Background: an optimization exercise with open tools, aiming at small area. Do not read the settings as production practice.
Function was checked by simulation only, so behaviour that the tests miss may differ from the original.
Not every run is shown, and edits may drop behaviour that the tests do not exercise.

File: config.mk
export PLATFORM = sky130hd
export DESIGN_NAME = hdcp_cipher
export DESIGN_NICKNAME = hdcp_cipher
export VERILOG_FILES = /design/flow/design.v
export SDC_FILE = /design/flow/constraint.sdc
export NUM_CORES = 4
export LEC_CHECK = 0
export CAP_MARGIN = 20
export CORE_MARGIN = 2
export CORE_UTILIZATION = 40
export SLEW_MARGIN = 20
File: run.sh
#!/bin/bash
# synth_recipe.tcl (not shown) runs the flow's synth.tcl, then flattens the netlist and writes it again
# the make line also repeats each setting of config.mk as NAME=value (left out here)
make -C /OpenROAD-flow-scripts/flow DESIGN_CONFIG=/design/flow/config.mk WORK_HOME=/design/flow/orfs CLKGATE_MAP_FILE= SYNTH_SCRIPT=/design/flow/synth_recipe.tcl finish
File: constraint.sdc
create_clock -name core_clock -period 4.0 [get_ports {clk}]
set_input_delay 0.8000 -clock core_clock [delete_from_list [all_inputs] [get_ports {clk}]]
set_output_delay 0.8000 -clock core_clock [all_outputs]
set_load 0.01 [all_outputs]
File: design.v
module diff_network (
		     input wire [6:0]   i,
		     output wire [6:0]  o,
		     input wire [6:0]   k
		     );
   assign o[0] = k[0] ^      ^ i[1] ^ i[2] ^ i[3] ^ i[4] ^ i[5] ^ i[6];
   assign o[1] = k[1] ^ i[0] ^      ^ i[2] ^ i[3] ^ i[4] ^ i[5] ^ i[6];
   assign o[2] = k[2] ^ i[0] ^ i[1] ^      ^ i[3] ^ i[4] ^ i[5] ^ i[6];
   assign o[3] = k[3] ^ i[0] ^ i[1] ^ i[2] ^      ^ i[4] ^ i[5] ^ i[6];
   assign o[4] = k[4] ^ i[0] ^ i[1] ^ i[2] ^ i[3] ^      ^ i[5] ^ i[6];
   assign o[5] = k[5] ^ i[0] ^ i[1] ^ i[2] ^ i[3] ^ i[4] ^      ^ i[6];
   assign o[6] = k[6] ^ i[0] ^ i[1] ^ i[2] ^ i[3] ^ i[4] ^ i[5] ^ i[6];
endmodule  
module shuffle_network (
			input wire clk,
			input wire reset,
			input wire din,
			input wire sel,
			input wire advance,
			input wire init_iv,
			output wire dout
			);
   reg 				    a, b;
   always @(posedge clk or posedge reset) begin
      if( reset == 1 ) begin
	 a <= 1'b0;
	 b <= 1'b1;
      end else begin
	 if( init_iv ) begin
	    a <= 1'b0;
	    b <= 1'b1;
	 end else if( advance ) begin
	    a <= sel ? din : b;
	    b <= sel ? a : din;
	 end else begin
	    a <= a;
	    b <= b;
	 end
      end  
   end  
   assign dout = sel ? b : a;
endmodule  
module hdcp_lfsr(
		   input wire    clk,
		   input wire    reset,            
		   input wire [55:0]  iv,               
		   input  wire   init_iv,          
		   input  wire   advance,          
		   output wire   onebit            
		   );
   reg [12:0] 			 lfsr0;
   reg [13:0] 			 lfsr1;
   reg [15:0] 			 lfsr2;
   reg [16:0] 			 lfsr3;
   wire [3:0] 			 comb_tap0;
   wire [3:0] 			 comb_tap1;
   wire [3:0] 			 comb_tap2;
   always @(posedge clk or posedge reset) begin
      if( reset == 1 ) begin
	 lfsr0 <= 13'b0;
	 lfsr1 <= 14'b0;
	 lfsr2 <= 16'b0;
	 lfsr3 <= 17'b0;
      end else begin
	 if( init_iv ) begin
	    lfsr0[12:0] <= {~iv[6],iv[11:0]};
	    lfsr1[13:0] <= {~iv[18],iv[24:12]};
	    lfsr2[15:0] <= {~iv[32],iv[39:25]};
	    lfsr3[16:0] <= {~iv[47],iv[55:40]};
	 end else if( advance ) begin
	    lfsr0[0 ] <= lfsr0[4] ^ lfsr0[8] ^ lfsr0[10] ^ lfsr0[12];
	    lfsr0[1 ] <= lfsr0[0 ];
	    lfsr0[2 ] <= lfsr0[1 ];
	    lfsr0[3 ] <= lfsr0[2 ];
	    lfsr0[4 ] <= lfsr0[3 ];
	    lfsr0[5 ] <= lfsr0[4 ];
	    lfsr0[6 ] <= lfsr0[5 ];
	    lfsr0[7 ] <= lfsr0[6 ];
	    lfsr0[8 ] <= lfsr0[7 ];
	    lfsr0[9 ] <= lfsr0[8 ];
	    lfsr0[10] <= lfsr0[9 ];
	    lfsr0[11] <= lfsr0[10];
	    lfsr0[12] <= lfsr0[11];
	    lfsr1[0 ] <= lfsr1[3] ^ lfsr1[5] ^ lfsr1[6] ^ lfsr1[9] ^ lfsr1[10] ^ lfsr1[13];
	    lfsr1[1 ] <= lfsr1[0 ];
	    lfsr1[2 ] <= lfsr1[1 ];
	    lfsr1[3 ] <= lfsr1[2 ];
	    lfsr1[4 ] <= lfsr1[3 ];
	    lfsr1[5 ] <= lfsr1[4 ];
	    lfsr1[6 ] <= lfsr1[5 ];
	    lfsr1[7 ] <= lfsr1[6 ];
	    lfsr1[8 ] <= lfsr1[7 ];
	    lfsr1[9 ] <= lfsr1[8 ];
	    lfsr1[10] <= lfsr1[9 ];
	    lfsr1[11] <= lfsr1[10];
	    lfsr1[12] <= lfsr1[11];
	    lfsr1[13] <= lfsr1[12];
	    lfsr2[0 ] <= lfsr2[4] ^ lfsr2[6] ^ lfsr2[7] ^ lfsr2[11] ^ lfsr2[14] ^ lfsr2[15];
	    lfsr2[1 ] <= lfsr2[0 ];
	    lfsr2[2 ] <= lfsr2[1 ];
	    lfsr2[3 ] <= lfsr2[2 ];
	    lfsr2[4 ] <= lfsr2[3 ];
	    lfsr2[5 ] <= lfsr2[4 ];
	    lfsr2[6 ] <= lfsr2[5 ];
	    lfsr2[7 ] <= lfsr2[6 ];
	    lfsr2[8 ] <= lfsr2[7 ];
	    lfsr2[9 ] <= lfsr2[8 ];
	    lfsr2[10] <= lfsr2[9 ];
	    lfsr2[11] <= lfsr2[10];
	    lfsr2[12] <= lfsr2[11];
	    lfsr2[13] <= lfsr2[12];
	    lfsr2[14] <= lfsr2[13];
	    lfsr2[15] <= lfsr2[14];
	    lfsr3[0 ] <= lfsr3[4] ^ lfsr3[10] ^ lfsr3[14] ^ lfsr3[16];
	    lfsr3[1 ] <= lfsr3[0 ];
	    lfsr3[2 ] <= lfsr3[1 ];
	    lfsr3[3 ] <= lfsr3[2 ];
	    lfsr3[4 ] <= lfsr3[3 ];
	    lfsr3[5 ] <= lfsr3[4 ];
	    lfsr3[6 ] <= lfsr3[5 ];
	    lfsr3[7 ] <= lfsr3[6 ];
	    lfsr3[8 ] <= lfsr3[7 ];
	    lfsr3[9 ] <= lfsr3[8 ];
	    lfsr3[10] <= lfsr3[9 ];
	    lfsr3[11] <= lfsr3[10];
	    lfsr3[12] <= lfsr3[11];
	    lfsr3[13] <= lfsr3[12];
	    lfsr3[14] <= lfsr3[13];
	    lfsr3[15] <= lfsr3[14];
	    lfsr3[16] <= lfsr3[15];
	 end else begin
	    lfsr0 <= lfsr0;
	    lfsr1 <= lfsr1;
	    lfsr2 <= lfsr2;
	    lfsr3 <= lfsr3;
	 end
      end  
   end  
   assign comb_tap0[0] = lfsr0[3];
   assign comb_tap0[1] = lfsr1[4];
   assign comb_tap0[2] = lfsr2[5];
   assign comb_tap0[3] = lfsr3[5];
   assign comb_tap1[0] = lfsr0[7];
   assign comb_tap1[1] = lfsr1[8];
   assign comb_tap1[2] = lfsr2[9];
   assign comb_tap1[3] = lfsr3[11];
   assign comb_tap2[0] = lfsr0[12];
   assign comb_tap2[1] = lfsr1[13];
   assign comb_tap2[2] = lfsr2[15];
   assign comb_tap2[3] = lfsr3[16];
   wire [3:0] sh_dout;
   shuffle_network sh0 ( .clk(clk), .reset(reset),
			 .din(comb_tap0[0] ^ comb_tap0[1] ^ comb_tap0[2] ^ comb_tap0[3]),
			 .sel(comb_tap1[0]),
			 .advance(advance),
			 .init_iv(init_iv),
			 .dout(sh_dout[0])
			 );
   shuffle_network sh1 ( .clk(clk), .reset(reset),
			 .din(sh_dout[0]),
			 .sel(comb_tap1[1]),
			 .advance(advance),
			 .init_iv(init_iv),
			 .dout(sh_dout[1])
			 );
   shuffle_network sh2 ( .clk(clk), .reset(reset),
			 .din(sh_dout[1]),
			 .sel(comb_tap1[2]),
			 .advance(advance),
			 .init_iv(init_iv),
			 .dout(sh_dout[2])
			 );
   shuffle_network sh3 ( .clk(clk), .reset(reset),
			 .din(sh_dout[2]),
			 .sel(comb_tap1[3]),
			 .advance(advance),
			 .init_iv(init_iv),
			 .dout(sh_dout[3])
			 );
   assign onebit = sh_dout[3] ^ comb_tap2[0] ^ comb_tap2[1] ^ comb_tap2[2] ^ comb_tap2[3];
endmodule  
module hdcp_block (
		   input wire clk,
		   input wire reset,
		   input wire load,
		   input wire [83:0] B,
		   input wire [83:0] K,
		   output wire [83:0] Bo,
		   input wire rekey,
		   input wire lfsr_in,
		   output reg [23:0] ostream,
		   input wire advance
		   );
   reg [27:0] 		      Bx;
   reg [27:0]		      By;
   reg [27:0] 		      Bz;
   wire [27:0] 		      o_Bx;
   wire [27:0]		      o_By;
   wire [27:0] 		      o_Bz;
   reg [27:0] 		      Kx;
   reg [27:0] 		      Ky;
   reg [27:0] 		      Kz;
   wire [27:0] 		      o_Kx;
   wire [27:0] 		      o_Ky;
   wire 		      o_Ky13;  
   wire [27:0] 		      o_Kz;
   wire [23:0] 		      ostream_r;
   wire [3:0] 		      SK0_in;
   wire [3:0] 		      SK1_in;
   wire [3:0] 		      SK2_in;
   wire [3:0] 		      SK3_in;
   wire [3:0] 		      SK4_in;
   wire [3:0] 		      SK5_in;
   wire [3:0] 		      SK6_in;
   reg [3:0] 		      SK0;
   reg [3:0] 		      SK1;
   reg [3:0] 		      SK2;
   reg [3:0] 		      SK3;
   reg [3:0] 		      SK4;
   reg [3:0] 		      SK5;
   reg [3:0] 		      SK6;
   wire [3:0] 		      SB0_in;
   wire [3:0] 		      SB1_in;
   wire [3:0] 		      SB2_in;
   wire [3:0] 		      SB3_in;
   wire [3:0] 		      SB4_in;
   wire [3:0] 		      SB5_in;
   wire [3:0] 		      SB6_in;
   reg [3:0] 		      SB0;
   reg [3:0] 		      SB1;
   reg [3:0] 		      SB2;
   reg [3:0] 		      SB3;
   reg [3:0] 		      SB4;
   reg [3:0] 		      SB5;
   reg [3:0] 		      SB6;
   assign Bo = {Bz[27:0],By[27:0],Bx[27:0]};
   always @(posedge clk or posedge reset) begin
      if( reset ) begin
	 Bx <= 28'b0;
	 By <= 28'b0;
	 Bz <= 28'b0;
	 Kx <= 28'b0;
	 Ky <= 28'b0;
	 Kz <= 28'b0;
	 ostream <= 24'b0;
      end else begin
	 if( load ) begin
	    Bz <= {19'b0,1'b0,B[63:56]};  
	    By <= B[55:28];
	    Bx <= B[27:0];
	    Kz <= K[83:56];
	    Ky <= K[55:28];
	    Kx <= K[27:0];
	    ostream <= 24'b0;
	 end else if( advance ) begin
	    Bx <= o_Bx;
	    By <= o_By;
	    Bz <= o_Bz;
	    Kx <= o_Kx;
	    Ky <= o_Ky;
	    Kz <= o_Kz;
	    ostream <= ostream_r;
	 end else begin
	    Bx <= Bx;
	    By <= By;
	    Bz <= Bz;
	    Kx <= Kx;
	    Ky <= Ky;
	    Kz <= Kz;
	    ostream <= ostream;
	 end
      end  
   end  
   diff_network bround1 ( .o({o_Bx[24],o_Bx[20],o_Bx[16],o_Bx[12],o_Bx[8],o_Bx[4],o_Bx[0]}),
			  .k({Ky[6],Ky[5],Ky[4],Ky[3],Ky[2],Ky[1],Ky[0]}),
			  .i({Bz[6],Bz[5],Bz[4],Bz[3],Bz[2],Bz[1],Bz[0]}) );
   diff_network bround2 ( .o({o_By[24],o_By[20],o_By[16],o_By[12],o_By[8],o_By[4],o_By[0]}),
			  .k({1'b0,1'b0,1'b0,1'b0,1'b0,1'b0,1'b0}),
			  .i({By[12],By[2],By[1],By[0],Bz[9],Bz[8],Bz[7]}) );
   diff_network bround3 ( .o({o_By[25],o_By[21],o_By[17],o_By[13],o_By[9],o_By[5],o_By[1]}),
			  .k({1'b0,1'b0,1'b0,1'b0,1'b0,1'b0,1'b0}),
			  .i({By[13],By[5],By[4],By[3],Bz[12],Bz[11],Bz[10]}) );
   diff_network bround4 ( .o({o_By[26],o_By[22],o_By[18],o_By[14],o_By[10],o_By[6],o_By[2]}),
			  .k({1'b0,1'b0,1'b0,1'b0,1'b0,1'b0,1'b0}),
			  .i({By[14],By[8],By[7],By[6],Bz[15],Bz[14],Bz[13]}) );
   diff_network bround5 ( .o({o_By[27],o_By[23],o_By[19],o_By[15],o_By[11],o_By[7],o_By[3]}),
			  .k({1'b0,1'b0,1'b0,1'b0,1'b0,1'b0,1'b0}),
			  .i({By[15],By[11],By[10],By[9],Bz[18],Bz[17],Bz[16]}) );
   diff_network bround6 ( .o({o_Bx[25],o_Bx[21],o_Bx[17],o_Bx[13],o_Bx[9],o_Bx[5],o_Bx[1]}),
			  .k({Ky[13],Ky[12],Ky[11],Ky[10],Ky[9],Ky[8],Ky[7]}),
			  .i({Bz[21],Bz[20],Bz[19],By[19],By[18],By[17],By[16]}) );
   diff_network bround7 ( .o({o_Bx[26],o_Bx[22],o_Bx[18],o_Bx[14],o_Bx[10],o_Bx[6],o_Bx[2]}),
			  .k({Ky[20],Ky[19],Ky[18],Ky[17],Ky[16],Ky[15],Ky[14]}),
			  .i({Bz[24],Bz[23],Bz[22],By[23],By[22],By[21],By[20]}) );
   diff_network bround8 ( .o({o_Bx[27],o_Bx[23],o_Bx[19],o_Bx[15],o_Bx[11],o_Bx[7],o_Bx[3]}),
			  .k({Ky[27],Ky[26],Ky[25],Ky[24],Ky[23],Ky[22],Ky[21]}),
			  .i({Bz[27],Bz[26],Bz[25],By[27],By[26],By[25],By[24]}) );
   diff_network kround1 ( .o({o_Kx[24],o_Kx[20],o_Kx[16],o_Kx[12],o_Kx[8],o_Kx[4],o_Kx[0]}),
			  .i({Kz[6],Kz[5],Kz[4],Kz[3],Kz[2],Kz[1],Kz[0]}),
			  .k(7'b0) );
   diff_network kround2 ( .o({o_Ky[24],o_Ky[20],o_Ky[16],o_Ky[12],o_Ky[8],o_Ky[4],o_Ky[0]}),
			  .i({Ky[12],Ky[2],Ky[1],Ky[0],Kz[9],Kz[8],Kz[7]}),
			  .k(7'b0) );
   diff_network kround3 ( .o({o_Ky[25],o_Ky[21],o_Ky[17],o_Ky13,o_Ky[9],o_Ky[5],o_Ky[1]}),
			  .i({Ky[13],Ky[5],Ky[4],Ky[3],Kz[12],Kz[11],Kz[10]}),
			  .k(7'b0) );
   assign o_Ky[13] = rekey ? lfsr_in : o_Ky13;
   diff_network kround4 ( .o({o_Ky[26],o_Ky[22],o_Ky[18],o_Ky[14],o_Ky[10],o_Ky[6],o_Ky[2]}),
			  .i({Ky[14],Ky[8],Ky[7],Ky[6],Kz[15],Kz[14],Kz[13]}),
			  .k(7'b0) );
   diff_network kround5 ( .o({o_Ky[27],o_Ky[23],o_Ky[19],o_Ky[15],o_Ky[11],o_Ky[7],o_Ky[3]}),
			  .i({Ky[15],Ky[11],Ky[10],Ky[9],Kz[18],Kz[17],Kz[16]}),
			  .k(7'b0) );
   diff_network kround6 ( .o({o_Kx[25],o_Kx[21],o_Kx[17],o_Kx[13],o_Kx[9],o_Kx[5],o_Kx[1]}),
			  .i({Kz[21],Kz[20],Kz[19],Ky[19],Ky[18],Ky[17],Ky[16]}),
			  .k(7'b0) );
   diff_network kround7 ( .o({o_Kx[26],o_Kx[22],o_Kx[18],o_Kx[14],o_Kx[10],o_Kx[6],o_Kx[2]}),
			  .i({Kz[24],Kz[23],Kz[22],Ky[23],Ky[22],Ky[21],Ky[20]}),
			  .k(7'b0) );
   diff_network kround8 ( .o({o_Kx[27],o_Kx[23],o_Kx[19],o_Kx[15],o_Kx[11],o_Kx[7],o_Kx[3]}),
			  .i({Kz[27],Kz[26],Kz[25],Ky[27],Ky[26],Ky[25],Ky[24]}),
			  .k(7'b0) );
   always @(SK0_in[3:0]) begin
      case (SK0_in[3:0])
	4'h0: SK0 = 4'd8;
	4'h1: SK0 = 4'd14;
	4'h2: SK0 = 4'd5;
	4'h3: SK0 = 4'd9;
	4'h4: SK0 = 4'd3;
	4'h5: SK0 = 4'd0;
	4'h6: SK0 = 4'd12;
	4'h7: SK0 = 4'd6;
	4'h8: SK0 = 4'd1;
	4'h9: SK0 = 4'd11;
	4'hA: SK0 = 4'd15;
	4'hB: SK0 = 4'd2;
	4'hC: SK0 = 4'd4;
	4'hD: SK0 = 4'd7;
	4'hE: SK0 = 4'd10;
	4'hF: SK0 = 4'd13;
      endcase  
   end  
   always @(SK1_in[3:0]) begin
      case (SK1_in[3:0])
	4'h0: SK1 = 4'd1;
	4'h1: SK1 = 4'd6;
	4'h2: SK1 = 4'd4;
	4'h3: SK1 = 4'd15;
	4'h4: SK1 = 4'd8;
	4'h5: SK1 = 4'd3;
	4'h6: SK1 = 4'd11;
	4'h7: SK1 = 4'd5;
	4'h8: SK1 = 4'd10;
	4'h9: SK1 = 4'd0;
	4'hA: SK1 = 4'd9;
	4'hB: SK1 = 4'd12;
	4'hC: SK1 = 4'd7;
	4'hD: SK1 = 4'd13;
	4'hE: SK1 = 4'd14;
	4'hF: SK1 = 4'd2;
      endcase  
   end  
   always @(SK2_in[3:0]) begin
      case (SK2_in[3:0])
	4'h0: SK2 = 4'd13;
	4'h1: SK2 = 4'd11;
	4'h2: SK2 = 4'd8;
	4'h3: SK2 = 4'd6;
	4'h4: SK2 = 4'd7;
	4'h5: SK2 = 4'd4;
	4'h6: SK2 = 4'd2;
	4'h7: SK2 = 4'd15;
	4'h8: SK2 = 4'd1;
	4'h9: SK2 = 4'd12;
	4'hA: SK2 = 4'd14;
	4'hB: SK2 = 4'd0;
	4'hC: SK2 = 4'd10;
	4'hD: SK2 = 4'd3;
	4'hE: SK2 = 4'd9;
	4'hF: SK2 = 4'd5;
      endcase  
   end  
   always @(SK3_in[3:0]) begin
      case (SK3_in[3:0])
	4'h0: SK3 = 4'd0;
	4'h1: SK3 = 4'd14;
	4'h2: SK3 = 4'd11;
	4'h3: SK3 = 4'd7;
	4'h4: SK3 = 4'd12;
	4'h5: SK3 = 4'd3;
	4'h6: SK3 = 4'd2;
	4'h7: SK3 = 4'd13;
	4'h8: SK3 = 4'd15;
	4'h9: SK3 = 4'd4;
	4'hA: SK3 = 4'd8;
	4'hB: SK3 = 4'd1;
	4'hC: SK3 = 4'd9;
	4'hD: SK3 = 4'd10;
	4'hE: SK3 = 4'd5;
	4'hF: SK3 = 4'd6;
      endcase  
   end  
   always @(SK4_in[3:0]) begin
      case (SK4_in[3:0])
	4'h0: SK4 = 4'd12;
	4'h1: SK4 = 4'd7;
	4'h2: SK4 = 4'd15;
	4'h3: SK4 = 4'd8;
	4'h4: SK4 = 4'd11;
	4'h5: SK4 = 4'd14;
	4'h6: SK4 = 4'd1;
	4'h7: SK4 = 4'd4;
	4'h8: SK4 = 4'd6;
	4'h9: SK4 = 4'd10;
	4'hA: SK4 = 4'd3;
	4'hB: SK4 = 4'd5;
	4'hC: SK4 = 4'd0;
	4'hD: SK4 = 4'd9;
	4'hE: SK4 = 4'd13;
	4'hF: SK4 = 4'd2;
      endcase  
   end  
   always @(SK5_in[3:0]) begin
      case (SK5_in[3:0])
	4'h0: SK5 = 4'd1;
	4'h1: SK5 = 4'd12;
	4'h2: SK5 = 4'd7;
	4'h3: SK5 = 4'd2;
	4'h4: SK5 = 4'd8;
	4'h5: SK5 = 4'd3;
	4'h6: SK5 = 4'd4;
	4'h7: SK5 = 4'd14;
	4'h8: SK5 = 4'd11;
	4'h9: SK5 = 4'd5;
	4'hA: SK5 = 4'd0;
	4'hB: SK5 = 4'd15;
	4'hC: SK5 = 4'd13;
	4'hD: SK5 = 4'd6;
	4'hE: SK5 = 4'd10;
	4'hF: SK5 = 4'd9;
      endcase  
   end  
   always @(SK6_in[3:0]) begin
      case (SK6_in[3:0])
	4'h0: SK6 = 4'd10;
	4'h1: SK6 = 4'd7;
	4'h2: SK6 = 4'd6;
	4'h3: SK6 = 4'd1;
	4'h4: SK6 = 4'd0;
	4'h5: SK6 = 4'd14;
	4'h6: SK6 = 4'd3;
	4'h7: SK6 = 4'd13;
	4'h8: SK6 = 4'd12;
	4'h9: SK6 = 4'd9;
	4'hA: SK6 = 4'd11;
	4'hB: SK6 = 4'd2;
	4'hC: SK6 = 4'd15;
	4'hD: SK6 = 4'd5;
	4'hE: SK6 = 4'd4;
	4'hF: SK6 = 4'd8;
      endcase  
   end  
   always @(SB0_in[3:0]) begin
      case (SB0_in[3:0])
	4'h0: SB0 = 4'd12;
	4'h1: SB0 = 4'd9;
	4'h2: SB0 = 4'd3;
	4'h3: SB0 = 4'd0;
	4'h4: SB0 = 4'd11;
	4'h5: SB0 = 4'd5;
	4'h6: SB0 = 4'd13;
	4'h7: SB0 = 4'd6;
	4'h8: SB0 = 4'd2;
	4'h9: SB0 = 4'd4;
	4'hA: SB0 = 4'd14;
	4'hB: SB0 = 4'd7;
	4'hC: SB0 = 4'd8;
	4'hD: SB0 = 4'd15;
	4'hE: SB0 = 4'd1;
	4'hF: SB0 = 4'd10;
      endcase  
   end  
   always @(SB1_in[3:0]) begin
      case (SB1_in[3:0])
	4'h0: SB1 = 4'd3;
	4'h1: SB1 = 4'd8;
	4'h2: SB1 = 4'd14;
	4'h3: SB1 = 4'd1;
	4'h4: SB1 = 4'd5;
	4'h5: SB1 = 4'd2;
	4'h6: SB1 = 4'd11;
	4'h7: SB1 = 4'd13;
	4'h8: SB1 = 4'd10;
	4'h9: SB1 = 4'd4;
	4'hA: SB1 = 4'd9;
	4'hB: SB1 = 4'd7;
	4'hC: SB1 = 4'd6;
	4'hD: SB1 = 4'd15;
	4'hE: SB1 = 4'd12;
	4'hF: SB1 = 4'd0;
      endcase  
   end  
   always @(SB2_in[3:0]) begin
      case (SB2_in[3:0])
	4'h0: SB2 = 4'd7;
	4'h1: SB2 = 4'd4;
	4'h2: SB2 = 4'd1;
	4'h3: SB2 = 4'd10;
	4'h4: SB2 = 4'd11;
	4'h5: SB2 = 4'd13;
	4'h6: SB2 = 4'd14;
	4'h7: SB2 = 4'd3;
	4'h8: SB2 = 4'd12;
	4'h9: SB2 = 4'd15;
	4'hA: SB2 = 4'd6;
	4'hB: SB2 = 4'd0;
	4'hC: SB2 = 4'd2;
	4'hD: SB2 = 4'd8;
	4'hE: SB2 = 4'd9;
	4'hF: SB2 = 4'd5;
      endcase  
   end  
   always @(SB3_in[3:0]) begin
      case (SB3_in[3:0])
	4'h0: SB3 = 4'd6;
	4'h1: SB3 = 4'd3;
	4'h2: SB3 = 4'd1;
	4'h3: SB3 = 4'd4;
	4'h4: SB3 = 4'd10;
	4'h5: SB3 = 4'd12;
	4'h6: SB3 = 4'd15;
	4'h7: SB3 = 4'd2;
	4'h8: SB3 = 4'd5;
	4'h9: SB3 = 4'd14;
	4'hA: SB3 = 4'd11;
	4'hB: SB3 = 4'd8;
	4'hC: SB3 = 4'd9;
	4'hD: SB3 = 4'd7;
	4'hE: SB3 = 4'd0;
	4'hF: SB3 = 4'd13;
      endcase  
   end  
   always @(SB4_in[3:0]) begin
      case (SB4_in[3:0])
	4'h0: SB4 = 4'd3;
	4'h1: SB4 = 4'd6;
	4'h2: SB4 = 4'd15;
	4'h3: SB4 = 4'd12;
	4'h4: SB4 = 4'd4;
	4'h5: SB4 = 4'd1;
	4'h6: SB4 = 4'd9;
	4'h7: SB4 = 4'd2;
	4'h8: SB4 = 4'd5;
	4'h9: SB4 = 4'd8;
	4'hA: SB4 = 4'd10;
	4'hB: SB4 = 4'd7;
	4'hC: SB4 = 4'd11;
	4'hD: SB4 = 4'd13;
	4'hE: SB4 = 4'd0;
	4'hF: SB4 = 4'd14;
      endcase  
   end  
   always @(SB5_in[3:0]) begin
      case (SB5_in[3:0])
	4'h0: SB5 = 4'd11;
	4'h1: SB5 = 4'd14;
	4'h2: SB5 = 4'd6;
	4'h3: SB5 = 4'd8;
	4'h4: SB5 = 4'd5;
	4'h5: SB5 = 4'd2;
	4'h6: SB5 = 4'd12;
	4'h7: SB5 = 4'd7;
	4'h8: SB5 = 4'd1;
	4'h9: SB5 = 4'd4;
	4'hA: SB5 = 4'd15;
	4'hB: SB5 = 4'd3;
	4'hC: SB5 = 4'd10;
	4'hD: SB5 = 4'd13;
	4'hE: SB5 = 4'd9;
	4'hF: SB5 = 4'd0;
      endcase  
   end  
   always @(SB6_in[3:0]) begin
      case (SB6_in[3:0])
	4'h0: SB6 = 4'd1;
	4'h1: SB6 = 4'd11;
	4'h2: SB6 = 4'd7;
	4'h3: SB6 = 4'd4;
	4'h4: SB6 = 4'd2;
	4'h5: SB6 = 4'd5;
	4'h6: SB6 = 4'd12;
	4'h7: SB6 = 4'd9;
	4'h8: SB6 = 4'd13;
	4'h9: SB6 = 4'd6;
	4'hA: SB6 = 4'd8;
	4'hB: SB6 = 4'd15;
	4'hC: SB6 = 4'd14;
	4'hD: SB6 = 4'd0;
	4'hE: SB6 = 4'd3;
	4'hF: SB6 = 4'd10;
      endcase  
   end  
   assign SB0_in[0] = Bx[0];
   assign SB0_in[1] = Bx[7];
   assign SB0_in[2] = Bx[14];
   assign SB0_in[3] = Bx[21];
   assign SK0_in[0] = Kx[0];
   assign SK0_in[1] = Kx[7];
   assign SK0_in[2] = Kx[14];
   assign SK0_in[3] = Kx[21];
   assign o_Bz[0] = SB0[0];
   assign o_Bz[7] = SB0[1];
   assign o_Bz[14] = SB0[2];
   assign o_Bz[21] = SB0[3];
   assign o_Kz[0] = SK0[0];
   assign o_Kz[7] = SK0[1];
   assign o_Kz[14] = SK0[2];
   assign o_Kz[21] = SK0[3];
   assign SB1_in[0] = Bx[1];
   assign SB1_in[1] = Bx[8];
   assign SB1_in[2] = Bx[15];
   assign SB1_in[3] = Bx[22];
   assign SK1_in[0] = Kx[1];
   assign SK1_in[1] = Kx[8];
   assign SK1_in[2] = Kx[15];
   assign SK1_in[3] = Kx[22];
   assign o_Bz[1] = SB1[0];
   assign o_Bz[8] = SB1[1];
   assign o_Bz[15] = SB1[2];
   assign o_Bz[22] = SB1[3];
   assign o_Kz[1] = SK1[0];
   assign o_Kz[8] = SK1[1];
   assign o_Kz[15] = SK1[2];
   assign o_Kz[22] = SK1[3];
   assign SB2_in[0] = Bx[2];
   assign SB2_in[1] = Bx[9];
   assign SB2_in[2] = Bx[16];
   assign SB2_in[3] = Bx[23];
   assign SK2_in[0] = Kx[2];
   assign SK2_in[1] = Kx[9];
   assign SK2_in[2] = Kx[16];
   assign SK2_in[3] = Kx[23];
   assign o_Bz[2] = SB2[0];
   assign o_Bz[9] = SB2[1];
   assign o_Bz[16] = SB2[2];
   assign o_Bz[23] = SB2[3];
   assign o_Kz[2] = SK2[0];
   assign o_Kz[9] = SK2[1];
   assign o_Kz[16] = SK2[2];
   assign o_Kz[23] = SK2[3];
   assign SB3_in[0] = Bx[3];
   assign SB3_in[1] = Bx[10];
   assign SB3_in[2] = Bx[17];
   assign SB3_in[3] = Bx[24];
   assign SK3_in[0] = Kx[3];
   assign SK3_in[1] = Kx[10];
   assign SK3_in[2] = Kx[17];
   assign SK3_in[3] = Kx[24];
   assign o_Bz[3] = SB3[0];
   assign o_Bz[10] = SB3[1];
   assign o_Bz[17] = SB3[2];
   assign o_Bz[24] = SB3[3];
   assign o_Kz[3] = SK3[0];
   assign o_Kz[10] = SK3[1];
   assign o_Kz[17] = SK3[2];
   assign o_Kz[24] = SK3[3];
   assign SB4_in[0] = Bx[4];
   assign SB4_in[1] = Bx[11];
   assign SB4_in[2] = Bx[18];
   assign SB4_in[3] = Bx[25];
   assign SK4_in[0] = Kx[4];
   assign SK4_in[1] = Kx[11];
   assign SK4_in[2] = Kx[18];
   assign SK4_in[3] = Kx[25];
   assign o_Bz[4] = SB4[0];
   assign o_Bz[11] = SB4[1];
   assign o_Bz[18] = SB4[2];
   assign o_Bz[25] = SB4[3];
   assign o_Kz[4] = SK4[0];
   assign o_Kz[11] = SK4[1];
   assign o_Kz[18] = SK4[2];
   assign o_Kz[25] = SK4[3];
   assign SB5_in[0] = Bx[5];
   assign SB5_in[1] = Bx[12];
   assign SB5_in[2] = Bx[19];
   assign SB5_in[3] = Bx[26];
   assign SK5_in[0] = Kx[5];
   assign SK5_in[1] = Kx[12];
   assign SK5_in[2] = Kx[19];
   assign SK5_in[3] = Kx[26];
   assign o_Bz[5] = SB5[0];
   assign o_Bz[12] = SB5[1];
   assign o_Bz[19] = SB5[2];
   assign o_Bz[26] = SB5[3];
   assign o_Kz[5] = SK5[0];
   assign o_Kz[12] = SK5[1];
   assign o_Kz[19] = SK5[2];
   assign o_Kz[26] = SK5[3];
   assign SB6_in[0] = Bx[6];
   assign SB6_in[1] = Bx[13];
   assign SB6_in[2] = Bx[20];
   assign SB6_in[3] = Bx[27];
   assign SK6_in[0] = Kx[6];
   assign SK6_in[1] = Kx[13];
   assign SK6_in[2] = Kx[20];
   assign SK6_in[3] = Kx[27];
   assign o_Bz[6] = SB6[0];
   assign o_Bz[13] = SB6[1];
   assign o_Bz[20] = SB6[2];
   assign o_Bz[27] = SB6[3];
   assign o_Kz[6] = SK6[0];
   assign o_Kz[13] = SK6[1];
   assign o_Kz[20] = SK6[2];
   assign o_Kz[27] = SK6[3];
assign ostream_r[0] = (Bz[17] & Kz[3]) ^ (Bz[26] & Kz[6]) ^ (Bz[22] & Kz[0]) ^ (Bz[27] & Kz[9]) ^ (Bz[21] & Kz[4]) ^ (Bz[18] & Kz[22]) ^ (Bz[2] & Kz[5]) ^ By[5] ^ Ky[10];
assign ostream_r[1] = (Bz[5] & Kz[20]) ^ (Bz[20] & Kz[18]) ^ (Bz[15] & Kz[7]) ^ (Bz[24] & Kz[23]) ^ (Bz[2] & Kz[15]) ^ (Bz[25] & Kz[5]) ^ (Bz[0] & Kz[3]) ^ By[16] ^ Ky[25];
assign ostream_r[2] = (Bz[22] & Kz[7]) ^ (Bz[5] & Kz[19]) ^ (Bz[14] & Kz[2]) ^ (Bz[16] & Kz[10]) ^ (Bz[25] & Kz[22]) ^ (Bz[17] & Kz[4]) ^ (Bz[20] & Kz[13]) ^ By[11] ^ Ky[21];
assign ostream_r[3] = (Bz[19] & Kz[6]) ^ (Bz[3] & Kz[14]) ^ (Bz[15] & Kz[9]) ^ (Bz[11] & Kz[8]) ^ (Bz[21] & Kz[17]) ^ (Bz[16] & Kz[18]) ^ (Bz[27] & Kz[12]) ^ By[1] ^ Ky[24];
assign ostream_r[4] = (Bz[19] & Kz[25]) ^ (Bz[6] & Kz[6]) ^ (Bz[17] & Kz[5]) ^ (Bz[18] & Kz[2]) ^ (Bz[22] & Kz[10]) ^ (Bz[7] & Kz[15]) ^ (Bz[9] & Kz[21]) ^ By[12] ^ Ky[8];
assign ostream_r[5] = (Bz[3] & Kz[27]) ^ (Bz[7] & Kz[14]) ^ (Bz[4] & Kz[2]) ^ (Bz[8] & Kz[4]) ^ (Bz[16] & Kz[24]) ^ (Bz[6] & Kz[19]) ^ (Bz[5] & Kz[1]) ^ By[17] ^ Ky[12];
assign ostream_r[6] = (Bz[8] & Kz[17]) ^ (Bz[21] & Kz[26]) ^ (Bz[27] & Kz[4]) ^ (Bz[2] & Kz[16]) ^ (Bz[11] & Kz[27]) ^ (Bz[24] & Kz[7]) ^ (Bz[12] & Kz[22]) ^ By[3] ^ Ky[11];
assign ostream_r[7] = (Bz[9] & Kz[9]) ^ (Bz[5] & Kz[10]) ^ (Bz[7] & Kz[19]) ^ (Bz[4] & Kz[11]) ^ (Bz[8] & Kz[7]) ^ (Bz[13] & Kz[6]) ^ (Bz[3] & Kz[8]) ^ By[15] ^ Ky[23];
assign ostream_r[8] = (Bz[26] & Kz[13]) ^ (Bz[13] & Kz[12]) ^ (Bz[23] & Kz[18]) ^ (Bz[10] & Kz[24]) ^ (Bz[11] & Kz[15]) ^ (Bz[7] & Kz[23]) ^ (Bz[15] & Kz[7]) ^ By[19] ^ Ky[16];
assign ostream_r[9] = (Bz[1] & Kz[0]) ^ (Bz[0] & Kz[5]) ^ (Bz[19] & Kz[20]) ^ (Bz[11] & Kz[25]) ^ (Bz[13] & Kz[1]) ^ (Bz[16] & Kz[24]) ^ (Bz[24] & Kz[9]) ^ By[18] ^ Ky[27];
assign ostream_r[10] = (Bz[26] & Kz[14]) ^ (Bz[13] & Kz[23]) ^ (Bz[9] & Kz[27]) ^ (Bz[14] & Kz[25]) ^ (Bz[10] & Kz[17]) ^ (Bz[4] & Kz[19]) ^ (Bz[1] & Kz[1]) ^ By[2] ^ Ky[22];
assign ostream_r[11] = (Bz[21] & Kz[6]) ^ (Bz[15] & Kz[21]) ^ (Bz[5] & Kz[17]) ^ (Bz[3] & Kz[15]) ^ (Bz[13] & Kz[26]) ^ (Bz[25] & Kz[11]) ^ (Bz[16] & Kz[16]) ^ By[27] ^ Ky[7];
assign ostream_r[12] = (Bz[20] & Kz[11]) ^ (Bz[7] & Kz[22]) ^ (Bz[18] & Kz[20]) ^ (Bz[12] & Kz[0]) ^ (Bz[17] & Kz[26]) ^ (Bz[1] & Kz[23]) ^ (Bz[16] & Kz[17]) ^ By[0] ^ Ky[2];
assign ostream_r[13] = (Bz[14] & Kz[8]) ^ (Bz[23] & Kz[4]) ^ (Bz[1] & Kz[3]) ^ (Bz[12] & Kz[14]) ^ (Bz[24] & Kz[20]) ^ (Bz[6] & Kz[26]) ^ (Bz[18] & Kz[23]) ^ By[9] ^ Ky[15];
assign ostream_r[14] = (Bz[19] & Kz[19]) ^ (Bz[6] & Kz[0]) ^ (Bz[21] & Kz[18]) ^ (Bz[25] & Kz[2]) ^ (Bz[23] & Kz[13]) ^ (Bz[1] & Kz[8]) ^ (Bz[10] & Kz[24]) ^ By[8] ^ Ky[14];
assign ostream_r[15] = (Bz[3] & Kz[16]) ^ (Bz[0] & Kz[21]) ^ (Bz[27] & Kz[24]) ^ (Bz[23] & Kz[25]) ^ (Bz[19] & Kz[12]) ^ (Bz[8] & Kz[27]) ^ (Bz[4] & Kz[15]) ^ By[7] ^ Ky[18];
assign ostream_r[16] = (Bz[6] & Kz[3]) ^ (Bz[5] & Kz[5]) ^ (Bz[14] & Kz[8]) ^ (Bz[22] & Kz[25]) ^ (Bz[24] & Kz[7]) ^ (Bz[18] & Kz[27]) ^ (Bz[2] & Kz[2]) ^ By[21] ^ Ky[26];
assign ostream_r[17] = (Bz[3] & Kz[11]) ^ (Bz[4] & Kz[14]) ^ (Bz[2] & Kz[23]) ^ (Bz[6] & Kz[17]) ^ (Bz[22] & Kz[22]) ^ (Bz[14] & Kz[13]) ^ (Bz[12] & Kz[19]) ^ By[26] ^ Ky[4];
assign ostream_r[18] = (Bz[25] & Kz[1]) ^ (Bz[21] & Kz[16]) ^ (Bz[19] & Kz[14]) ^ (Bz[9] & Kz[11]) ^ (Bz[10] & Kz[12]) ^ (Bz[15] & Kz[6]) ^ (Bz[13] & Kz[10]) ^ By[22] ^ Ky[19];
assign ostream_r[19] = (Bz[23] & Kz[21]) ^ (Bz[11] & Kz[1]) ^ (Bz[10] & Kz[10]) ^ (Bz[20] & Kz[20]) ^ (Bz[1] & Kz[18]) ^ (Bz[12] & Kz[26]) ^ (Bz[14] & Kz[9]) ^ By[4] ^ Ky[13];
assign ostream_r[20] = (Bz[11] & Kz[20]) ^ (Bz[26] & Kz[21]) ^ (Bz[20] & Kz[9]) ^ (Bz[17] & Kz[25]) ^ (Bz[8] & Kz[12]) ^ (Bz[23] & Kz[3]) ^ (Bz[0] & Kz[15]) ^ By[24] ^ Ky[0];
assign ostream_r[21] = (Bz[9] & Kz[18]) ^ (Bz[17] & Kz[12]) ^ (Bz[26] & Kz[21]) ^ (Bz[4] & Kz[27]) ^ (Bz[27] & Kz[1]) ^ (Bz[0] & Kz[16]) ^ (Bz[15] & Kz[24]) ^ By[6] ^ Ky[20];
assign ostream_r[22] = (Bz[22] & Kz[13]) ^ (Bz[12] & Kz[0]) ^ (Bz[2] & Kz[3]) ^ (Bz[10] & Kz[16]) ^ (Bz[7] & Kz[22]) ^ (Bz[20] & Kz[11]) ^ (Bz[25] & Kz[26]) ^ By[13] ^ Ky[9];
assign ostream_r[23] = (Bz[27] & Kz[2]) ^ (Bz[24] & Kz[0]) ^ (Bz[26] & Kz[13]) ^ (Bz[8] & Kz[5]) ^ (Bz[0] & Kz[4]) ^ (Bz[9] & Kz[8]) ^ (Bz[18] & Kz[10]) ^ By[23] ^ Ky[3];
endmodule  
module hdcp_cipher(
		   input wire    clk,
		   input         reset,
		   input [55:0]  Km,               
		   input [63:0]  An,               
		   input         hdcpBlockCipher_init,  
		   input         authentication,   
		   input         hdcpRekeyCipher,  
		   input         hdcpStreamCipher, 
		   output [23:0] pr_data,          
		   output reg    stream_ready      
		   );
   wire 			 lfsr_out;
   wire [23:0] 			 ostream;
   wire [83:0] 			 Bo_wire;
   parameter INIT =       12'b1 << 0;    
   parameter BLOCK_1 =    12'b1 << 1;    
   parameter BLOCK_2 =    12'b1 << 2;    
   parameter BLOCK_3 =    12'b1 << 3;    
   parameter BLOCK_4 =    12'b1 << 4;    
   parameter BLOCK_5 =    12'b1 << 5;    
   parameter BLOCK_6 =    12'b1 << 6;    
   parameter BLOCK_7 =    12'b1 << 7;    
   parameter BLOCK_8 =    12'b1 << 8;    
   parameter BLOCK_9 =    12'b1 << 9;    
   parameter GET_M   =    12'b1 << 10;   
   parameter STREAM  =    12'b1 << 11;   
   parameter REKEY   =    12'b1 << 12;   
   parameter nSTATES = 13;
   reg [(nSTATES-1):0] cstate;
   reg [(nSTATES-1):0] nstate;
   reg [5:0] 	       statecnt;
   reg 		       rekey;
   reg 		       load_block;
   reg 		       load_56;  
   reg 		       load_lfsr;
   reg 		       advance_lfsr;
   reg 		       advance_block;
   reg [83:0] 	       Ks;
   reg [83:0] 	       Ki;
   reg [63:0] 	       Mi;
   reg 		       load_ks;
   reg 		       auth_mode;
   reg [83:0] 	       Kmod;
   always @ (posedge clk or posedge reset) begin
      if (reset)
	cstate <= INIT;
            else
	cstate <= nstate;
   end
   hdcp_lfsr  lfsr( .clk(clk), .reset(reset),
		    .iv(auth_mode ? Ks[55:0] : Ki[55:0]),
		    .init_iv(load_lfsr),
		    .advance(advance_lfsr),
		    .onebit(lfsr_out));
   hdcp_block block( .clk(clk), .reset(reset),
		     .load(load_block),
		     .B(auth_mode ? {20'b0,An} : {20'b0,Mi}),
		     .K(Kmod),
		     .Bo(Bo_wire),
		     .rekey(rekey),
		     .lfsr_in(lfsr_out),
		     .ostream(ostream),
		     .advance(advance_block));
   assign pr_data = ostream;
   always @ (*) begin
      case ({auth_mode,load_56})  
	2'b00: begin   
	   Kmod = Ki;
	end
	2'b01: begin   
	   Kmod = {28'b0,Ks[55:0]};
	end
	2'b10: begin  
	   Kmod = Ks;
	end
	2'b11: begin  
	   Kmod = {28'b0,Km[55:0]};
	end
      endcase  
   end  
   always @ (*) begin
      case (cstate)  
	INIT: begin
	   nstate = hdcpBlockCipher_init ? BLOCK_1 : INIT;
	end
	BLOCK_1: begin
	   nstate = BLOCK_2;
	end
	BLOCK_2: begin
	   nstate = (statecnt >= 6'd47) ? BLOCK_3: BLOCK_2;
	end
	BLOCK_3: begin
	   nstate = BLOCK_4;
	end
	BLOCK_4: begin
	   nstate = BLOCK_5;
	end
	BLOCK_5: begin
	   nstate = BLOCK_6;
	end
	BLOCK_6: begin
	   nstate = BLOCK_7;
	end
	BLOCK_7: begin
	   nstate = BLOCK_8;
	end
	BLOCK_8: begin
	   nstate = (statecnt >= 6'd55) ? BLOCK_9: BLOCK_8;
	end
	BLOCK_9: begin
	   nstate = GET_M;
	end
	GET_M: begin
	   nstate = STREAM;
	end
	STREAM: begin
	   if( hdcpBlockCipher_init ) begin
	      nstate = BLOCK_1;
	   end else if( hdcpRekeyCipher ) begin
	      nstate = REKEY;
	   end else begin
	      nstate = STREAM;
	   end
	end
	REKEY: begin
	   if( hdcpBlockCipher_init ) begin
	      nstate = BLOCK_1;
	   end else begin
	      nstate = (statecnt >= 6'd55) ? STREAM : REKEY;
	   end
	end
	default: begin
	   nstate = INIT;
	end
      endcase  
   end
   always @ (posedge clk or posedge reset) begin
      if( reset ) begin
	 statecnt <= 6'b0;
	 rekey <= 1'b0;
	 load_block <= 1'b0;
	 advance_lfsr <= 1'b0;
	 advance_block <= 1'b0;
	 load_ks <= 1'b0;
	 auth_mode <= 1'b0;
	 load_lfsr <= 1'b0;
	 stream_ready <= 1'b0;
	 load_56 <= 1'b0;
      end else begin
	 case (cstate)  
	   INIT: begin
	      statecnt <= 6'b0;
	      rekey <= 1'b0;
	      load_block <= 1'b0;
	      advance_lfsr <= 1'b0;
	      advance_block <= 1'b0;
	      load_ks <= 1'b0;
	      auth_mode <= authentication;
	      load_lfsr <= 1'b0;
	      stream_ready <= 1'b0;
	      load_56 <= 1'b0;
	   end
	   BLOCK_1: begin
	      statecnt <= 6'b0;   
	      rekey <= 1'b0;
	      load_block <= 1'b1;  
	      advance_lfsr <= 1'b0;
	      advance_block <= 1'b0;
	      load_ks <= 1'b0;
	      auth_mode <= auth_mode;
	      load_lfsr <= 1'b0;
	      stream_ready <= 1'b0;
	      load_56 <= 1'b1;
	   end
	   BLOCK_2: begin
	      statecnt <= statecnt + 1;  
	      rekey <= 1'b0;
	      load_block <= 1'b0;
	      advance_lfsr <= 1'b0;
	      advance_block <= 1'b1;
	      load_ks <= 1'b0;
	      auth_mode <= auth_mode;
	      load_lfsr <= 1'b0;
	      stream_ready <= 1'b0;
	      load_56 <= 1'b0;
	   end
	   BLOCK_3: begin
	      statecnt <= 0;
	      rekey <= 1'b0;
	      load_block <= 1'b0;
	      advance_lfsr <= 1'b0;
	      advance_block <= 1'b0;
	      load_ks <= 1'b1;   
	      auth_mode <= auth_mode;
	      load_lfsr <= 1'b0;
	      stream_ready <= 1'b0;
	      load_56 <= 1'b0;
	   end
	   BLOCK_4: begin
	      statecnt <= 0;
	      rekey <= 1'b0;
	      load_block <= 1'b0;
	      advance_lfsr <= 1'b0;
	      advance_block <= 1'b0;
	      load_ks <= 1'b1;  
	      auth_mode <= auth_mode;
	      load_lfsr <= 1'b0;
	      stream_ready <= 1'b0;
	      load_56 <= 1'b0;
	   end
	   BLOCK_5: begin
	      statecnt <= 0;
	      rekey <= 1'b0;
	      load_block <= 1'b1;    
	      advance_lfsr <= 1'b0;
	      advance_block <= 1'b0;
	      load_ks <= 1'b0;
	      auth_mode <= auth_mode;
	      load_lfsr <= 1'b0;
	      stream_ready <= 1'b0;
	      load_56 <= 1'b0;
	   end
	   BLOCK_6: begin
	      statecnt <= 0;
	      rekey <= 1'b0;   
	      load_block <= 1'b0;
	      advance_lfsr <= 1'b0;
	      advance_block <= 1'b0;
	      load_ks <= 1'b0;
	      auth_mode <= auth_mode;
	      load_lfsr <= 1'b1;     
	      stream_ready <= 1'b0;
	      load_56 <= 1'b0;
	   end
	   BLOCK_7: begin
	      statecnt <= 0;
	      rekey <= 1'b1;          
	      load_block <= 1'b0;
	      advance_lfsr <= 1'b0;
	      advance_block <= 1'b0;
	      load_ks <= 1'b0;
	      auth_mode <= auth_mode;
	      load_lfsr <= 1'b0;
	      stream_ready <= 1'b0;
	      load_56 <= 1'b0;
	   end
	   BLOCK_8: begin
	      statecnt <= statecnt + 1;  
	      rekey <= 1'b1; 
	      load_block <= 1'b0;
	      advance_lfsr <= 1'b1;
	      advance_block <= 1'b1;
	      load_ks <= 1'b0;
	      auth_mode <= auth_mode;
	      load_lfsr <= 1'b0;
	      stream_ready <= 1'b0;
	      load_56 <= 1'b0;
	   end
	   BLOCK_9: begin
	      statecnt <= 0;
	      rekey <= 1'b0;     
	      load_block <= 1'b0;
	      advance_lfsr <= 1'b0;
	      advance_block <= 1'b0;
	      load_ks <= 1'b0;
	      auth_mode <= auth_mode;
	      load_lfsr <= 1'b0;
	      stream_ready <= 1'b0;
	      load_56 <= 1'b0;
	   end  
	   GET_M: begin    
	      statecnt <= 0;
	      rekey <= 1'b0;
	      load_block <= 1'b0;
	      advance_lfsr <= 1'b0;
	      advance_block <= 1'b0;
	      load_ks <= 1'b0;
	      auth_mode <= 1'b0;
	      load_lfsr <= 1'b0;
	      stream_ready <= 1'b0;
	      load_56 <= 1'b0;
	   end
	   STREAM: begin
	      if( !hdcpBlockCipher_init && hdcpRekeyCipher ) begin
		 statecnt <= statecnt + 1;
		 rekey <= 1'b1;
		 load_block <= 1'b0;
		 advance_lfsr <= 1'b1;
		 advance_block <= 1'b1;
		 load_ks <= 1'b0;
		 auth_mode <= auth_mode;
		 load_lfsr <= 1'b0;
		 stream_ready <= 1'b0;
		 load_56 <= 1'b0;
	      end else begin  
		 statecnt <= 0;
		 rekey <= 1'b0;
		 load_block <= 1'b0;
		 advance_lfsr <= hdcpStreamCipher;
		 advance_block <= hdcpStreamCipher;
		 load_ks <= 1'b0;
		 auth_mode <= authentication;
		 load_lfsr <= 1'b0;
		 stream_ready <= 1'b1;
		 load_56 <= 1'b0;
	      end
	   end
	   REKEY: begin
	      statecnt <= statecnt + 1;
	      rekey <= 1'b1;
	      load_block <= 1'b0;
	      advance_lfsr <= 1'b1;
	      advance_block <= 1'b1;
	      load_ks <= 1'b0;
	      auth_mode <= auth_mode;
	      load_lfsr <= 1'b0;
	      stream_ready <= 1'b0;
	      load_56 <= 1'b0;
	   end
	 endcase  
      end
   end  
   always @(posedge clk or posedge reset) begin
      if( reset ) begin
	 Ks <= 80'b0;
	 Ki <= 80'b0;
      end else begin
	 if( load_ks && auth_mode ) begin
	    Ks <= Bo_wire;
	    Ki <= 80'b0;
	 end else if( load_ks && !auth_mode ) begin
	    Ks <= Ks;
	    Ki <= Bo_wire;
	 end else begin
	    Ks <= Ks;
	    Ki <= Ki;
	 end
      end
   end  
   always @(posedge clk or posedge reset) begin
      if( reset ) begin
	 Mi <= 80'b0;
      end else begin
	 if( (cstate == BLOCK_8) || (cstate == BLOCK_9) || (cstate == GET_M) ) begin
	    Mi[15:0] <= ostream[15:0];
	    Mi[31:16] <= Mi[15:0];
	    Mi[47:32] <= Mi[31:16];
	    Mi[63:48] <= Mi[47:32];
	 end else begin
	    Mi <= Mi;
	 end
      end  
   end  
endmodule  
==> summary.log, run 1 <==
INFO  run_status     outcome=no timing/DRC/antenna violations
INFO  critical_path  path_cells=nor4_1 -> o2111ai_1 -> a21boi_0 -> or3_1 -> mux2_1
INFO  finish         n_all_buffers=190
INFO  hold_path      hold_path_endpoint=Mi[63]
INFO  timing         worst_clock_skew=0.03092ns
INFO  floorplan      nWellTaps=1070
INFO  finish         multi_input_gate_area_in_the_final_layout=18320squm
INFO  grt            groute.layer.met2.usage=40.38%
INFO  synth          ys_dominant_reg_cell=sky130_fd_sc_hd__dfrtp_1
INFO  timing         slew-limit-headroom=21.71%
INFO  placed_design  dp.final_hpwl=76720microns
INFO  synth          synth_top_area_share=38.88%
INFO  hold_path      worstHoldPathType=flip-flop to flip-flop
INFO  floorplan      floorplan.core_area=81980squm
INFO  timing         max_freq=0.3687GHz
INFO  timing         layout_setup_ws=1.288ns
INFO  floorplan      top_level_ports=151
INFO  grt            grt_max_degree=201
INFO  synth          synthesis.instances=3450
INFO  floorplan      die_x=291.6microns
INFO  grt            use_met1=33.71%
INFO  route          drtPass1Iterations=6
INFO  finish         multi_input_cells=2464
INFO  critical_path  critical_path.top_delay_family=simple AND/OR/NAND/NOR gates
INFO  critical_path  crit_slowest_cell=sky130_fd_sc_hd__nor4_1
INFO  timing         hold_viol_final=0
INFO  floorplan      floorplan.initialDensity=40.35%
INFO  route          dr.first_iter.drc_count=2240
INFO  critical_path  worst_r2r_endpoint=advance_block
INFO  synth          seq_area_frac_synth=39.28%
INFO  finish         final.signal_inverter_count=140
INFO  critical_path  rr_startpoint=cstate[5]
INFO  critical_path  worstSetupStartpoint=cstate[5]
INFO  critical_path  data_required_time_at_the_worst_endpoint=4.52ns
INFO  flow_run       cap_viol_max_count=0
INFO  timing         final.period_utilization=67.80%
INFO  finish         layout.area.top_class=multi-input gates
INFO  critical_path  worst-path-max-fanout=9
INFO  critical_path  crit_path_max_incr_delay=0.70ns
INFO  placed_design  globalplace.congestion=0.9734
INFO  placed_design  dp.cells=4383
INFO  clock_network  cts.reportedPaths.clkPinSlew=0.07ns
INFO  critical_path  critPathKind=flip-flop to flip-flop
INFO  synth          yosys.area_share.xor_xnor=13.82%
INFO  finish         clock_buffers=79
INFO  route          top_layer=met4
INFO  route          routedLengthMet1=46560microns
INFO  clock_network  clock-root-buffer=sky130_fd_sc_hd__clkbuf_16
INFO  route          dr_wl_met3=6827microns
INFO  finish         area_growth_syn_to_layout=12.73%
INFO  route          met2WireLength=50070microns
INFO  finish         area_share_nonclk_buffers=5.368%
INFO  floorplan      num_rows=105
INFO  finish         final_cell_count_without_fillers=4490
INFO  clock_network  clock_sinks=519
INFO  finish         nNetsFinal=3570
INFO  route          antenna_violating_nets_post_route=0
INFO  synth          yosys.cell_count.top_type=sky130_fd_sc_hd__dfrtp_1
INFO  floorplan      die_h=291.6microns
INFO  synth          muxShareOfSynthArea=14.33%
INFO  synth          synth-compound-area-share=13.03%
INFO  synth          synth.cells.most_frequent=514 x sky130_fd_sc_hd__dfrtp_1, 377 x sky130_fd_sc_hd__xnor2_1, 294 x sky130_fd_sc_hd__nand2_1, 291 x sky130_fd_sc_hd__o21ai_0, 275 x sky130_fd_sc_hd__clkbuf_1
INFO  finish         most-common-layout-cells=507 x sky130_fd_sc_hd__dfrtp_1, 377 x sky130_fd_sc_hd__xnor2_1, 292 x sky130_fd_sc_hd__nand2_1
INFO  critical_path  crit_cells=5
INFO  hold_path      hold_startpoint=Mi[63]
INFO  timing         final_max_slew_viol_count=0
INFO  clock_network  maximum_clock_insertion_buffer_count=3
INFO  placed_design  post-place-ws=1.315ns
INFO  timing         rsz0062_at_grt=no
INFO  synth          synth_edf_count=0
INFO  synth          async_reset_ff_share=100.0%
INFO  clock_network  cts_hold_buf=0
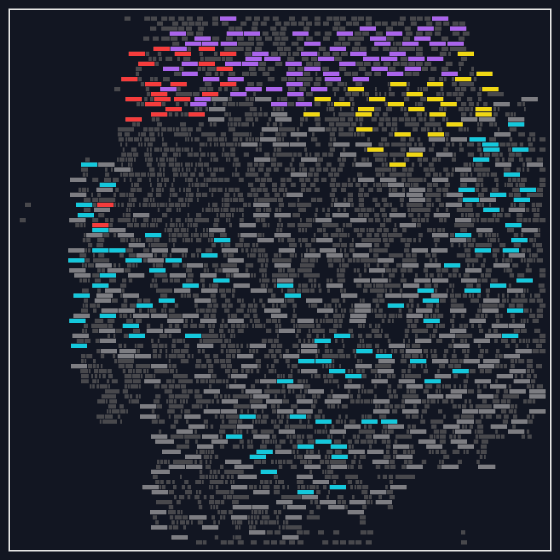
run_1/flops_by_reg.png
Other sequential cells in the stronger gray, the rest of the logic in the fainter gray.
- yellow: `block.By` (sequential cells 28; where top right)
- cyan: `Ks` (sequential cells 84)
- red: `block.ostream` (sequential cells 24; where top left)
- purple: `Mi` (sequential cells 64)
Util after Layout: 45.49%
sequential cell area: 13020 sq um
sequential fraction of total cell area: 34.91%

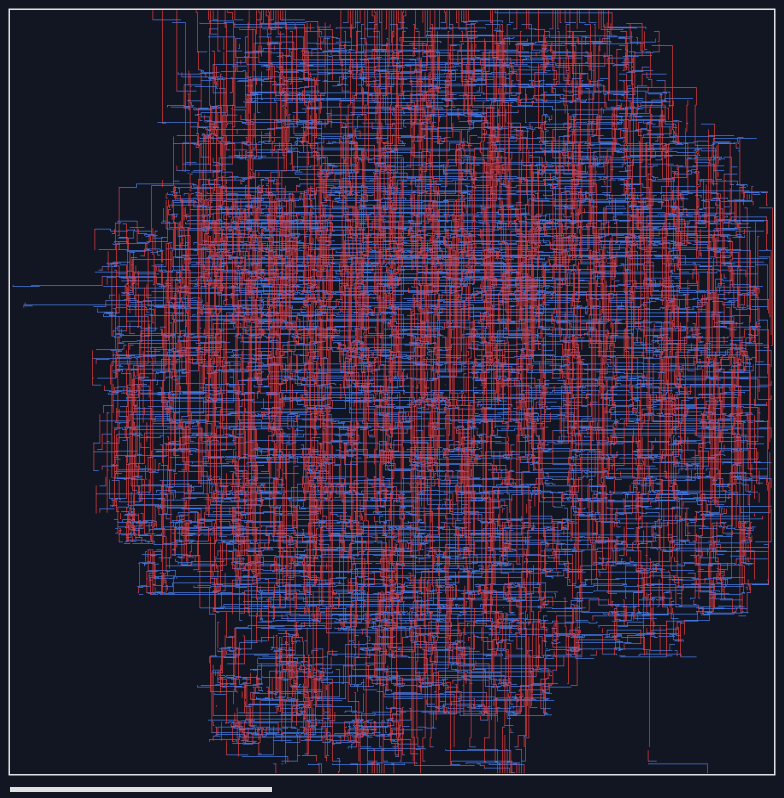
run_1/wires.png
The bar under the picture is 100 microns long. Two of the layers only.
- blue: metal 1 (wire length 46.6 mm)
- red: metal 2 (wire length 50.1 mm)
vias post-DR: 25100
Wirelength per Cell: 24.00 microns
Total Wirelength: 107800 microns
overall routing resource usage: 25.00%

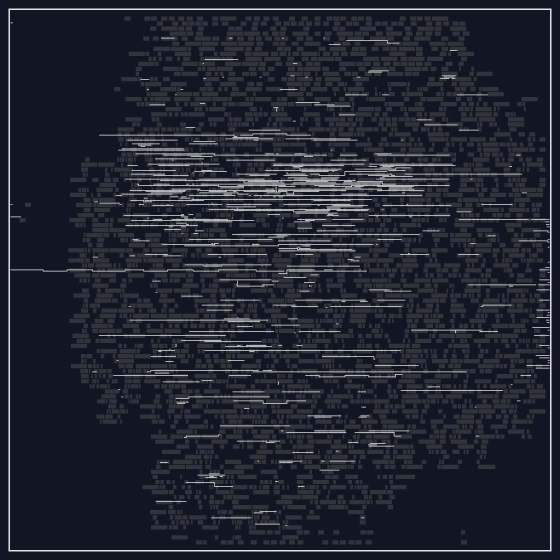
run_1/layer_met3.png
Cells faint in the background.
- longest straight run: 115 microns
- nets with wire on the layer: 254
- share of all routed wire: 6.3%
- main direction: horizontal
met3 layer usage reported by global route: 4.194%

==> run 2: a larger rewrite; changed files in full <==
==> design.v <==
module diff_network (
		     input wire [6:0]   i,
		     output wire [6:0]  o,
		     input wire [6:0]   k
		     );
   wire p = i[0] ^ i[1] ^ i[2] ^ i[3] ^ i[4] ^ i[5] ^ i[6];
   assign o[0] = k[0] ^ p ^ i[0];
   assign o[1] = k[1] ^ p ^ i[1];
   assign o[2] = k[2] ^ p ^ i[2];
   assign o[3] = k[3] ^ p ^ i[3];
   assign o[4] = k[4] ^ p ^ i[4];
   assign o[5] = k[5] ^ p ^ i[5];
   assign o[6] = k[6] ^ p;
endmodule  
module shuffle_network (
			input wire clk,
			input wire din,
			input wire sel,
			input wire advance,
			input wire init_iv,
			output wire dout
			);
   reg 				    a, b;
   always @(posedge clk) begin
      if( init_iv ) begin
	 a <= 1'b0;
	 b <= 1'b1;
      end else if( advance ) begin
	 a <= sel ? din : b;
	 b <= sel ? a : din;
      end
   end
   assign dout = sel ? b : a;
endmodule  
module hdcp_lfsr(
		   input wire    clk,
		   input wire [55:0]  iv,               
		   input  wire   init_iv,          
		   input  wire   advance,          
		   output wire   onebit            
		   );
   reg [12:0] 			 lfsr0;
   reg [13:0] 			 lfsr1;
   reg [15:0] 			 lfsr2;
   reg [16:0] 			 lfsr3;
   always @(posedge clk) begin
      if( init_iv ) begin
	 lfsr0[12:0] <= {~iv[6],iv[11:0]};
	 lfsr1[13:0] <= {~iv[18],iv[24:12]};
	 lfsr2[15:0] <= {~iv[32],iv[39:25]};
	 lfsr3[16:0] <= {~iv[47],iv[55:40]};
      end else if( advance ) begin
	 lfsr0 <= {lfsr0[11:0], lfsr0[4] ^ lfsr0[8] ^ lfsr0[10] ^ lfsr0[12]};
	 lfsr1 <= {lfsr1[12:0], lfsr1[3] ^ lfsr1[5] ^ lfsr1[6] ^ lfsr1[9] ^ lfsr1[10] ^ lfsr1[13]};
	 lfsr2 <= {lfsr2[14:0], lfsr2[4] ^ lfsr2[6] ^ lfsr2[7] ^ lfsr2[11] ^ lfsr2[14] ^ lfsr2[15]};
	 lfsr3 <= {lfsr3[15:0], lfsr3[4] ^ lfsr3[10] ^ lfsr3[14] ^ lfsr3[16]};
      end
   end
   wire [3:0] sh_dout;
   shuffle_network sh0 ( .clk(clk),
			 .din(lfsr0[3] ^ lfsr1[4] ^ lfsr2[5] ^ lfsr3[5]),
			 .sel(lfsr0[7]),
			 .advance(advance),
			 .init_iv(init_iv),
			 .dout(sh_dout[0])
			 );
   shuffle_network sh1 ( .clk(clk),
			 .din(sh_dout[0]),
			 .sel(lfsr1[8]),
			 .advance(advance),
			 .init_iv(init_iv),
			 .dout(sh_dout[1])
			 );
   shuffle_network sh2 ( .clk(clk),
			 .din(sh_dout[1]),
			 .sel(lfsr2[9]),
			 .advance(advance),
			 .init_iv(init_iv),
			 .dout(sh_dout[2])
			 );
   shuffle_network sh3 ( .clk(clk),
			 .din(sh_dout[2]),
			 .sel(lfsr3[11]),
			 .advance(advance),
			 .init_iv(init_iv),
			 .dout(sh_dout[3])
			 );
   assign onebit = sh_dout[3] ^ lfsr0[12] ^ lfsr1[13] ^ lfsr2[15] ^ lfsr3[16];
endmodule  
module hdcp_block (
		   input wire clk,
		   input wire load,          
		   input wire load56,        
		   input wire [63:0] bsrc,
		   input wire [55:0] ksrc,
		   output wire [55:0] Bo,    
		   output wire [55:0] Kcur,  
		   input wire rekey,
		   input wire lfsr_in,
		   output wire [23:0] ostream,
		   input wire advance
		   );
   reg [27:0] 		      Bx;
   reg [27:0]		      By;
   reg [27:0] 		      Bz;
   wire [27:0] 		      o_Bx;
   wire [27:0]		      o_By;
   wire [27:0] 		      o_Bz;
   reg [27:0] 		      Kx;
   reg [27:0] 		      Ky;
   reg [27:0] 		      Kz;
   wire [27:0] 		      o_Kx;
   wire [27:0] 		      o_Ky;
   wire 		      o_Ky13;  
   wire [27:0] 		      o_Kz;
   reg 			      st;      
   reg 			      rk_d;    
   reg 			      lf_d;    
   wire [23:0] 		      ostream_r;
   wire [3:0] 		      SK0_in;
   wire [3:0] 		      SK1_in;
   wire [3:0] 		      SK2_in;
   wire [3:0] 		      SK3_in;
   wire [3:0] 		      SK4_in;
   wire [3:0] 		      SK5_in;
   wire [3:0] 		      SK6_in;
   wire [3:0] 		      SK0;
   wire [3:0] 		      SK1;
   wire [3:0] 		      SK2;
   wire [3:0] 		      SK3;
   wire [3:0] 		      SK4;
   wire [3:0] 		      SK5;
   wire [3:0] 		      SK6;
   wire [3:0] 		      SB0_in;
   wire [3:0] 		      SB1_in;
   wire [3:0] 		      SB2_in;
   wire [3:0] 		      SB3_in;
   wire [3:0] 		      SB4_in;
   wire [3:0] 		      SB5_in;
   wire [3:0] 		      SB6_in;
   wire [3:0] 		      SB0;
   wire [3:0] 		      SB1;
   wire [3:0] 		      SB2;
   wire [3:0] 		      SB3;
   wire [3:0] 		      SB4;
   wire [3:0] 		      SB5;
   wire [3:0] 		      SB6;
   assign Bo = {o_By[27:0],o_Bx[27:0]};
   assign Kcur = {Ky[27:0],Kx[27:0]};
   assign ostream = ostream_r;
   always @(posedge clk) begin
      if( load ) begin
	 Bz <= {19'b0,1'b0,bsrc[63:56]};  
	 By <= bsrc[55:28];
	 Bx <= bsrc[27:0];
	 if( load56 ) begin
	    Kz <= 28'b0;
	    Ky <= ksrc[55:28];
	    Kx <= ksrc[27:0];
	 end else begin
	    Kz <= o_Bz;
	    Ky <= o_By;
	    Kx <= o_Bx;
	 end
	 st <= 1'b0;
      end else if( advance ) begin
	 if( st ) begin
	    Bx <= o_Bx;
	    By <= o_By;
	    Bz <= o_Bz;
	    Kx <= o_Kx;
	    Ky <= o_Ky;
	    Kz <= o_Kz;
	 end
	 st <= 1'b1;
	 rk_d <= rekey;
	 lf_d <= lfsr_in;
      end
   end
   diff_network bround1 ( .o({o_Bx[24],o_Bx[20],o_Bx[16],o_Bx[12],o_Bx[8],o_Bx[4],o_Bx[0]}),
			  .k({Ky[6],Ky[5],Ky[4],Ky[3],Ky[2],Ky[1],Ky[0]}),
			  .i({Bz[6],Bz[5],Bz[4],Bz[3],Bz[2],Bz[1],Bz[0]}) );
   diff_network bround2 ( .o({o_By[24],o_By[20],o_By[16],o_By[12],o_By[8],o_By[4],o_By[0]}),
			  .k({1'b0,1'b0,1'b0,1'b0,1'b0,1'b0,1'b0}),
			  .i({By[12],By[2],By[1],By[0],Bz[9],Bz[8],Bz[7]}) );
   diff_network bround3 ( .o({o_By[25],o_By[21],o_By[17],o_By[13],o_By[9],o_By[5],o_By[1]}),
			  .k({1'b0,1'b0,1'b0,1'b0,1'b0,1'b0,1'b0}),
			  .i({By[13],By[5],By[4],By[3],Bz[12],Bz[11],Bz[10]}) );
   diff_network bround4 ( .o({o_By[26],o_By[22],o_By[18],o_By[14],o_By[10],o_By[6],o_By[2]}),
			  .k({1'b0,1'b0,1'b0,1'b0,1'b0,1'b0,1'b0}),
			  .i({By[14],By[8],By[7],By[6],Bz[15],Bz[14],Bz[13]}) );
   diff_network bround5 ( .o({o_By[27],o_By[23],o_By[19],o_By[15],o_By[11],o_By[7],o_By[3]}),
			  .k({1'b0,1'b0,1'b0,1'b0,1'b0,1'b0,1'b0}),
			  .i({By[15],By[11],By[10],By[9],Bz[18],Bz[17],Bz[16]}) );
   diff_network bround6 ( .o({o_Bx[25],o_Bx[21],o_Bx[17],o_Bx[13],o_Bx[9],o_Bx[5],o_Bx[1]}),
			  .k({Ky[13],Ky[12],Ky[11],Ky[10],Ky[9],Ky[8],Ky[7]}),
			  .i({Bz[21],Bz[20],Bz[19],By[19],By[18],By[17],By[16]}) );
   diff_network bround7 ( .o({o_Bx[26],o_Bx[22],o_Bx[18],o_Bx[14],o_Bx[10],o_Bx[6],o_Bx[2]}),
			  .k({Ky[20],Ky[19],Ky[18],Ky[17],Ky[16],Ky[15],Ky[14]}),
			  .i({Bz[24],Bz[23],Bz[22],By[23],By[22],By[21],By[20]}) );
   diff_network bround8 ( .o({o_Bx[27],o_Bx[23],o_Bx[19],o_Bx[15],o_Bx[11],o_Bx[7],o_Bx[3]}),
			  .k({Ky[27],Ky[26],Ky[25],Ky[24],Ky[23],Ky[22],Ky[21]}),
			  .i({Bz[27],Bz[26],Bz[25],By[27],By[26],By[25],By[24]}) );
   diff_network kround1 ( .o({o_Kx[24],o_Kx[20],o_Kx[16],o_Kx[12],o_Kx[8],o_Kx[4],o_Kx[0]}),
			  .i({Kz[6],Kz[5],Kz[4],Kz[3],Kz[2],Kz[1],Kz[0]}),
			  .k(7'b0) );
   diff_network kround2 ( .o({o_Ky[24],o_Ky[20],o_Ky[16],o_Ky[12],o_Ky[8],o_Ky[4],o_Ky[0]}),
			  .i({Ky[12],Ky[2],Ky[1],Ky[0],Kz[9],Kz[8],Kz[7]}),
			  .k(7'b0) );
   diff_network kround3 ( .o({o_Ky[25],o_Ky[21],o_Ky[17],o_Ky13,o_Ky[9],o_Ky[5],o_Ky[1]}),
			  .i({Ky[13],Ky[5],Ky[4],Ky[3],Kz[12],Kz[11],Kz[10]}),
			  .k(7'b0) );
   assign o_Ky[13] = rk_d ? lf_d : o_Ky13;
   diff_network kround4 ( .o({o_Ky[26],o_Ky[22],o_Ky[18],o_Ky[14],o_Ky[10],o_Ky[6],o_Ky[2]}),
			  .i({Ky[14],Ky[8],Ky[7],Ky[6],Kz[15],Kz[14],Kz[13]}),
			  .k(7'b0) );
   diff_network kround5 ( .o({o_Ky[27],o_Ky[23],o_Ky[19],o_Ky[15],o_Ky[11],o_Ky[7],o_Ky[3]}),
			  .i({Ky[15],Ky[11],Ky[10],Ky[9],Kz[18],Kz[17],Kz[16]}),
			  .k(7'b0) );
   diff_network kround6 ( .o({o_Kx[25],o_Kx[21],o_Kx[17],o_Kx[13],o_Kx[9],o_Kx[5],o_Kx[1]}),
			  .i({Kz[21],Kz[20],Kz[19],Ky[19],Ky[18],Ky[17],Ky[16]}),
			  .k(7'b0) );
   diff_network kround7 ( .o({o_Kx[26],o_Kx[22],o_Kx[18],o_Kx[14],o_Kx[10],o_Kx[6],o_Kx[2]}),
			  .i({Kz[24],Kz[23],Kz[22],Ky[23],Ky[22],Ky[21],Ky[20]}),
			  .k(7'b0) );
   diff_network kround8 ( .o({o_Kx[27],o_Kx[23],o_Kx[19],o_Kx[15],o_Kx[11],o_Kx[7],o_Kx[3]}),
			  .i({Kz[27],Kz[26],Kz[25],Ky[27],Ky[26],Ky[25],Ky[24]}),
			  .k(7'b0) );
   function [3:0] sbox(input [63:0] table_, input [3:0] n);
      sbox = table_[n*4 +: 4];
   endfunction
   assign SK0 = sbox(64'hda742fb16c0395e8, SK0_in);
   assign SK1 = sbox(64'h2ed7c90a5b38f461, SK1_in);
   assign SK2 = sbox(64'h593a0ec1f24768bd, SK2_in);
   assign SK3 = sbox(64'h65a9184fd23c7be0, SK3_in);
   assign SK4 = sbox(64'h2d9053a641eb8f7c, SK4_in);
   assign SK5 = sbox(64'h9a6df05be43827c1, SK5_in);
   assign SK6 = sbox(64'h845f2b9cd3e0167a, SK6_in);
   assign SB0 = sbox(64'ha1f87e426d5b039c, SB0_in);
   assign SB1 = sbox(64'h0cf6794adb251e83, SB1_in);
   assign SB2 = sbox(64'h598206fc3edba147, SB2_in);
   assign SB3 = sbox(64'hd0798be52fca4136, SB3_in);
   assign SB4 = sbox(64'he0db7a852914cf63, SB4_in);
   assign SB5 = sbox(64'h09da3f417c2586eb, SB5_in);
   assign SB6 = sbox(64'ha30ef86d9c5247b1, SB6_in);
   assign SB0_in[0] = Bx[0];
   assign SB0_in[1] = Bx[7];
   assign SB0_in[2] = Bx[14];
   assign SB0_in[3] = Bx[21];
   assign SK0_in[0] = Kx[0];
   assign SK0_in[1] = Kx[7];
   assign SK0_in[2] = Kx[14];
   assign SK0_in[3] = Kx[21];
   assign o_Bz[0] = SB0[0];
   assign o_Bz[7] = SB0[1];
   assign o_Bz[14] = SB0[2];
   assign o_Bz[21] = SB0[3];
   assign o_Kz[0] = SK0[0];
   assign o_Kz[7] = SK0[1];
   assign o_Kz[14] = SK0[2];
   assign o_Kz[21] = SK0[3];
   assign SB1_in[0] = Bx[1];
   assign SB1_in[1] = Bx[8];
   assign SB1_in[2] = Bx[15];
   assign SB1_in[3] = Bx[22];
   assign SK1_in[0] = Kx[1];
   assign SK1_in[1] = Kx[8];
   assign SK1_in[2] = Kx[15];
   assign SK1_in[3] = Kx[22];
   assign o_Bz[1] = SB1[0];
   assign o_Bz[8] = SB1[1];
   assign o_Bz[15] = SB1[2];
   assign o_Bz[22] = SB1[3];
   assign o_Kz[1] = SK1[0];
   assign o_Kz[8] = SK1[1];
   assign o_Kz[15] = SK1[2];
   assign o_Kz[22] = SK1[3];
   assign SB2_in[0] = Bx[2];
   assign SB2_in[1] = Bx[9];
   assign SB2_in[2] = Bx[16];
   assign SB2_in[3] = Bx[23];
   assign SK2_in[0] = Kx[2];
   assign SK2_in[1] = Kx[9];
   assign SK2_in[2] = Kx[16];
   assign SK2_in[3] = Kx[23];
   assign o_Bz[2] = SB2[0];
   assign o_Bz[9] = SB2[1];
   assign o_Bz[16] = SB2[2];
   assign o_Bz[23] = SB2[3];
   assign o_Kz[2] = SK2[0];
   assign o_Kz[9] = SK2[1];
   assign o_Kz[16] = SK2[2];
   assign o_Kz[23] = SK2[3];
   assign SB3_in[0] = Bx[3];
   assign SB3_in[1] = Bx[10];
   assign SB3_in[2] = Bx[17];
   assign SB3_in[3] = Bx[24];
   assign SK3_in[0] = Kx[3];
   assign SK3_in[1] = Kx[10];
   assign SK3_in[2] = Kx[17];
   assign SK3_in[3] = Kx[24];
   assign o_Bz[3] = SB3[0];
   assign o_Bz[10] = SB3[1];
   assign o_Bz[17] = SB3[2];
   assign o_Bz[24] = SB3[3];
   assign o_Kz[3] = SK3[0];
   assign o_Kz[10] = SK3[1];
   assign o_Kz[17] = SK3[2];
   assign o_Kz[24] = SK3[3];
   assign SB4_in[0] = Bx[4];
   assign SB4_in[1] = Bx[11];
   assign SB4_in[2] = Bx[18];
   assign SB4_in[3] = Bx[25];
   assign SK4_in[0] = Kx[4];
   assign SK4_in[1] = Kx[11];
   assign SK4_in[2] = Kx[18];
   assign SK4_in[3] = Kx[25];
   assign o_Bz[4] = SB4[0];
   assign o_Bz[11] = SB4[1];
   assign o_Bz[18] = SB4[2];
   assign o_Bz[25] = SB4[3];
   assign o_Kz[4] = SK4[0];
   assign o_Kz[11] = SK4[1];
   assign o_Kz[18] = SK4[2];
   assign o_Kz[25] = SK4[3];
   assign SB5_in[0] = Bx[5];
   assign SB5_in[1] = Bx[12];
   assign SB5_in[2] = Bx[19];
   assign SB5_in[3] = Bx[26];
   assign SK5_in[0] = Kx[5];
   assign SK5_in[1] = Kx[12];
   assign SK5_in[2] = Kx[19];
   assign SK5_in[3] = Kx[26];
   assign o_Bz[5] = SB5[0];
   assign o_Bz[12] = SB5[1];
   assign o_Bz[19] = SB5[2];
   assign o_Bz[26] = SB5[3];
   assign o_Kz[5] = SK5[0];
   assign o_Kz[12] = SK5[1];
   assign o_Kz[19] = SK5[2];
   assign o_Kz[26] = SK5[3];
   assign SB6_in[0] = Bx[6];
   assign SB6_in[1] = Bx[13];
   assign SB6_in[2] = Bx[20];
   assign SB6_in[3] = Bx[27];
   assign SK6_in[0] = Kx[6];
   assign SK6_in[1] = Kx[13];
   assign SK6_in[2] = Kx[20];
   assign SK6_in[3] = Kx[27];
   assign o_Bz[6] = SB6[0];
   assign o_Bz[13] = SB6[1];
   assign o_Bz[20] = SB6[2];
   assign o_Bz[27] = SB6[3];
   assign o_Kz[6] = SK6[0];
   assign o_Kz[13] = SK6[1];
   assign o_Kz[20] = SK6[2];
   assign o_Kz[27] = SK6[3];
assign ostream_r[0] = (Bz[17] & Kz[3]) ^ (Bz[26] & Kz[6]) ^ (Bz[22] & Kz[0]) ^ (Bz[27] & Kz[9]) ^ (Bz[21] & Kz[4]) ^ (Bz[18] & Kz[22]) ^ (Bz[2] & Kz[5]) ^ By[5] ^ Ky[10];
assign ostream_r[1] = (Bz[5] & Kz[20]) ^ (Bz[20] & Kz[18]) ^ (Bz[15] & Kz[7]) ^ (Bz[24] & Kz[23]) ^ (Bz[2] & Kz[15]) ^ (Bz[25] & Kz[5]) ^ (Bz[0] & Kz[3]) ^ By[16] ^ Ky[25];
assign ostream_r[2] = (Bz[22] & Kz[7]) ^ (Bz[5] & Kz[19]) ^ (Bz[14] & Kz[2]) ^ (Bz[16] & Kz[10]) ^ (Bz[25] & Kz[22]) ^ (Bz[17] & Kz[4]) ^ (Bz[20] & Kz[13]) ^ By[11] ^ Ky[21];
assign ostream_r[3] = (Bz[19] & Kz[6]) ^ (Bz[3] & Kz[14]) ^ (Bz[15] & Kz[9]) ^ (Bz[11] & Kz[8]) ^ (Bz[21] & Kz[17]) ^ (Bz[16] & Kz[18]) ^ (Bz[27] & Kz[12]) ^ By[1] ^ Ky[24];
assign ostream_r[4] = (Bz[19] & Kz[25]) ^ (Bz[6] & Kz[6]) ^ (Bz[17] & Kz[5]) ^ (Bz[18] & Kz[2]) ^ (Bz[22] & Kz[10]) ^ (Bz[7] & Kz[15]) ^ (Bz[9] & Kz[21]) ^ By[12] ^ Ky[8];
assign ostream_r[5] = (Bz[3] & Kz[27]) ^ (Bz[7] & Kz[14]) ^ (Bz[4] & Kz[2]) ^ (Bz[8] & Kz[4]) ^ (Bz[16] & Kz[24]) ^ (Bz[6] & Kz[19]) ^ (Bz[5] & Kz[1]) ^ By[17] ^ Ky[12];
assign ostream_r[6] = (Bz[8] & Kz[17]) ^ (Bz[21] & Kz[26]) ^ (Bz[27] & Kz[4]) ^ (Bz[2] & Kz[16]) ^ (Bz[11] & Kz[27]) ^ (Bz[24] & Kz[7]) ^ (Bz[12] & Kz[22]) ^ By[3] ^ Ky[11];
assign ostream_r[7] = (Bz[9] & Kz[9]) ^ (Bz[5] & Kz[10]) ^ (Bz[7] & Kz[19]) ^ (Bz[4] & Kz[11]) ^ (Bz[8] & Kz[7]) ^ (Bz[13] & Kz[6]) ^ (Bz[3] & Kz[8]) ^ By[15] ^ Ky[23];
assign ostream_r[8] = (Bz[26] & Kz[13]) ^ (Bz[13] & Kz[12]) ^ (Bz[23] & Kz[18]) ^ (Bz[10] & Kz[24]) ^ (Bz[11] & Kz[15]) ^ (Bz[7] & Kz[23]) ^ (Bz[15] & Kz[7]) ^ By[19] ^ Ky[16];
assign ostream_r[9] = (Bz[1] & Kz[0]) ^ (Bz[0] & Kz[5]) ^ (Bz[19] & Kz[20]) ^ (Bz[11] & Kz[25]) ^ (Bz[13] & Kz[1]) ^ (Bz[16] & Kz[24]) ^ (Bz[24] & Kz[9]) ^ By[18] ^ Ky[27];
assign ostream_r[10] = (Bz[26] & Kz[14]) ^ (Bz[13] & Kz[23]) ^ (Bz[9] & Kz[27]) ^ (Bz[14] & Kz[25]) ^ (Bz[10] & Kz[17]) ^ (Bz[4] & Kz[19]) ^ (Bz[1] & Kz[1]) ^ By[2] ^ Ky[22];
assign ostream_r[11] = (Bz[21] & Kz[6]) ^ (Bz[15] & Kz[21]) ^ (Bz[5] & Kz[17]) ^ (Bz[3] & Kz[15]) ^ (Bz[13] & Kz[26]) ^ (Bz[25] & Kz[11]) ^ (Bz[16] & Kz[16]) ^ By[27] ^ Ky[7];
assign ostream_r[12] = (Bz[20] & Kz[11]) ^ (Bz[7] & Kz[22]) ^ (Bz[18] & Kz[20]) ^ (Bz[12] & Kz[0]) ^ (Bz[17] & Kz[26]) ^ (Bz[1] & Kz[23]) ^ (Bz[16] & Kz[17]) ^ By[0] ^ Ky[2];
assign ostream_r[13] = (Bz[14] & Kz[8]) ^ (Bz[23] & Kz[4]) ^ (Bz[1] & Kz[3]) ^ (Bz[12] & Kz[14]) ^ (Bz[24] & Kz[20]) ^ (Bz[6] & Kz[26]) ^ (Bz[18] & Kz[23]) ^ By[9] ^ Ky[15];
assign ostream_r[14] = (Bz[19] & Kz[19]) ^ (Bz[6] & Kz[0]) ^ (Bz[21] & Kz[18]) ^ (Bz[25] & Kz[2]) ^ (Bz[23] & Kz[13]) ^ (Bz[1] & Kz[8]) ^ (Bz[10] & Kz[24]) ^ By[8] ^ Ky[14];
assign ostream_r[15] = (Bz[3] & Kz[16]) ^ (Bz[0] & Kz[21]) ^ (Bz[27] & Kz[24]) ^ (Bz[23] & Kz[25]) ^ (Bz[19] & Kz[12]) ^ (Bz[8] & Kz[27]) ^ (Bz[4] & Kz[15]) ^ By[7] ^ Ky[18];
assign ostream_r[16] = (Bz[6] & Kz[3]) ^ (Bz[5] & Kz[5]) ^ (Bz[14] & Kz[8]) ^ (Bz[22] & Kz[25]) ^ (Bz[24] & Kz[7]) ^ (Bz[18] & Kz[27]) ^ (Bz[2] & Kz[2]) ^ By[21] ^ Ky[26];
assign ostream_r[17] = (Bz[3] & Kz[11]) ^ (Bz[4] & Kz[14]) ^ (Bz[2] & Kz[23]) ^ (Bz[6] & Kz[17]) ^ (Bz[22] & Kz[22]) ^ (Bz[14] & Kz[13]) ^ (Bz[12] & Kz[19]) ^ By[26] ^ Ky[4];
assign ostream_r[18] = (Bz[25] & Kz[1]) ^ (Bz[21] & Kz[16]) ^ (Bz[19] & Kz[14]) ^ (Bz[9] & Kz[11]) ^ (Bz[10] & Kz[12]) ^ (Bz[15] & Kz[6]) ^ (Bz[13] & Kz[10]) ^ By[22] ^ Ky[19];
assign ostream_r[19] = (Bz[23] & Kz[21]) ^ (Bz[11] & Kz[1]) ^ (Bz[10] & Kz[10]) ^ (Bz[20] & Kz[20]) ^ (Bz[1] & Kz[18]) ^ (Bz[12] & Kz[26]) ^ (Bz[14] & Kz[9]) ^ By[4] ^ Ky[13];
assign ostream_r[20] = (Bz[11] & Kz[20]) ^ (Bz[26] & Kz[21]) ^ (Bz[20] & Kz[9]) ^ (Bz[17] & Kz[25]) ^ (Bz[8] & Kz[12]) ^ (Bz[23] & Kz[3]) ^ (Bz[0] & Kz[15]) ^ By[24] ^ Ky[0];
assign ostream_r[21] = (Bz[9] & Kz[18]) ^ (Bz[17] & Kz[12]) ^ (Bz[26] & Kz[21]) ^ (Bz[4] & Kz[27]) ^ (Bz[27] & Kz[1]) ^ (Bz[0] & Kz[16]) ^ (Bz[15] & Kz[24]) ^ By[6] ^ Ky[20];
assign ostream_r[22] = (Bz[22] & Kz[13]) ^ (Bz[12] & Kz[0]) ^ (Bz[2] & Kz[3]) ^ (Bz[10] & Kz[16]) ^ (Bz[7] & Kz[22]) ^ (Bz[20] & Kz[11]) ^ (Bz[25] & Kz[26]) ^ By[13] ^ Ky[9];
assign ostream_r[23] = (Bz[27] & Kz[2]) ^ (Bz[24] & Kz[0]) ^ (Bz[26] & Kz[13]) ^ (Bz[8] & Kz[5]) ^ (Bz[0] & Kz[4]) ^ (Bz[9] & Kz[8]) ^ (Bz[18] & Kz[10]) ^ By[23] ^ Ky[3];
endmodule  
module hdcp_cipher(
		   input wire    clk,
		   input         reset,
		   input [55:0]  Km,               
		   input [63:0]  An,               
		   input         hdcpBlockCipher_init,  
		   input         authentication,   
		   input         hdcpRekeyCipher,  
		   input         hdcpStreamCipher, 
		   output [23:0] pr_data,          
		   output reg    stream_ready      
		   );
   wire 			 lfsr_out;
   wire [23:0] 			 ostream;
   wire [55:0] 			 Bo;
   wire [55:0] 			 Kcur;
   reg 				 run;        
   reg 				 is_init;    
   reg [6:0] 			 cnt;
   reg 				 adv_s;      
   reg 				 auth_mode;
   reg [55:0] 			 Ks;
   reg 				 ks_v;       
   reg [63:0] 			 Mi;
   reg 				 mi_v;       
   wire start_init  = hdcpBlockCipher_init & ~run;
   wire start_rekey = hdcpRekeyCipher & ~hdcpBlockCipher_init & stream_ready & ~run;
   wire start = start_init | start_rekey;
   wire k_ge56 = cnt[6] | (cnt[5] & cnt[4] & cnt[3]);
   wire win_init = (cnt >= 7'd3) & (cnt <= 7'd50);
   wire win_rekey = k_ge56 & (cnt <= 7'd111);
   wire advance = adv_s | (run & (win_init | win_rekey));
   wire rekey = run & k_ge56;
   wire load = run & ((cnt == 7'd2) | (cnt == 7'd53));
   wire load56 = ~cnt[5];
   wire ks_we = run & auth_mode & (cnt == 7'd51);
   wire load_lfsr = run & (cnt == 7'd54);
   wire mi_sh = run & is_init & (cnt >= 7'd109) & (cnt <= 7'd112);
   wire fin = run & (is_init ? (cnt == 7'd113) : (cnt == 7'd111));
   wire ready_nx = run ? fin : (stream_ready & ~start_rekey);
   always @(posedge clk or posedge reset) begin
      if( reset ) begin
	 run <= 1'b0;
	 stream_ready <= 1'b0;
	 adv_s <= 1'b0;
	 ks_v <= 1'b0;
	 mi_v <= 1'b0;
      end else begin
	 if( start )
	   run <= 1'b1;
	 else if( fin )
	   run <= 1'b0;
	 stream_ready <= ready_nx;
	 adv_s <= hdcpStreamCipher & ready_nx;
	 if( ks_we )
	   ks_v <= 1'b1;
	 if( mi_sh )
	   mi_v <= 1'b1;
      end
   end
   always @(posedge clk) begin
      if( start ) begin
	 cnt <= start_init ? 7'd1 : 7'd56;
	 is_init <= start_init;
      end else
	cnt <= cnt + 7'd1;
      if( start_init )
	auth_mode <= authentication;
      if( ks_we )
	Ks <= Bo;
      if( mi_sh )
	Mi <= {Mi[47:0], ostream[15:0]};
   end
   hdcp_lfsr  lfsr( .clk(clk),
		    .iv(Kcur),
		    .init_iv(load_lfsr),
		    .advance(advance),
		    .onebit(lfsr_out));
   hdcp_block block( .clk(clk),
		     .load(load),
		     .load56(load56),
		     .bsrc(auth_mode ? An : (Mi & {64{mi_v}})),
		     .ksrc(auth_mode ? Km : (Ks & {56{ks_v}})),
		     .Bo(Bo),
		     .Kcur(Kcur),
		     .rekey(rekey),
		     .lfsr_in(lfsr_out),
		     .ostream(ostream),
		     .advance(advance));
   assign pr_data = ostream;
endmodule  
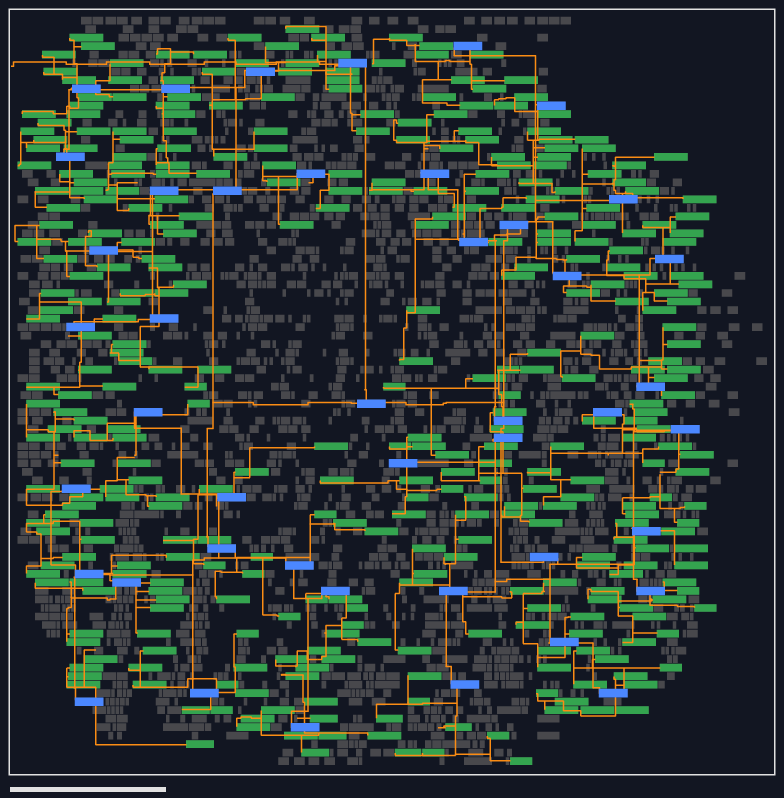
run_2/clk_routes.png
The bar under the picture is 50 microns long.
- green: flip-flops (count 373)
- orange: clock wires (length 5730 microns)
- blue: clock drivers (count 44)
- routed clock nets: 45
- flops lie: widely spread
Max Clock Skew: 0.01403 ns
source-to-sink clock delay at the later pin of the worst-skew pair: 0.59 ns

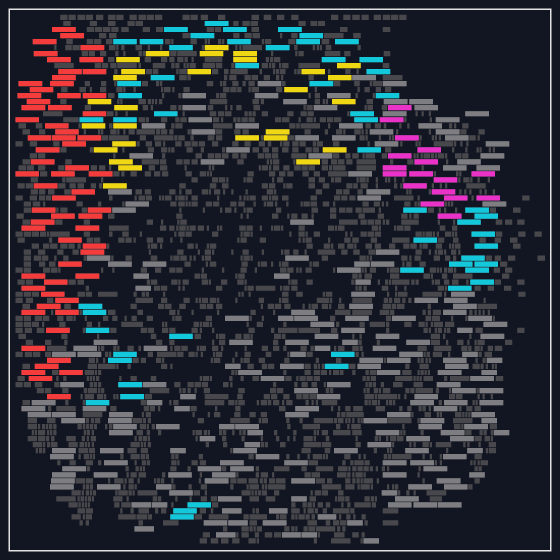
run_2/flops_by_reg.png
Other sequential cells in the stronger gray, the rest of the logic in the fainter gray.
- red: `Mi` (sequential cells 64)
- yellow: `block.By` (sequential cells 28)
- magenta: `lfsr.lfsr3` (sequential cells 17)
- cyan: `Ks` (sequential cells 56; where widely spread)
- not colored: 208
Util after Layout: 46.56%

==> run 2 against run 1 <==
Still clean. Register-to-register slack lost 0.42 ns. Setup slack lost 1.2 ns. Flip-flop and latch count shrank 146. Non-clock buffer count grew 8. Final cell count shrank 30%. Worst hold slack lost 0.070 ns. Cell area shrank 28%. Synthesized cell count shrank 34%. Largest cell class unchanged.
==> summary.log, run 2 <==
INFO  finish         n_all_buffers=198 [was 190]
INFO  run_status     outcome=no timing/DRC/antenna violations [unchanged]
INFO  critical_path  worstSetupStartpoint=block.Kz[2] [was cstate[5]]
INFO  timing         layout_setup_ws=0.1239ns [was 1.288 ns]
INFO  synth          synth.cells.most_frequent=382 x sky130_fd_sc_hd__nand2_1, 338 x sky130_fd_sc_hd__xnor2_1, 332 x sky130_fd_sc_hd__edfxtp_1, 172 x sky130_fd_sc_hd__nor2_1, 154 x sky130_fd_sc_hd__clkbuf_1 [was 514 x sky130_fd_sc_hd__dfrtp_1, 377 x sky130_fd_sc_hd__xnor2_1, 294 x sky130_fd_sc_hd__nand2_1, 291 x sky130_fd_sc_hd__o21ai_0, 275 x sky130_fd_sc_hd__clkbuf_1]
INFO  route          wirelength_per_cell=28.32microns [was 24.00 microns]
INFO  route          top_layer=met4 [unchanged]
INFO  flow_run       cap_viol_max_count=0 [unchanged]
INFO  placed_design  dp.final_hpwl=66420microns [was 76720 microns]
INFO  clock_network  clock_sinks=373 [was 519]
INFO  critical_path  critPathKind=flip-flop to output port [was flip-flop to flip-flop]
INFO  grt            grt_pass1_wl=125200microns [was 159500 microns]
INFO  finish         sequential_cell_area=10830squm [was 13020 sq um]
INFO  clock_network  maximum_clock_insertion_buffer_count=3 [unchanged]
INFO  synth          muxShareOfSynthArea=2.811% [was 14.33%]
INFO  placed_design  dp.cells=3056 [was 4383]
INFO  finish         area_growth_syn_to_layout=15.82% [was 12.73%]
INFO  floorplan      floorplan.core_area=57370squm [was 81980 sq um]
INFO  finish         layout.area.top_class=multi-input gates [unchanged]
INFO  placed_design  globalplace.congestion=0.9998 [was 0.9734]
INFO  timing         slew-limit-headroom=25.22% [was 21.71%]
INFO  floorplan      die_h=244.1microns [was 291.6 microns]
INFO  synth          yosys.area_share.xor_xnor=17.96% [was 13.82%]
INFO  route          routedLengthMet1=38180microns [was 46560 microns]
INFO  finish         final_cell_count_without_fillers=3135 [was 4490]
INFO  synth          syn-num-nets=2478 [was 3648]
INFO  critical_path  crit_slowest_cell=sky130_fd_sc_hd__edfxtp_1 [was sky130_fd_sc_hd__nor4_1]
INFO  route          finalWirelength=88780microns [was 107800 microns]
INFO  floorplan      nWellTaps=765 [was 1070]
INFO  synth          synth_top_area_share=43.24% [was 38.88%]
INFO  timing         rsz0062_at_grt=no [unchanged]
INFO  critical_path  data_required_time_at_the_worst_endpoint=3.20ns [was 4.52 ns]
INFO  synth          synth_edf_count=332 [was 0]
INFO  finish         multi_input_cells=1643 [was 2464]
INFO  timing         setup_tns=0ns [unchanged]
INFO  finish         clock_buffers=58 [was 79]
INFO  finish         layout.cells.most_common=sky130_fd_sc_hd__nand2_1 [was sky130_fd_sc_hd__dfrtp_1]
INFO  clock_network  cts_hold_buf=0 [unchanged]
INFO  route          vias_post_dr=18260 [was 25100]
INFO  critical_path  rr_startpoint=run [was cstate[5]]
INFO  floorplan      floorplan.initialDensity=40.20% [was 40.35%]
INFO  timing         final_max_slew_viol_count=0 [unchanged]
INFO  synth          ys_dominant_reg_cell=sky130_fd_sc_hd__edfxtp_1 [was sky130_fd_sc_hd__dfrtp_1]
INFO  route          dr_wl_met3=7939microns [was 6827 microns]
INFO  synth          seq_area_frac_synth=46.90% [was 39.28%]
INFO  finish         multi_input_gate_area_in_the_final_layout=11290squm [was 18320 sq um]
INFO  critical_path  worst-path-max-fanout=8 [was 9]
INFO  finish         final.signal_inverter_count=77 [was 140]
INFO  clock_network  clock-root-buffer=sky130_fd_sc_hd__clkbuf_16 [unchanged]
INFO  timing         hold_viol_final=0 [unchanged]
INFO  floorplan      top_level_ports=151 [unchanged]
INFO  critical_path  crit_cells=5 [unchanged]
INFO  route          dr.first_iter.drc_count=2392 [was 2240]
INFO  floorplan      floorplan.die_area=59580squm [was 85020 sq um]
INFO  floorplan      num_rows=88 [was 105]
INFO  finish         nNetsFinal=2528 [was 3570]
INFO  critical_path  critical_path.top_delay_family=XOR/XNOR gates [was simple AND/OR/NAND/NOR gates]
INFO  grt            groute.layer.met2.usage=44.85% [was 40.38%]
INFO  finish         area_share_clock_buf_inv=5.013% [was 5.579%]
INFO  synth          async_reset_ff_share=1.340% [was 100.0%]
INFO  finish         most-common-layout-cells=381 x sky130_fd_sc_hd__nand2_1, 338 x sky130_fd_sc_hd__xnor2_1, 332 x sky130_fd_sc_hd__edfxtp_1 [was 507 x sky130_fd_sc_hd__dfrtp_1, 377 x sky130_fd_sc_hd__xnor2_1, 292 x sky130_fd_sc_hd__nand2_1]
INFO  synth          synthesis.instances=2287 [was 3450]
INFO  placed_design  post-place-ws=0.8343ns [was 1.315 ns]
INFO  route          antenna_violating_nets_post_route=0 [unchanged]
INFO  critical_path  crit_path_max_incr_delay=0.78ns [was 0.70 ns]
INFO  critical_path  path_cells=nand2_1 -> xnor2_1 -> xnor2_1 -> xnor2_1 -> clkdlybuf4s50_1 [was nor4_1 -> o2111ai_1 -> a21boi_0 -> or3_1 -> mux2_1]
INFO  route          met2WireLength=39660microns [was 50070 microns]
INFO  finish         area_share_nonclk_buffers=7.487% [was 5.368%]
INFO  grt            grt_max_degree=123 [was 201]
--- run 3 (diff from run 2) ---
==> flow/run.sh (new file) <==
#!/bin/bash
# The standard synthesis, then an area-oriented re-mapping of the
# combinational logic (the flip-flops are kept as they are, with their
# names and cell types), then the standard layout with plain buf_1
# cells as the port buffers.
set -euo pipefail
W=$PWD
RES=$W/orfs/results/sky130hd/hdcp_cipher/base
LIB=$FLOW_HOME/platforms/sky130hd/lib/sky130_fd_sc_hd__tt_025C_1v80.lib

# 1. standard synthesis (up to the Yosys netlist)
bash standard.sh $RES/1_2_yosys.v > synth_standard.log 2>&1
cp $RES/1_2_yosys.v $W/netlist_standard.v

# 2. re-map the combinational logic for area
grep -oE "^\s*sky130_fd_sc_hd__\w+" $W/netlist_standard.v | tr -d ' ' | sort -u > $W/cells_used.txt
python3 $W/flow/mkcells.py $LIB $W/cells_used.txt > $W/cell_models.v
printf 'set_driving_cell sky130_fd_sc_hd__buf_1\nset_load 5\n' > $W/abc.constr
sed -e "s#@LIB@#$LIB#g" -e "s#@W@#$W#g" $W/flow/resyn.ys > $W/resyn_run.ys
yosys -s $W/resyn_run.ys > $W/resyn.log 2>&1
cp $W/netlist_resyn.v $RES/1_2_yosys.v

# 3. the rest of the standard flow
export BUFFER_PORTS_ARGS="-buffer_cell sky130_fd_sc_hd__buf_1"
bash standard.sh > standard.log 2>&1
==> flow/mkcells.py (new file) <==
# generate Verilog models: combinational cells as assigns, sequential as blackboxes
import re,sys
lib=open(sys.argv[1]).read()
used=set(open(sys.argv[2]).read().split())
out=[]
# split into cells
for m in re.finditer(r'\n\s*cell\s*\(\s*"?(\w+)"?\s*\)\s*\{', lib):
    pass
pos=[(m.group(1),m.start()) for m in re.finditer(r'\n\s*cell\s*\(\s*"?(\w+)"?\s*\)\s*\{', lib)]
for i,(name,st) in enumerate(pos):
    if name not in used: continue
    en=pos[i+1][1] if i+1<len(pos) else len(lib)
    body=lib[st:en]
    seq = ('ff (' in body) or ('ff(' in body) or ('latch' in body) or ('statetable' in body)
    pins=[]
    for pm in re.finditer(r'\n\s*pin\s*\(\s*"?(\w+)"?\s*\)\s*\{', body):
        pst=pm.end()
        # find direction and function within this pin group (until next pin( )
        nxt=re.search(r'\n\s*pin\s*\(', body[pst:])
        pb=body[pst: pst+nxt.start()] if nxt else body[pst:]
        d=re.search(r'direction\s*:\s*"?(\w+)"?',pb).group(1)
        f=re.search(r'\bfunction\s*:\s*"([^"]*)"',pb)
        pins.append((pm.group(1),d,f.group(1) if f else None))
    ports=', '.join(p[0] for p in pins)
    lines=['module %s(%s);'%(name,ports)]
    for p,d,f in pins:
        lines.append('  %s %s;'%('input' if d=='input' else 'output',p))
    if seq:
        lines[0]='(* blackbox *)\n'+lines[0]
    else:
        for p,d,f in pins:
            if d=='output':
                e=f.replace('!','~')
                e=re.sub(r'\)\s*\(',') & (',e)
                e=re.sub(r'(\w)\s+(?=[\w(~])',r'\1 & ',e)
                lines.append('  assign %s = %s;'%(p,e))
    lines.append('endmodule')
    out.append('\n'.join(lines))
print('\n'.join(out))
==> flow/resyn.abc (new file) <==
strash
dc2
dch -f
amap
==> flow/resyn.ys (new file) <==
read_verilog @W@/cell_models.v
read_verilog @W@/netlist_standard.v
hierarchy -top hdcp_cipher
flatten
hierarchy -top hdcp_cipher
read_liberty -lib -ignore_redef @LIB@
techmap
opt -purge
abc -liberty @LIB@ -dont_use sky130_fd_sc_hd__probe_p_8 -dont_use sky130_fd_sc_hd__probec_p_8 -dont_use *lpflow* -constr @W@/abc.constr -script @W@/flow/resyn.abc
splitnets
opt_clean -purge
hilomap -singleton -hicell sky130_fd_sc_hd__conb_1 HI -locell sky130_fd_sc_hd__conb_1 LO
insbuf -buf sky130_fd_sc_hd__buf_4 A X
check -assert -mapped
stat -liberty @LIB@
write_verilog -noattr -nohex -nodec @W@/netlist_resyn.v
==> standard.sh (new file) <==
#!/bin/bash
# synth_recipe.tcl (not shown) runs the flow's synth.tcl, then flattens the netlist and writes it again
# the make line also repeats each setting of config.mk as NAME=value (left out here)
make -C /OpenROAD-flow-scripts/flow DESIGN_CONFIG=/design/flow/config.mk WORK_HOME=/design/flow/orfs CLKGATE_MAP_FILE= SYNTH_SCRIPT=/design/flow/synth_recipe.tcl "${@:-finish}"
removed: run.sh
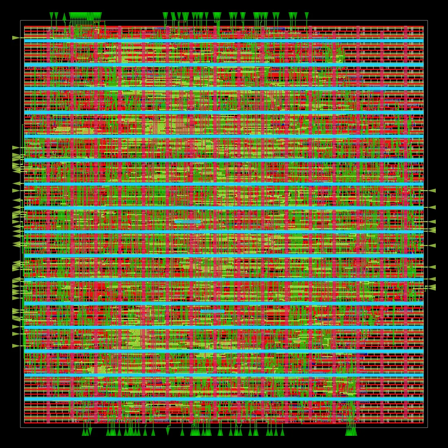
run_3/chip.png
DIE HEIGHT: 231.9 microns
Total Wirelength: 95240 microns

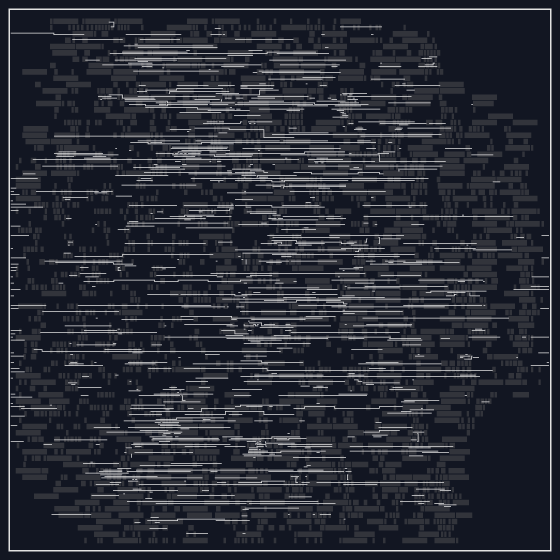
run_3/layer_met3.png
Cells faint in the background.
- wire length on this layer: 9850 microns
- share of all routed wire: 10%
- main direction: horizontal
- nets with wire on the layer: 429
- longest straight run: 114 microns
met3 layer usage reported by global route: 6.729%
vias post-DR: 20710

==> run 3 against run 2 <==
Cell area is 9.5% lower. Sequential share of layout area is 4.2 points higher. Setup slack worse by 0.075 ns.
==> summary.log, run 3 <==
INFO  timing         slew-limit-headroom=18.76% [was 25.22%]
INFO  critical_path  rrSetupSlack=0.22ns [was 0.87 ns]
INFO  hold_path      worstHoldPathType=input pin to asynchronous set/reset pin [unchanged]
INFO  grt            grtUsageTotal=34.87% [was 29.24%]
INFO  critical_path  worstPathBufferInverterCount=2 [was 1]
INFO  clock_network  clock_sinks=373 [unchanged]
INFO  timing         final-setup-viol-count=0 [unchanged]
INFO  finish         n_all_buffers=225 [was 198]
INFO  floorplan      floorplan.core_area=51300squm [was 57370 sq um]
INFO  clock_network  maximum_clock_insertion_buffer_count=3 [unchanged]
INFO  finish         area_growth_syn_to_layout=16.35% [was 15.82%]
INFO  flow_run       cap_viol_max_count=0 [unchanged]
INFO  timing         hold_viol_final=0 [unchanged]
INFO  critical_path  critPathKind=flip-flop to output port [unchanged]
INFO  finish         layout.cells.most_common=sky130_fd_sc_hd__nor2_1 [was sky130_fd_sc_hd__nand2_1]
INFO  critical_path  worst-path-max-fanout=5 [was 8]
INFO  finish         layout.area.top_class=registers [was multi-input gates]
INFO  route          antenna_violating_nets_post_route=0 [unchanged]
INFO  timing         layout_setup_ws=0.04929ns [was 0.1239 ns]
INFO  finish         final.signal_inverter_count=299 [was 77]
INFO  timing         max_freq=0.2531GHz [was 0.2580 GHz]
INFO  grt            busiest_layer=met2 [unchanged]
INFO  critical_path  critical_path.top_delay_family=compound AO/OA/AOI/OAI gates [was XOR/XNOR gates]
INFO  route          dr_wl_met3=9850microns [was 7939 microns]
INFO  route          met2WireLength=41770microns [was 39660 microns]
INFO  critical_path  ff2ff_path_depth=10 [was 5]
INFO  route          wirelength_per_cell=28.63microns [was 28.32 microns]
INFO  clock_network  clock-root-buffer=sky130_fd_sc_hd__clkbuf_16 [unchanged]
INFO  critical_path  worstSetupStartpoint=block.Ky[0] [was block.Kz[2]]
INFO  clock_network  cts.reportedPaths.clkPinSlew=0.06ns [about the same]
INFO  synth          syn-num-nets=2491 [was 2478]
INFO  placed_design  dp.final_hpwl=72620microns [was 66420 microns]
INFO  finish         multi_input_cells=1669 [was 1643]
INFO  grt            use_met1=47.09% [was 41.97%]
INFO  finish         multi_input_gate_area_in_the_final_layout=8737squm [was 11290 sq um]
INFO  critical_path  data_required_time_at_the_worst_endpoint=3.20ns [about the same]
INFO  grt            grt_pass1_wl=132800microns [was 125200 microns]
INFO  synth          netlist_area=20780squm [was 23060 sq um]
INFO  timing         final_max_slew_viol_count=0 [unchanged]
INFO  critical_path  path_cells=clkinv_1 -> o22ai_1 -> nor2_1 -> a21oi_1 -> nor2_1 -> a21oi_1 -> nand2_1 -> o21ai_0 -> buf_1 [was nand2_1 -> xnor2_1 -> xnor2_1 -> xnor2_1 -> clkdlybuf4s50_1]
INFO  finish         final_cell_count_without_fillers=3327 [was 3135]
INFO  route          detail_route.vias_per_cell=6.225 [was 5.826]
INFO  finish         nNetsFinal=2738 [was 2528]
INFO  route          dr.first_iter.drc_count=2826 [was 2392]
INFO  finish         area_share_nonclk_buffers=5.226% [was 7.487%]
INFO  clock_network  clk_latency=0.58ns [was 0.59 ns]
INFO  critical_path  crit_path_max_incr_delay=0.59ns [was 0.78 ns]
INFO  finish         sequential_cell_area=10820squm [was 10830 sq um]
INFO  grt            groute.layer.met2.usage=53.55% [was 44.85%]
INFO  finish         clock_buffers=62 [was 58]
INFO  finish         seq_area_share=44.75% [was 40.54%]
INFO  route          top_layer=met5 [was met4]
INFO  clock_network  cts_hold_buf=0 [unchanged]
INFO  grt            grt_max_degree=98 [was 123]
INFO  route          routedLengthMet1=37950microns [was 38180 microns]
INFO  placed_design  dp.cells=3246 [was 3056]
INFO  critical_path  rr_startpoint=block.Bz[15] [was run]
INFO  route          drtPass1Iterations=7 [was 6]
INFO  placed_design  globalplace.congestion=1.010 [was 0.9998]
INFO  timing         rsz0062_at_grt=no [unchanged]
INFO  finish         most-common-layout-cells=492 x sky130_fd_sc_hd__nor2_1, 332 x sky130_fd_sc_hd__edfxtp_1, 314 x sky130_fd_sc_hd__o22ai_1 [was 381 x sky130_fd_sc_hd__nand2_1, 338 x sky130_fd_sc_hd__xnor2_1, 332 x sky130_fd_sc_hd__edfxtp_1]
INFO  timing         setup_tns=0ns [unchanged]
INFO  placed_design  post-place-ws=0.4091ns [was 0.8343 ns]
INFO  floorplan      nWellTaps=680 [was 765]
INFO  synth          synthesis.instances=2365 [was 2287]
INFO  timing         final.period_utilization=98.77% [was 96.90%]
INFO  floorplan      num_rows=83 [was 88]
INFO  finish         area_share_clock_buf_inv=5.646% [was 5.013%]
INFO  critical_path  worst_r2r_endpoint=block.Ky[10] [was block.By[25]]
INFO  run_status     outcome=no timing/DRC/antenna violations [unchanged]
INFO  floorplan      top_level_ports=151 [unchanged]
INFO  floorplan      floorplan.die_area=53800squm [was 59580 sq um]
INFO  critical_path  crit_cells=9 [was 5]
INFO  floorplan      die_x=231.9microns [was 244.1 microns]
INFO  timing         worst_clock_skew=0.02282ns [was 0.01403 ns]
INFO  finish         layout.core_utilization=47.13% [was 46.56%]
INFO  finish         drive_above_1_share=5.560% [was 6.878%]
--- run 4 (diff from run 3) ---
--- a/design.v
+++ b/design.v
@@ -90,9 +90,9 @@
 module hdcp_block (
 		   input wire clk,
-		   input wire load,          
-		   input wire load56,        
-		   input wire [63:0] bsrc,
-		   input wire [55:0] ksrc,
-		   output wire [55:0] Bo,    
+		   input wire loadB,         
+		   input wire loadK,         
+		   input wire catchup,       
+		   input wire [63:0] src,
+		   output wire [55:0] Bcur,  
 		   output wire [55:0] Kcur,  
 		   input wire rekey,
@@ -146,31 +146,30 @@
    wire [3:0] 		      SB5;
    wire [3:0] 		      SB6;
-   assign Bo = {o_By[27:0],o_Bx[27:0]};
+   assign Bcur = {By[27:0],Bx[27:0]};
    assign Kcur = {Ky[27:0],Kx[27:0]};
    assign ostream = ostream_r;
+   wire step = advance & st;
    always @(posedge clk) begin
-      if( load ) begin
-	 Bz <= {19'b0,1'b0,bsrc[63:56]};  
-	 By <= bsrc[55:28];
-	 Bx <= bsrc[27:0];
-	 if( load56 ) begin
-	    Kz <= 28'b0;
-	    Ky <= ksrc[55:28];
-	    Kx <= ksrc[27:0];
-	 end else begin
-	    Kz <= o_Bz;
-	    Ky <= o_By;
-	    Kx <= o_Bx;
-	 end
-	 st <= 1'b0;
-      end else if( advance ) begin
-	 if( st ) begin
-	    Bx <= o_Bx;
-	    By <= o_By;
-	    Bz <= o_Bz;
-	    Kx <= o_Kx;
-	    Ky <= o_Ky;
-	    Kz <= o_Kz;
-	 end
+      if( loadB ) begin
+	 Bz <= {19'b0,1'b0,src[63:56]};  
+	 By <= src[55:28];
+	 Bx <= src[27:0];
+      end else if( step | catchup ) begin
+	 Bx <= o_Bx;
+	 By <= o_By;
+	 Bz <= o_Bz;
+      end
+      if( loadK ) begin
+	 Kz <= Bz;
+	 Ky <= By;
+	 Kx <= Bx;
+      end else if( step ) begin
+	 Kx <= o_Kx;
+	 Ky <= o_Ky;
+	 Kz <= o_Kz;
+      end
+      if( loadK )
+	st <= 1'b0;
+      else if( advance ) begin
 	 st <= 1'b1;
 	 rk_d <= rekey;
@@ -395,5 +394,5 @@
    wire 			 lfsr_out;
    wire [23:0] 			 ostream;
-   wire [55:0] 			 Bo;
+   wire [55:0] 			 Bcur;
    wire [55:0] 			 Kcur;
    reg 				 run;        
@@ -414,7 +413,8 @@
    wire advance = adv_s | (run & (win_init | win_rekey));
    wire rekey = run & k_ge56;
-   wire load = run & ((cnt == 7'd2) | (cnt == 7'd53));
-   wire load56 = ~cnt[5];
-   wire ks_we = run & auth_mode & (cnt == 7'd51);
+   wire k1 = run & (cnt == 7'd1);
+   wire loadK = run & ((cnt == 7'd2) | (cnt == 7'd53));
+   wire catchup = run & (cnt == 7'd52);
+   wire ks_we = run & auth_mode & (cnt == 7'd53);
    wire load_lfsr = run & (cnt == 7'd54);
    wire mi_sh = run & is_init & (cnt >= 7'd109) & (cnt <= 7'd112);
@@ -450,5 +450,5 @@
 	auth_mode <= authentication;
       if( ks_we )
-	Ks <= Bo;
+	Ks <= Bcur;
       if( mi_sh )
 	Mi <= {Mi[47:0], ostream[15:0]};
@@ -460,9 +460,10 @@
 		    .onebit(lfsr_out));
    hdcp_block block( .clk(clk),
-		     .load(load),
-		     .load56(load56),
-		     .bsrc(auth_mode ? An : (Mi & {64{mi_v}})),
-		     .ksrc(auth_mode ? Km : (Ks & {56{ks_v}})),
-		     .Bo(Bo),
+		     .loadB(k1 | loadK),
+		     .loadK(loadK),
+		     .catchup(catchup),
+		     .src(k1 ? {8'b0, auth_mode ? Km : (Ks & {56{ks_v}})}
+			     : (auth_mode ? An : (Mi & {64{mi_v}}))),
+		     .Bcur(Bcur),
 		     .Kcur(Kcur),
 		     .rekey(rekey),
--- a/config.mk
+++ b/config.mk
@@ -9,3 +9,6 @@
 export CORE_MARGIN = 2
 export CORE_UTILIZATION = 40
+export CTS_BUF_LIST = sky130_fd_sc_hd__clkbuf_8
+export CTS_CLUSTER_DIAMETER = 50
+export CTS_CLUSTER_SIZE = 14
 export SLEW_MARGIN = 20
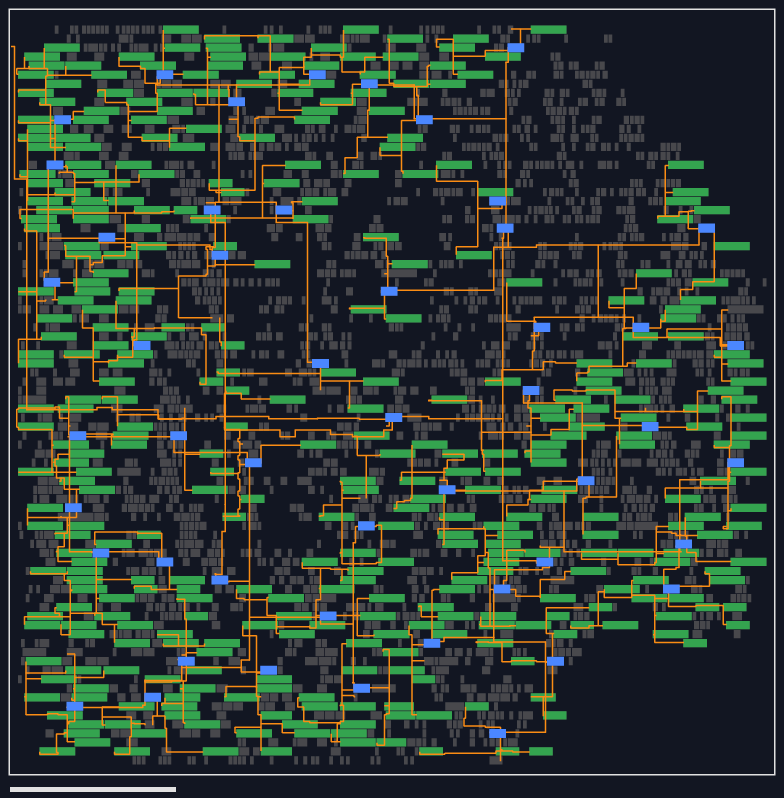
run_4/clk_routes.png
The bar under the picture is 50 microns long.
source-to-sink clock delay at the later pin of the worst-skew pair: 0.70 ns
Max Clock Skew: 0.03602 ns

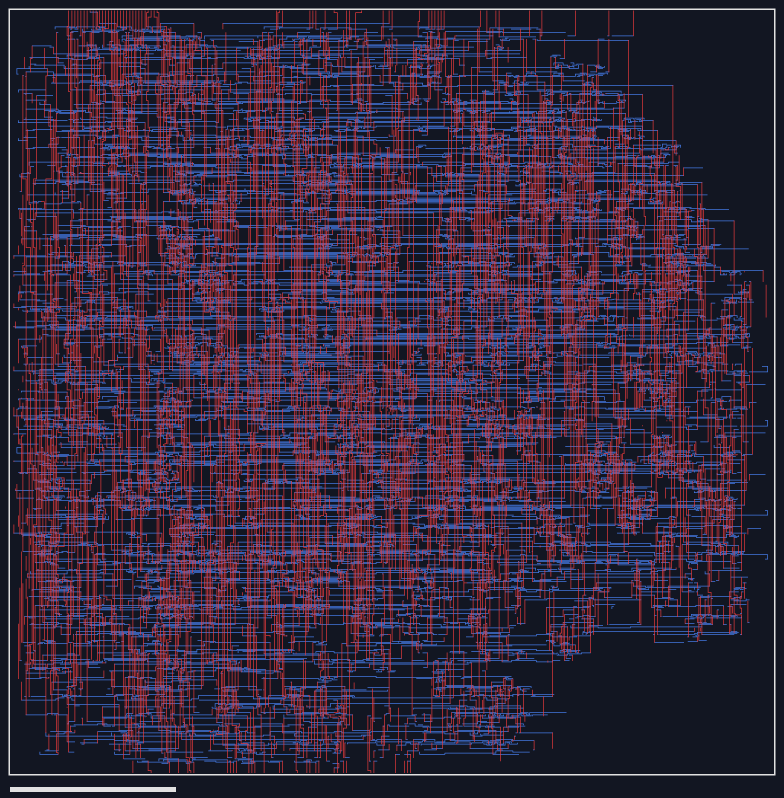
run_4/wires.png
The bar under the picture is 50 microns long. Two of the layers only.
Total Wirelength: 91690 microns
Wirelength per Cell: 28.58 microns
vias post-DR: 20260
overall routing resource usage: 33.89%

==> run 4 against run 3 <==
Cell area decreased by 2.1%. Flip-flop and latch count unchanged. Area after synthesis decreased by 1.4%. Sequential share of layout area up 0.98 points. Non-clock buffer count is 9 higher. Critical path type unchanged. Core utilization fell by 0.16 points. Register-to-register slack better by 0.20 ns.
==> summary.log, run 4 <==
INFO  critical_path  rrSetupSlack=0.42ns [was 0.22 ns]
INFO  route          top_layer=met5 [unchanged]
INFO  grt            grt_max_degree=121 [was 98]
INFO  clock_network  maximum_clock_insertion_buffer_count=3 [unchanged]
INFO  placed_design  post-place-ws=0.5069ns [was 0.4091 ns]
INFO  hold_path      hold_startpoint=authentication
INFO  hold_path      hold_path_endpoint=auth_mode
INFO  route          routedLengthMet1=37790microns [was 37950 microns]
INFO  critical_path  critPathKind=flip-flop to output port [unchanged]
INFO  synth          synthesis.instances=2234 [was 2365]
INFO  critical_path  worst_r2r_endpoint=block.Kx[7] [was block.Ky[10]]
INFO  finish         layout.cells.most_common=sky130_fd_sc_hd__nor2_1 [unchanged]
INFO  route          antenna_violating_nets_post_route=0 [unchanged]
INFO  clock_network  clock-root-buffer=sky130_fd_sc_hd__clkbuf_8 [was sky130_fd_sc_hd__clkbuf_16]
INFO  timing         hold_viol_final=0 [unchanged]
INFO  synth          netlist_area=20490squm [was 20780 sq um]
INFO  placed_design  globalplace.congestion=1.067 [was 1.010]
INFO  clock_network  cts.reportedPaths.clkPinSlew=0.09ns [was 0.06 ns]
INFO  finish         area_share_clock_buf_inv=4.506% [was 5.646%]
INFO  route          dr.first_iter.drc_count=3489 [was 2826]
INFO  hold_path      worstHoldPathType=input pin to flip-flop [was input pin to asynchronous set/reset pin]
INFO  critical_path  crit_path_max_incr_delay=0.58ns [was 0.59 ns]
INFO  critical_path  worst-path-max-fanout=10 [was 5]
INFO  clock_network  clock_sinks=373 [unchanged]
INFO  route          detail_route.vias_per_cell=6.315 [was 6.225]
INFO  placed_design  placed_area=22530squm [was 22810 sq um]
INFO  finish         area_share_nonclk_buffers=5.531% [was 5.226%]
INFO  finish         area_growth_syn_to_layout=15.48% [was 16.35%]
INFO  route          met2WireLength=39060microns [was 41770 microns]
INFO  finish         seq_area_share=45.73% [was 44.75%]
INFO  grt            busiest_layer=met2 [unchanged]
INFO  critical_path  data_required_time_at_the_worst_endpoint=3.20ns [about the same]
INFO  finish         multi_input_cells=1572 [was 1669]
INFO  timing         max_freq=0.2555GHz [was 0.2531 GHz]
INFO  floorplan      die_x=230.3microns [was 231.9 microns]
INFO  finish         drive_above_1_share=7.692% [was 5.560%]
INFO  finish         clock_buffers=51 [was 62]
INFO  grt            groute.layer.met2.usage=49.67% [was 53.55%]
INFO  timing         final-setup-viol-count=0 [unchanged]
INFO  critical_path  ff2ff_path_depth=10 [unchanged]
INFO  timing         setup_tns=0ns [unchanged]
INFO  floorplan      die_h=230.3microns [was 231.9 microns]
INFO  floorplan      num_rows=82 [was 83]
INFO  finish         most-common-layout-cells=456 x sky130_fd_sc_hd__nor2_1, 332 x sky130_fd_sc_hd__edfxtp_1, 265 x sky130_fd_sc_hd__o22ai_1 [was 492 x sky130_fd_sc_hd__nor2_1, 332 x sky130_fd_sc_hd__edfxtp_1, 314 x sky130_fd_sc_hd__o22ai_1]
INFO  finish         final_cell_count_without_fillers=3208 [was 3327]
INFO  route          dr_wl_met3=10180microns [was 9850 microns]
INFO  grt            use_met1=47.85% [was 47.09%]
INFO  critical_path  worstPathBufferInverterCount=2 [unchanged]
INFO  floorplan      floorplan.initialDensity=40.67% [was 40.51%]
INFO  run_status     outcome=no timing/DRC/antenna violations [unchanged]
INFO  clock_network  cts_hold_buf=1 [was 0]
INFO  critical_path  path_cells=clkinv_1 -> nor2_1 -> nor2_1 -> a21oi_1 -> a21oi_1 -> o21ai_0 -> buf_1 [was clkinv_1 -> o22ai_1 -> nor2_1 -> a21oi_1 -> nor2_1 -> a21oi_1 -> nand2_1 -> o21ai_0 -> buf_1]
INFO  floorplan      nWellTaps=672 [was 680]
INFO  flow_run       cap_viol_max_count=0 [unchanged]
INFO  critical_path  worstSetupStartpoint=block.Bz[13] [was block.Ky[0]]
INFO  grt            grt_pass1_wl=129400microns [was 132800 microns]
INFO  finish         layout.area.top_class=registers [unchanged]
INFO  synth          syn-num-nets=2360 [was 2491]
INFO  grt            met3_usage=7.230% [was 6.729%]
INFO  critical_path  rr_startpoint=block.Kz[25] [was block.Bz[15]]
INFO  critical_path  crit_slowest_cell=sky130_fd_sc_hd__o21ai_0 [was sky130_fd_sc_hd__edfxtp_1]
INFO  floorplan      floorplan.core_area=50380squm [was 51300 sq um]
INFO  placed_design  dp.cells=3115 [was 3246]
INFO  critical_path  critical_path.top_delay_family=compound AO/OA/AOI/OAI gates [unchanged]
INFO  finish         layout.core_utilization=46.97% [was 47.13%]
INFO  finish         final.signal_inverter_count=265 [was 299]
INFO  finish         multi_input_gate_area_in_the_final_layout=8598squm [was 8737 sq um]
INFO  floorplan      top_level_ports=151 [unchanged]
INFO  placed_design  dp.final_hpwl=69050microns [was 72620 microns]
--- run 5 (diff from run 4) ---
--- a/flow/resyn.ys
+++ b/flow/resyn.ys
@@ -4,4 +4,5 @@
 flatten
 hierarchy -top hdcp_cipher
+rename -hide w:_*_.*
 read_liberty -lib -ignore_redef @LIB@
 techmap
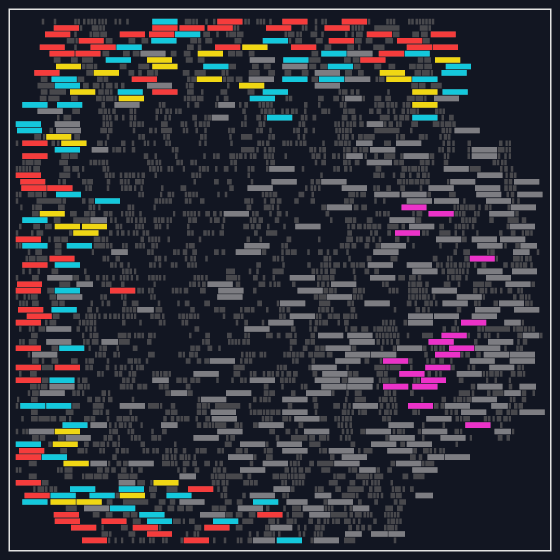
run_5/flops_by_reg.png
Other sequential cells in the stronger gray, the rest of the logic in the fainter gray.
- magenta: `lfsr.lfsr3` (sequential cells 17)
- cyan: `Ks` (sequential cells 56; where widely spread)
- red: `Mi` (sequential cells 64; where widely spread)
- yellow: `block.By` (sequential cells 28; where widely spread)
- not colored: 208
sequential cell area: 10820 sq um
Util after Layout: 46.91%
sequential fraction of total cell area: 45.97%

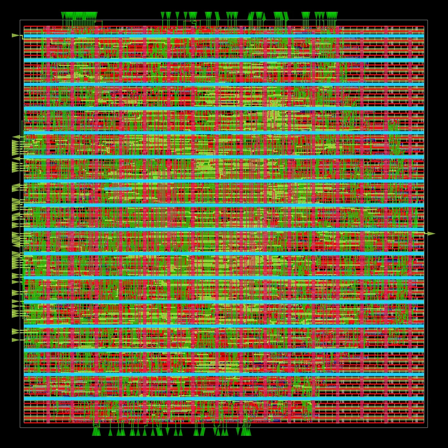
run_5/chip.png
design area: 23540 sq um
placement row count: 82

==> run 5 against run 4 <==
Final cell count decreased by 0.50%. Clock skew increased by 0.0082 ns. Non-clock buffer count fell by 11. Sequential share of layout area grew 0.24 points. Fmax is 0.47% higher. Die area decreased by 0.86%. Register-to-register slack worse by 0.23 ns. Core utilization fell by 0.055 points. Cell area decreased by 0.52%.
==> summary.log, run 5 <==
INFO  run_status     outcome=no timing/DRC/antenna violations [unchanged]
INFO  finish         clock_buffers=47 [was 51]
INFO  clock_network  cts_hold_buf=1 [unchanged]
INFO  floorplan      nWellTaps=672 [unchanged]
INFO  finish         multi_input_gate_area_in_the_final_layout=8574squm [was 8598 sq um]
INFO  route          dr.first_iter.drc_count=2965 [was 3489]
INFO  finish         multi_input_cells=1572 [unchanged]
INFO  grt            grt_max_degree=89 [was 121]
INFO  critical_path  rrSetupSlack=0.19ns [was 0.42 ns]
INFO  finish         area_growth_syn_to_layout=15.90% [was 15.48%]
INFO  critical_path  crit_slowest_cell=sky130_fd_sc_hd__dfxtp_1 [was sky130_fd_sc_hd__o21ai_0]
INFO  synth          syn-num-nets=2336 [was 2360]
INFO  floorplan      floorplan.die_area=52590squm [was 53050 sq um]
INFO  placed_design  placed_area=22430squm [was 22530 sq um]
INFO  route          vias_post_dr=20390 [was 20260]
INFO  hold_path      worstHoldPathType=input pin to flip-flop [unchanged]
INFO  route          met2WireLength=40350microns [was 39060 microns]
INFO  finish         drive_above_1_share=6.868% [was 7.692%]
INFO  floorplan      die_x=229.3microns [was 230.3 microns]
INFO  finish         area_share_clock_buf_inv=4.572% [was 4.506%]
INFO  route          drtPass1Iterations=9 [was 7]
INFO  critical_path  data_required_time_at_the_worst_endpoint=3.20ns [about the same]
INFO  hold_path      hold_path_endpoint=auth_mode [unchanged]
INFO  critical_path  worstPathBufferInverterCount=2 [unchanged]
INFO  timing         layout_setup_ws=0.1045ns [was 0.08637 ns]
INFO  timing         rsz0062_at_grt=no [unchanged]
INFO  timing         setup_tns=0ns [unchanged]
INFO  finish         area_share_nonclk_buffers=5.157% [was 5.531%]
INFO  placed_design  post-place-ws=0.2329ns [was 0.5069 ns]
INFO  critical_path  worst_r2r_endpoint=block.By[10] [was block.Kx[7]]
INFO  finish         final.signal_inverter_count=265 [unchanged]
INFO  timing         final-setup-viol-count=0 [unchanged]
INFO  critical_path  rr_startpoint=block.Bz[14] [was block.Kz[25]]
INFO  route          wirelength_per_cell=29.03microns [was 28.58 microns]
INFO  floorplan      top_level_ports=151 [unchanged]
INFO  timing         hold_viol_final=0 [unchanged]
INFO  finish         layout.area.top_class=registers [unchanged]
INFO  route          top_layer=met5 [unchanged]
INFO  clock_network  maximum_clock_insertion_buffer_count=3 [unchanged]
INFO  finish         final_cell_count_without_fillers=3192 [was 3208]
INFO  grt            groute.layer.met2.usage=52.54% [was 49.67%]
INFO  floorplan      floorplan.core_area=50170squm [was 50380 sq um]
INFO  finish         n_all_buffers=223 [was 234]
INFO  finish         layout.cells.most_common=sky130_fd_sc_hd__nor2_1 [unchanged]
INFO  clock_network  clock-root-buffer=sky130_fd_sc_hd__clkbuf_8 [unchanged]
INFO  timing         slew-limit-headroom=21.25% [was 28.37%]
INFO  placed_design  globalplace.congestion=1.089 [was 1.067]
INFO  grt            grtUsageTotal=34.70% [was 33.89%]
INFO  route          antenna_violating_nets_post_route=0 [unchanged]
INFO  critical_path  critical_path.top_delay_family=buffers and inverters [was compound AO/OA/AOI/OAI gates]
INFO  critical_path  critPathKind=flip-flop to output port [unchanged]
INFO  floorplan      die_h=229.3microns [was 230.3 microns]
INFO  clock_network  clock_sinks=373 [unchanged]
INFO  route          finalWirelength=92680microns [was 91690 microns]
INFO  hold_path      hold_startpoint=authentication [unchanged]
INFO  critical_path  ff2ff_path_depth=12 [was 10]
INFO  route          detail_route.vias_per_cell=6.386 [was 6.315]
INFO  flow_run       cap_viol_max_count=0 [unchanged]
INFO  timing         final_max_slew_viol_count=0 [unchanged]
INFO  placed_design  dp.cells=3104 [was 3115]
INFO  grt            busiest_layer=met2 [unchanged]
INFO  critical_path  worstSetupStartpoint=block.Bz[14] [was block.Bz[13]]
INFO  route          dr_wl_met3=9475microns [was 10180 microns]
INFO  critical_path  worst-path-max-fanout=8 [was 10]
INFO  timing         max_freq=0.2567GHz [was 0.2555 GHz]
INFO  placed_design  dp.final_hpwl=69230microns [was 69050 microns]
INFO  critical_path  crit_cells=9 [was 7]
INFO  route          routedLengthMet1=37310microns [was 37790 microns]
INFO  grt            met3_usage=5.777% [was 7.230%]
INFO  timing         worst_clock_skew=0.04418ns [was 0.03602 ns]
INFO  clock_network  cts.reportedPaths.clkPinSlew=0.08ns [was 0.09 ns]
INFO  floorplan      floorplan.initialDensity=40.48% [was 40.67%]
INFO  clock_network  clk_latency=0.69ns [was 0.70 ns]
--- run 6 (diff from run 5) ---
--- a/config.mk
+++ b/config.mk
@@ -6,5 +6,5 @@
 export NUM_CORES = 4
 export LEC_CHECK = 0
-export CAP_MARGIN = 20
+export CAP_MARGIN = 5
 export CORE_MARGIN = 2
 export CORE_UTILIZATION = 40
@@ -12,3 +12,3 @@
 export CTS_CLUSTER_DIAMETER = 50
 export CTS_CLUSTER_SIZE = 14
-export SLEW_MARGIN = 20
+export SLEW_MARGIN = 5
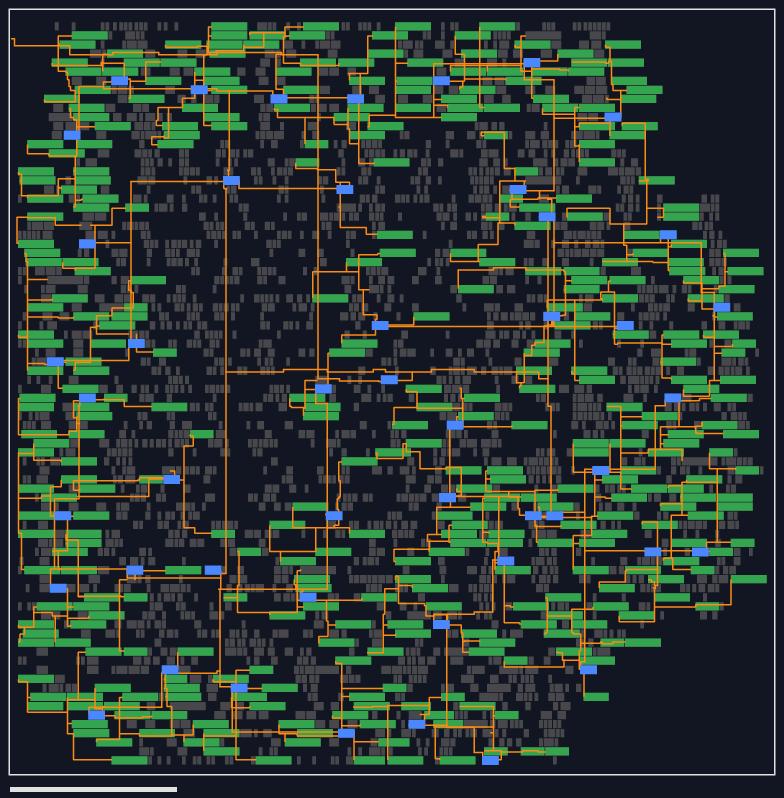
run_6/clk_routes.png
The bar under the picture is 50 microns long.
- orange: clock wires (length 5630 microns)
- blue: clock drivers (count 47)
- green: flip-flops (count 373)
- routed clock nets: 48
source-to-sink clock delay at the later pin of the worst-skew pair: 0.69 ns
Max Clock Skew: 0.04418 ns

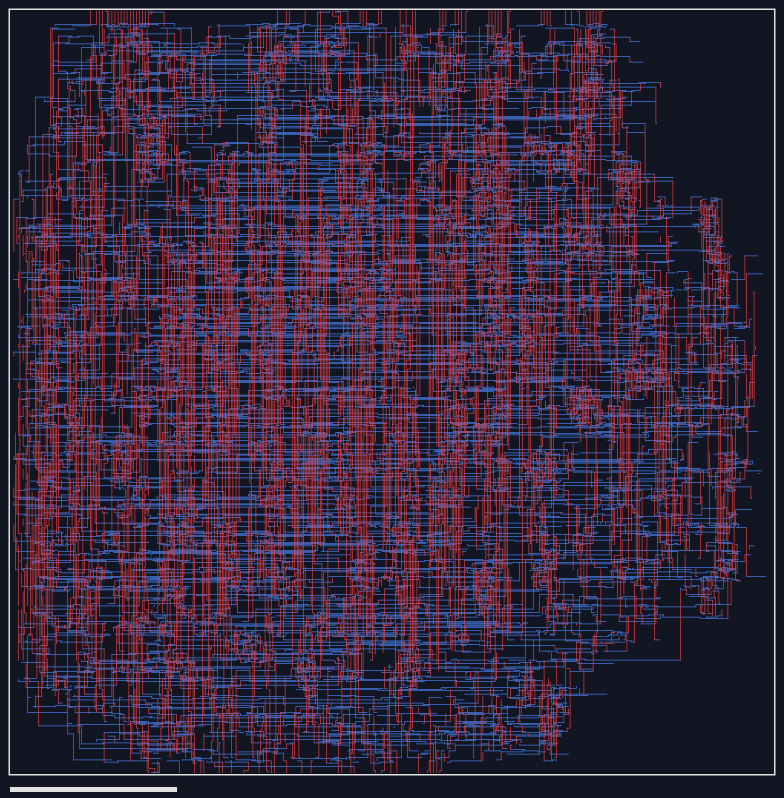
run_6/wires.png
The bar under the picture is 50 microns long. Two of the layers only.
- blue: metal 1 (wire length 37.3 mm)
- red: metal 2 (wire length 40.3 mm)
Total Wirelength: 92680 microns
overall routing resource usage: 34.70%

==> run 6 against run 5 <==
Still clean. Clock-buffer cell count unchanged. Non-clock buffer count unchanged. Core utilization unchanged. Cell area unchanged. Global-route usage unchanged. Sequential share of layout area unchanged. First-iteration DRC count unchanged. Register-to-register slack about the same. Flip-flop and latch count unchanged. Critical path depth unchanged.
==> summary.log, run 6 <==
INFO  finish         biggestRegsByFlops=Mi x64, Ks x56 [unchanged]
INFO  finish         multi_input_gate_area_in_the_final_layout=8574squm [unchanged]
INFO  timing         whs=0.2962ns [unchanged]
INFO  placed_design  post-place-ws=0.2329ns [unchanged]
INFO  hold_path      whs_path_depth=1 [unchanged]
INFO  route          detail_route.drc_violations=0 [unchanged]
INFO  critical_path  worst_r2r_endpoint=block.By[10] [unchanged]
INFO  clock_network  cts_repair_resize_count=0 [unchanged]
INFO  hold_path      worstHoldPathType=input pin to flip-flop [unchanged]
INFO  timing         slew-limit-headroom=21.25% [unchanged]
INFO  finish         seq_area_share=45.97% [unchanged]
INFO  floorplan      nWellTaps=672 [unchanged]
INFO  critical_path  critPathKind=flip-flop to output port [unchanged]
INFO  floorplan      floorplan.die_area=52590squm [unchanged]
INFO  grt            use_met1=47.78% [unchanged]
INFO  timing         rsz0062_at_grt=no [unchanged]
INFO  timing         finalWorstPathRequiredPeriod=3.895ns [unchanged]
INFO  critical_path  path_cells=clkinv_1 -> nor2_1 -> nor2_1 -> a21oi_1 -> nor2_1 -> a21oi_1 -> nand2_1 -> o21ai_0 -> buf_1 [unchanged]
INFO  synth          synthesis.instances=2210 [unchanged]
INFO  synth          syn-num-nets=2336 [unchanged]
INFO  finish         fill_cells=4851 [unchanged]
INFO  hold_path      hold_path_endpoint=auth_mode [unchanged]
INFO  finish         multi_input_area_share=36.43% [unchanged]
INFO  finish         most-common-layout-cells=457 x sky130_fd_sc_hd__nor2_1, 332 x sky130_fd_sc_hd__edfxtp_1, 267 x sky130_fd_sc_hd__o22ai_1 [unchanged]
INFO  grt            grt_pass1_wl=131800microns [unchanged]
INFO  grt            grt_max_degree=89 [unchanged]
INFO  clock_network  post-cts-setup-buffer-count=0 [unchanged]
INFO  finish         sequential_cell_area=10820squm [unchanged]
INFO  route          routedLengthMet1=37310microns [unchanged]
INFO  finish         drive_above_1_share=6.868% [unchanged]
INFO  grt            busiest_layer=met2 [unchanged]
INFO  floorplan      floorplan.core_area=50170squm [unchanged]
INFO  timing         final_max_slew_viol_count=0 [unchanged]
INFO  finish         n_all_buffers=223 [unchanged]
INFO  finish         nNetsFinal=2608 [unchanged]
INFO  floorplan      num_rows=82 [unchanged]
INFO  timing         layout_setup_ws=0.1045ns [unchanged]
INFO  critical_path  worst_setup_path_start_kind=flip-flop [unchanged]
INFO  timing         max_slew.worst_pin.slew=1.174ns [unchanged]
INFO  route          drtPass1Iterations=9 [unchanged]
INFO  critical_path  rr_startpoint=block.Bz[14] [unchanged]
INFO  clock_network  tritoncts=built [unchanged]
INFO  critical_path  ff2ff_path_depth=12 [unchanged]
INFO  run_status     outcome=no timing/DRC/antenna violations [unchanged]
INFO  clock_network  cts_hold_buf=1 [unchanged]
INFO  grt            grt_pass1_vias=18780 [unchanged]
INFO  route          dr.first_iter.drc_count=2965 [unchanged]
INFO  grt            grt_overflow_total=0 [unchanged]
INFO  route          vias_post_dr=20390 [unchanged]
INFO  grt            groute.layer.met2.usage=52.54% [unchanged]
INFO  placed_design  placement.io_buffers=150 [unchanged]
INFO  critical_path  worst-endpoint-arrival=3.10ns [about the same]
INFO  finish         diodes=1 [unchanged]
INFO  finish         clock_buffers=47 [unchanged]
INFO  floorplan      top_level_ports=151 [unchanged]
INFO  floorplan      floorplan.initialDensity=40.48% [unchanged]
INFO  critical_path  critical_path.most_common_cell=sky130_fd_sc_hd__nor2_1 [unchanged]
INFO  clock_network  maximum_clock_insertion_buffer_count=3 [unchanged]
INFO  grt            antenna_found_initial=3 [unchanged]
INFO  route          met2WireLength=40350microns [unchanged]
INFO  timing         final.period_utilization=97.39% [unchanged]
INFO  placed_design  dp.cells=3104 [unchanged]
INFO  critical_path  crit_path_max_incr_delay=0.52ns [about the same]
INFO  critical_path  crit_path_end=pr_data[19] [unchanged]
INFO  critical_path  worstPathBufferInverterCount=2 [unchanged]
INFO  finish         seq_cell_count=373 [unchanged]
INFO  finish         stdcell_area=23540squm [unchanged]
INFO  route          dr_wl_met3=9475microns [unchanged]
INFO  route          top_layer=met5 [unchanged]
INFO  clock_network  tritoncts.num_buffers=47 [unchanged]
INFO  floorplan      die_x=229.3microns [unchanged]
INFO  critical_path  worstSetupStartpoint=block.Bz[14] [unchanged]
INFO  timing         hold_viol_final=0 [unchanged]
INFO  floorplan      die_h=229.3microns [unchanged]
INFO  finish         multi_input_cells=1572 [unchanged]
INFO  finish         layout.area.top_class=registers [unchanged]
INFO  clock_network  clock_sinks=373 [unchanged]
INFO  placed_design  placed_area=22430squm [unchanged]
INFO  clock_network  maximum_level_of_the_cts_h_tree=2 [unchanged]
INFO  grt            met3_usage=5.777% [unchanged]
INFO  finish         final.signal_inverter_count=265 [unchanged]
INFO  critical_path  crit_cells=9 [unchanged]
INFO  critical_path  crit_slowest_cell=sky130_fd_sc_hd__dfxtp_1 [unchanged]
INFO  finish         largest_register_by_flop_count=Mi [unchanged]
INFO  critical_path  endpoint_kind=output port [unchanged]
INFO  hold_path      hold_startpoint=authentication [unchanged]
INFO  synth          syn_area_per_cell=9.189squm [unchanged]
INFO  route          antenna_violating_nets_post_route=0 [unchanged]
INFO  timing         setup_tns=0ns [unchanged]
INFO  finish         layout.cells.most_common=sky130_fd_sc_hd__nor2_1 [unchanged]
INFO  finish         area_share_nonclk_buffers=5.157% [unchanged]
INFO  critical_path  data_required_time_at_the_worst_endpoint=3.20ns [about the same]
INFO  route          wirelength_per_cell=29.03microns [unchanged]
INFO  timing         max_freq=0.2567GHz [unchanged]
INFO  critical_path  worst-path-max-fanout=8 [unchanged]
INFO  critical_path  rrSetupSlack=0.19ns [about the same]
INFO  clock_network  clock-root-buffer=sky130_fd_sc_hd__clkbuf_8 [unchanged]
INFO  finish         area_share_clock_buf_inv=4.572% [unchanged]
INFO  finish         layout.core_utilization=46.91% [unchanged]
INFO  route          detail_route.vias_per_cell=6.386 [unchanged]
INFO  critical_path  critical_path.top_delay_family=buffers and inverters [unchanged]
INFO  finish         area_growth_syn_to_layout=15.90% [unchanged]
INFO  finish         final_cell_count_without_fillers=3192 [unchanged]
INFO  finish         largest_register_ffs=64 [unchanged]
INFO  placed_design  globalplace.congestion=1.089 [unchanged]
INFO  flow_run       cap_viol_max_count=0 [unchanged]
INFO  clock_network  cts.reportedPaths.clkPinSlew=0.08ns [about the same]
INFO  synth          netlist_area=20310squm [unchanged]
INFO  timing         final-setup-viol-count=0 [unchanged]
INFO  placed_design  dp.final_hpwl=69230microns [unchanged]
INFO  synth          yosys_warnings=4 [unchanged]
--- run 7 (diff from run 6) ---
==> config.mk (replaced) <==
export PLATFORM = sky130hd
export DESIGN_NAME = hdcp_cipher
export DESIGN_NICKNAME = hdcp_cipher
export VERILOG_FILES = /design/flow/design.v
export SDC_FILE = /design/flow/constraint.sdc
export NUM_CORES = 4
export LEC_CHECK = 0
export CAP_MARGIN = 20
export CORE_MARGIN = 2
export CORE_UTILIZATION = 40
export CTS_BUF_LIST = sky130_fd_sc_hd__clkbuf_4
export CTS_CLUSTER_DIAMETER = 40
export CTS_CLUSTER_SIZE = 8
export SLEW_MARGIN = 20
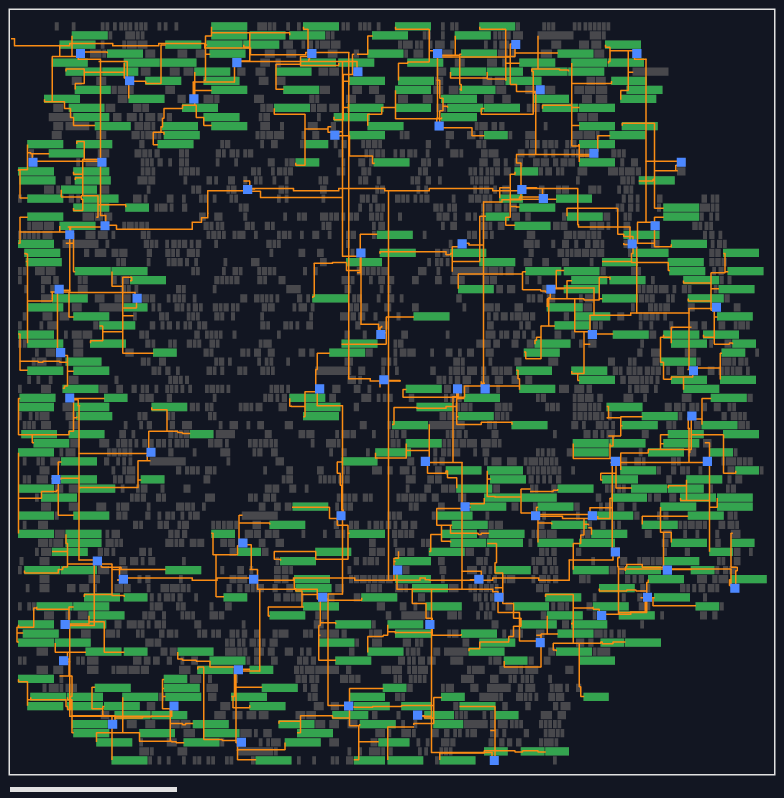
run_7/clk_routes.png
The bar under the picture is 50 microns long.
- blue: clock drivers (count 72)
- green: flip-flops (count 373)
- orange: clock wires (length 5940 microns)
- flops lie: widely spread
Max Clock Skew: 0.04893 ns

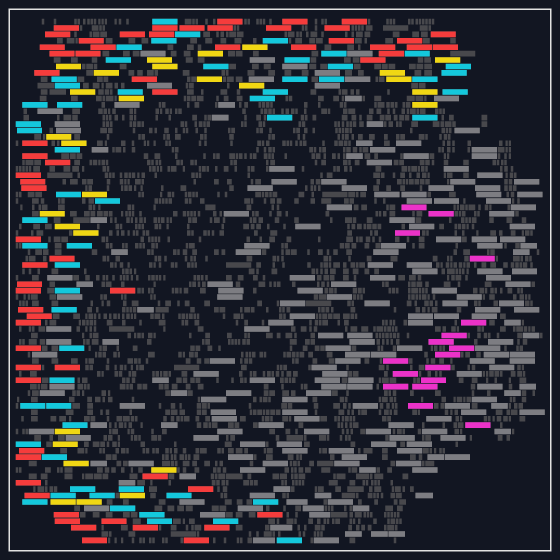
run_7/flops_by_reg.png
Other sequential cells in the stronger gray, the rest of the logic in the fainter gray.
- magenta: `lfsr.lfsr3` (sequential cells 17)
- red: `Mi` (sequential cells 64; where widely spread)
- cyan: `Ks` (sequential cells 56; where widely spread)
- yellow: `block.By` (sequential cells 28; where widely spread)
Util after Layout: 47.17%
sequential fraction of total cell area: 45.71%

==> run 7 against run 6 <==
Cell area is 0.56% higher. Highest routed layer unchanged. Fmax is 1.1% lower. Setup slack worse by 0.041 ns. Worst hold slack worse by 0.18 ns. First-iteration DRC count is 4.0% lower. Synthesized cell count stayed put. Core utilization is 0.26 points higher. Sequential share of layout area is 0.26 points lower. Still clean on timing, DRC and antenna.
==> summary.log, run 7 <==
INFO  floorplan      floorplan.die_area=52590squm [unchanged]
INFO  route          wirelength_per_cell=28.76microns [was 29.03 microns]
INFO  timing         whs=0.1188ns [was 0.2962 ns]
INFO  timing         layout_setup_ws=0.06321ns [was 0.1045 ns]
INFO  clock_network  cts.reportedPaths.clkPinSlew=0.08ns [about the same]
INFO  finish         largest_register_by_flop_count=Mi [unchanged]
INFO  critical_path  crit_slowest_cell=sky130_fd_sc_hd__edfxtp_1 [was sky130_fd_sc_hd__dfxtp_1]
INFO  grt            use_met1=47.50% [was 47.78%]
INFO  route          drtPass1Iterations=8 [was 9]
INFO  critical_path  worst_setup_path_start_kind=flip-flop [unchanged]
INFO  finish         most-common-layout-cells=454 x sky130_fd_sc_hd__nor2_1, 332 x sky130_fd_sc_hd__edfxtp_1, 266 x sky130_fd_sc_hd__o22ai_1 [was 457 x sky130_fd_sc_hd__nor2_1, 332 x sky130_fd_sc_hd__edfxtp_1, 267 x sky130_fd_sc_hd__o22ai_1]
INFO  critical_path  worstPathBufferInverterCount=2 [unchanged]
INFO  clock_network  cts_hold_buf=1 [unchanged]
INFO  grt            grt_max_degree=89 [unchanged]
INFO  critical_path  path_cells=clkinv_1 -> o22ai_1 -> nor2_1 -> a21oi_1 -> a21oi_1 -> o21ai_0 -> buf_1 [was clkinv_1 -> nor2_1 -> nor2_1 -> a21oi_1 -> nor2_1 -> a21oi_1 -> nand2_1 -> o21ai_0 -> buf_1]
INFO  grt            grt_overflow_total=0 [unchanged]
INFO  finish         seq_cell_count=373 [unchanged]
INFO  finish         area_share_clock_buf_inv=4.599% [was 4.572%]
INFO  timing         final.period_utilization=98.42% [was 97.39%]
INFO  critical_path  worst-path-max-fanout=6 [was 8]
INFO  route          detail_route.vias_per_cell=6.335 [was 6.386]
INFO  clock_network  tritoncts.num_buffers=72 [was 47]
INFO  finish         multi_input_area_share=36.33% [was 36.43%]
INFO  run_status     outcome=no timing/DRC/antenna violations [unchanged]
INFO  synth          syn-num-nets=2336 [unchanged]
INFO  placed_design  placement.io_buffers=150 [unchanged]
INFO  hold_path      whs_path_depth=1 [unchanged]
INFO  critical_path  worst_r2r_endpoint=block.By[10] [unchanged]
INFO  route          met2WireLength=40010microns [was 40350 microns]
INFO  clock_network  maximum_level_of_the_cts_h_tree=3 [was 2]
INFO  finish         biggestRegsByFlops=Mi x64, Ks x56 [unchanged]
INFO  placed_design  dp.final_hpwl=69230microns [unchanged]
INFO  critical_path  worstSetupStartpoint=block.Ky[23] [was block.Bz[14]]
INFO  grt            grt_pass1_wl=132500microns [was 131800 microns]
INFO  placed_design  post-place-ws=0.2329ns [unchanged]
INFO  grt            groute.layer.met2.usage=51.85% [was 52.54%]
INFO  hold_path      hold_startpoint=authentication [unchanged]
INFO  clock_network  cts_repair_resize_count=3 [was 0]
INFO  critical_path  worst-endpoint-arrival=3.14ns [was 3.10 ns]
INFO  floorplan      nWellTaps=672 [unchanged]
INFO  critical_path  critical_path.most_common_cell=sky130_fd_sc_hd__a21oi_1 [was sky130_fd_sc_hd__nor2_1]
INFO  floorplan      die_h=229.3microns [unchanged]
INFO  route          top_layer=met5 [unchanged]
INFO  clock_network  tritoncts=built [unchanged]
INFO  clock_network  clock_sinks=373 [unchanged]
INFO  finish         final.signal_inverter_count=265 [unchanged]
INFO  clock_network  maximum_clock_insertion_buffer_count=3 [unchanged]
INFO  finish         multi_input_gate_area_in_the_final_layout=8600squm [was 8574 sq um]
INFO  flow_run       cap_viol_max_count=0 [unchanged]
INFO  timing         max_slew.worst_pin.slew=1.139ns [was 1.174 ns]
INFO  finish         stdcell_area=23670squm [was 23540 sq um]
INFO  placed_design  dp.cells=3104 [unchanged]
INFO  grt            grtUsageTotal=34.97% [was 34.70%]
INFO  finish         layout.area.top_class=registers [unchanged]
INFO  route          detail_route.drc_violations=0 [unchanged]
INFO  finish         multi_input_cells=1572 [unchanged]
INFO  critical_path  critical_path.top_delay_family=compound AO/OA/AOI/OAI gates [was buffers and inverters]
INFO  finish         sequential_cell_area=10820squm [unchanged]
INFO  floorplan      floorplan.initialDensity=40.48% [unchanged]
INFO  route          vias_post_dr=20520 [was 20390]
INFO  timing         setup_tns=0ns [unchanged]
INFO  critical_path  critPathKind=flip-flop to output port [unchanged]
INFO  grt            grt_pass1_vias=19040 [was 18780]
INFO  route          routedLengthMet1=36980microns [was 37310 microns]
INFO  finish         fill_cells=4882 [was 4851]
INFO  finish         layout.cells.most_common=sky130_fd_sc_hd__nor2_1 [unchanged]
INFO  critical_path  crit_path_end=pr_data[7] [was pr_data[19]]
INFO  synth          synthesis.instances=2210 [unchanged]
INFO  timing         final_max_slew_viol_count=0 [unchanged]
INFO  critical_path  endpoint_kind=output port [unchanged]
INFO  synth          netlist_area=20310squm [unchanged]
INFO  finish         drive_above_1_share=9.197% [was 6.868%]
INFO  route          dr.first_iter.drc_count=2846 [was 2965]
INFO  floorplan      die_x=229.3microns [unchanged]
INFO  finish         clock_buffers=88 [was 47]
INFO  finish         area_growth_syn_to_layout=16.54% [was 15.90%]
INFO  critical_path  crit_cells=7 [was 9]
INFO  hold_path      worstHoldPathType=input pin to flip-flop [unchanged]
INFO  finish         largest_register_ffs=64 [unchanged]
INFO  timing         finalWorstPathRequiredPeriod=3.937ns [was 3.895 ns]
--- run 8 (diff from run 7) ---
--- a/flow/run.sh
+++ b/flow/run.sh
@@ -2,6 +2,7 @@
 # The standard synthesis, then an area-oriented re-mapping of the
 # combinational logic (the flip-flops are kept as they are, with their
-# names and cell types), then the standard layout with plain buf_1
-# cells as the port buffers.
+# names and cell types; a few ABC scripts are tried and the smallest
+# netlist is kept), then the standard layout with plain buf_1 cells
+# as the port buffers.
 set -euo pipefail
 W=$PWD
@@ -17,7 +18,20 @@
 python3 $W/flow/mkcells.py $LIB $W/cells_used.txt > $W/cell_models.v
 printf 'set_driving_cell sky130_fd_sc_hd__buf_1\nset_load 5\n' > $W/abc.constr
-sed -e "s#@LIB@#$LIB#g" -e "s#@W@#$W#g" $W/flow/resyn.ys > $W/resyn_run.ys
-yosys -s $W/resyn_run.ys > $W/resyn.log 2>&1
-cp $W/netlist_resyn.v $RES/1_2_yosys.v
+for i in 1 2 3 4; do
+  sed -e "s#@LIB@#$LIB#g" -e "s#@W@#$W#g" -e "s#@ABC@#$W/flow/resyn$i.abc#" \
+      -e "s#@OUT@#$W/netlist_resyn$i.v#" $W/flow/resyn.ys > $W/resyn$i.ys
+  yosys -s $W/resyn$i.ys > $W/resyn$i.log 2>&1 &
+done
+wait || true
+best=""; bestarea=""
+for i in 1 2 3 4; do
+  if [[ -f $W/netlist_resyn$i.v ]]; then
+    a=$(grep "Chip area" $W/resyn$i.log | tail -1 | awk '{print $NF}')
+    echo "script $i: area $a" >> $W/resyn_choice.log
+    if [[ -z "$best" ]] || awk "BEGIN{exit !($a < $bestarea)}"; then best=$i; bestarea=$a; fi
+  fi
+done
+echo "chosen: script $best ($bestarea)" >> $W/resyn_choice.log
+cp $W/netlist_resyn$best.v $RES/1_2_yosys.v
 
 # 3. the rest of the standard flow
--- a/flow/resyn.ys
+++ b/flow/resyn.ys
@@ -8,5 +8,5 @@
 techmap
 opt -purge
-abc -liberty @LIB@ -dont_use sky130_fd_sc_hd__probe_p_8 -dont_use sky130_fd_sc_hd__probec_p_8 -dont_use *lpflow* -constr @W@/abc.constr -script @W@/flow/resyn.abc
+abc -liberty @LIB@ -dont_use sky130_fd_sc_hd__probe_p_8 -dont_use sky130_fd_sc_hd__probec_p_8 -dont_use *lpflow* -constr @W@/abc.constr -script @ABC@
 splitnets
 opt_clean -purge
@@ -15,3 +15,3 @@
 check -assert -mapped
 stat -liberty @LIB@
-write_verilog -noattr -nohex -nodec @W@/netlist_resyn.v
+write_verilog -noattr -nohex -nodec @OUT@
==> flow/resyn1.abc (new file) <==
strash
dc2
dch -f
amap
==> flow/resyn2.abc (new file) <==
&get -n
&st
&b
&dc2
&put
dch -f
amap
==> flow/resyn3.abc (new file) <==
&get -n
&st
&syn2
&dc2
&put
dch -f
amap
==> flow/resyn4.abc (new file) <==
&get -n
&st
&b
&syn2
&dc2
&put
dch -f
amap
--- a/config.mk
+++ b/config.mk
@@ -9,6 +9,6 @@
 export CORE_MARGIN = 2
 export CORE_UTILIZATION = 40
-export CTS_BUF_LIST = sky130_fd_sc_hd__clkbuf_4
-export CTS_CLUSTER_DIAMETER = 40
-export CTS_CLUSTER_SIZE = 8
+export CTS_BUF_LIST = sky130_fd_sc_hd__clkbuf_8
+export CTS_CLUSTER_DIAMETER = 50
+export CTS_CLUSTER_SIZE = 14
 export SLEW_MARGIN = 20
removed: flow/resyn.abc
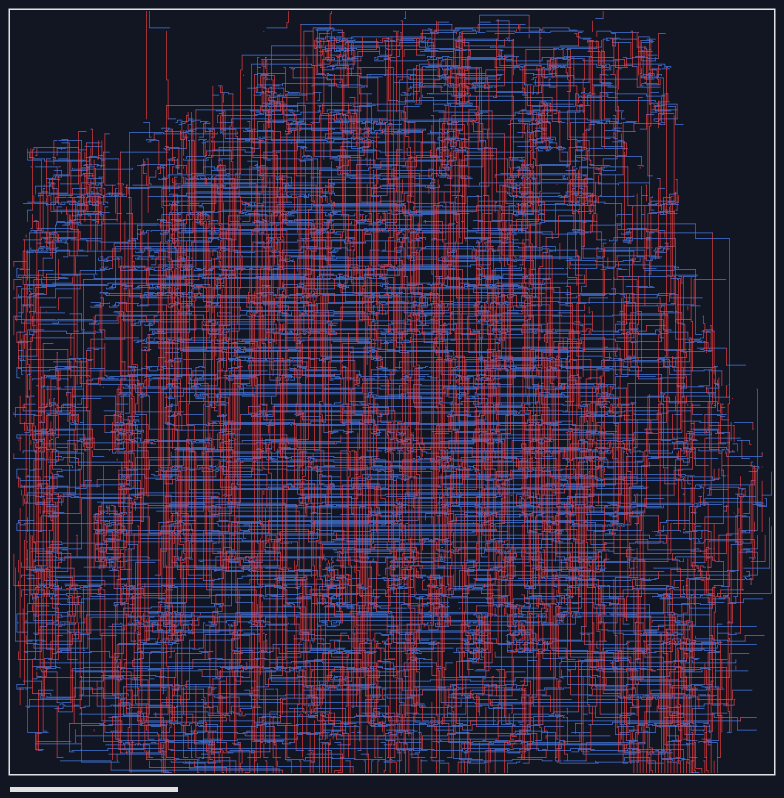
run_8/wires.png
The bar under the picture is 50 microns long. Two of the layers only.
- blue: metal 1 (wire length 36.6 mm)
- red: metal 2 (wire length 39.1 mm)
overall routing resource usage: 34.00%
Total Wirelength: 89940 microns
Wirelength per Cell: 28.39 microns

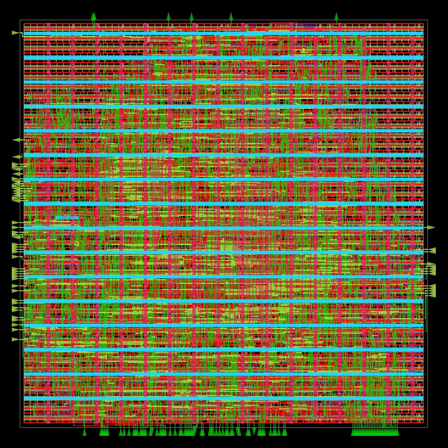
run_8/chip.png
design area: 23260 sq um
Util after Layout: 46.75%
Die W: 227.8 microns
total die area: 51900 sq um

==> run 8 against run 7 <==
Via count is 3.9% lower. First-iteration DRC count decreased by 2.5%. Non-clock buffer count is 8 lower. Still clean on timing, DRC and antenna. Area after synthesis is 1.3% lower. Clock skew decreased by 0.012 ns. Critical endpoint is now pr_data[1].
==> summary.log, run 8 <==
INFO  run_status     outcome=no timing/DRC/antenna violations [unchanged]
INFO  timing         final-setup-viol-count=0 [unchanged]
INFO  route          routedLengthMet1=36610microns [was 36980 microns]
INFO  finish         largest_register_ffs=64 [unchanged]
INFO  critical_path  worst_setup_path_start_kind=flip-flop [unchanged]
INFO  finish         largest_register_by_flop_count=Mi [unchanged]
INFO  critical_path  crit_path_end=pr_data[1] [was pr_data[7]]
INFO  hold_path      hold_path_endpoint=auth_mode [unchanged]
INFO  finish         layout.cells.most_common=sky130_fd_sc_hd__nor2_1 [unchanged]
INFO  finish         multi_input_cells=1561 [was 1572]
INFO  route          met2WireLength=39050microns [was 40010 microns]
INFO  placed_design  post-place-ws=0.5283ns [was 0.2329 ns]
INFO  critical_path  path_cells=clkinv_1 -> o22ai_2 -> nor2_1 -> a21oi_1 -> nor2_1 -> a21oi_1 -> nor2_1 -> a21oi_1 -> buf_1 [was clkinv_1 -> o22ai_1 -> nor2_1 -> a21oi_1 -> a21oi_1 -> o21ai_0 -> buf_1]
INFO  critical_path  crit_slowest_cell=sky130_fd_sc_hd__edfxtp_1 [unchanged]
INFO  timing         final_max_slew_viol_count=0 [unchanged]
INFO  finish         area_growth_syn_to_layout=16.08% [was 16.54%]
INFO  finish         area_share_nonclk_buffers=5.175% [was 5.287%]
INFO  timing         finalWorstPathRequiredPeriod=3.959ns [was 3.937 ns]
INFO  critical_path  data_required_time_at_the_worst_endpoint=3.20ns [about the same]
INFO  clock_network  maximum_clock_insertion_buffer_count=3 [unchanged]
INFO  finish         sequential_cell_area=10820squm [unchanged]
INFO  route          top_layer=met5 [unchanged]
INFO  floorplan      floorplan.core_area=49760squm [was 50170 sq um]
INFO  finish         drive_above_1_share=7.255% [was 9.197%]
INFO  timing         whs=0.2863ns [was 0.1188 ns]
INFO  timing         setup_tns=0ns [unchanged]
INFO  floorplan      num_rows=82 [unchanged]
INFO  clock_network  clock-root-buffer=sky130_fd_sc_hd__clkbuf_8 [was sky130_fd_sc_hd__clkbuf_4]
INFO  critical_path  worst_r2r_endpoint=block.Kx[21] [was block.By[10]]
INFO  timing         final.period_utilization=98.96% [was 98.42%]
INFO  critical_path  ff2ff_path_depth=12 [unchanged]
INFO  finish         biggestRegsByFlops=Mi x64, Ks x56 [unchanged]
INFO  grt            antenna_found_initial=4 [was 3]
INFO  finish         seq_cell_count=373 [unchanged]
INFO  timing         slew-limit-headroom=33.75% [was 23.58%]
INFO  timing         max_freq=0.2526GHz [was 0.2540 GHz]
INFO  critical_path  crit_cells=9 [was 7]
INFO  critical_path  worstPathBufferInverterCount=2 [unchanged]
INFO  grt            grt_overflow_total=0 [unchanged]
INFO  finish         multi_input_gate_area_in_the_final_layout=8418squm [was 8600 sq um]
INFO  grt            grt_max_degree=121 [was 89]
INFO  clock_network  cts_hold_buf=1 [unchanged]
INFO  placed_design  dp.cells=3081 [was 3104]
INFO  critical_path  crit_path_max_incr_delay=0.63ns [was 0.59 ns]
INFO  critical_path  worst-path-max-fanout=5 [was 6]
INFO  clock_network  cts.reportedPaths.clkPinSlew=0.09ns [was 0.08 ns]
INFO  floorplan      nWellTaps=672 [unchanged]
INFO  grt            busiest_layer=met2 [unchanged]
INFO  timing         max_slew.worst_pin.slew=0.9900ns [was 1.139 ns]
INFO  placed_design  dp.final_hpwl=68210microns [was 69230 microns]
INFO  finish         nNetsFinal=2584 [was 2638]
INFO  placed_design  globalplace.congestion=1.081 [was 1.089]
INFO  grt            grt_pass1_wl=128700microns [was 132500 microns]
INFO  finish         area_share_clock_buf_inv=4.287% [was 4.599%]
INFO  critical_path  endpoint_kind=output port [unchanged]
INFO  route          antenna_violating_nets_post_route=0 [unchanged]
INFO  hold_path      hold_startpoint=authentication [unchanged]
INFO  finish         clock_buffers=46 [was 88]
INFO  timing         rsz0062_at_grt=yes [was no]
INFO  finish         n_all_buffers=220 [was 228]
INFO  grt            groute.layer.met2.usage=51.13% [was 51.85%]
INFO  route          dr.first_iter.drc_count=2775 [was 2846]
INFO  clock_network  tritoncts.num_buffers=46 [was 72]
INFO  floorplan      top_level_ports=151 [unchanged]
INFO  hold_path      whs_path_depth=1 [unchanged]
INFO  placed_design  placed_area=22190squm [was 22430 sq um]
INFO  synth          netlist_area=20040squm [was 20310 sq um]
INFO  synth          syn_area_per_cell=9.150squm [was 9.189 sq um]
INFO  clock_network  clock_sinks=373 [unchanged]
INFO  timing         worst_clock_skew=0.03657ns [was 0.04893 ns]
INFO  clock_network  tritoncts=built [unchanged]
INFO  route          dr_wl_met3=9049microns [was 10150 microns]
INFO  finish         final_cell_count_without_fillers=3168 [was 3239]
INFO  clock_network  cts_repair_resize_count=3 [unchanged]
INFO  placed_design  placement.io_buffers=150 [unchanged]
INFO  synth          synthesis.instances=2190 [was 2210]
INFO  route          vias_post_dr=19720 [was 20520]
INFO  timing         hold_viol_final=0 [unchanged]
INFO  critical_path  worstSetupStartpoint=block.By[16] [was block.Ky[23]]
INFO  critical_path  critical_path.top_delay_family=compound AO/OA/AOI/OAI gates [unchanged]
INFO  finish         final.signal_inverter_count=256 [was 265]
INFO  grt            met3_usage=6.738% [was 7.445%]
INFO  floorplan      floorplan.initialDensity=40.27% [was 40.48%]
INFO  route          detail_route.vias_per_cell=6.225 [was 6.335]
INFO  synth          syn-num-nets=2316 [was 2336]
INFO  flow_run       cap_viol_max_count=0 [unchanged]
INFO  finish         layout.area.top_class=registers [unchanged]
INFO  clock_network  clk_latency=0.69ns [was 0.85 ns]
INFO  critical_path  rrSetupSlack=0.32ns [was 0.21 ns]
INFO  finish         fill_cells=4847 [was 4882]
INFO  hold_path      worstHoldPathType=input pin to flip-flop [unchanged]
INFO  critical_path  critPathKind=flip-flop to output port [unchanged]
INFO  route          drtPass1Iterations=6 [was 8]
INFO  finish         diodes=1 [unchanged]
INFO  grt            grt_pass1_vias=18520 [was 19040]
INFO  finish         multi_input_area_share=36.19% [was 36.33%]
INFO  finish         seq_area_share=46.51% [was 45.71%]
INFO  finish         most-common-layout-cells=462 x sky130_fd_sc_hd__nor2_1, 332 x sky130_fd_sc_hd__edfxtp_1, 331 x sky130_fd_sc_hd__o22ai_1 [was 454 x sky130_fd_sc_hd__nor2_1, 332 x sky130_fd_sc_hd__edfxtp_1, 266 x sky130_fd_sc_hd__o22ai_1]
INFO  synth          yosys_warnings=4 [unchanged]
INFO  clock_network  post-cts-setup-buffer-count=0 [unchanged]
INFO  clock_network  maximum_level_of_the_cts_h_tree=2 [was 3]
INFO  grt            use_met1=46.53% [was 47.50%]
INFO  critical_path  rr_startpoint=block.Ky[18] [was block.Bz[14]]
INFO  timing         layout_setup_ws=0.04142ns [was 0.06321 ns]
INFO  route          detail_route.drc_violations=0 [unchanged]
INFO  critical_path  worst-endpoint-arrival=3.16ns [was 3.14 ns]
--- run 9 (diff from run 8) ---
--- a/design.v
+++ b/design.v
@@ -44,16 +44,20 @@
    reg [15:0] 			 lfsr2;
    reg [16:0] 			 lfsr3;
+   wire sI = init_iv;
+   wire sA = ~init_iv & advance;
+   wire sH = ~init_iv & ~advance;
    always @(posedge clk) begin
-      if( init_iv ) begin
-	 lfsr0[12:0] <= {~iv[6],iv[11:0]};
-	 lfsr1[13:0] <= {~iv[18],iv[24:12]};
-	 lfsr2[15:0] <= {~iv[32],iv[39:25]};
-	 lfsr3[16:0] <= {~iv[47],iv[55:40]};
-      end else if( advance ) begin
-	 lfsr0 <= {lfsr0[11:0], lfsr0[4] ^ lfsr0[8] ^ lfsr0[10] ^ lfsr0[12]};
-	 lfsr1 <= {lfsr1[12:0], lfsr1[3] ^ lfsr1[5] ^ lfsr1[6] ^ lfsr1[9] ^ lfsr1[10] ^ lfsr1[13]};
-	 lfsr2 <= {lfsr2[14:0], lfsr2[4] ^ lfsr2[6] ^ lfsr2[7] ^ lfsr2[11] ^ lfsr2[14] ^ lfsr2[15]};
-	 lfsr3 <= {lfsr3[15:0], lfsr3[4] ^ lfsr3[10] ^ lfsr3[14] ^ lfsr3[16]};
-      end
+      lfsr0 <= ({13{sI}} & {~iv[6],iv[11:0]}) |
+	       ({13{sA}} & {lfsr0[11:0], lfsr0[4] ^ lfsr0[8] ^ lfsr0[10] ^ lfsr0[12]}) |
+	       ({13{sH}} & lfsr0);
+      lfsr1 <= ({14{sI}} & {~iv[18],iv[24:12]}) |
+	       ({14{sA}} & {lfsr1[12:0], lfsr1[3] ^ lfsr1[5] ^ lfsr1[6] ^ lfsr1[9] ^ lfsr1[10] ^ lfsr1[13]}) |
+	       ({14{sH}} & lfsr1);
+      lfsr2 <= ({16{sI}} & {~iv[32],iv[39:25]}) |
+	       ({16{sA}} & {lfsr2[14:0], lfsr2[4] ^ lfsr2[6] ^ lfsr2[7] ^ lfsr2[11] ^ lfsr2[14] ^ lfsr2[15]}) |
+	       ({16{sH}} & lfsr2);
+      lfsr3 <= ({17{sI}} & {~iv[47],iv[55:40]}) |
+	       ({17{sA}} & {lfsr3[15:0], lfsr3[4] ^ lfsr3[10] ^ lfsr3[14] ^ lfsr3[16]}) |
+	       ({17{sH}} & lfsr3);
    end
    wire [3:0] sh_dout;
@@ -93,5 +97,5 @@
 		   input wire loadK,         
 		   input wire catchup,       
-		   input wire [63:0] src,
+		   input wire [63:0] src,   
 		   output wire [55:0] Bcur,  
 		   output wire [55:0] Kcur,  
@@ -150,23 +154,16 @@
    assign ostream = ostream_r;
    wire step = advance & st;
+   wire bA = ~loadB & (step | catchup);
+   wire bH = ~loadB & ~(step | catchup);
+   wire kL = loadK;
+   wire kA = ~loadK & step;
+   wire kH = ~loadK & ~step;
    always @(posedge clk) begin
-      if( loadB ) begin
-	 Bz <= {19'b0,1'b0,src[63:56]};  
-	 By <= src[55:28];
-	 Bx <= src[27:0];
-      end else if( step | catchup ) begin
-	 Bx <= o_Bx;
-	 By <= o_By;
-	 Bz <= o_Bz;
-      end
-      if( loadK ) begin
-	 Kz <= Bz;
-	 Ky <= By;
-	 Kx <= Bx;
-      end else if( step ) begin
-	 Kx <= o_Kx;
-	 Ky <= o_Ky;
-	 Kz <= o_Kz;
-      end
+      Bz <= {20'b0,src[63:56]} | ({28{bA}} & o_Bz) | ({28{bH}} & Bz);  
+      By <= src[55:28] | ({28{bA}} & o_By) | ({28{bH}} & By);
+      Bx <= src[27:0] | ({28{bA}} & o_Bx) | ({28{bH}} & Bx);
+      Kz <= ({28{kL}} & Bz) | ({28{kA}} & o_Kz) | ({28{kH}} & Kz);
+      Ky <= ({28{kL}} & By) | ({28{kA}} & o_Ky) | ({28{kH}} & Ky);
+      Kx <= ({28{kL}} & Bx) | ({28{kA}} & o_Kx) | ({28{kH}} & Kx);
       if( loadK )
 	st <= 1'b0;
@@ -420,4 +417,10 @@
    wire mi_sh = run & is_init & (cnt >= 7'd109) & (cnt <= 7'd112);
    wire fin = run & (is_init ? (cnt == 7'd113) : (cnt == 7'd111));
+   wire sKm = k1 & auth_mode;
+   wire sKs = k1 & ~auth_mode & ks_v;
+   wire sAn = loadK & auth_mode;
+   wire sMi = loadK & ~auth_mode & mi_v;
+   wire [63:0] src = ({64{sKm}} & {8'b0, Km}) | ({64{sKs}} & {8'b0, Ks}) |
+		     ({64{sAn}} & An) | ({64{sMi}} & Mi);
    wire ready_nx = run ? fin : (stream_ready & ~start_rekey);
    always @(posedge clk or posedge reset) begin
@@ -463,6 +466,5 @@
 		     .loadK(loadK),
 		     .catchup(catchup),
-		     .src(k1 ? {8'b0, auth_mode ? Km : (Ks & {56{ks_v}})}
-			     : (auth_mode ? An : (Mi & {64{mi_v}}))),
+		     .src(src),
 		     .Bcur(Bcur),
 		     .Kcur(Kcur),
--- a/config.mk
+++ b/config.mk
@@ -12,3 +12,4 @@
 export CTS_CLUSTER_DIAMETER = 50
 export CTS_CLUSTER_SIZE = 14
+export SETUP_SLACK_MARGIN = 0.03
 export SLEW_MARGIN = 20
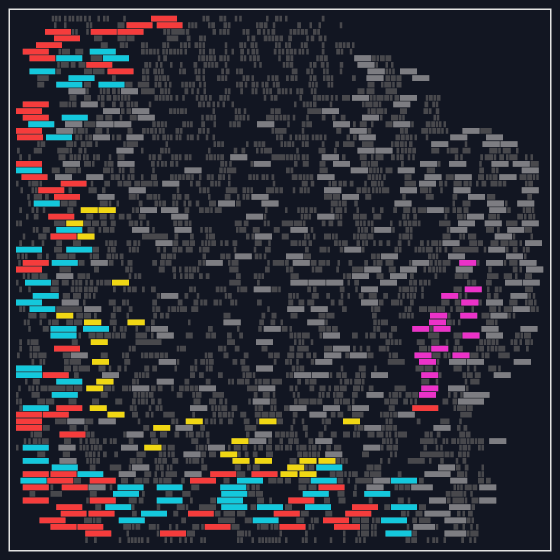
run_9/flops_by_reg.png
Other sequential cells in the stronger gray, the rest of the logic in the fainter gray.
- cyan: `Ks` (sequential cells 56)
- yellow: `block.By` (sequential cells 28)
- red: `Mi` (sequential cells 64)
- magenta: `lfsr.lfsr3` (sequential cells 17; where right middle)
- not colored: 208
sequential cell area: 8733 sq um
Util after Layout: 46.83%
sequential fraction of total cell area: 39.31%

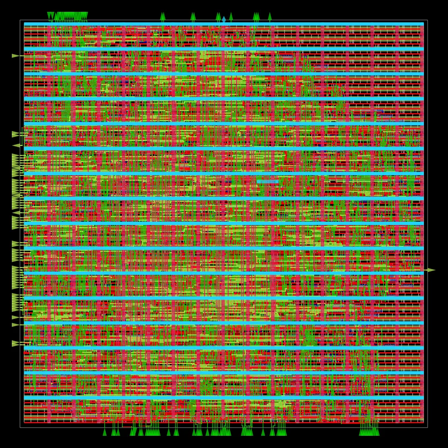
run_9/chip.png
final cell count without fillers: 3256
Die W: 222.5 microns
design area: 22220 sq um
DIE HEIGHT: 222.5 microns
placement row count: 80

==> run 9 against run 8 <==
Still clean on timing, DRC and antenna. Critical path depth is 2 lower. Global-route usage increased by 0.77 points. Die area is 4.6% lower. Sequential share of layout area is 7.2 points lower. Register-to-register slack improved by 0.16 ns. Critical endpoint is now pr_data[9].
==> summary.log, run 9 <==
INFO  run_status     outcome=no timing/DRC/antenna violations [unchanged]
INFO  critical_path  worst_setup_path_start_kind=flip-flop [unchanged]
INFO  finish         seq_cell_count=373 [unchanged]
INFO  finish         largest_register_ffs=64 [unchanged]
INFO  grt            grt_max_degree=77 [was 121]
INFO  finish         area_growth_syn_to_layout=16.31% [was 16.08%]
INFO  grt            antenna_found_initial=3 [was 4]
INFO  finish         area_share_nonclk_buffers=5.587% [was 5.175%]
INFO  critical_path  worst_r2r_endpoint=block.Bz[2] [was block.Kx[21]]
INFO  clock_network  tritoncts=built [unchanged]
INFO  timing         finalWorstPathRequiredPeriod=3.888ns [was 3.959 ns]
INFO  timing         layout_setup_ws=0.1118ns [was 0.04142 ns]
INFO  synth          netlist_area=19100squm [was 20040 sq um]
INFO  clock_network  cts.reportedPaths.clkPinSlew=0.09ns [about the same]
INFO  route          dr_wl_met3=9130microns [was 9049 microns]
INFO  route          wirelength_per_cell=27.19microns [was 28.39 microns]
INFO  clock_network  maximum_level_of_the_cts_h_tree=2 [unchanged]
INFO  critical_path  crit_path_end=pr_data[9] [was pr_data[1]]
INFO  route          detail_route.vias_per_cell=6.403 [was 6.225]
INFO  route          drtPass1Iterations=12 [was 6]
INFO  finish         drive_above_1_share=6.556% [was 7.255%]
INFO  critical_path  data_required_time_at_the_worst_endpoint=3.20ns [about the same]
INFO  finish         clock_buffers=48 [was 46]
INFO  finish         area_share_clock_buf_inv=4.404% [was 4.287%]
INFO  timing         max_slew.worst_pin.slew=0.9359ns [was 0.9900 ns]
INFO  route          finalWirelength=88540microns [was 89940 microns]
INFO  synth          syn_area_per_cell=8.188squm [was 9.150 sq um]
INFO  timing         hold_viol_final=0 [unchanged]
INFO  synth          syn-num-nets=2459 [was 2316]
INFO  placed_design  dp.cells=3177 [was 3081]
INFO  placed_design  post-place-ws=0.4563ns [was 0.5283 ns]
INFO  timing         rsz0062_at_grt=no [was yes]
INFO  grt            grt_pass1_wl=126400microns [was 128700 microns]
INFO  synth          yosys_warnings=4 [unchanged]
INFO  hold_path      hold_path_endpoint=auth_mode [unchanged]
INFO  critical_path  crit_path_max_incr_delay=0.61ns [was 0.63 ns]
INFO  placed_design  dp.final_hpwl=67720microns [was 68210 microns]
INFO  finish         largest_register_by_flop_count=Mi [unchanged]
INFO  floorplan      nWellTaps=615 [was 672]
INFO  critical_path  critical_path.top_delay_family=compound AO/OA/AOI/OAI gates [unchanged]
INFO  critical_path  ff2ff_path_depth=11 [was 12]
INFO  timing         worst_clock_skew=0.05194ns [was 0.03657 ns]
INFO  critical_path  path_cells=clkinvlp_4 -> nor2_1 -> nor2_1 -> a21oi_1 -> a21oi_1 -> o21ai_0 -> buf_1 [was clkinv_1 -> o22ai_2 -> nor2_1 -> a21oi_1 -> nor2_1 -> a21oi_1 -> nor2_1 -> a21oi_1 -> buf_1]
INFO  route          met2WireLength=38000microns [was 39050 microns]
INFO  timing         max_freq=0.2572GHz [was 0.2526 GHz]
INFO  placed_design  placement.io_buffers=150 [unchanged]
INFO  clock_network  cts_hold_buf=1 [unchanged]
INFO  timing         setup_tns=0ns [unchanged]
INFO  route          vias_post_dr=20850 [was 19720]
INFO  finish         diodes=2 [was 1]
INFO  placed_design  globalplace.congestion=1.049 [was 1.081]
INFO  grt            grtUsageTotal=34.77% [was 34.00%]
INFO  hold_path      hold_startpoint=authentication [unchanged]
INFO  hold_path      worstHoldPathType=input pin to flip-flop [unchanged]
INFO  finish         n_all_buffers=230 [was 220]
INFO  grt            met3_usage=5.977% [was 6.738%]
INFO  route          dr.first_iter.drc_count=3105 [was 2775]
INFO  finish         layout.cells.most_common=sky130_fd_sc_hd__nor2_1 [unchanged]
INFO  timing         final_max_slew_viol_count=0 [unchanged]
INFO  timing         whs=0.3181ns [was 0.2863 ns]
INFO  timing         final.period_utilization=97.20% [was 98.96%]
INFO  timing         final-setup-viol-count=0 [unchanged]
INFO  finish         multi_input_area_share=41.39% [was 36.19%]
INFO  finish         multi_input_cells=1620 [was 1561]
INFO  clock_network  post-cts-setup-buffer-count=0 [unchanged]
INFO  timing         slew-limit-headroom=37.61% [was 33.75%]
INFO  placed_design  placed_area=21180squm [was 22190 sq um]
INFO  critical_path  crit_slowest_cell=sky130_fd_sc_hd__o21ai_0 [was sky130_fd_sc_hd__edfxtp_1]
INFO  grt            use_met1=47.11% [was 46.53%]
INFO  finish         multi_input_gate_area_in_the_final_layout=9195squm [was 8418 sq um]
INFO  clock_network  cts_repair_resize_count=0 [was 3]
INFO  grt            busiest_layer=met2 [unchanged]
INFO  floorplan      floorplan.core_area=47450squm [was 49760 sq um]
INFO  route          antenna_violating_nets_post_route=0 [unchanged]
INFO  route          detail_route.drc_violations=0 [unchanged]
INFO  critical_path  worst-path-max-fanout=10 [was 5]
INFO  grt            groute.layer.met2.usage=51.64% [was 51.13%]
INFO  clock_network  clk_latency=0.67ns [was 0.69 ns]
INFO  clock_network  clock_sinks=373 [unchanged]
INFO  grt            grt_pass1_vias=18610 [was 18520]
INFO  clock_network  maximum_clock_insertion_buffer_count=3 [unchanged]
INFO  critical_path  worstSetupStartpoint=block.Bz[1] [was block.By[16]]
INFO  critical_path  worstPathBufferInverterCount=2 [unchanged]
INFO  finish         biggestRegsByFlops=Mi x64, Ks x56 [unchanged]
INFO  critical_path  critPathKind=flip-flop to output port [unchanged]
INFO  hold_path      whs_path_depth=1 [unchanged]
INFO  floorplan      floorplan.die_area=49520squm [was 51900 sq um]
INFO  critical_path  rr_startpoint=cnt[4] [was block.Ky[18]]
INFO  finish         layout.area.top_class=multi-input gates [was registers]
INFO  critical_path  rrSetupSlack=0.48ns [was 0.32 ns]
INFO  critical_path  worst-endpoint-arrival=3.09ns [was 3.16 ns]
INFO  grt            grt_overflow_total=0 [unchanged]
INFO  route          top_layer=met5 [unchanged]
INFO  finish         fill_cells=4756 [was 4847]
INFO  critical_path  endpoint_kind=output port [unchanged]
INFO  clock_network  clock-root-buffer=sky130_fd_sc_hd__clkbuf_8 [unchanged]
INFO  finish         most-common-layout-cells=478 x sky130_fd_sc_hd__nor2_1, 333 x sky130_fd_sc_hd__clkinv_1, 271 x sky130_fd_sc_hd__a21oi_1 [was 462 x sky130_fd_sc_hd__nor2_1, 332 x sky130_fd_sc_hd__edfxtp_1, 331 x sky130_fd_sc_hd__o22ai_1]
--- run 10 (diff from run 9) ---
--- a/config.mk
+++ b/config.mk
@@ -12,4 +12,4 @@
 export CTS_CLUSTER_DIAMETER = 50
 export CTS_CLUSTER_SIZE = 14
-export SETUP_SLACK_MARGIN = 0.03
+export SETUP_SLACK_MARGIN = 0.12
 export SLEW_MARGIN = 20
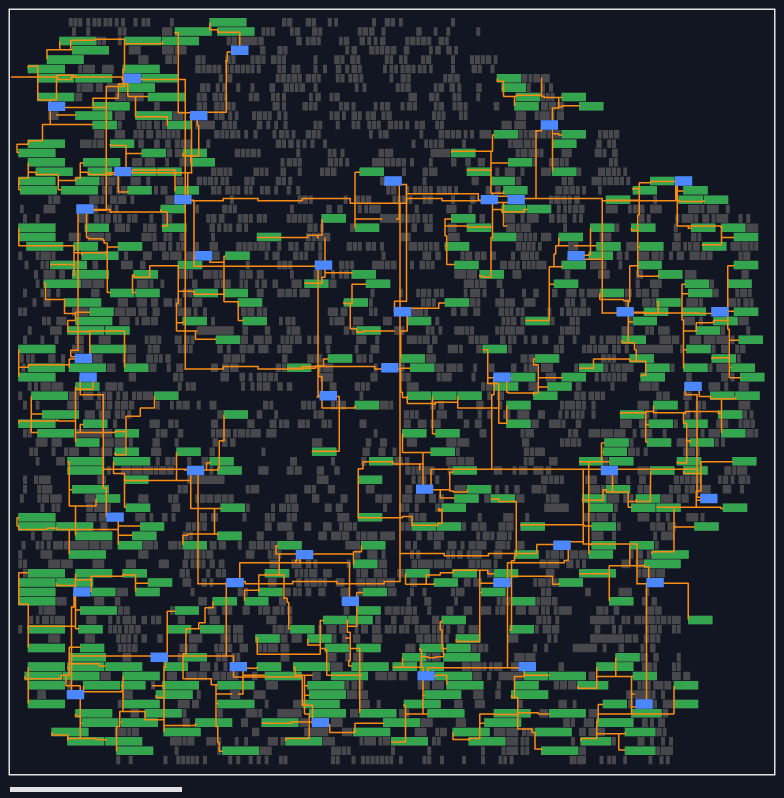
run_10/clk_routes.png
The bar under the picture is 50 microns long.
- orange: clock wires (length 5130 microns)
- green: flip-flops (count 373)
- blue: clock drivers (count 43)
- flops lie: widely spread
- routed clock nets: 44
Max Clock Skew: 0.05253 ns
source-to-sink clock delay at the later pin of the worst-skew pair: 0.67 ns

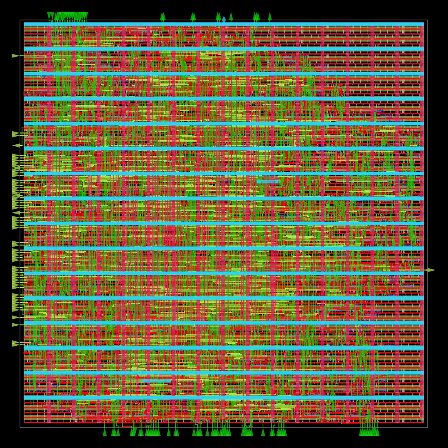
run_10/chip.png
Total Wirelength: 88590 microns
number of placed I/O pins: 151

==> run 10 against run 9 <==
Setup slack worse by 0.0098 ns. Non-clock buffer count is the same. Via count is 0.17% lower. Clock skew is 0.00059 ns higher. First-iteration DRC count shrank 0.13%. Critical endpoint is now pr_data[2]. Highest routed layer unchanged.
==> summary.log, run 10 <==
INFO  placed_design  dp.cells=3177 [unchanged]
INFO  route          wirelength_per_cell=27.21microns [was 27.19 microns]
INFO  finish         n_all_buffers=230 [unchanged]
INFO  placed_design  globalplace.congestion=1.049 [unchanged]
INFO  grt            grt_pass1_wl=126400microns [unchanged]
INFO  clock_network  cts_hold_buf=1 [unchanged]
INFO  route          dr_wl_met3=8691microns [was 9130 microns]
INFO  route          dr.first_iter.drc_count=3101 [was 3105]
INFO  route          met2WireLength=37690microns [was 38000 microns]
INFO  clock_network  maximum_level_of_the_cts_h_tree=2 [unchanged]
INFO  run_status     outcome=no timing/DRC/antenna violations [unchanged]
INFO  timing         slew-limit-headroom=36.92% [was 37.61%]
INFO  timing         hold_viol_final=0 [unchanged]
INFO  timing         final-setup-viol-count=0 [unchanged]
INFO  placed_design  placed_area=21180squm [unchanged]
INFO  clock_network  tritoncts=built [unchanged]
INFO  finish         seq_cell_count=373 [unchanged]
INFO  grt            use_met1=47.11% [unchanged]
INFO  synth          netlist_area=19100squm [unchanged]
INFO  floorplan      nWellTaps=615 [unchanged]
INFO  timing         finalWorstPathRequiredPeriod=3.898ns [was 3.888 ns]
INFO  critical_path  rr_startpoint=cnt[4] [unchanged]
INFO  clock_network  clock_sinks=373 [unchanged]
INFO  timing         rsz0062_at_grt=yes [was no]
INFO  critical_path  crit_cells=9 [was 7]
INFO  clock_network  cts.reportedPaths.clkPinSlew=0.09ns [about the same]
INFO  route          top_layer=met5 [unchanged]
INFO  finish         clock_buffers=48 [unchanged]
INFO  grt            grtUsageTotal=34.77% [unchanged]
INFO  route          routedLengthMet1=35880microns [was 35250 microns]
INFO  grt            busiest_layer=met2 [unchanged]
INFO  flow_run       cap_viol_max_count=0 [unchanged]
INFO  synth          yosys_warnings=4 [unchanged]
INFO  finish         area_share_nonclk_buffers=5.578% [was 5.587%]
INFO  timing         final.period_utilization=97.45% [was 97.20%]
INFO  finish         nNetsFinal=2734 [unchanged]
INFO  timing         final_max_slew_viol_count=0 [unchanged]
INFO  finish         sequential_cell_area=8733squm [unchanged]
INFO  synth          syn-num-nets=2459 [unchanged]
INFO  route          drtPass1Iterations=9 [was 12]
INFO  timing         max_slew.worst_pin.slew=0.9463ns [was 0.9359 ns]
INFO  finish         final_cell_count_without_fillers=3256 [unchanged]
INFO  critical_path  crit_path_max_incr_delay=0.55ns [was 0.61 ns]
INFO  finish         diodes=2 [unchanged]
INFO  critical_path  worst-path-max-fanout=6 [was 10]
INFO  critical_path  crit_path_end=pr_data[2] [was pr_data[9]]
INFO  placed_design  placement.io_buffers=150 [unchanged]
INFO  timing         layout_setup_ws=0.1020ns [was 0.1118 ns]
INFO  critical_path  data_required_time_at_the_worst_endpoint=3.20ns [about the same]
INFO  critical_path  worstPathBufferInverterCount=2 [unchanged]
INFO  clock_network  post-cts-setup-buffer-count=0 [unchanged]
INFO  clock_network  clock-root-buffer=sky130_fd_sc_hd__clkbuf_8 [unchanged]
INFO  floorplan      num_rows=80 [unchanged]
INFO  timing         setup_tns=0ns [unchanged]
INFO  route          detail_route.drc_violations=0 [unchanged]
INFO  finish         layout.area.top_class=multi-input gates [unchanged]
INFO  critical_path  crit_slowest_cell=sky130_fd_sc_hd__dfxtp_1 [was sky130_fd_sc_hd__o21ai_0]
INFO  finish         most-common-layout-cells=478 x sky130_fd_sc_hd__nor2_1, 327 x sky130_fd_sc_hd__clkinv_1, 271 x sky130_fd_sc_hd__a21oi_1 [was 478 x sky130_fd_sc_hd__nor2_1, 333 x sky130_fd_sc_hd__clkinv_1, 271 x sky130_fd_sc_hd__a21oi_1]
INFO  critical_path  path_cells=clkinv_1 -> o22ai_1 -> nor2_1 -> a21oi_1 -> nor2_1 -> a21oi_1 -> nor2_1 -> a21oi_1 -> buf_1 [was clkinvlp_4 -> nor2_1 -> nor2_1 -> a21oi_1 -> a21oi_1 -> o21ai_0 -> buf_1]
INFO  critical_path  worst_r2r_endpoint=block.Bz[2] [unchanged]
INFO  floorplan      die_h=222.5microns [unchanged]
INFO  grt            met3_usage=5.977% [unchanged]
INFO  finish         area_growth_syn_to_layout=16.49% [was 16.31%]
INFO  critical_path  endpoint_kind=output port [unchanged]
INFO  route          detail_route.vias_per_cell=6.393 [was 6.403]
INFO  synth          synthesis.instances=2333 [unchanged]
INFO  route          vias_post_dr=20810 [was 20850]
INFO  hold_path      whs_path_depth=1 [unchanged]
INFO  finish         layout.cells.most_common=sky130_fd_sc_hd__nor2_1 [unchanged]
INFO  hold_path      worstHoldPathType=input pin to flip-flop [unchanged]
INFO  finish         drive_above_1_share=6.859% [was 6.556%]
INFO  finish         final.signal_inverter_count=340 [unchanged]
INFO  placed_design  dp.final_hpwl=67720microns [unchanged]
INFO  grt            groute.layer.met2.usage=51.64% [unchanged]
INFO  finish         area_share_clock_buf_inv=4.397% [was 4.404%]
INFO  placed_design  post-place-ws=0.4563ns [unchanged]
INFO  critical_path  worstSetupStartpoint=block.Ky[21] [was block.Bz[1]]
INFO  floorplan      die_x=222.5microns [unchanged]
INFO  finish         largest_register_ffs=64 [unchanged]
INFO  critical_path  critical_path.top_delay_family=compound AO/OA/AOI/OAI gates [unchanged]
INFO  finish         largest_register_by_flop_count=Mi [unchanged]
INFO  floorplan      floorplan.core_area=47450squm [unchanged]
INFO  grt            grt_max_degree=77 [unchanged]
INFO  clock_network  tritoncts.num_buffers=43 [unchanged]
INFO  grt            grt_pass1_vias=18610 [unchanged]
INFO  critical_path  critPathKind=flip-flop to output port [unchanged]
INFO  finish         fill_cells=4752 [was 4756]
INFO  finish         multi_input_cells=1620 [unchanged]
INFO  timing         whs=0.3148ns [was 0.3181 ns]
INFO  finish         multi_input_gate_area_in_the_final_layout=9208squm [was 9195 sq um]
--- run 11 (diff from run 10) ---
--- a/config.mk
+++ b/config.mk
@@ -10,6 +10,6 @@
 export CORE_UTILIZATION = 40
 export CTS_BUF_LIST = sky130_fd_sc_hd__clkbuf_8
-export CTS_CLUSTER_DIAMETER = 50
-export CTS_CLUSTER_SIZE = 14
+export CTS_CLUSTER_DIAMETER = 52
+export CTS_CLUSTER_SIZE = 22
 export SETUP_SLACK_MARGIN = 0.12
 export SLEW_MARGIN = 20
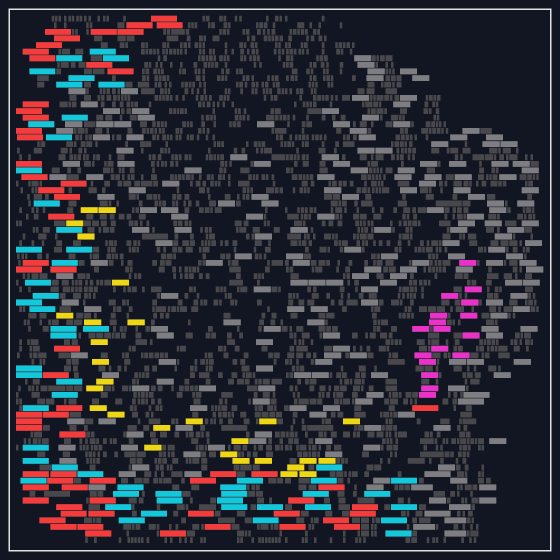
run_11/flops_by_reg.png
Other sequential cells in the stronger gray, the rest of the logic in the fainter gray.
- red: `Mi` (sequential cells 64)
- magenta: `lfsr.lfsr3` (sequential cells 17; where right middle)
- cyan: `Ks` (sequential cells 56)
- yellow: `block.By` (sequential cells 28)
- not colored: 208
Util after Layout: 47.08%

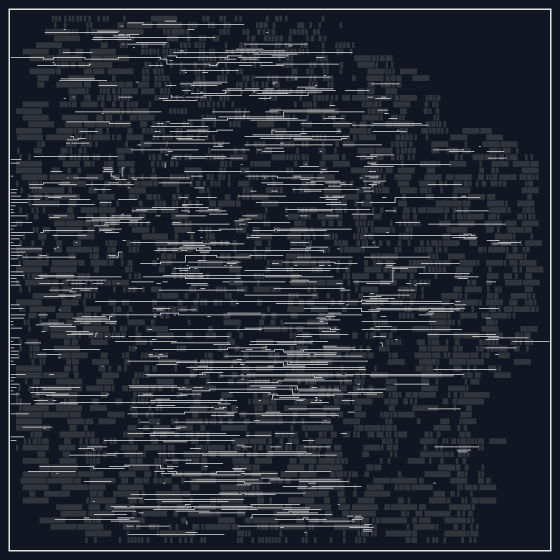
run_11/layer_met3.png
Cells faint in the background.
Total Wirelength: 88460 microns
vias post-DR: 20830
met3 layer usage reported by global route: 5.210%

==> run 11 against run 10 <==
Still clean. Global-route usage up 0.089 points. Sequential share of layout area down 0.15 points. Setup slack better by 0.055 ns. Register-to-register slack better by 0.03 ns. Core utilization up 0.18 points. Area after synthesis unchanged. Final cell count about the same. Wire length down 0.15%. Flip-flop and latch count unchanged. Largest cell class unchanged. Highest routed layer is now met4.
==> summary.log, run 11 <==
INFO  run_status     outcome=no timing/DRC/antenna violations [unchanged]
INFO  clock_network  cts_hold_buf=1 [unchanged]
INFO  route          top_layer=met4 [was met5]
INFO  flow_run       cap_viol_max_count=0 [unchanged]
INFO  route          drtPass1Iterations=11 [was 9]
INFO  finish         layout.area.top_class=multi-input gates [unchanged]
INFO  grt            grt_max_degree=77 [unchanged]
INFO  placed_design  post-place-ws=0.4563ns [unchanged]
INFO  grt            busiest_layer=met2 [unchanged]
INFO  clock_network  maximum_clock_insertion_buffer_count=3 [unchanged]
INFO  critical_path  ff2ff_path_depth=11 [unchanged]
INFO  finish         clock_buffers=46 [was 48]
INFO  clock_network  post-cts-setup-buffer-count=0 [unchanged]
INFO  floorplan      num_rows=80 [unchanged]
INFO  timing         max_slew.worst_pin.slew=0.9302ns [was 0.9463 ns]
INFO  critical_path  critPathKind=flip-flop to output port [unchanged]
INFO  placed_design  placed_area=21180squm [unchanged]
INFO  critical_path  worst_setup_path_start_kind=flip-flop [unchanged]
INFO  finish         seq_area_share=39.10% [was 39.25%]
INFO  grt            grtUsageTotal=34.86% [was 34.77%]
INFO  grt            grt_pass1_wl=126800microns [was 126400 microns]
INFO  placed_design  dp.cells=3177 [unchanged]
INFO  timing         setup_tns=0ns [unchanged]
INFO  timing         finalWorstPathRequiredPeriod=3.843ns [was 3.898 ns]
INFO  finish         diodes=0 [was 2]
INFO  route          detail_route.vias_per_cell=6.392 [was 6.393]
INFO  finish         area_share_nonclk_buffers=5.557% [was 5.578%]
INFO  critical_path  data_required_time_at_the_worst_endpoint=3.20ns [about the same]
INFO  timing         final-setup-viol-count=0 [unchanged]
INFO  timing         final.period_utilization=96.07% [was 97.45%]
INFO  placed_design  globalplace.congestion=1.049 [unchanged]
INFO  finish         final_cell_count_without_fillers=3258 [was 3256]
INFO  critical_path  worst-path-max-fanout=6 [unchanged]
INFO  critical_path  critical_path.top_delay_family=compound AO/OA/AOI/OAI gates [unchanged]
INFO  synth          yosys_warnings=4 [unchanged]
INFO  critical_path  path_cells=clkinv_1 -> o22ai_1 -> nor2_1 -> a21oi_1 -> nor2_1 -> a21oi_1 -> nor2_1 -> a21oi_1 -> buf_1 [unchanged]
INFO  critical_path  crit_path_max_incr_delay=0.55ns [about the same]
INFO  finish         largest_register_ffs=64 [unchanged]
INFO  critical_path  crit_slowest_cell=sky130_fd_sc_hd__dfxtp_1 [unchanged]
INFO  floorplan      top_level_ports=151 [unchanged]
INFO  critical_path  endpoint_kind=output port [unchanged]
INFO  route          wirelength_per_cell=27.15microns [was 27.21 microns]
INFO  route          dr_wl_met3=9209microns [was 8691 microns]
INFO  clock_network  maximum_level_of_the_cts_h_tree=2 [unchanged]
INFO  finish         fill_cells=4767 [was 4752]
INFO  finish         multi_input_cells=1620 [unchanged]
INFO  floorplan      nWellTaps=615 [unchanged]
INFO  critical_path  crit_path_end=pr_data[2] [unchanged]
INFO  floorplan      die_h=222.5microns [unchanged]
INFO  placed_design  placement.io_buffers=150 [unchanged]
INFO  hold_path      hold_path_endpoint=auth_mode [unchanged]
INFO  route          dr.first_iter.drc_count=3320 [was 3101]
INFO  synth          netlist_area=19100squm [unchanged]
INFO  hold_path      hold_startpoint=authentication [unchanged]
INFO  grt            use_met1=47.28% [was 47.11%]
INFO  synth          synthesis.instances=2333 [unchanged]
INFO  finish         n_all_buffers=230 [unchanged]
INFO  floorplan      floorplan.initialDensity=40.26% [unchanged]
INFO  finish         stdcell_area=22340squm [was 22250 sq um]
INFO  finish         final.signal_inverter_count=340 [unchanged]
INFO  finish         multi_input_area_share=41.28% [was 41.38%]
INFO  timing         final_max_slew_viol_count=0 [unchanged]
INFO  timing         layout_setup_ws=0.1574ns [was 0.1020 ns]
INFO  critical_path  worstPathBufferInverterCount=2 [unchanged]
INFO  timing         slew-limit-headroom=37.99% [was 36.92%]
INFO  clock_network  cts.reportedPaths.clkPinSlew=0.10ns [was 0.09 ns]
INFO  finish         seq_cell_count=373 [unchanged]
INFO  floorplan      die_x=222.5microns [unchanged]
INFO  hold_path      worstHoldPathType=input pin to flip-flop [unchanged]
INFO  critical_path  worst-endpoint-arrival=3.04ns [was 3.10 ns]
INFO  finish         layout.cells.most_common=sky130_fd_sc_hd__nor2_1 [unchanged]
INFO  finish         sequential_cell_area=8733squm [unchanged]
INFO  grt            grt_pass1_vias=18650 [was 18610]
INFO  grt            groute.layer.met2.usage=52.27% [was 51.64%]
INFO  clock_network  clock_sinks=373 [unchanged]
INFO  route          detail_route.drc_violations=0 [unchanged]
INFO  critical_path  rrSetupSlack=0.43ns [was 0.40 ns]
INFO  clock_network  tritoncts.num_buffers=43 [unchanged]
INFO  synth          syn-num-nets=2459 [unchanged]
INFO  timing         max_freq=0.2602GHz [was 0.2565 GHz]
INFO  floorplan      floorplan.core_area=47450squm [unchanged]
INFO  hold_path      whs_path_depth=1 [unchanged]
INFO  clock_network  tritoncts=built [unchanged]
--- run 12 (diff from run 11) ---
--- a/config.mk
+++ b/config.mk
@@ -8,8 +8,8 @@
 export CAP_MARGIN = 20
 export CORE_MARGIN = 2
-export CORE_UTILIZATION = 40
+export CORE_UTILIZATION = 36
 export CTS_BUF_LIST = sky130_fd_sc_hd__clkbuf_8
-export CTS_CLUSTER_DIAMETER = 52
-export CTS_CLUSTER_SIZE = 22
+export CTS_CLUSTER_DIAMETER = 55
+export CTS_CLUSTER_SIZE = 16
 export SETUP_SLACK_MARGIN = 0.12
 export SLEW_MARGIN = 20
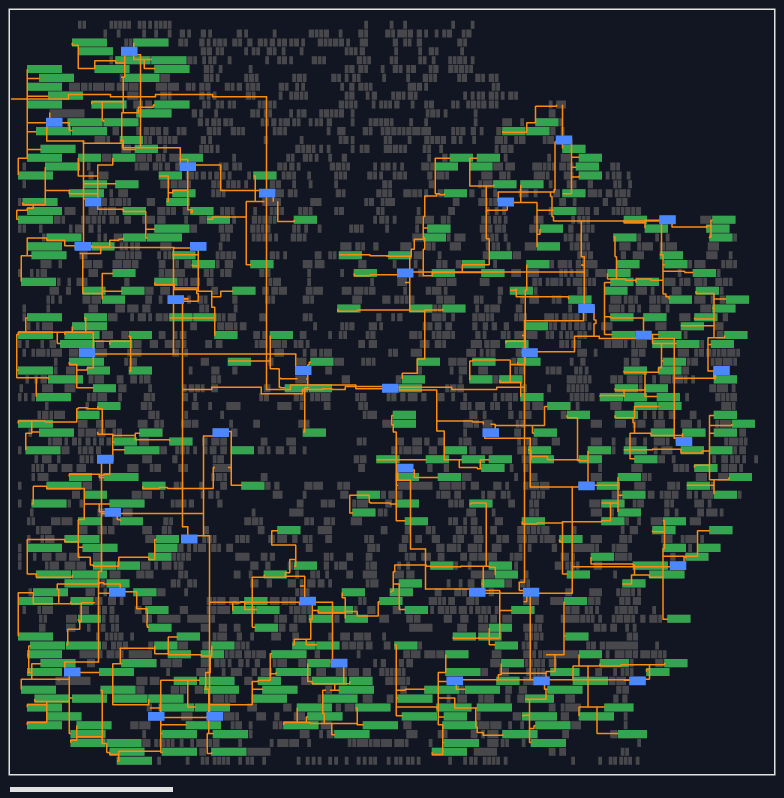
run_12/clk_routes.png
The bar under the picture is 50 microns long.
- green: flip-flops (count 373)
- blue: clock drivers (count 39)
- orange: clock wires (length 5210 microns)
- flops lie: widely spread
- routed clock nets: 40
Max Clock Skew: 0.03420 ns

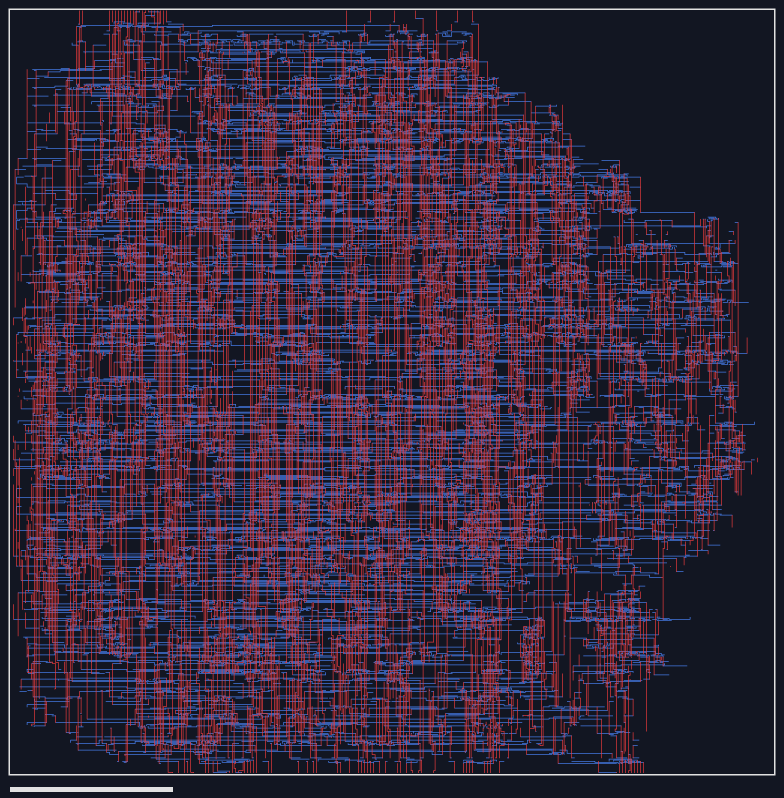
run_12/wires.png
The bar under the picture is 50 microns long. Two of the layers only.
- red: metal 2 (wire length 40.4 mm)
- blue: metal 1 (wire length 38.0 mm)
Wirelength per Cell: 27.78 microns
vias post-DR: 20880

==> run 12 against run 11 <==
Register-to-register slack improved by 0.05 ns. Setup slack gained 0.041 ns. Flip-flop and latch count unchanged.
==> summary.log, run 12 <==
INFO  finish         layout.area.top_class=multi-input gates [unchanged]
INFO  finish         area_growth_syn_to_layout=17.46% [was 16.93%]
INFO  critical_path  worst_setup_path_start_kind=flip-flop [unchanged]
INFO  timing         finalWorstPathRequiredPeriod=3.802ns [was 3.843 ns]
INFO  finish         most-common-layout-cells=479 x sky130_fd_sc_hd__nor2_1, 324 x sky130_fd_sc_hd__clkinv_1, 269 x sky130_fd_sc_hd__a21oi_1 [was 478 x sky130_fd_sc_hd__nor2_1, 329 x sky130_fd_sc_hd__clkinv_1, 269 x sky130_fd_sc_hd__a21oi_1]
INFO  finish         n_all_buffers=250 [was 230]
INFO  grt            grtUsageTotal=33.22% [was 34.86%]
INFO  run_status     outcome=no timing/DRC/antenna violations [unchanged]
INFO  critical_path  critical_path.top_delay_family=compound AO/OA/AOI/OAI gates [unchanged]
INFO  clock_network  maximum_level_of_the_cts_h_tree=2 [unchanged]
INFO  critical_path  endpoint_kind=output port [unchanged]
INFO  critical_path  rr_startpoint=block.Ky[20] [was cnt[4]]
INFO  clock_network  cts_hold_buf=0 [was 1]
INFO  finish         area_share_nonclk_buffers=6.302% [was 5.557%]
INFO  floorplan      num_rows=84 [was 80]
INFO  grt            grt_pass1_wl=131100microns [was 126800 microns]
INFO  clock_network  post-cts-setup-buffer-count=0 [unchanged]
INFO  route          drtPass1Iterations=10 [was 11]
INFO  finish         largest_register_ffs=64 [unchanged]
INFO  critical_path  critPathKind=flip-flop to output port [unchanged]
INFO  timing         slew-limit-headroom=32.06% [was 37.99%]
INFO  placed_design  placed_area=21430squm [was 21180 sq um]
INFO  timing         max_freq=0.2630GHz [was 0.2602 GHz]
INFO  placed_design  post-place-ws=0.6313ns [was 0.4563 ns]
INFO  finish         sequential_cell_area=8733squm [unchanged]
INFO  route          detail_route.drc_violations=0 [unchanged]
INFO  route          dr.first_iter.drc_count=3213 [was 3320]
INFO  synth          syn-num-nets=2459 [unchanged]
INFO  flow_run       cap_viol_max_count=0 [unchanged]
INFO  route          dr_wl_met3=8503microns [was 9209 microns]
INFO  grt            busiest_layer=met2 [unchanged]
INFO  floorplan      floorplan.initialDensity=36.35% [was 40.26%]
INFO  critical_path  crit_slowest_cell=sky130_fd_sc_hd__dfxtp_1 [unchanged]
INFO  clock_network  tritoncts.num_buffers=39 [was 43]
INFO  clock_network  maximum_clock_insertion_buffer_count=3 [unchanged]
INFO  finish         multi_input_area_share=41.12% [was 41.28%]
INFO  timing         whs=0.02160ns [was 0.3198 ns]
INFO  finish         diodes=3 [was 0]
INFO  clock_network  tritoncts=built [unchanged]
INFO  finish         area_share_clock_buf_inv=3.887% [was 4.717%]
INFO  synth          yosys_warnings=4 [unchanged]
INFO  floorplan      floorplan.die_area=54920squm [was 49520 sq um]
INFO  route          routedLengthMet1=37950microns [was 35090 microns]
INFO  timing         final-setup-viol-count=0 [unchanged]
INFO  timing         final_max_slew_viol_count=0 [unchanged]
INFO  hold_path      worstHoldPathType=input pin to asynchronous set/reset pin [was input pin to flip-flop]
INFO  floorplan      floorplan.core_area=52550squm [was 47450 sq um]
INFO  timing         hold_viol_final=0 [unchanged]
INFO  finish         largest_register_by_flop_count=Mi [unchanged]
INFO  grt            grt_overflow_total=0 [unchanged]
INFO  timing         layout_setup_ws=0.1982ns [was 0.1574 ns]
INFO  timing         rsz0062_at_grt=no [unchanged]
INFO  clock_network  cts.reportedPaths.clkPinSlew=0.11ns [was 0.10 ns]
INFO  critical_path  worstSetupStartpoint=block.Ky[20] [was block.Ky[21]]
INFO  clock_network  clock_sinks=373 [unchanged]
INFO  finish         final.signal_inverter_count=340 [unchanged]
INFO  placed_design  placement.io_buffers=150 [unchanged]
INFO  finish         stdcell_area=22440squm [was 22340 sq um]
INFO  finish         fill_cells=5329 [was 4767]
INFO  route          detail_route.vias_per_cell=6.245 [was 6.392]
INFO  finish         final_cell_count_without_fillers=3344 [was 3258]
INFO  route          finalWirelength=92890microns [was 88460 microns]
INFO  finish         clock_buffers=41 [was 46]
INFO  critical_path  worstPathBufferInverterCount=2 [unchanged]
INFO  finish         biggestRegsByFlops=Mi x64, Ks x56 [unchanged]
INFO  finish         drive_above_1_share=7.539% [was 7.075%]
INFO  critical_path  crit_path_max_incr_delay=0.57ns [was 0.55 ns]
INFO  critical_path  worst-endpoint-arrival=3.00ns [was 3.04 ns]
INFO  floorplan      top_level_ports=151 [unchanged]
INFO  timing         max_slew.worst_pin.slew=1.019ns [was 0.9302 ns]
INFO  synth          syn_area_per_cell=8.188squm [unchanged]
INFO  grt            grt_pass1_vias=18840 [was 18650]
INFO  placed_design  dp.cells=3267 [was 3177]
INFO  route          met2WireLength=40370microns [was 37860 microns]
INFO  floorplan      die_h=234.4microns [was 222.5 microns]
INFO  finish         layout.cells.most_common=sky130_fd_sc_hd__nor2_1 [unchanged]
INFO  critical_path  path_cells=clkinv_1 -> o22ai_1 -> nor2_1 -> a21oi_1 -> nor2_1 -> a21oi_1 -> nand2_1 -> o21ai_0 -> buf_1 [was clkinv_1 -> o22ai_1 -> nor2_1 -> a21oi_1 -> nor2_1 -> a21oi_1 -> nor2_1 -> a21oi_1 -> buf_1]
INFO  finish         multi_input_cells=1620 [unchanged]
INFO  critical_path  rrSetupSlack=0.48ns [was 0.43 ns]
INFO  finish         seq_cell_count=373 [unchanged]
INFO  grt            grt_max_degree=67 [was 77]
INFO  finish         layout.core_utilization=42.70% [was 47.08%]
INFO  route          antenna_violating_nets_post_route=0 [unchanged]
INFO  critical_path  worst-path-max-fanout=6 [unchanged]
INFO  finish         multi_input_gate_area_in_the_final_layout=9225squm [was 9221 sq um]
INFO  timing         setup_tns=0ns [unchanged]
INFO  floorplan      die_x=234.4microns [was 222.5 microns]
INFO  route          top_layer=met4 [unchanged]
INFO  clock_network  cts_repair_resize_count=4 [was 2]
INFO  finish         seq_area_share=38.92% [was 39.10%]
INFO  clock_network  clk_latency=0.65ns [was 0.68 ns]
INFO  placed_design  dp.final_hpwl=71880microns [was 67720 microns]
INFO  critical_path  data_required_time_at_the_worst_endpoint=3.20ns [about the same]
INFO  floorplan      nWellTaps=688 [was 615]
INFO  critical_path  crit_cells=9 [unchanged]
INFO  critical_path  ff2ff_path_depth=12 [was 11]
INFO  finish         nNetsFinal=2750 [was 2734]
INFO  synth          netlist_area=19100squm [unchanged]
INFO  critical_path  worst_r2r_endpoint=block.Kx[14] [was block.Bz[2]]
INFO  timing         final.period_utilization=95.04% [was 96.07%]
INFO  synth          synthesis.instances=2333 [unchanged]
INFO  critical_path  crit_path_end=pr_data[21] [was pr_data[2]]
INFO  clock_network  clock-root-buffer=sky130_fd_sc_hd__clkbuf_8 [unchanged]
INFO  grt            groute.layer.met2.usage=50.58% [was 52.27%]
INFO  placed_design  globalplace.congestion=1.024 [was 1.049]
INFO  grt            met3_usage=4.608% [was 5.210%]
INFO  grt            use_met1=45.11% [was 47.28%]
INFO  grt            antenna_found_initial=2 [was 1]
--- run 13 (diff from run 12) ---
--- a/config.mk
+++ b/config.mk
@@ -8,8 +8,9 @@
 export CAP_MARGIN = 20
 export CORE_MARGIN = 2
-export CORE_UTILIZATION = 36
+export CORE_UTILIZATION = 40
 export CTS_BUF_LIST = sky130_fd_sc_hd__clkbuf_8
 export CTS_CLUSTER_DIAMETER = 55
 export CTS_CLUSTER_SIZE = 16
+export PLACE_DENSITY = 0.75
 export SETUP_SLACK_MARGIN = 0.12
 export SLEW_MARGIN = 20
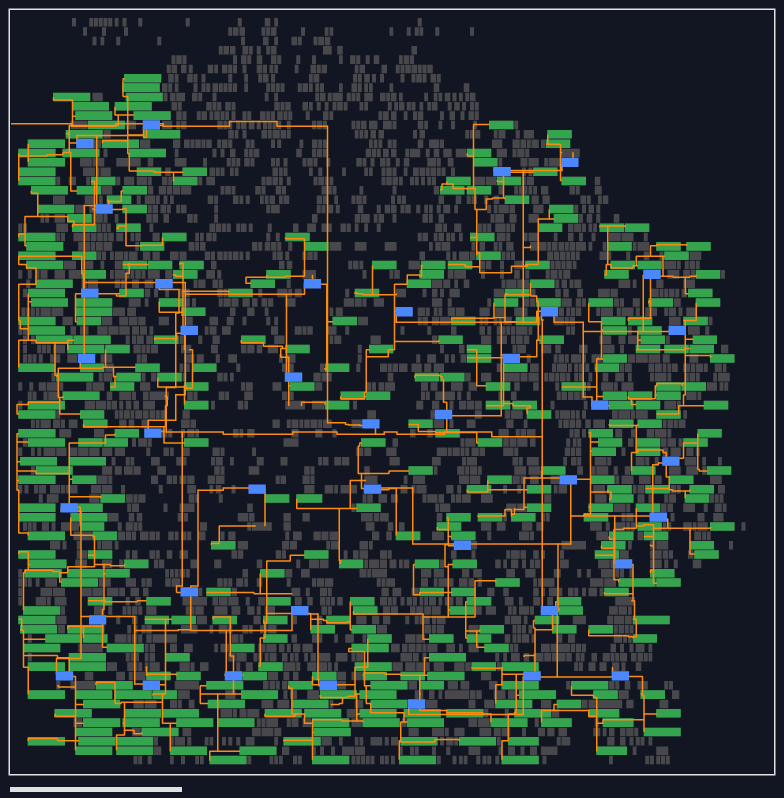
run_13/clk_routes.png
The bar under the picture is 50 microns long.
source-to-sink clock delay at the later pin of the worst-skew pair: 0.65 ns
Max Clock Skew: 0.03539 ns

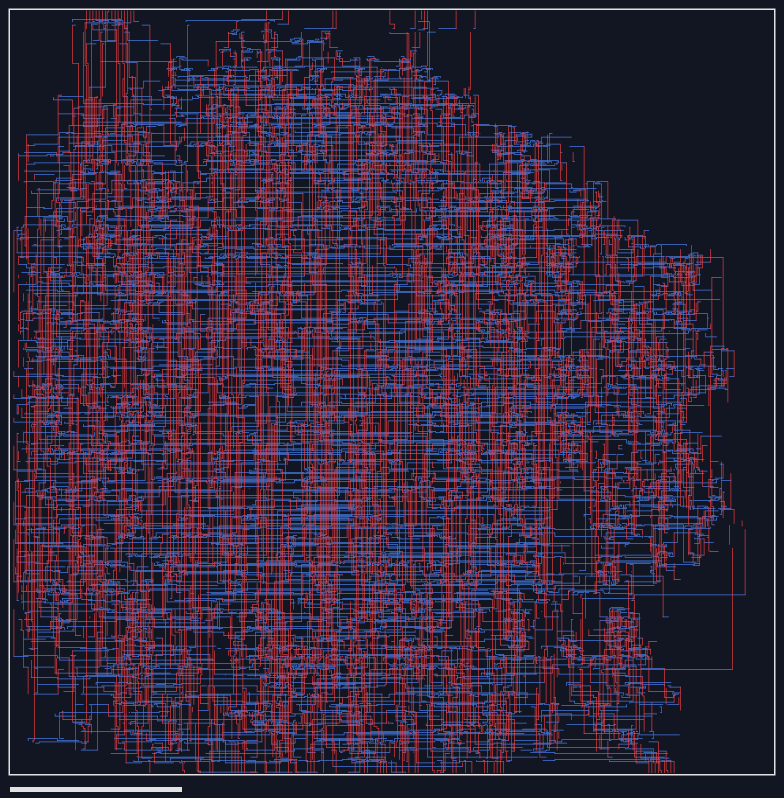
run_13/wires.png
The bar under the picture is 50 microns long. Two of the layers only.
- blue: metal 1 (wire length 34.0 mm)
- red: metal 2 (wire length 37.2 mm)
vias post-DR: 21300
Total Wirelength: 88380 microns
Wirelength per Cell: 27.06 microns
overall routing resource usage: 34.67%

==> run 13 against run 12 <==
Highest routed layer unchanged. Cell area fell by 0.91%. Critical endpoint is now pr_data[2]. Global-route usage rose by 1.4 points. Setup slack got worse by 0.083 ns. Still clean.
==> summary.log, run 13 <==
INFO  run_status     outcome=no timing/DRC/antenna violations [unchanged]
INFO  critical_path  endpoint_kind=output port [unchanged]
INFO  placed_design  globalplace.congestion=1.057 [was 1.024]
INFO  synth          netlist_area=19100squm [unchanged]
INFO  critical_path  rr_startpoint=block.Ky[9] [was block.Ky[20]]
INFO  finish         seq_cell_count=373 [unchanged]
INFO  finish         fill_cells=4754 [was 5329]
INFO  route          met2WireLength=37210microns [was 40370 microns]
INFO  finish         final.signal_inverter_count=340 [unchanged]
INFO  route          antenna_violating_nets_post_route=0 [unchanged]
INFO  finish         sequential_cell_area=8735squm [was 8733 sq um]
INFO  timing         slew-limit-headroom=29.66% [was 32.06%]
INFO  finish         multi_input_gate_area_in_the_final_layout=9205squm [was 9225 sq um]
INFO  route          dr.first_iter.drc_count=3329 [was 3213]
INFO  placed_design  dp.cells=3195 [was 3267]
INFO  finish         most-common-layout-cells=478 x sky130_fd_sc_hd__nor2_1, 328 x sky130_fd_sc_hd__clkinv_1, 268 x sky130_fd_sc_hd__a21oi_1 [was 479 x sky130_fd_sc_hd__nor2_1, 324 x sky130_fd_sc_hd__clkinv_1, 269 x sky130_fd_sc_hd__a21oi_1]
INFO  finish         n_all_buffers=248 [was 250]
INFO  finish         area_growth_syn_to_layout=16.38% [was 17.46%]
INFO  finish         stdcell_area=22230squm [was 22440 sq um]
INFO  finish         drive_above_1_share=7.248% [was 7.539%]
INFO  route          routedLengthMet1=33960microns [was 37950 microns]
INFO  critical_path  worstSetupStartpoint=block.By[11] [was block.Ky[20]]
INFO  flow_run       cap_viol_max_count=0 [unchanged]
INFO  floorplan      die_x=222.5microns [was 234.4 microns]
INFO  grt            grt_pass1_wl=127000microns [was 131100 microns]
INFO  grt            grt_max_degree=67 [unchanged]
INFO  timing         final_max_slew_viol_count=0 [unchanged]
INFO  route          detail_route.vias_per_cell=6.522 [was 6.245]
INFO  finish         area_share_clock_buf_inv=3.664% [was 3.887%]
INFO  clock_network  clock-root-buffer=sky130_fd_sc_hd__clkbuf_8 [unchanged]
INFO  finish         layout.area.top_class=multi-input gates [unchanged]
INFO  timing         finalWorstPathRequiredPeriod=3.885ns [was 3.802 ns]
INFO  finish         seq_area_share=39.29% [was 38.92%]
INFO  finish         multi_input_area_share=41.41% [was 41.12%]
INFO  grt            busiest_layer=met2 [unchanged]
INFO  timing         max_slew.worst_pin.slew=1.055ns [was 1.019 ns]
INFO  route          detail_route.drc_violations=0 [unchanged]
INFO  critical_path  path_cells=clkinv_1 -> o22ai_1 -> nor2_1 -> a21oi_1 -> nor2_1 -> a21oi_1 -> nor2_1 -> a21oi_1 -> buf_1 [was clkinv_1 -> o22ai_1 -> nor2_1 -> a21oi_1 -> nor2_1 -> a21oi_1 -> nand2_1 -> o21ai_0 -> buf_1]
INFO  hold_path      hold_path_endpoint=auth_mode
INFO  finish         layout.core_utilization=46.86% [was 42.70%]
INFO  route          drtPass1Iterations=10 [unchanged]
INFO  placed_design  post-place-ws=0.5713ns [was 0.6313 ns]
INFO  timing         rsz0062_at_grt=yes [was no]
INFO  floorplan      top_level_ports=151 [unchanged]
INFO  clock_network  cts_hold_buf=1 [was 0]
INFO  grt            grt_overflow_total=0 [unchanged]
INFO  timing         setup_tns=0ns [unchanged]
INFO  critical_path  worst_r2r_endpoint=block.Ky[15] [was block.Kx[14]]
INFO  finish         multi_input_cells=1620 [unchanged]
INFO  hold_path      hold_startpoint=authentication
INFO  floorplan      die_h=222.5microns [was 234.4 microns]
INFO  clock_network  cts_repair_resize_count=3 [was 4]
INFO  critical_path  worst-path-max-fanout=5 [was 6]
INFO  hold_path      worstHoldPathType=input pin to flip-flop [was input pin to asynchronous set/reset pin]
INFO  synth          syn_area_per_cell=8.188squm [unchanged]
INFO  finish         largest_register_by_flop_count=Mi [unchanged]
INFO  finish         diodes=2 [was 3]
INFO  clock_network  post-cts-setup-buffer-count=0 [unchanged]
INFO  finish         biggestRegsByFlops=Mi x64, Ks x56 [unchanged]
INFO  finish         clock_buffers=43 [was 41]
INFO  timing         final.period_utilization=97.12% [was 95.04%]
INFO  critical_path  rrSetupSlack=0.33ns [was 0.48 ns]
INFO  grt            groute.layer.met2.usage=51.69% [was 50.58%]
INFO  critical_path  critical_path.top_delay_family=compound AO/OA/AOI/OAI gates [unchanged]
INFO  critical_path  ff2ff_path_depth=11 [was 12]
INFO  placed_design  dp.final_hpwl=68280microns [was 71880 microns]
INFO  placed_design  placement.io_buffers=150 [unchanged]
INFO  critical_path  data_required_time_at_the_worst_endpoint=3.20ns [about the same]
INFO  clock_network  cts.reportedPaths.clkPinSlew=0.10ns [was 0.11 ns]
INFO  critical_path  worstPathBufferInverterCount=2 [unchanged]
INFO  synth          synthesis.instances=2333 [unchanged]
INFO  clock_network  maximum_level_of_the_cts_h_tree=2 [unchanged]
INFO  finish         final_cell_count_without_fillers=3266 [was 3344]
INFO  timing         hold_viol_final=0 [unchanged]
INFO  floorplan      num_rows=80 [was 84]
--- run 14 (diff from run 13) ---
--- a/config.mk
+++ b/config.mk
@@ -12,5 +12,4 @@
 export CTS_CLUSTER_DIAMETER = 55
 export CTS_CLUSTER_SIZE = 16
-export PLACE_DENSITY = 0.75
 export SETUP_SLACK_MARGIN = 0.12
 export SLEW_MARGIN = 20
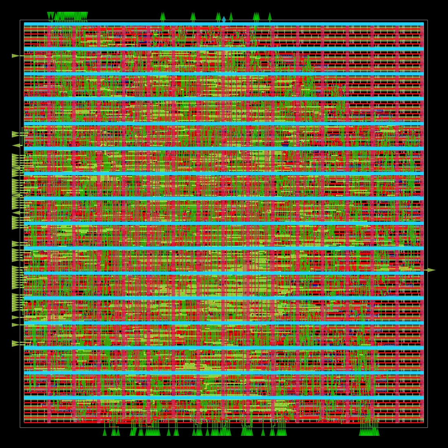
run_14/chip.png
final cell count without fillers: 3255
design area: 22230 sq um
Util after Layout: 46.85%

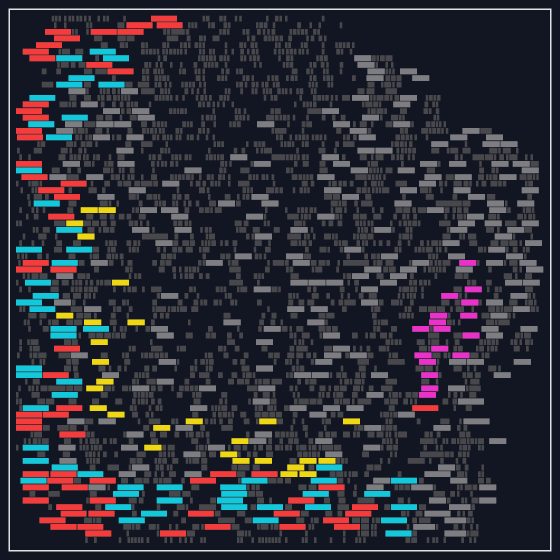
run_14/flops_by_reg.png
Other sequential cells in the stronger gray, the rest of the logic in the fainter gray.
- yellow: `block.By` (sequential cells 28)
- cyan: `Ks` (sequential cells 56)
- magenta: `lfsr.lfsr3` (sequential cells 17; where right middle)
- red: `Mi` (sequential cells 64)
- not colored: 208
sequential fraction of total cell area: 39.29%

==> run 14 against run 13 <==
Synthesized cell count unchanged. Clock-buffer cell count grew 1. Setup slack improved by 0.058 ns. Worst hold slack lost 0.028 ns. First-iteration DRC count shrank 7.1%.
==> summary.log, run 14 <==
INFO  finish         nNetsFinal=2732 [was 2748]
INFO  finish         layout.cells.most_common=sky130_fd_sc_hd__nor2_1 [unchanged]
INFO  placed_design  post-place-ws=0.4563ns [was 0.5713 ns]
INFO  clock_network  cts.reportedPaths.clkPinSlew=0.10ns [about the same]
INFO  finish         multi_input_cells=1620 [unchanged]
INFO  grt            grt_pass1_wl=126600microns [was 127000 microns]
INFO  critical_path  worst_r2r_endpoint=block.Bz[2] [was block.Ky[15]]
INFO  clock_network  maximum_clock_insertion_buffer_count=3 [unchanged]
INFO  critical_path  endpoint_kind=output port [unchanged]
INFO  route          detail_route.vias_per_cell=6.375 [was 6.522]
INFO  finish         multi_input_area_share=41.47% [was 41.41%]
INFO  finish         n_all_buffers=230 [was 248]
INFO  clock_network  clock-root-buffer=sky130_fd_sc_hd__clkbuf_8 [unchanged]
INFO  finish         diodes=1 [was 2]
INFO  finish         sequential_cell_area=8733squm [was 8735 sq um]
INFO  critical_path  ff2ff_path_depth=11 [unchanged]
INFO  timing         whs=0.3145ns [was 0.3422 ns]
INFO  placed_design  dp.cells=3177 [was 3195]
INFO  critical_path  data_required_time_at_the_worst_endpoint=3.20ns [about the same]
INFO  finish         largest_register_by_flop_count=Mi [unchanged]
INFO  hold_path      hold_path_endpoint=auth_mode [unchanged]
INFO  critical_path  crit_slowest_cell=sky130_fd_sc_hd__dfxtp_1 [unchanged]
INFO  clock_network  tritoncts=built [unchanged]
INFO  synth          synthesis.instances=2333 [unchanged]
INFO  critical_path  worst-endpoint-arrival=3.03ns [was 3.08 ns]
INFO  floorplan      nWellTaps=615 [unchanged]
INFO  floorplan      num_rows=80 [unchanged]
INFO  timing         worst_clock_skew=0.07658ns [was 0.03539 ns]
INFO  finish         most-common-layout-cells=478 x sky130_fd_sc_hd__nor2_1, 326 x sky130_fd_sc_hd__clkinv_1, 270 x sky130_fd_sc_hd__a21oi_1 [was 478 x sky130_fd_sc_hd__nor2_1, 328 x sky130_fd_sc_hd__clkinv_1, 268 x sky130_fd_sc_hd__a21oi_1]
INFO  critical_path  path_cells=clkinv_1 -> o22ai_1 -> nor2_1 -> a21oi_1 -> nor2_1 -> a21oi_1 -> nor2_1 -> a21oi_1 -> buf_1 [unchanged]
INFO  route          top_layer=met4 [unchanged]
INFO  placed_design  dp.final_hpwl=67720microns [was 68280 microns]
INFO  route          met2WireLength=37880microns [was 37210 microns]
INFO  route          dr.first_iter.drc_count=3091 [was 3329]
INFO  critical_path  rr_startpoint=cnt[4] [was block.Ky[9]]
INFO  timing         final_max_slew_viol_count=0 [unchanged]
INFO  hold_path      whs_path_depth=1 [unchanged]
INFO  route          wirelength_per_cell=27.21microns [was 27.06 microns]
INFO  run_status     outcome=no timing/DRC/antenna violations [unchanged]
INFO  finish         drive_above_1_share=6.897% [was 7.248%]
INFO  finish         area_share_clock_buf_inv=4.244% [was 3.664%]
INFO  finish         layout.area.top_class=multi-input gates [unchanged]
INFO  floorplan      top_level_ports=151 [unchanged]
INFO  timing         slew-limit-headroom=37.21% [was 29.66%]
INFO  clock_network  cts_repair_resize_count=2 [was 3]
INFO  timing         setup_tns=0ns [unchanged]
INFO  hold_path      worstHoldPathType=input pin to flip-flop [unchanged]
INFO  timing         hold_viol_final=0 [unchanged]
INFO  critical_path  worst-path-max-fanout=6 [was 5]
INFO  grt            busiest_layer=met2 [unchanged]
INFO  grt            antenna_found_initial=1 [was 3]
INFO  finish         largest_register_ffs=64 [unchanged]
INFO  finish         area_share_nonclk_buffers=5.584% [was 6.247%]
INFO  finish         fill_cells=4774 [was 4754]
INFO  route          finalWirelength=88560microns [was 88380 microns]
INFO  route          drtPass1Iterations=9 [was 10]
INFO  route          vias_post_dr=20750 [was 21300]
INFO  grt            met3_usage=5.752% [was 7.088%]
INFO  clock_network  clk_latency=0.68ns [was 0.65 ns]
INFO  floorplan      floorplan.core_area=47450squm [unchanged]
INFO  grt            grt_overflow_total=0 [unchanged]
INFO  route          dr_wl_met3=8624microns [was 9940 microns]
INFO  clock_network  post-cts-setup-buffer-count=0 [unchanged]
INFO  route          antenna_violating_nets_post_route=0 [unchanged]
INFO  critical_path  crit_path_end=pr_data[2] [unchanged]
INFO  clock_network  cts_hold_buf=1 [unchanged]
INFO  floorplan      die_x=222.5microns [unchanged]
INFO  critical_path  worstSetupStartpoint=block.Ky[21] [was block.By[11]]
INFO  grt            grt_max_degree=77 [was 67]
INFO  critical_path  critical_path.top_delay_family=compound AO/OA/AOI/OAI gates [unchanged]
INFO  timing         final-setup-viol-count=0 [unchanged]
INFO  timing         rsz0062_at_grt=yes [unchanged]
INFO  floorplan      die_h=222.5microns [unchanged]
INFO  route          routedLengthMet1=35910microns [was 33960 microns]
INFO  floorplan      floorplan.die_area=49520squm [unchanged]
INFO  timing         finalWorstPathRequiredPeriod=3.826ns [was 3.885 ns]
INFO  clock_network  clock_sinks=373 [unchanged]
INFO  finish         final.signal_inverter_count=340 [unchanged]
INFO  route          detail_route.drc_violations=0 [unchanged]
--- run 15 (diff from run 14) ---
--- a/config.mk
+++ b/config.mk
@@ -9,5 +9,5 @@
 export CORE_MARGIN = 2
 export CORE_UTILIZATION = 40
-export CTS_BUF_LIST = sky130_fd_sc_hd__clkbuf_8
+export CTS_BUF_LIST = sky130_fd_sc_hd__clkbuf_4 sky130_fd_sc_hd__clkbuf_8 sky130_fd_sc_hd__clkbuf_16
 export CTS_CLUSTER_DIAMETER = 55
 export CTS_CLUSTER_SIZE = 16
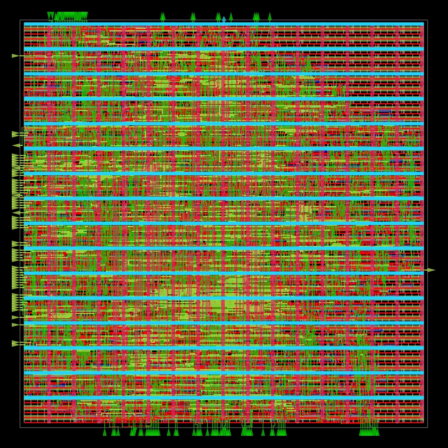
run_15/chip.png
Total Wirelength: 88680 microns
design area: 22690 sq um

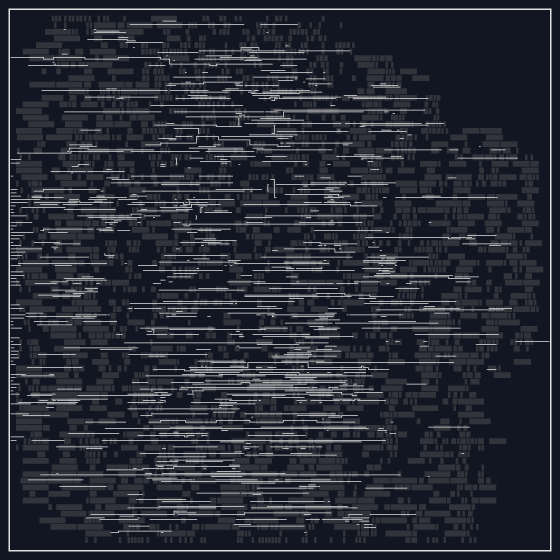
run_15/layer_met3.png
Cells faint in the background.
- wire length on this layer: 9490 microns
- share of all routed wire: 11%
- longest straight run: 148 microns
vias post-DR: 20740
met3 layer usage reported by global route: 6.480%

==> run 15 against run 14 <==
Highest routed layer unchanged. Final cell count barely moved. Critical path depth unchanged. Die area stayed put. Area after synthesis stayed put. Wire length rose by 0.13%. Worst hold slack got worse by 0.26 ns. Non-clock buffer count decreased by 1. Cell area rose by 2.1%.
==> summary.log, run 15 <==
INFO  finish         seq_area_share=38.49% [was 39.29%]
INFO  critical_path  worstPathBufferInverterCount=2 [unchanged]
INFO  timing         hold_viol_final=0 [unchanged]
INFO  grt            antenna_found_initial=1 [unchanged]
INFO  timing         final-setup-viol-count=0 [unchanged]
INFO  clock_network  cts_hold_buf=0 [was 1]
INFO  route          drtPass1Iterations=10 [was 9]
INFO  clock_network  post-cts-setup-buffer-count=0 [unchanged]
INFO  critical_path  critPathKind=flip-flop to output port [unchanged]
INFO  timing         final.period_utilization=95.61% [was 95.66%]
INFO  finish         largest_register_by_flop_count=Mi [unchanged]
INFO  finish         clock_buffers=50 [was 44]
INFO  placed_design  placement.io_buffers=150 [unchanged]
INFO  grt            grtUsageTotal=34.92% [was 34.86%]
INFO  placed_design  placed_area=21180squm [unchanged]
INFO  finish         diodes=3 [was 1]
INFO  grt            grt_pass1_wl=127000microns [was 126600 microns]
INFO  timing         slew-limit-headroom=37.03% [was 37.21%]
INFO  critical_path  crit_path_max_incr_delay=0.55ns [was 0.54 ns]
INFO  grt            grt_max_degree=77 [unchanged]
INFO  placed_design  globalplace.congestion=1.049 [unchanged]
INFO  synth          netlist_area=19100squm [unchanged]
INFO  critical_path  worst-endpoint-arrival=3.02ns [was 3.03 ns]
INFO  finish         fill_cells=4726 [was 4774]
INFO  finish         biggestRegsByFlops=Mi x64, Ks x56 [unchanged]
INFO  route          detail_route.vias_per_cell=6.370 [was 6.375]
INFO  floorplan      die_h=222.5microns [unchanged]
INFO  critical_path  critical_path.top_delay_family=compound AO/OA/AOI/OAI gates [unchanged]
INFO  finish         seq_cell_count=373 [unchanged]
INFO  finish         most-common-layout-cells=478 x sky130_fd_sc_hd__nor2_1, 333 x sky130_fd_sc_hd__clkinv_1, 271 x sky130_fd_sc_hd__a21oi_1 [was 478 x sky130_fd_sc_hd__nor2_1, 326 x sky130_fd_sc_hd__clkinv_1, 270 x sky130_fd_sc_hd__a21oi_1]
INFO  timing         whs=0.05446ns [was 0.3145 ns]
INFO  synth          syn-num-nets=2459 [unchanged]
INFO  route          top_layer=met4 [unchanged]
INFO  critical_path  rr_startpoint=cnt[4] [unchanged]
INFO  clock_network  cts_repair_resize_count=0 [was 2]
INFO  flow_run       cap_viol_max_count=0 [unchanged]
INFO  timing         finalWorstPathRequiredPeriod=3.825ns [was 3.826 ns]
INFO  floorplan      floorplan.initialDensity=40.26% [unchanged]
INFO  floorplan      floorplan.die_area=49520squm [unchanged]
INFO  hold_path      worstHoldPathType=input pin to asynchronous set/reset pin [was input pin to flip-flop]
INFO  finish         largest_register_ffs=64 [unchanged]
INFO  timing         max_slew.worst_pin.slew=0.9445ns [was 0.9418 ns]
INFO  finish         area_growth_syn_to_layout=18.78% [was 16.37%]
INFO  finish         sequential_cell_area=8733squm [unchanged]
INFO  route          dr_wl_met3=9489microns [was 8624 microns]
INFO  critical_path  worst-path-max-fanout=6 [unchanged]
INFO  finish         nNetsFinal=2731 [was 2732]
INFO  floorplan      top_level_ports=151 [unchanged]
INFO  grt            grt_overflow_total=0 [unchanged]
INFO  timing         worst_clock_skew=0.03330ns [was 0.07658 ns]
INFO  route          routedLengthMet1=35090microns [was 35910 microns]
INFO  critical_path  data_required_time_at_the_worst_endpoint=3.20ns [about the same]
INFO  critical_path  worstSetupStartpoint=block.Ky[21] [unchanged]
INFO  timing         final_max_slew_viol_count=0 [unchanged]
INFO  finish         area_share_clock_buf_inv=6.397% [was 4.244%]
INFO  finish         final.signal_inverter_count=340 [unchanged]
INFO  finish         layout.core_utilization=47.82% [was 46.85%]
INFO  finish         multi_input_area_share=40.55% [was 41.47%]
INFO  route          antenna_violating_nets_post_route=0 [unchanged]
INFO  critical_path  crit_path_end=pr_data[2] [unchanged]
INFO  synth          syn_area_per_cell=8.188squm [unchanged]
INFO  clock_network  maximum_level_of_the_cts_h_tree=2 [unchanged]
INFO  route          dr.first_iter.drc_count=2923 [was 3091]
INFO  finish         multi_input_cells=1620 [unchanged]
INFO  finish         layout.area.top_class=multi-input gates [unchanged]
INFO  clock_network  clk_latency=0.60ns [was 0.68 ns]
INFO  grt            grt_pass1_vias=18610 [was 18600]
INFO  route          met2WireLength=38230microns [was 37880 microns]
INFO  run_status     outcome=no timing/DRC/antenna violations [unchanged]
INFO  timing         max_freq=0.2615GHz [was 0.2613 GHz]
INFO  finish         multi_input_gate_area_in_the_final_layout=9201squm [was 9218 sq um]
INFO  critical_path  worst_setup_path_start_kind=flip-flop [unchanged]
INFO  synth          yosys_warnings=4 [unchanged]
INFO  route          wirelength_per_cell=27.23microns [was 27.21 microns]
INFO  timing         setup_tns=0ns [unchanged]
INFO  clock_network  maximum_clock_insertion_buffer_count=3 [unchanged]
INFO  finish         final_cell_count_without_fillers=3256 [was 3255]
INFO  critical_path  worst_r2r_endpoint=block.Bz[2] [unchanged]
INFO  finish         layout.cells.most_common=sky130_fd_sc_hd__nor2_1 [unchanged]
INFO  placed_design  dp.final_hpwl=67720microns [unchanged]
INFO  floorplan      num_rows=80 [unchanged]
INFO  finish         area_share_nonclk_buffers=5.426% [was 5.584%]
INFO  clock_network  tritoncts=built [unchanged]
INFO  critical_path  endpoint_kind=output port [unchanged]
INFO  critical_path  crit_cells=9 [unchanged]
INFO  critical_path  crit_slowest_cell=sky130_fd_sc_hd__dfxtp_1 [unchanged]
INFO  grt            groute.layer.met2.usage=52.35% [was 52.18%]
INFO  critical_path  path_cells=clkinv_1 -> o22ai_1 -> nor2_1 -> a21oi_1 -> nor2_1 -> a21oi_1 -> nor2_1 -> a21oi_1 -> buf_1 [unchanged]
INFO  grt            busiest_layer=met2 [unchanged]
INFO  placed_design  dp.cells=3177 [unchanged]
INFO  floorplan      die_x=222.5microns [unchanged]
INFO  critical_path  rrSetupSlack=0.48ns [was 0.47 ns]
INFO  floorplan      floorplan.core_area=47450squm [unchanged]
INFO  timing         layout_setup_ws=0.1754ns [was 0.1736 ns]
INFO  synth          synthesis.instances=2333 [unchanged]
INFO  clock_network  clock_sinks=373 [unchanged]
INFO  finish         n_all_buffers=229 [was 230]
INFO  placed_design  post-place-ws=0.4563ns [unchanged]
INFO  grt            use_met1=47.06% [was 47.35%]
INFO  clock_network  clock-root-buffer=sky130_fd_sc_hd__clkbuf_16 [was sky130_fd_sc_hd__clkbuf_8]
INFO  route          detail_route.drc_violations=0 [unchanged]
INFO  clock_network  tritoncts.num_buffers=41 [unchanged]
INFO  critical_path  ff2ff_path_depth=11 [unchanged]
INFO  floorplan      nWellTaps=615 [unchanged]
INFO  timing         rsz0062_at_grt=no [was yes]
INFO  clock_network  cts.reportedPaths.clkPinSlew=0.07ns [was 0.10 ns]
INFO  finish         drive_above_1_share=6.748% [was 6.897%]
--- run 16 (diff from run 15) ---
--- a/config.mk
+++ b/config.mk
@@ -9,7 +9,7 @@
 export CORE_MARGIN = 2
 export CORE_UTILIZATION = 40
-export CTS_BUF_LIST = sky130_fd_sc_hd__clkbuf_4 sky130_fd_sc_hd__clkbuf_8 sky130_fd_sc_hd__clkbuf_16
-export CTS_CLUSTER_DIAMETER = 55
-export CTS_CLUSTER_SIZE = 16
+export CTS_BUF_LIST = sky130_fd_sc_hd__clkbuf_8
+export CTS_CLUSTER_DIAMETER = 60
+export CTS_CLUSTER_SIZE = 20
 export SETUP_SLACK_MARGIN = 0.12
 export SLEW_MARGIN = 20
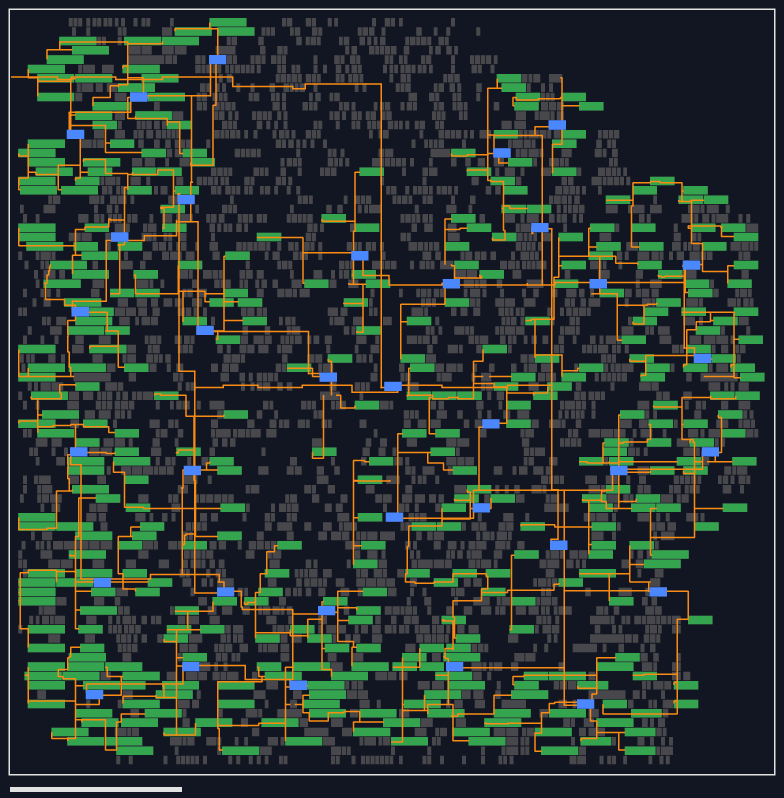
run_16/clk_routes.png
The bar under the picture is 50 microns long.
- green: flip-flops (count 373)
- orange: clock wires (length 5030 microns)
- blue: clock drivers (count 34)
- flops lie: widely spread
- routed clock nets: 35
source-to-sink clock delay at the later pin of the worst-skew pair: 0.66 ns
Max Clock Skew: 0.04584 ns

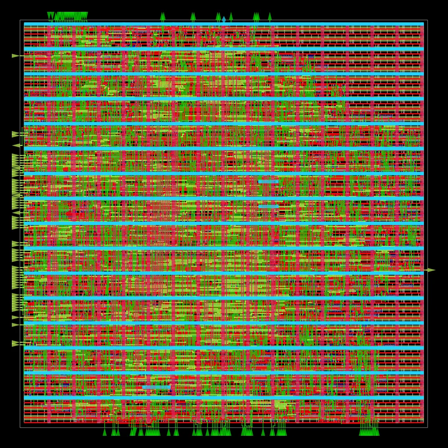
run_16/chip.png
total die area: 49520 sq um
design area: 22100 sq um
Util after Layout: 46.58%
Total Wirelength: 88420 microns
final cell count without fillers: 3243

==> run 16 against run 15 <==
Sequential share of layout area up 1.0 points. Wire length decreased by 0.29%. Clock skew is 0.013 ns higher. Setup slack worse by 0.030 ns. Synthesized cell count is the same. Flip-flop and latch count unchanged. Highest routed layer is now met5.
==> summary.log, run 16 <==
INFO  timing         hold_viol_final=0 [unchanged]
INFO  floorplan      floorplan.core_area=47450squm [unchanged]
INFO  finish         multi_input_area_share=41.69% [was 40.55%]
INFO  finish         largest_register_by_flop_count=Mi [unchanged]
INFO  finish         clock_buffers=38 [was 50]
INFO  synth          netlist_area=19100squm [unchanged]
INFO  critical_path  critPathKind=flip-flop to output port [unchanged]
INFO  timing         finalWorstPathRequiredPeriod=3.855ns [was 3.825 ns]
INFO  synth          syn_area_per_cell=8.188squm [unchanged]
INFO  critical_path  worst_setup_path_start_kind=flip-flop [unchanged]
INFO  grt            groute.layer.met2.usage=52.19% [was 52.35%]
INFO  timing         setup_tns=0ns [unchanged]
INFO  placed_design  globalplace.congestion=1.049 [unchanged]
INFO  grt            met3_usage=5.739% [was 6.480%]
INFO  finish         final.signal_inverter_count=340 [unchanged]
INFO  finish         diodes=3 [unchanged]
INFO  grt            grtUsageTotal=34.85% [was 34.92%]
INFO  route          antenna_violating_nets_post_route=0 [unchanged]
INFO  finish         layout.area.top_class=multi-input gates [unchanged]
INFO  hold_path      hold_startpoint=authentication
INFO  clock_network  clock-root-buffer=sky130_fd_sc_hd__clkbuf_8 [was sky130_fd_sc_hd__clkbuf_16]
INFO  grt            grt_overflow_total=0 [unchanged]
INFO  run_status     outcome=no timing/DRC/antenna violations [unchanged]
INFO  route          drtPass1Iterations=7 [was 10]
INFO  critical_path  worst_r2r_endpoint=block.Bz[2] [unchanged]
INFO  critical_path  crit_cells=9 [unchanged]
INFO  hold_path      whs_path_depth=1
INFO  timing         final-setup-viol-count=0 [unchanged]
INFO  clock_network  cts_hold_buf=1 [was 0]
INFO  critical_path  ff2ff_path_depth=11 [unchanged]
INFO  floorplan      die_x=222.5microns [unchanged]
INFO  finish         area_share_nonclk_buffers=5.616% [was 5.426%]
INFO  timing         rsz0062_at_grt=yes [was no]
INFO  synth          syn-num-nets=2459 [unchanged]
INFO  finish         multi_input_cells=1620 [unchanged]
INFO  critical_path  crit_slowest_cell=sky130_fd_sc_hd__dfxtp_1 [unchanged]
INFO  route          met2WireLength=37980microns [was 38230 microns]
INFO  route          vias_post_dr=20600 [was 20740]
INFO  finish         drive_above_1_share=6.400% [was 6.748%]
INFO  route          wirelength_per_cell=27.26microns [was 27.23 microns]
INFO  timing         max_slew.worst_pin.slew=0.9400ns [was 0.9445 ns]
INFO  finish         most-common-layout-cells=478 x sky130_fd_sc_hd__nor2_1, 327 x sky130_fd_sc_hd__clkinv_1, 271 x sky130_fd_sc_hd__a21oi_1 [was 478 x sky130_fd_sc_hd__nor2_1, 333 x sky130_fd_sc_hd__clkinv_1, 271 x sky130_fd_sc_hd__a21oi_1]
INFO  finish         layout.cells.most_common=sky130_fd_sc_hd__nor2_1 [unchanged]
INFO  grt            grt_max_degree=77 [unchanged]
INFO  finish         biggestRegsByFlops=Mi x64, Ks x56 [unchanged]
INFO  clock_network  tritoncts=built [unchanged]
INFO  critical_path  worstSetupStartpoint=block.Ky[21] [unchanged]
INFO  placed_design  placement.io_buffers=150 [unchanged]
INFO  route          top_layer=met5 [was met4]
INFO  synth          synthesis.instances=2333 [unchanged]
INFO  timing         layout_setup_ws=0.1451ns [was 0.1754 ns]
INFO  clock_network  cts.reportedPaths.clkPinSlew=0.10ns [was 0.07 ns]
INFO  finish         multi_input_gate_area_in_the_final_layout=9214squm [was 9201 sq um]
INFO  finish         seq_cell_count=373 [unchanged]
INFO  finish         fill_cells=4795 [was 4726]
INFO  finish         area_share_clock_buf_inv=3.702% [was 6.397%]
INFO  critical_path  rrSetupSlack=0.49ns [was 0.48 ns]
INFO  floorplan      nWellTaps=615 [unchanged]
INFO  critical_path  data_required_time_at_the_worst_endpoint=3.20ns [about the same]
INFO  finish         largest_register_ffs=64 [unchanged]
INFO  floorplan      num_rows=80 [unchanged]
INFO  critical_path  worstPathBufferInverterCount=2 [unchanged]
INFO  hold_path      hold_path_endpoint=auth_mode
INFO  critical_path  crit_path_max_incr_delay=0.54ns [was 0.55 ns]
INFO  clock_network  tritoncts.num_buffers=34 [was 41]
INFO  critical_path  worst-endpoint-arrival=3.05ns [was 3.02 ns]
INFO  critical_path  crit_path_end=pr_data[2] [unchanged]
INFO  placed_design  post-place-ws=0.4563ns [unchanged]
INFO  floorplan      top_level_ports=151 [unchanged]
INFO  critical_path  critical_path.top_delay_family=compound AO/OA/AOI/OAI gates [unchanged]
INFO  floorplan      die_h=222.5microns [unchanged]
INFO  placed_design  placed_area=21180squm [unchanged]
INFO  synth          yosys_warnings=4 [unchanged]

## Gallery

Top view of the die.
image #1
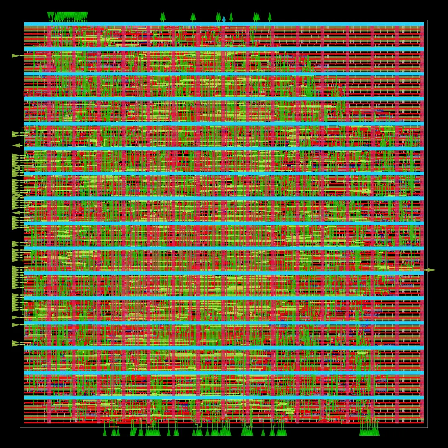
image #2
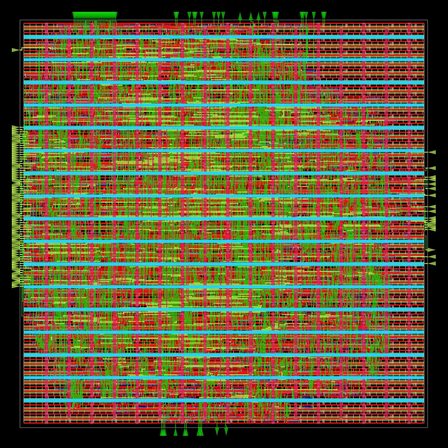
image #3
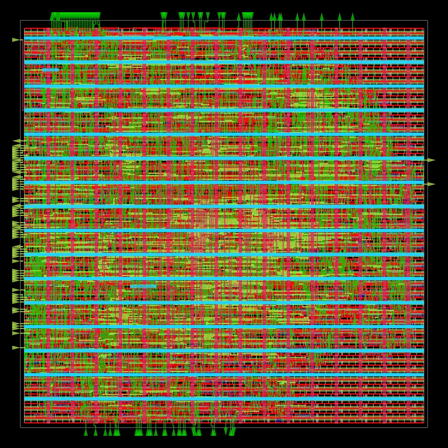
image #4
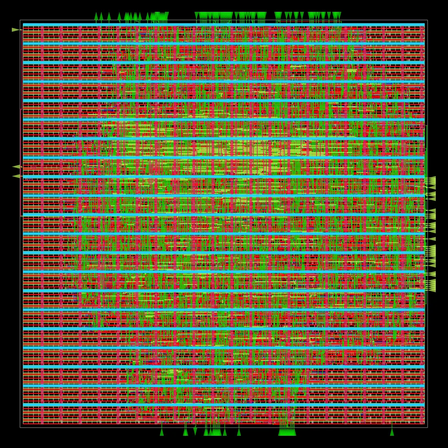
- most wire: image #4
- most cells: image #4
Image #3 is run 4.
Image #2 is run 2.
Image #4 is run 1.
Image #1 is run 11.

==> port drivers added, routing unchanged <==
The flow's constraints put no driver on any port. The routed layouts listed below were extracted and timed again, unchanged, in two steps. Step 1 sets driving cells, clkbuf_16 on the clock port and buf_2 on the other inputs (assumed; they add their load-dependent delay and slew). Step 2 also shifts input and output timing later by t, the mid clock arrival at the registers, as if the neighbouring blocks saw the same clock. Slacks: no drivers / after step 1 / after step 2; pairs: no drivers / after step 1.
run	t, ns	setup WS [ns]	hold slack, ns	cell pins on the clock port's net
run 1	0.688	1.288 / 1.288 / 1.288	0.494 / 0.492 / 0.494	1
run 2	0.649	0.124 / 0.059 / 0.708	0.424 / 0.380 / 0.452	1
run 3	0.638	0.049 / -0.017 / 0.220	0.082 / 0.037 / 0.443	1
run 4	0.738	0.086 / 0.027 / 0.420	0.275 / 0.236 / 0.459	1
run 5	0.723	0.105 / 0.048 / 0.189	0.296 / 0.264 / 0.456	1
run 6	0.723	0.105 / 0.048 / 0.189	0.296 / 0.264 / 0.456	1
run 7	0.888	0.063 / 0.004 / 0.212	0.119 / 0.084 / 0.449	1
run 8	0.732	0.041 / -0.014 / 0.320	0.286 / 0.255 / 0.453	1
run 9	0.697	0.112 / 0.056 / 0.483	0.318 / 0.296 / 0.449	1
run 10	0.702	0.102 / 0.046 / 0.397	0.315 / 0.293 / 0.448	1
run 11	0.696	0.157 / 0.103 / 0.435	0.320 / 0.299 / 0.448	1
run 12	0.692	0.198 / 0.142 / 0.483	0.022 / -0.014 / 0.448	1
run 13	0.681	0.115 / 0.062 / 0.330	0.342 / 0.317 / 0.436	1
run 14	0.700	0.174 / 0.118 / 0.473	0.315 / 0.292 / 0.449	1
run 15	0.638	0.175 / 0.117 / 0.475	0.054 / 0.016 / 0.446	1
run 16	0.691	0.145 / 0.089 / 0.492	0.330 / 0.307 / 0.450	1
After both steps every run listed still meets setup and hold.
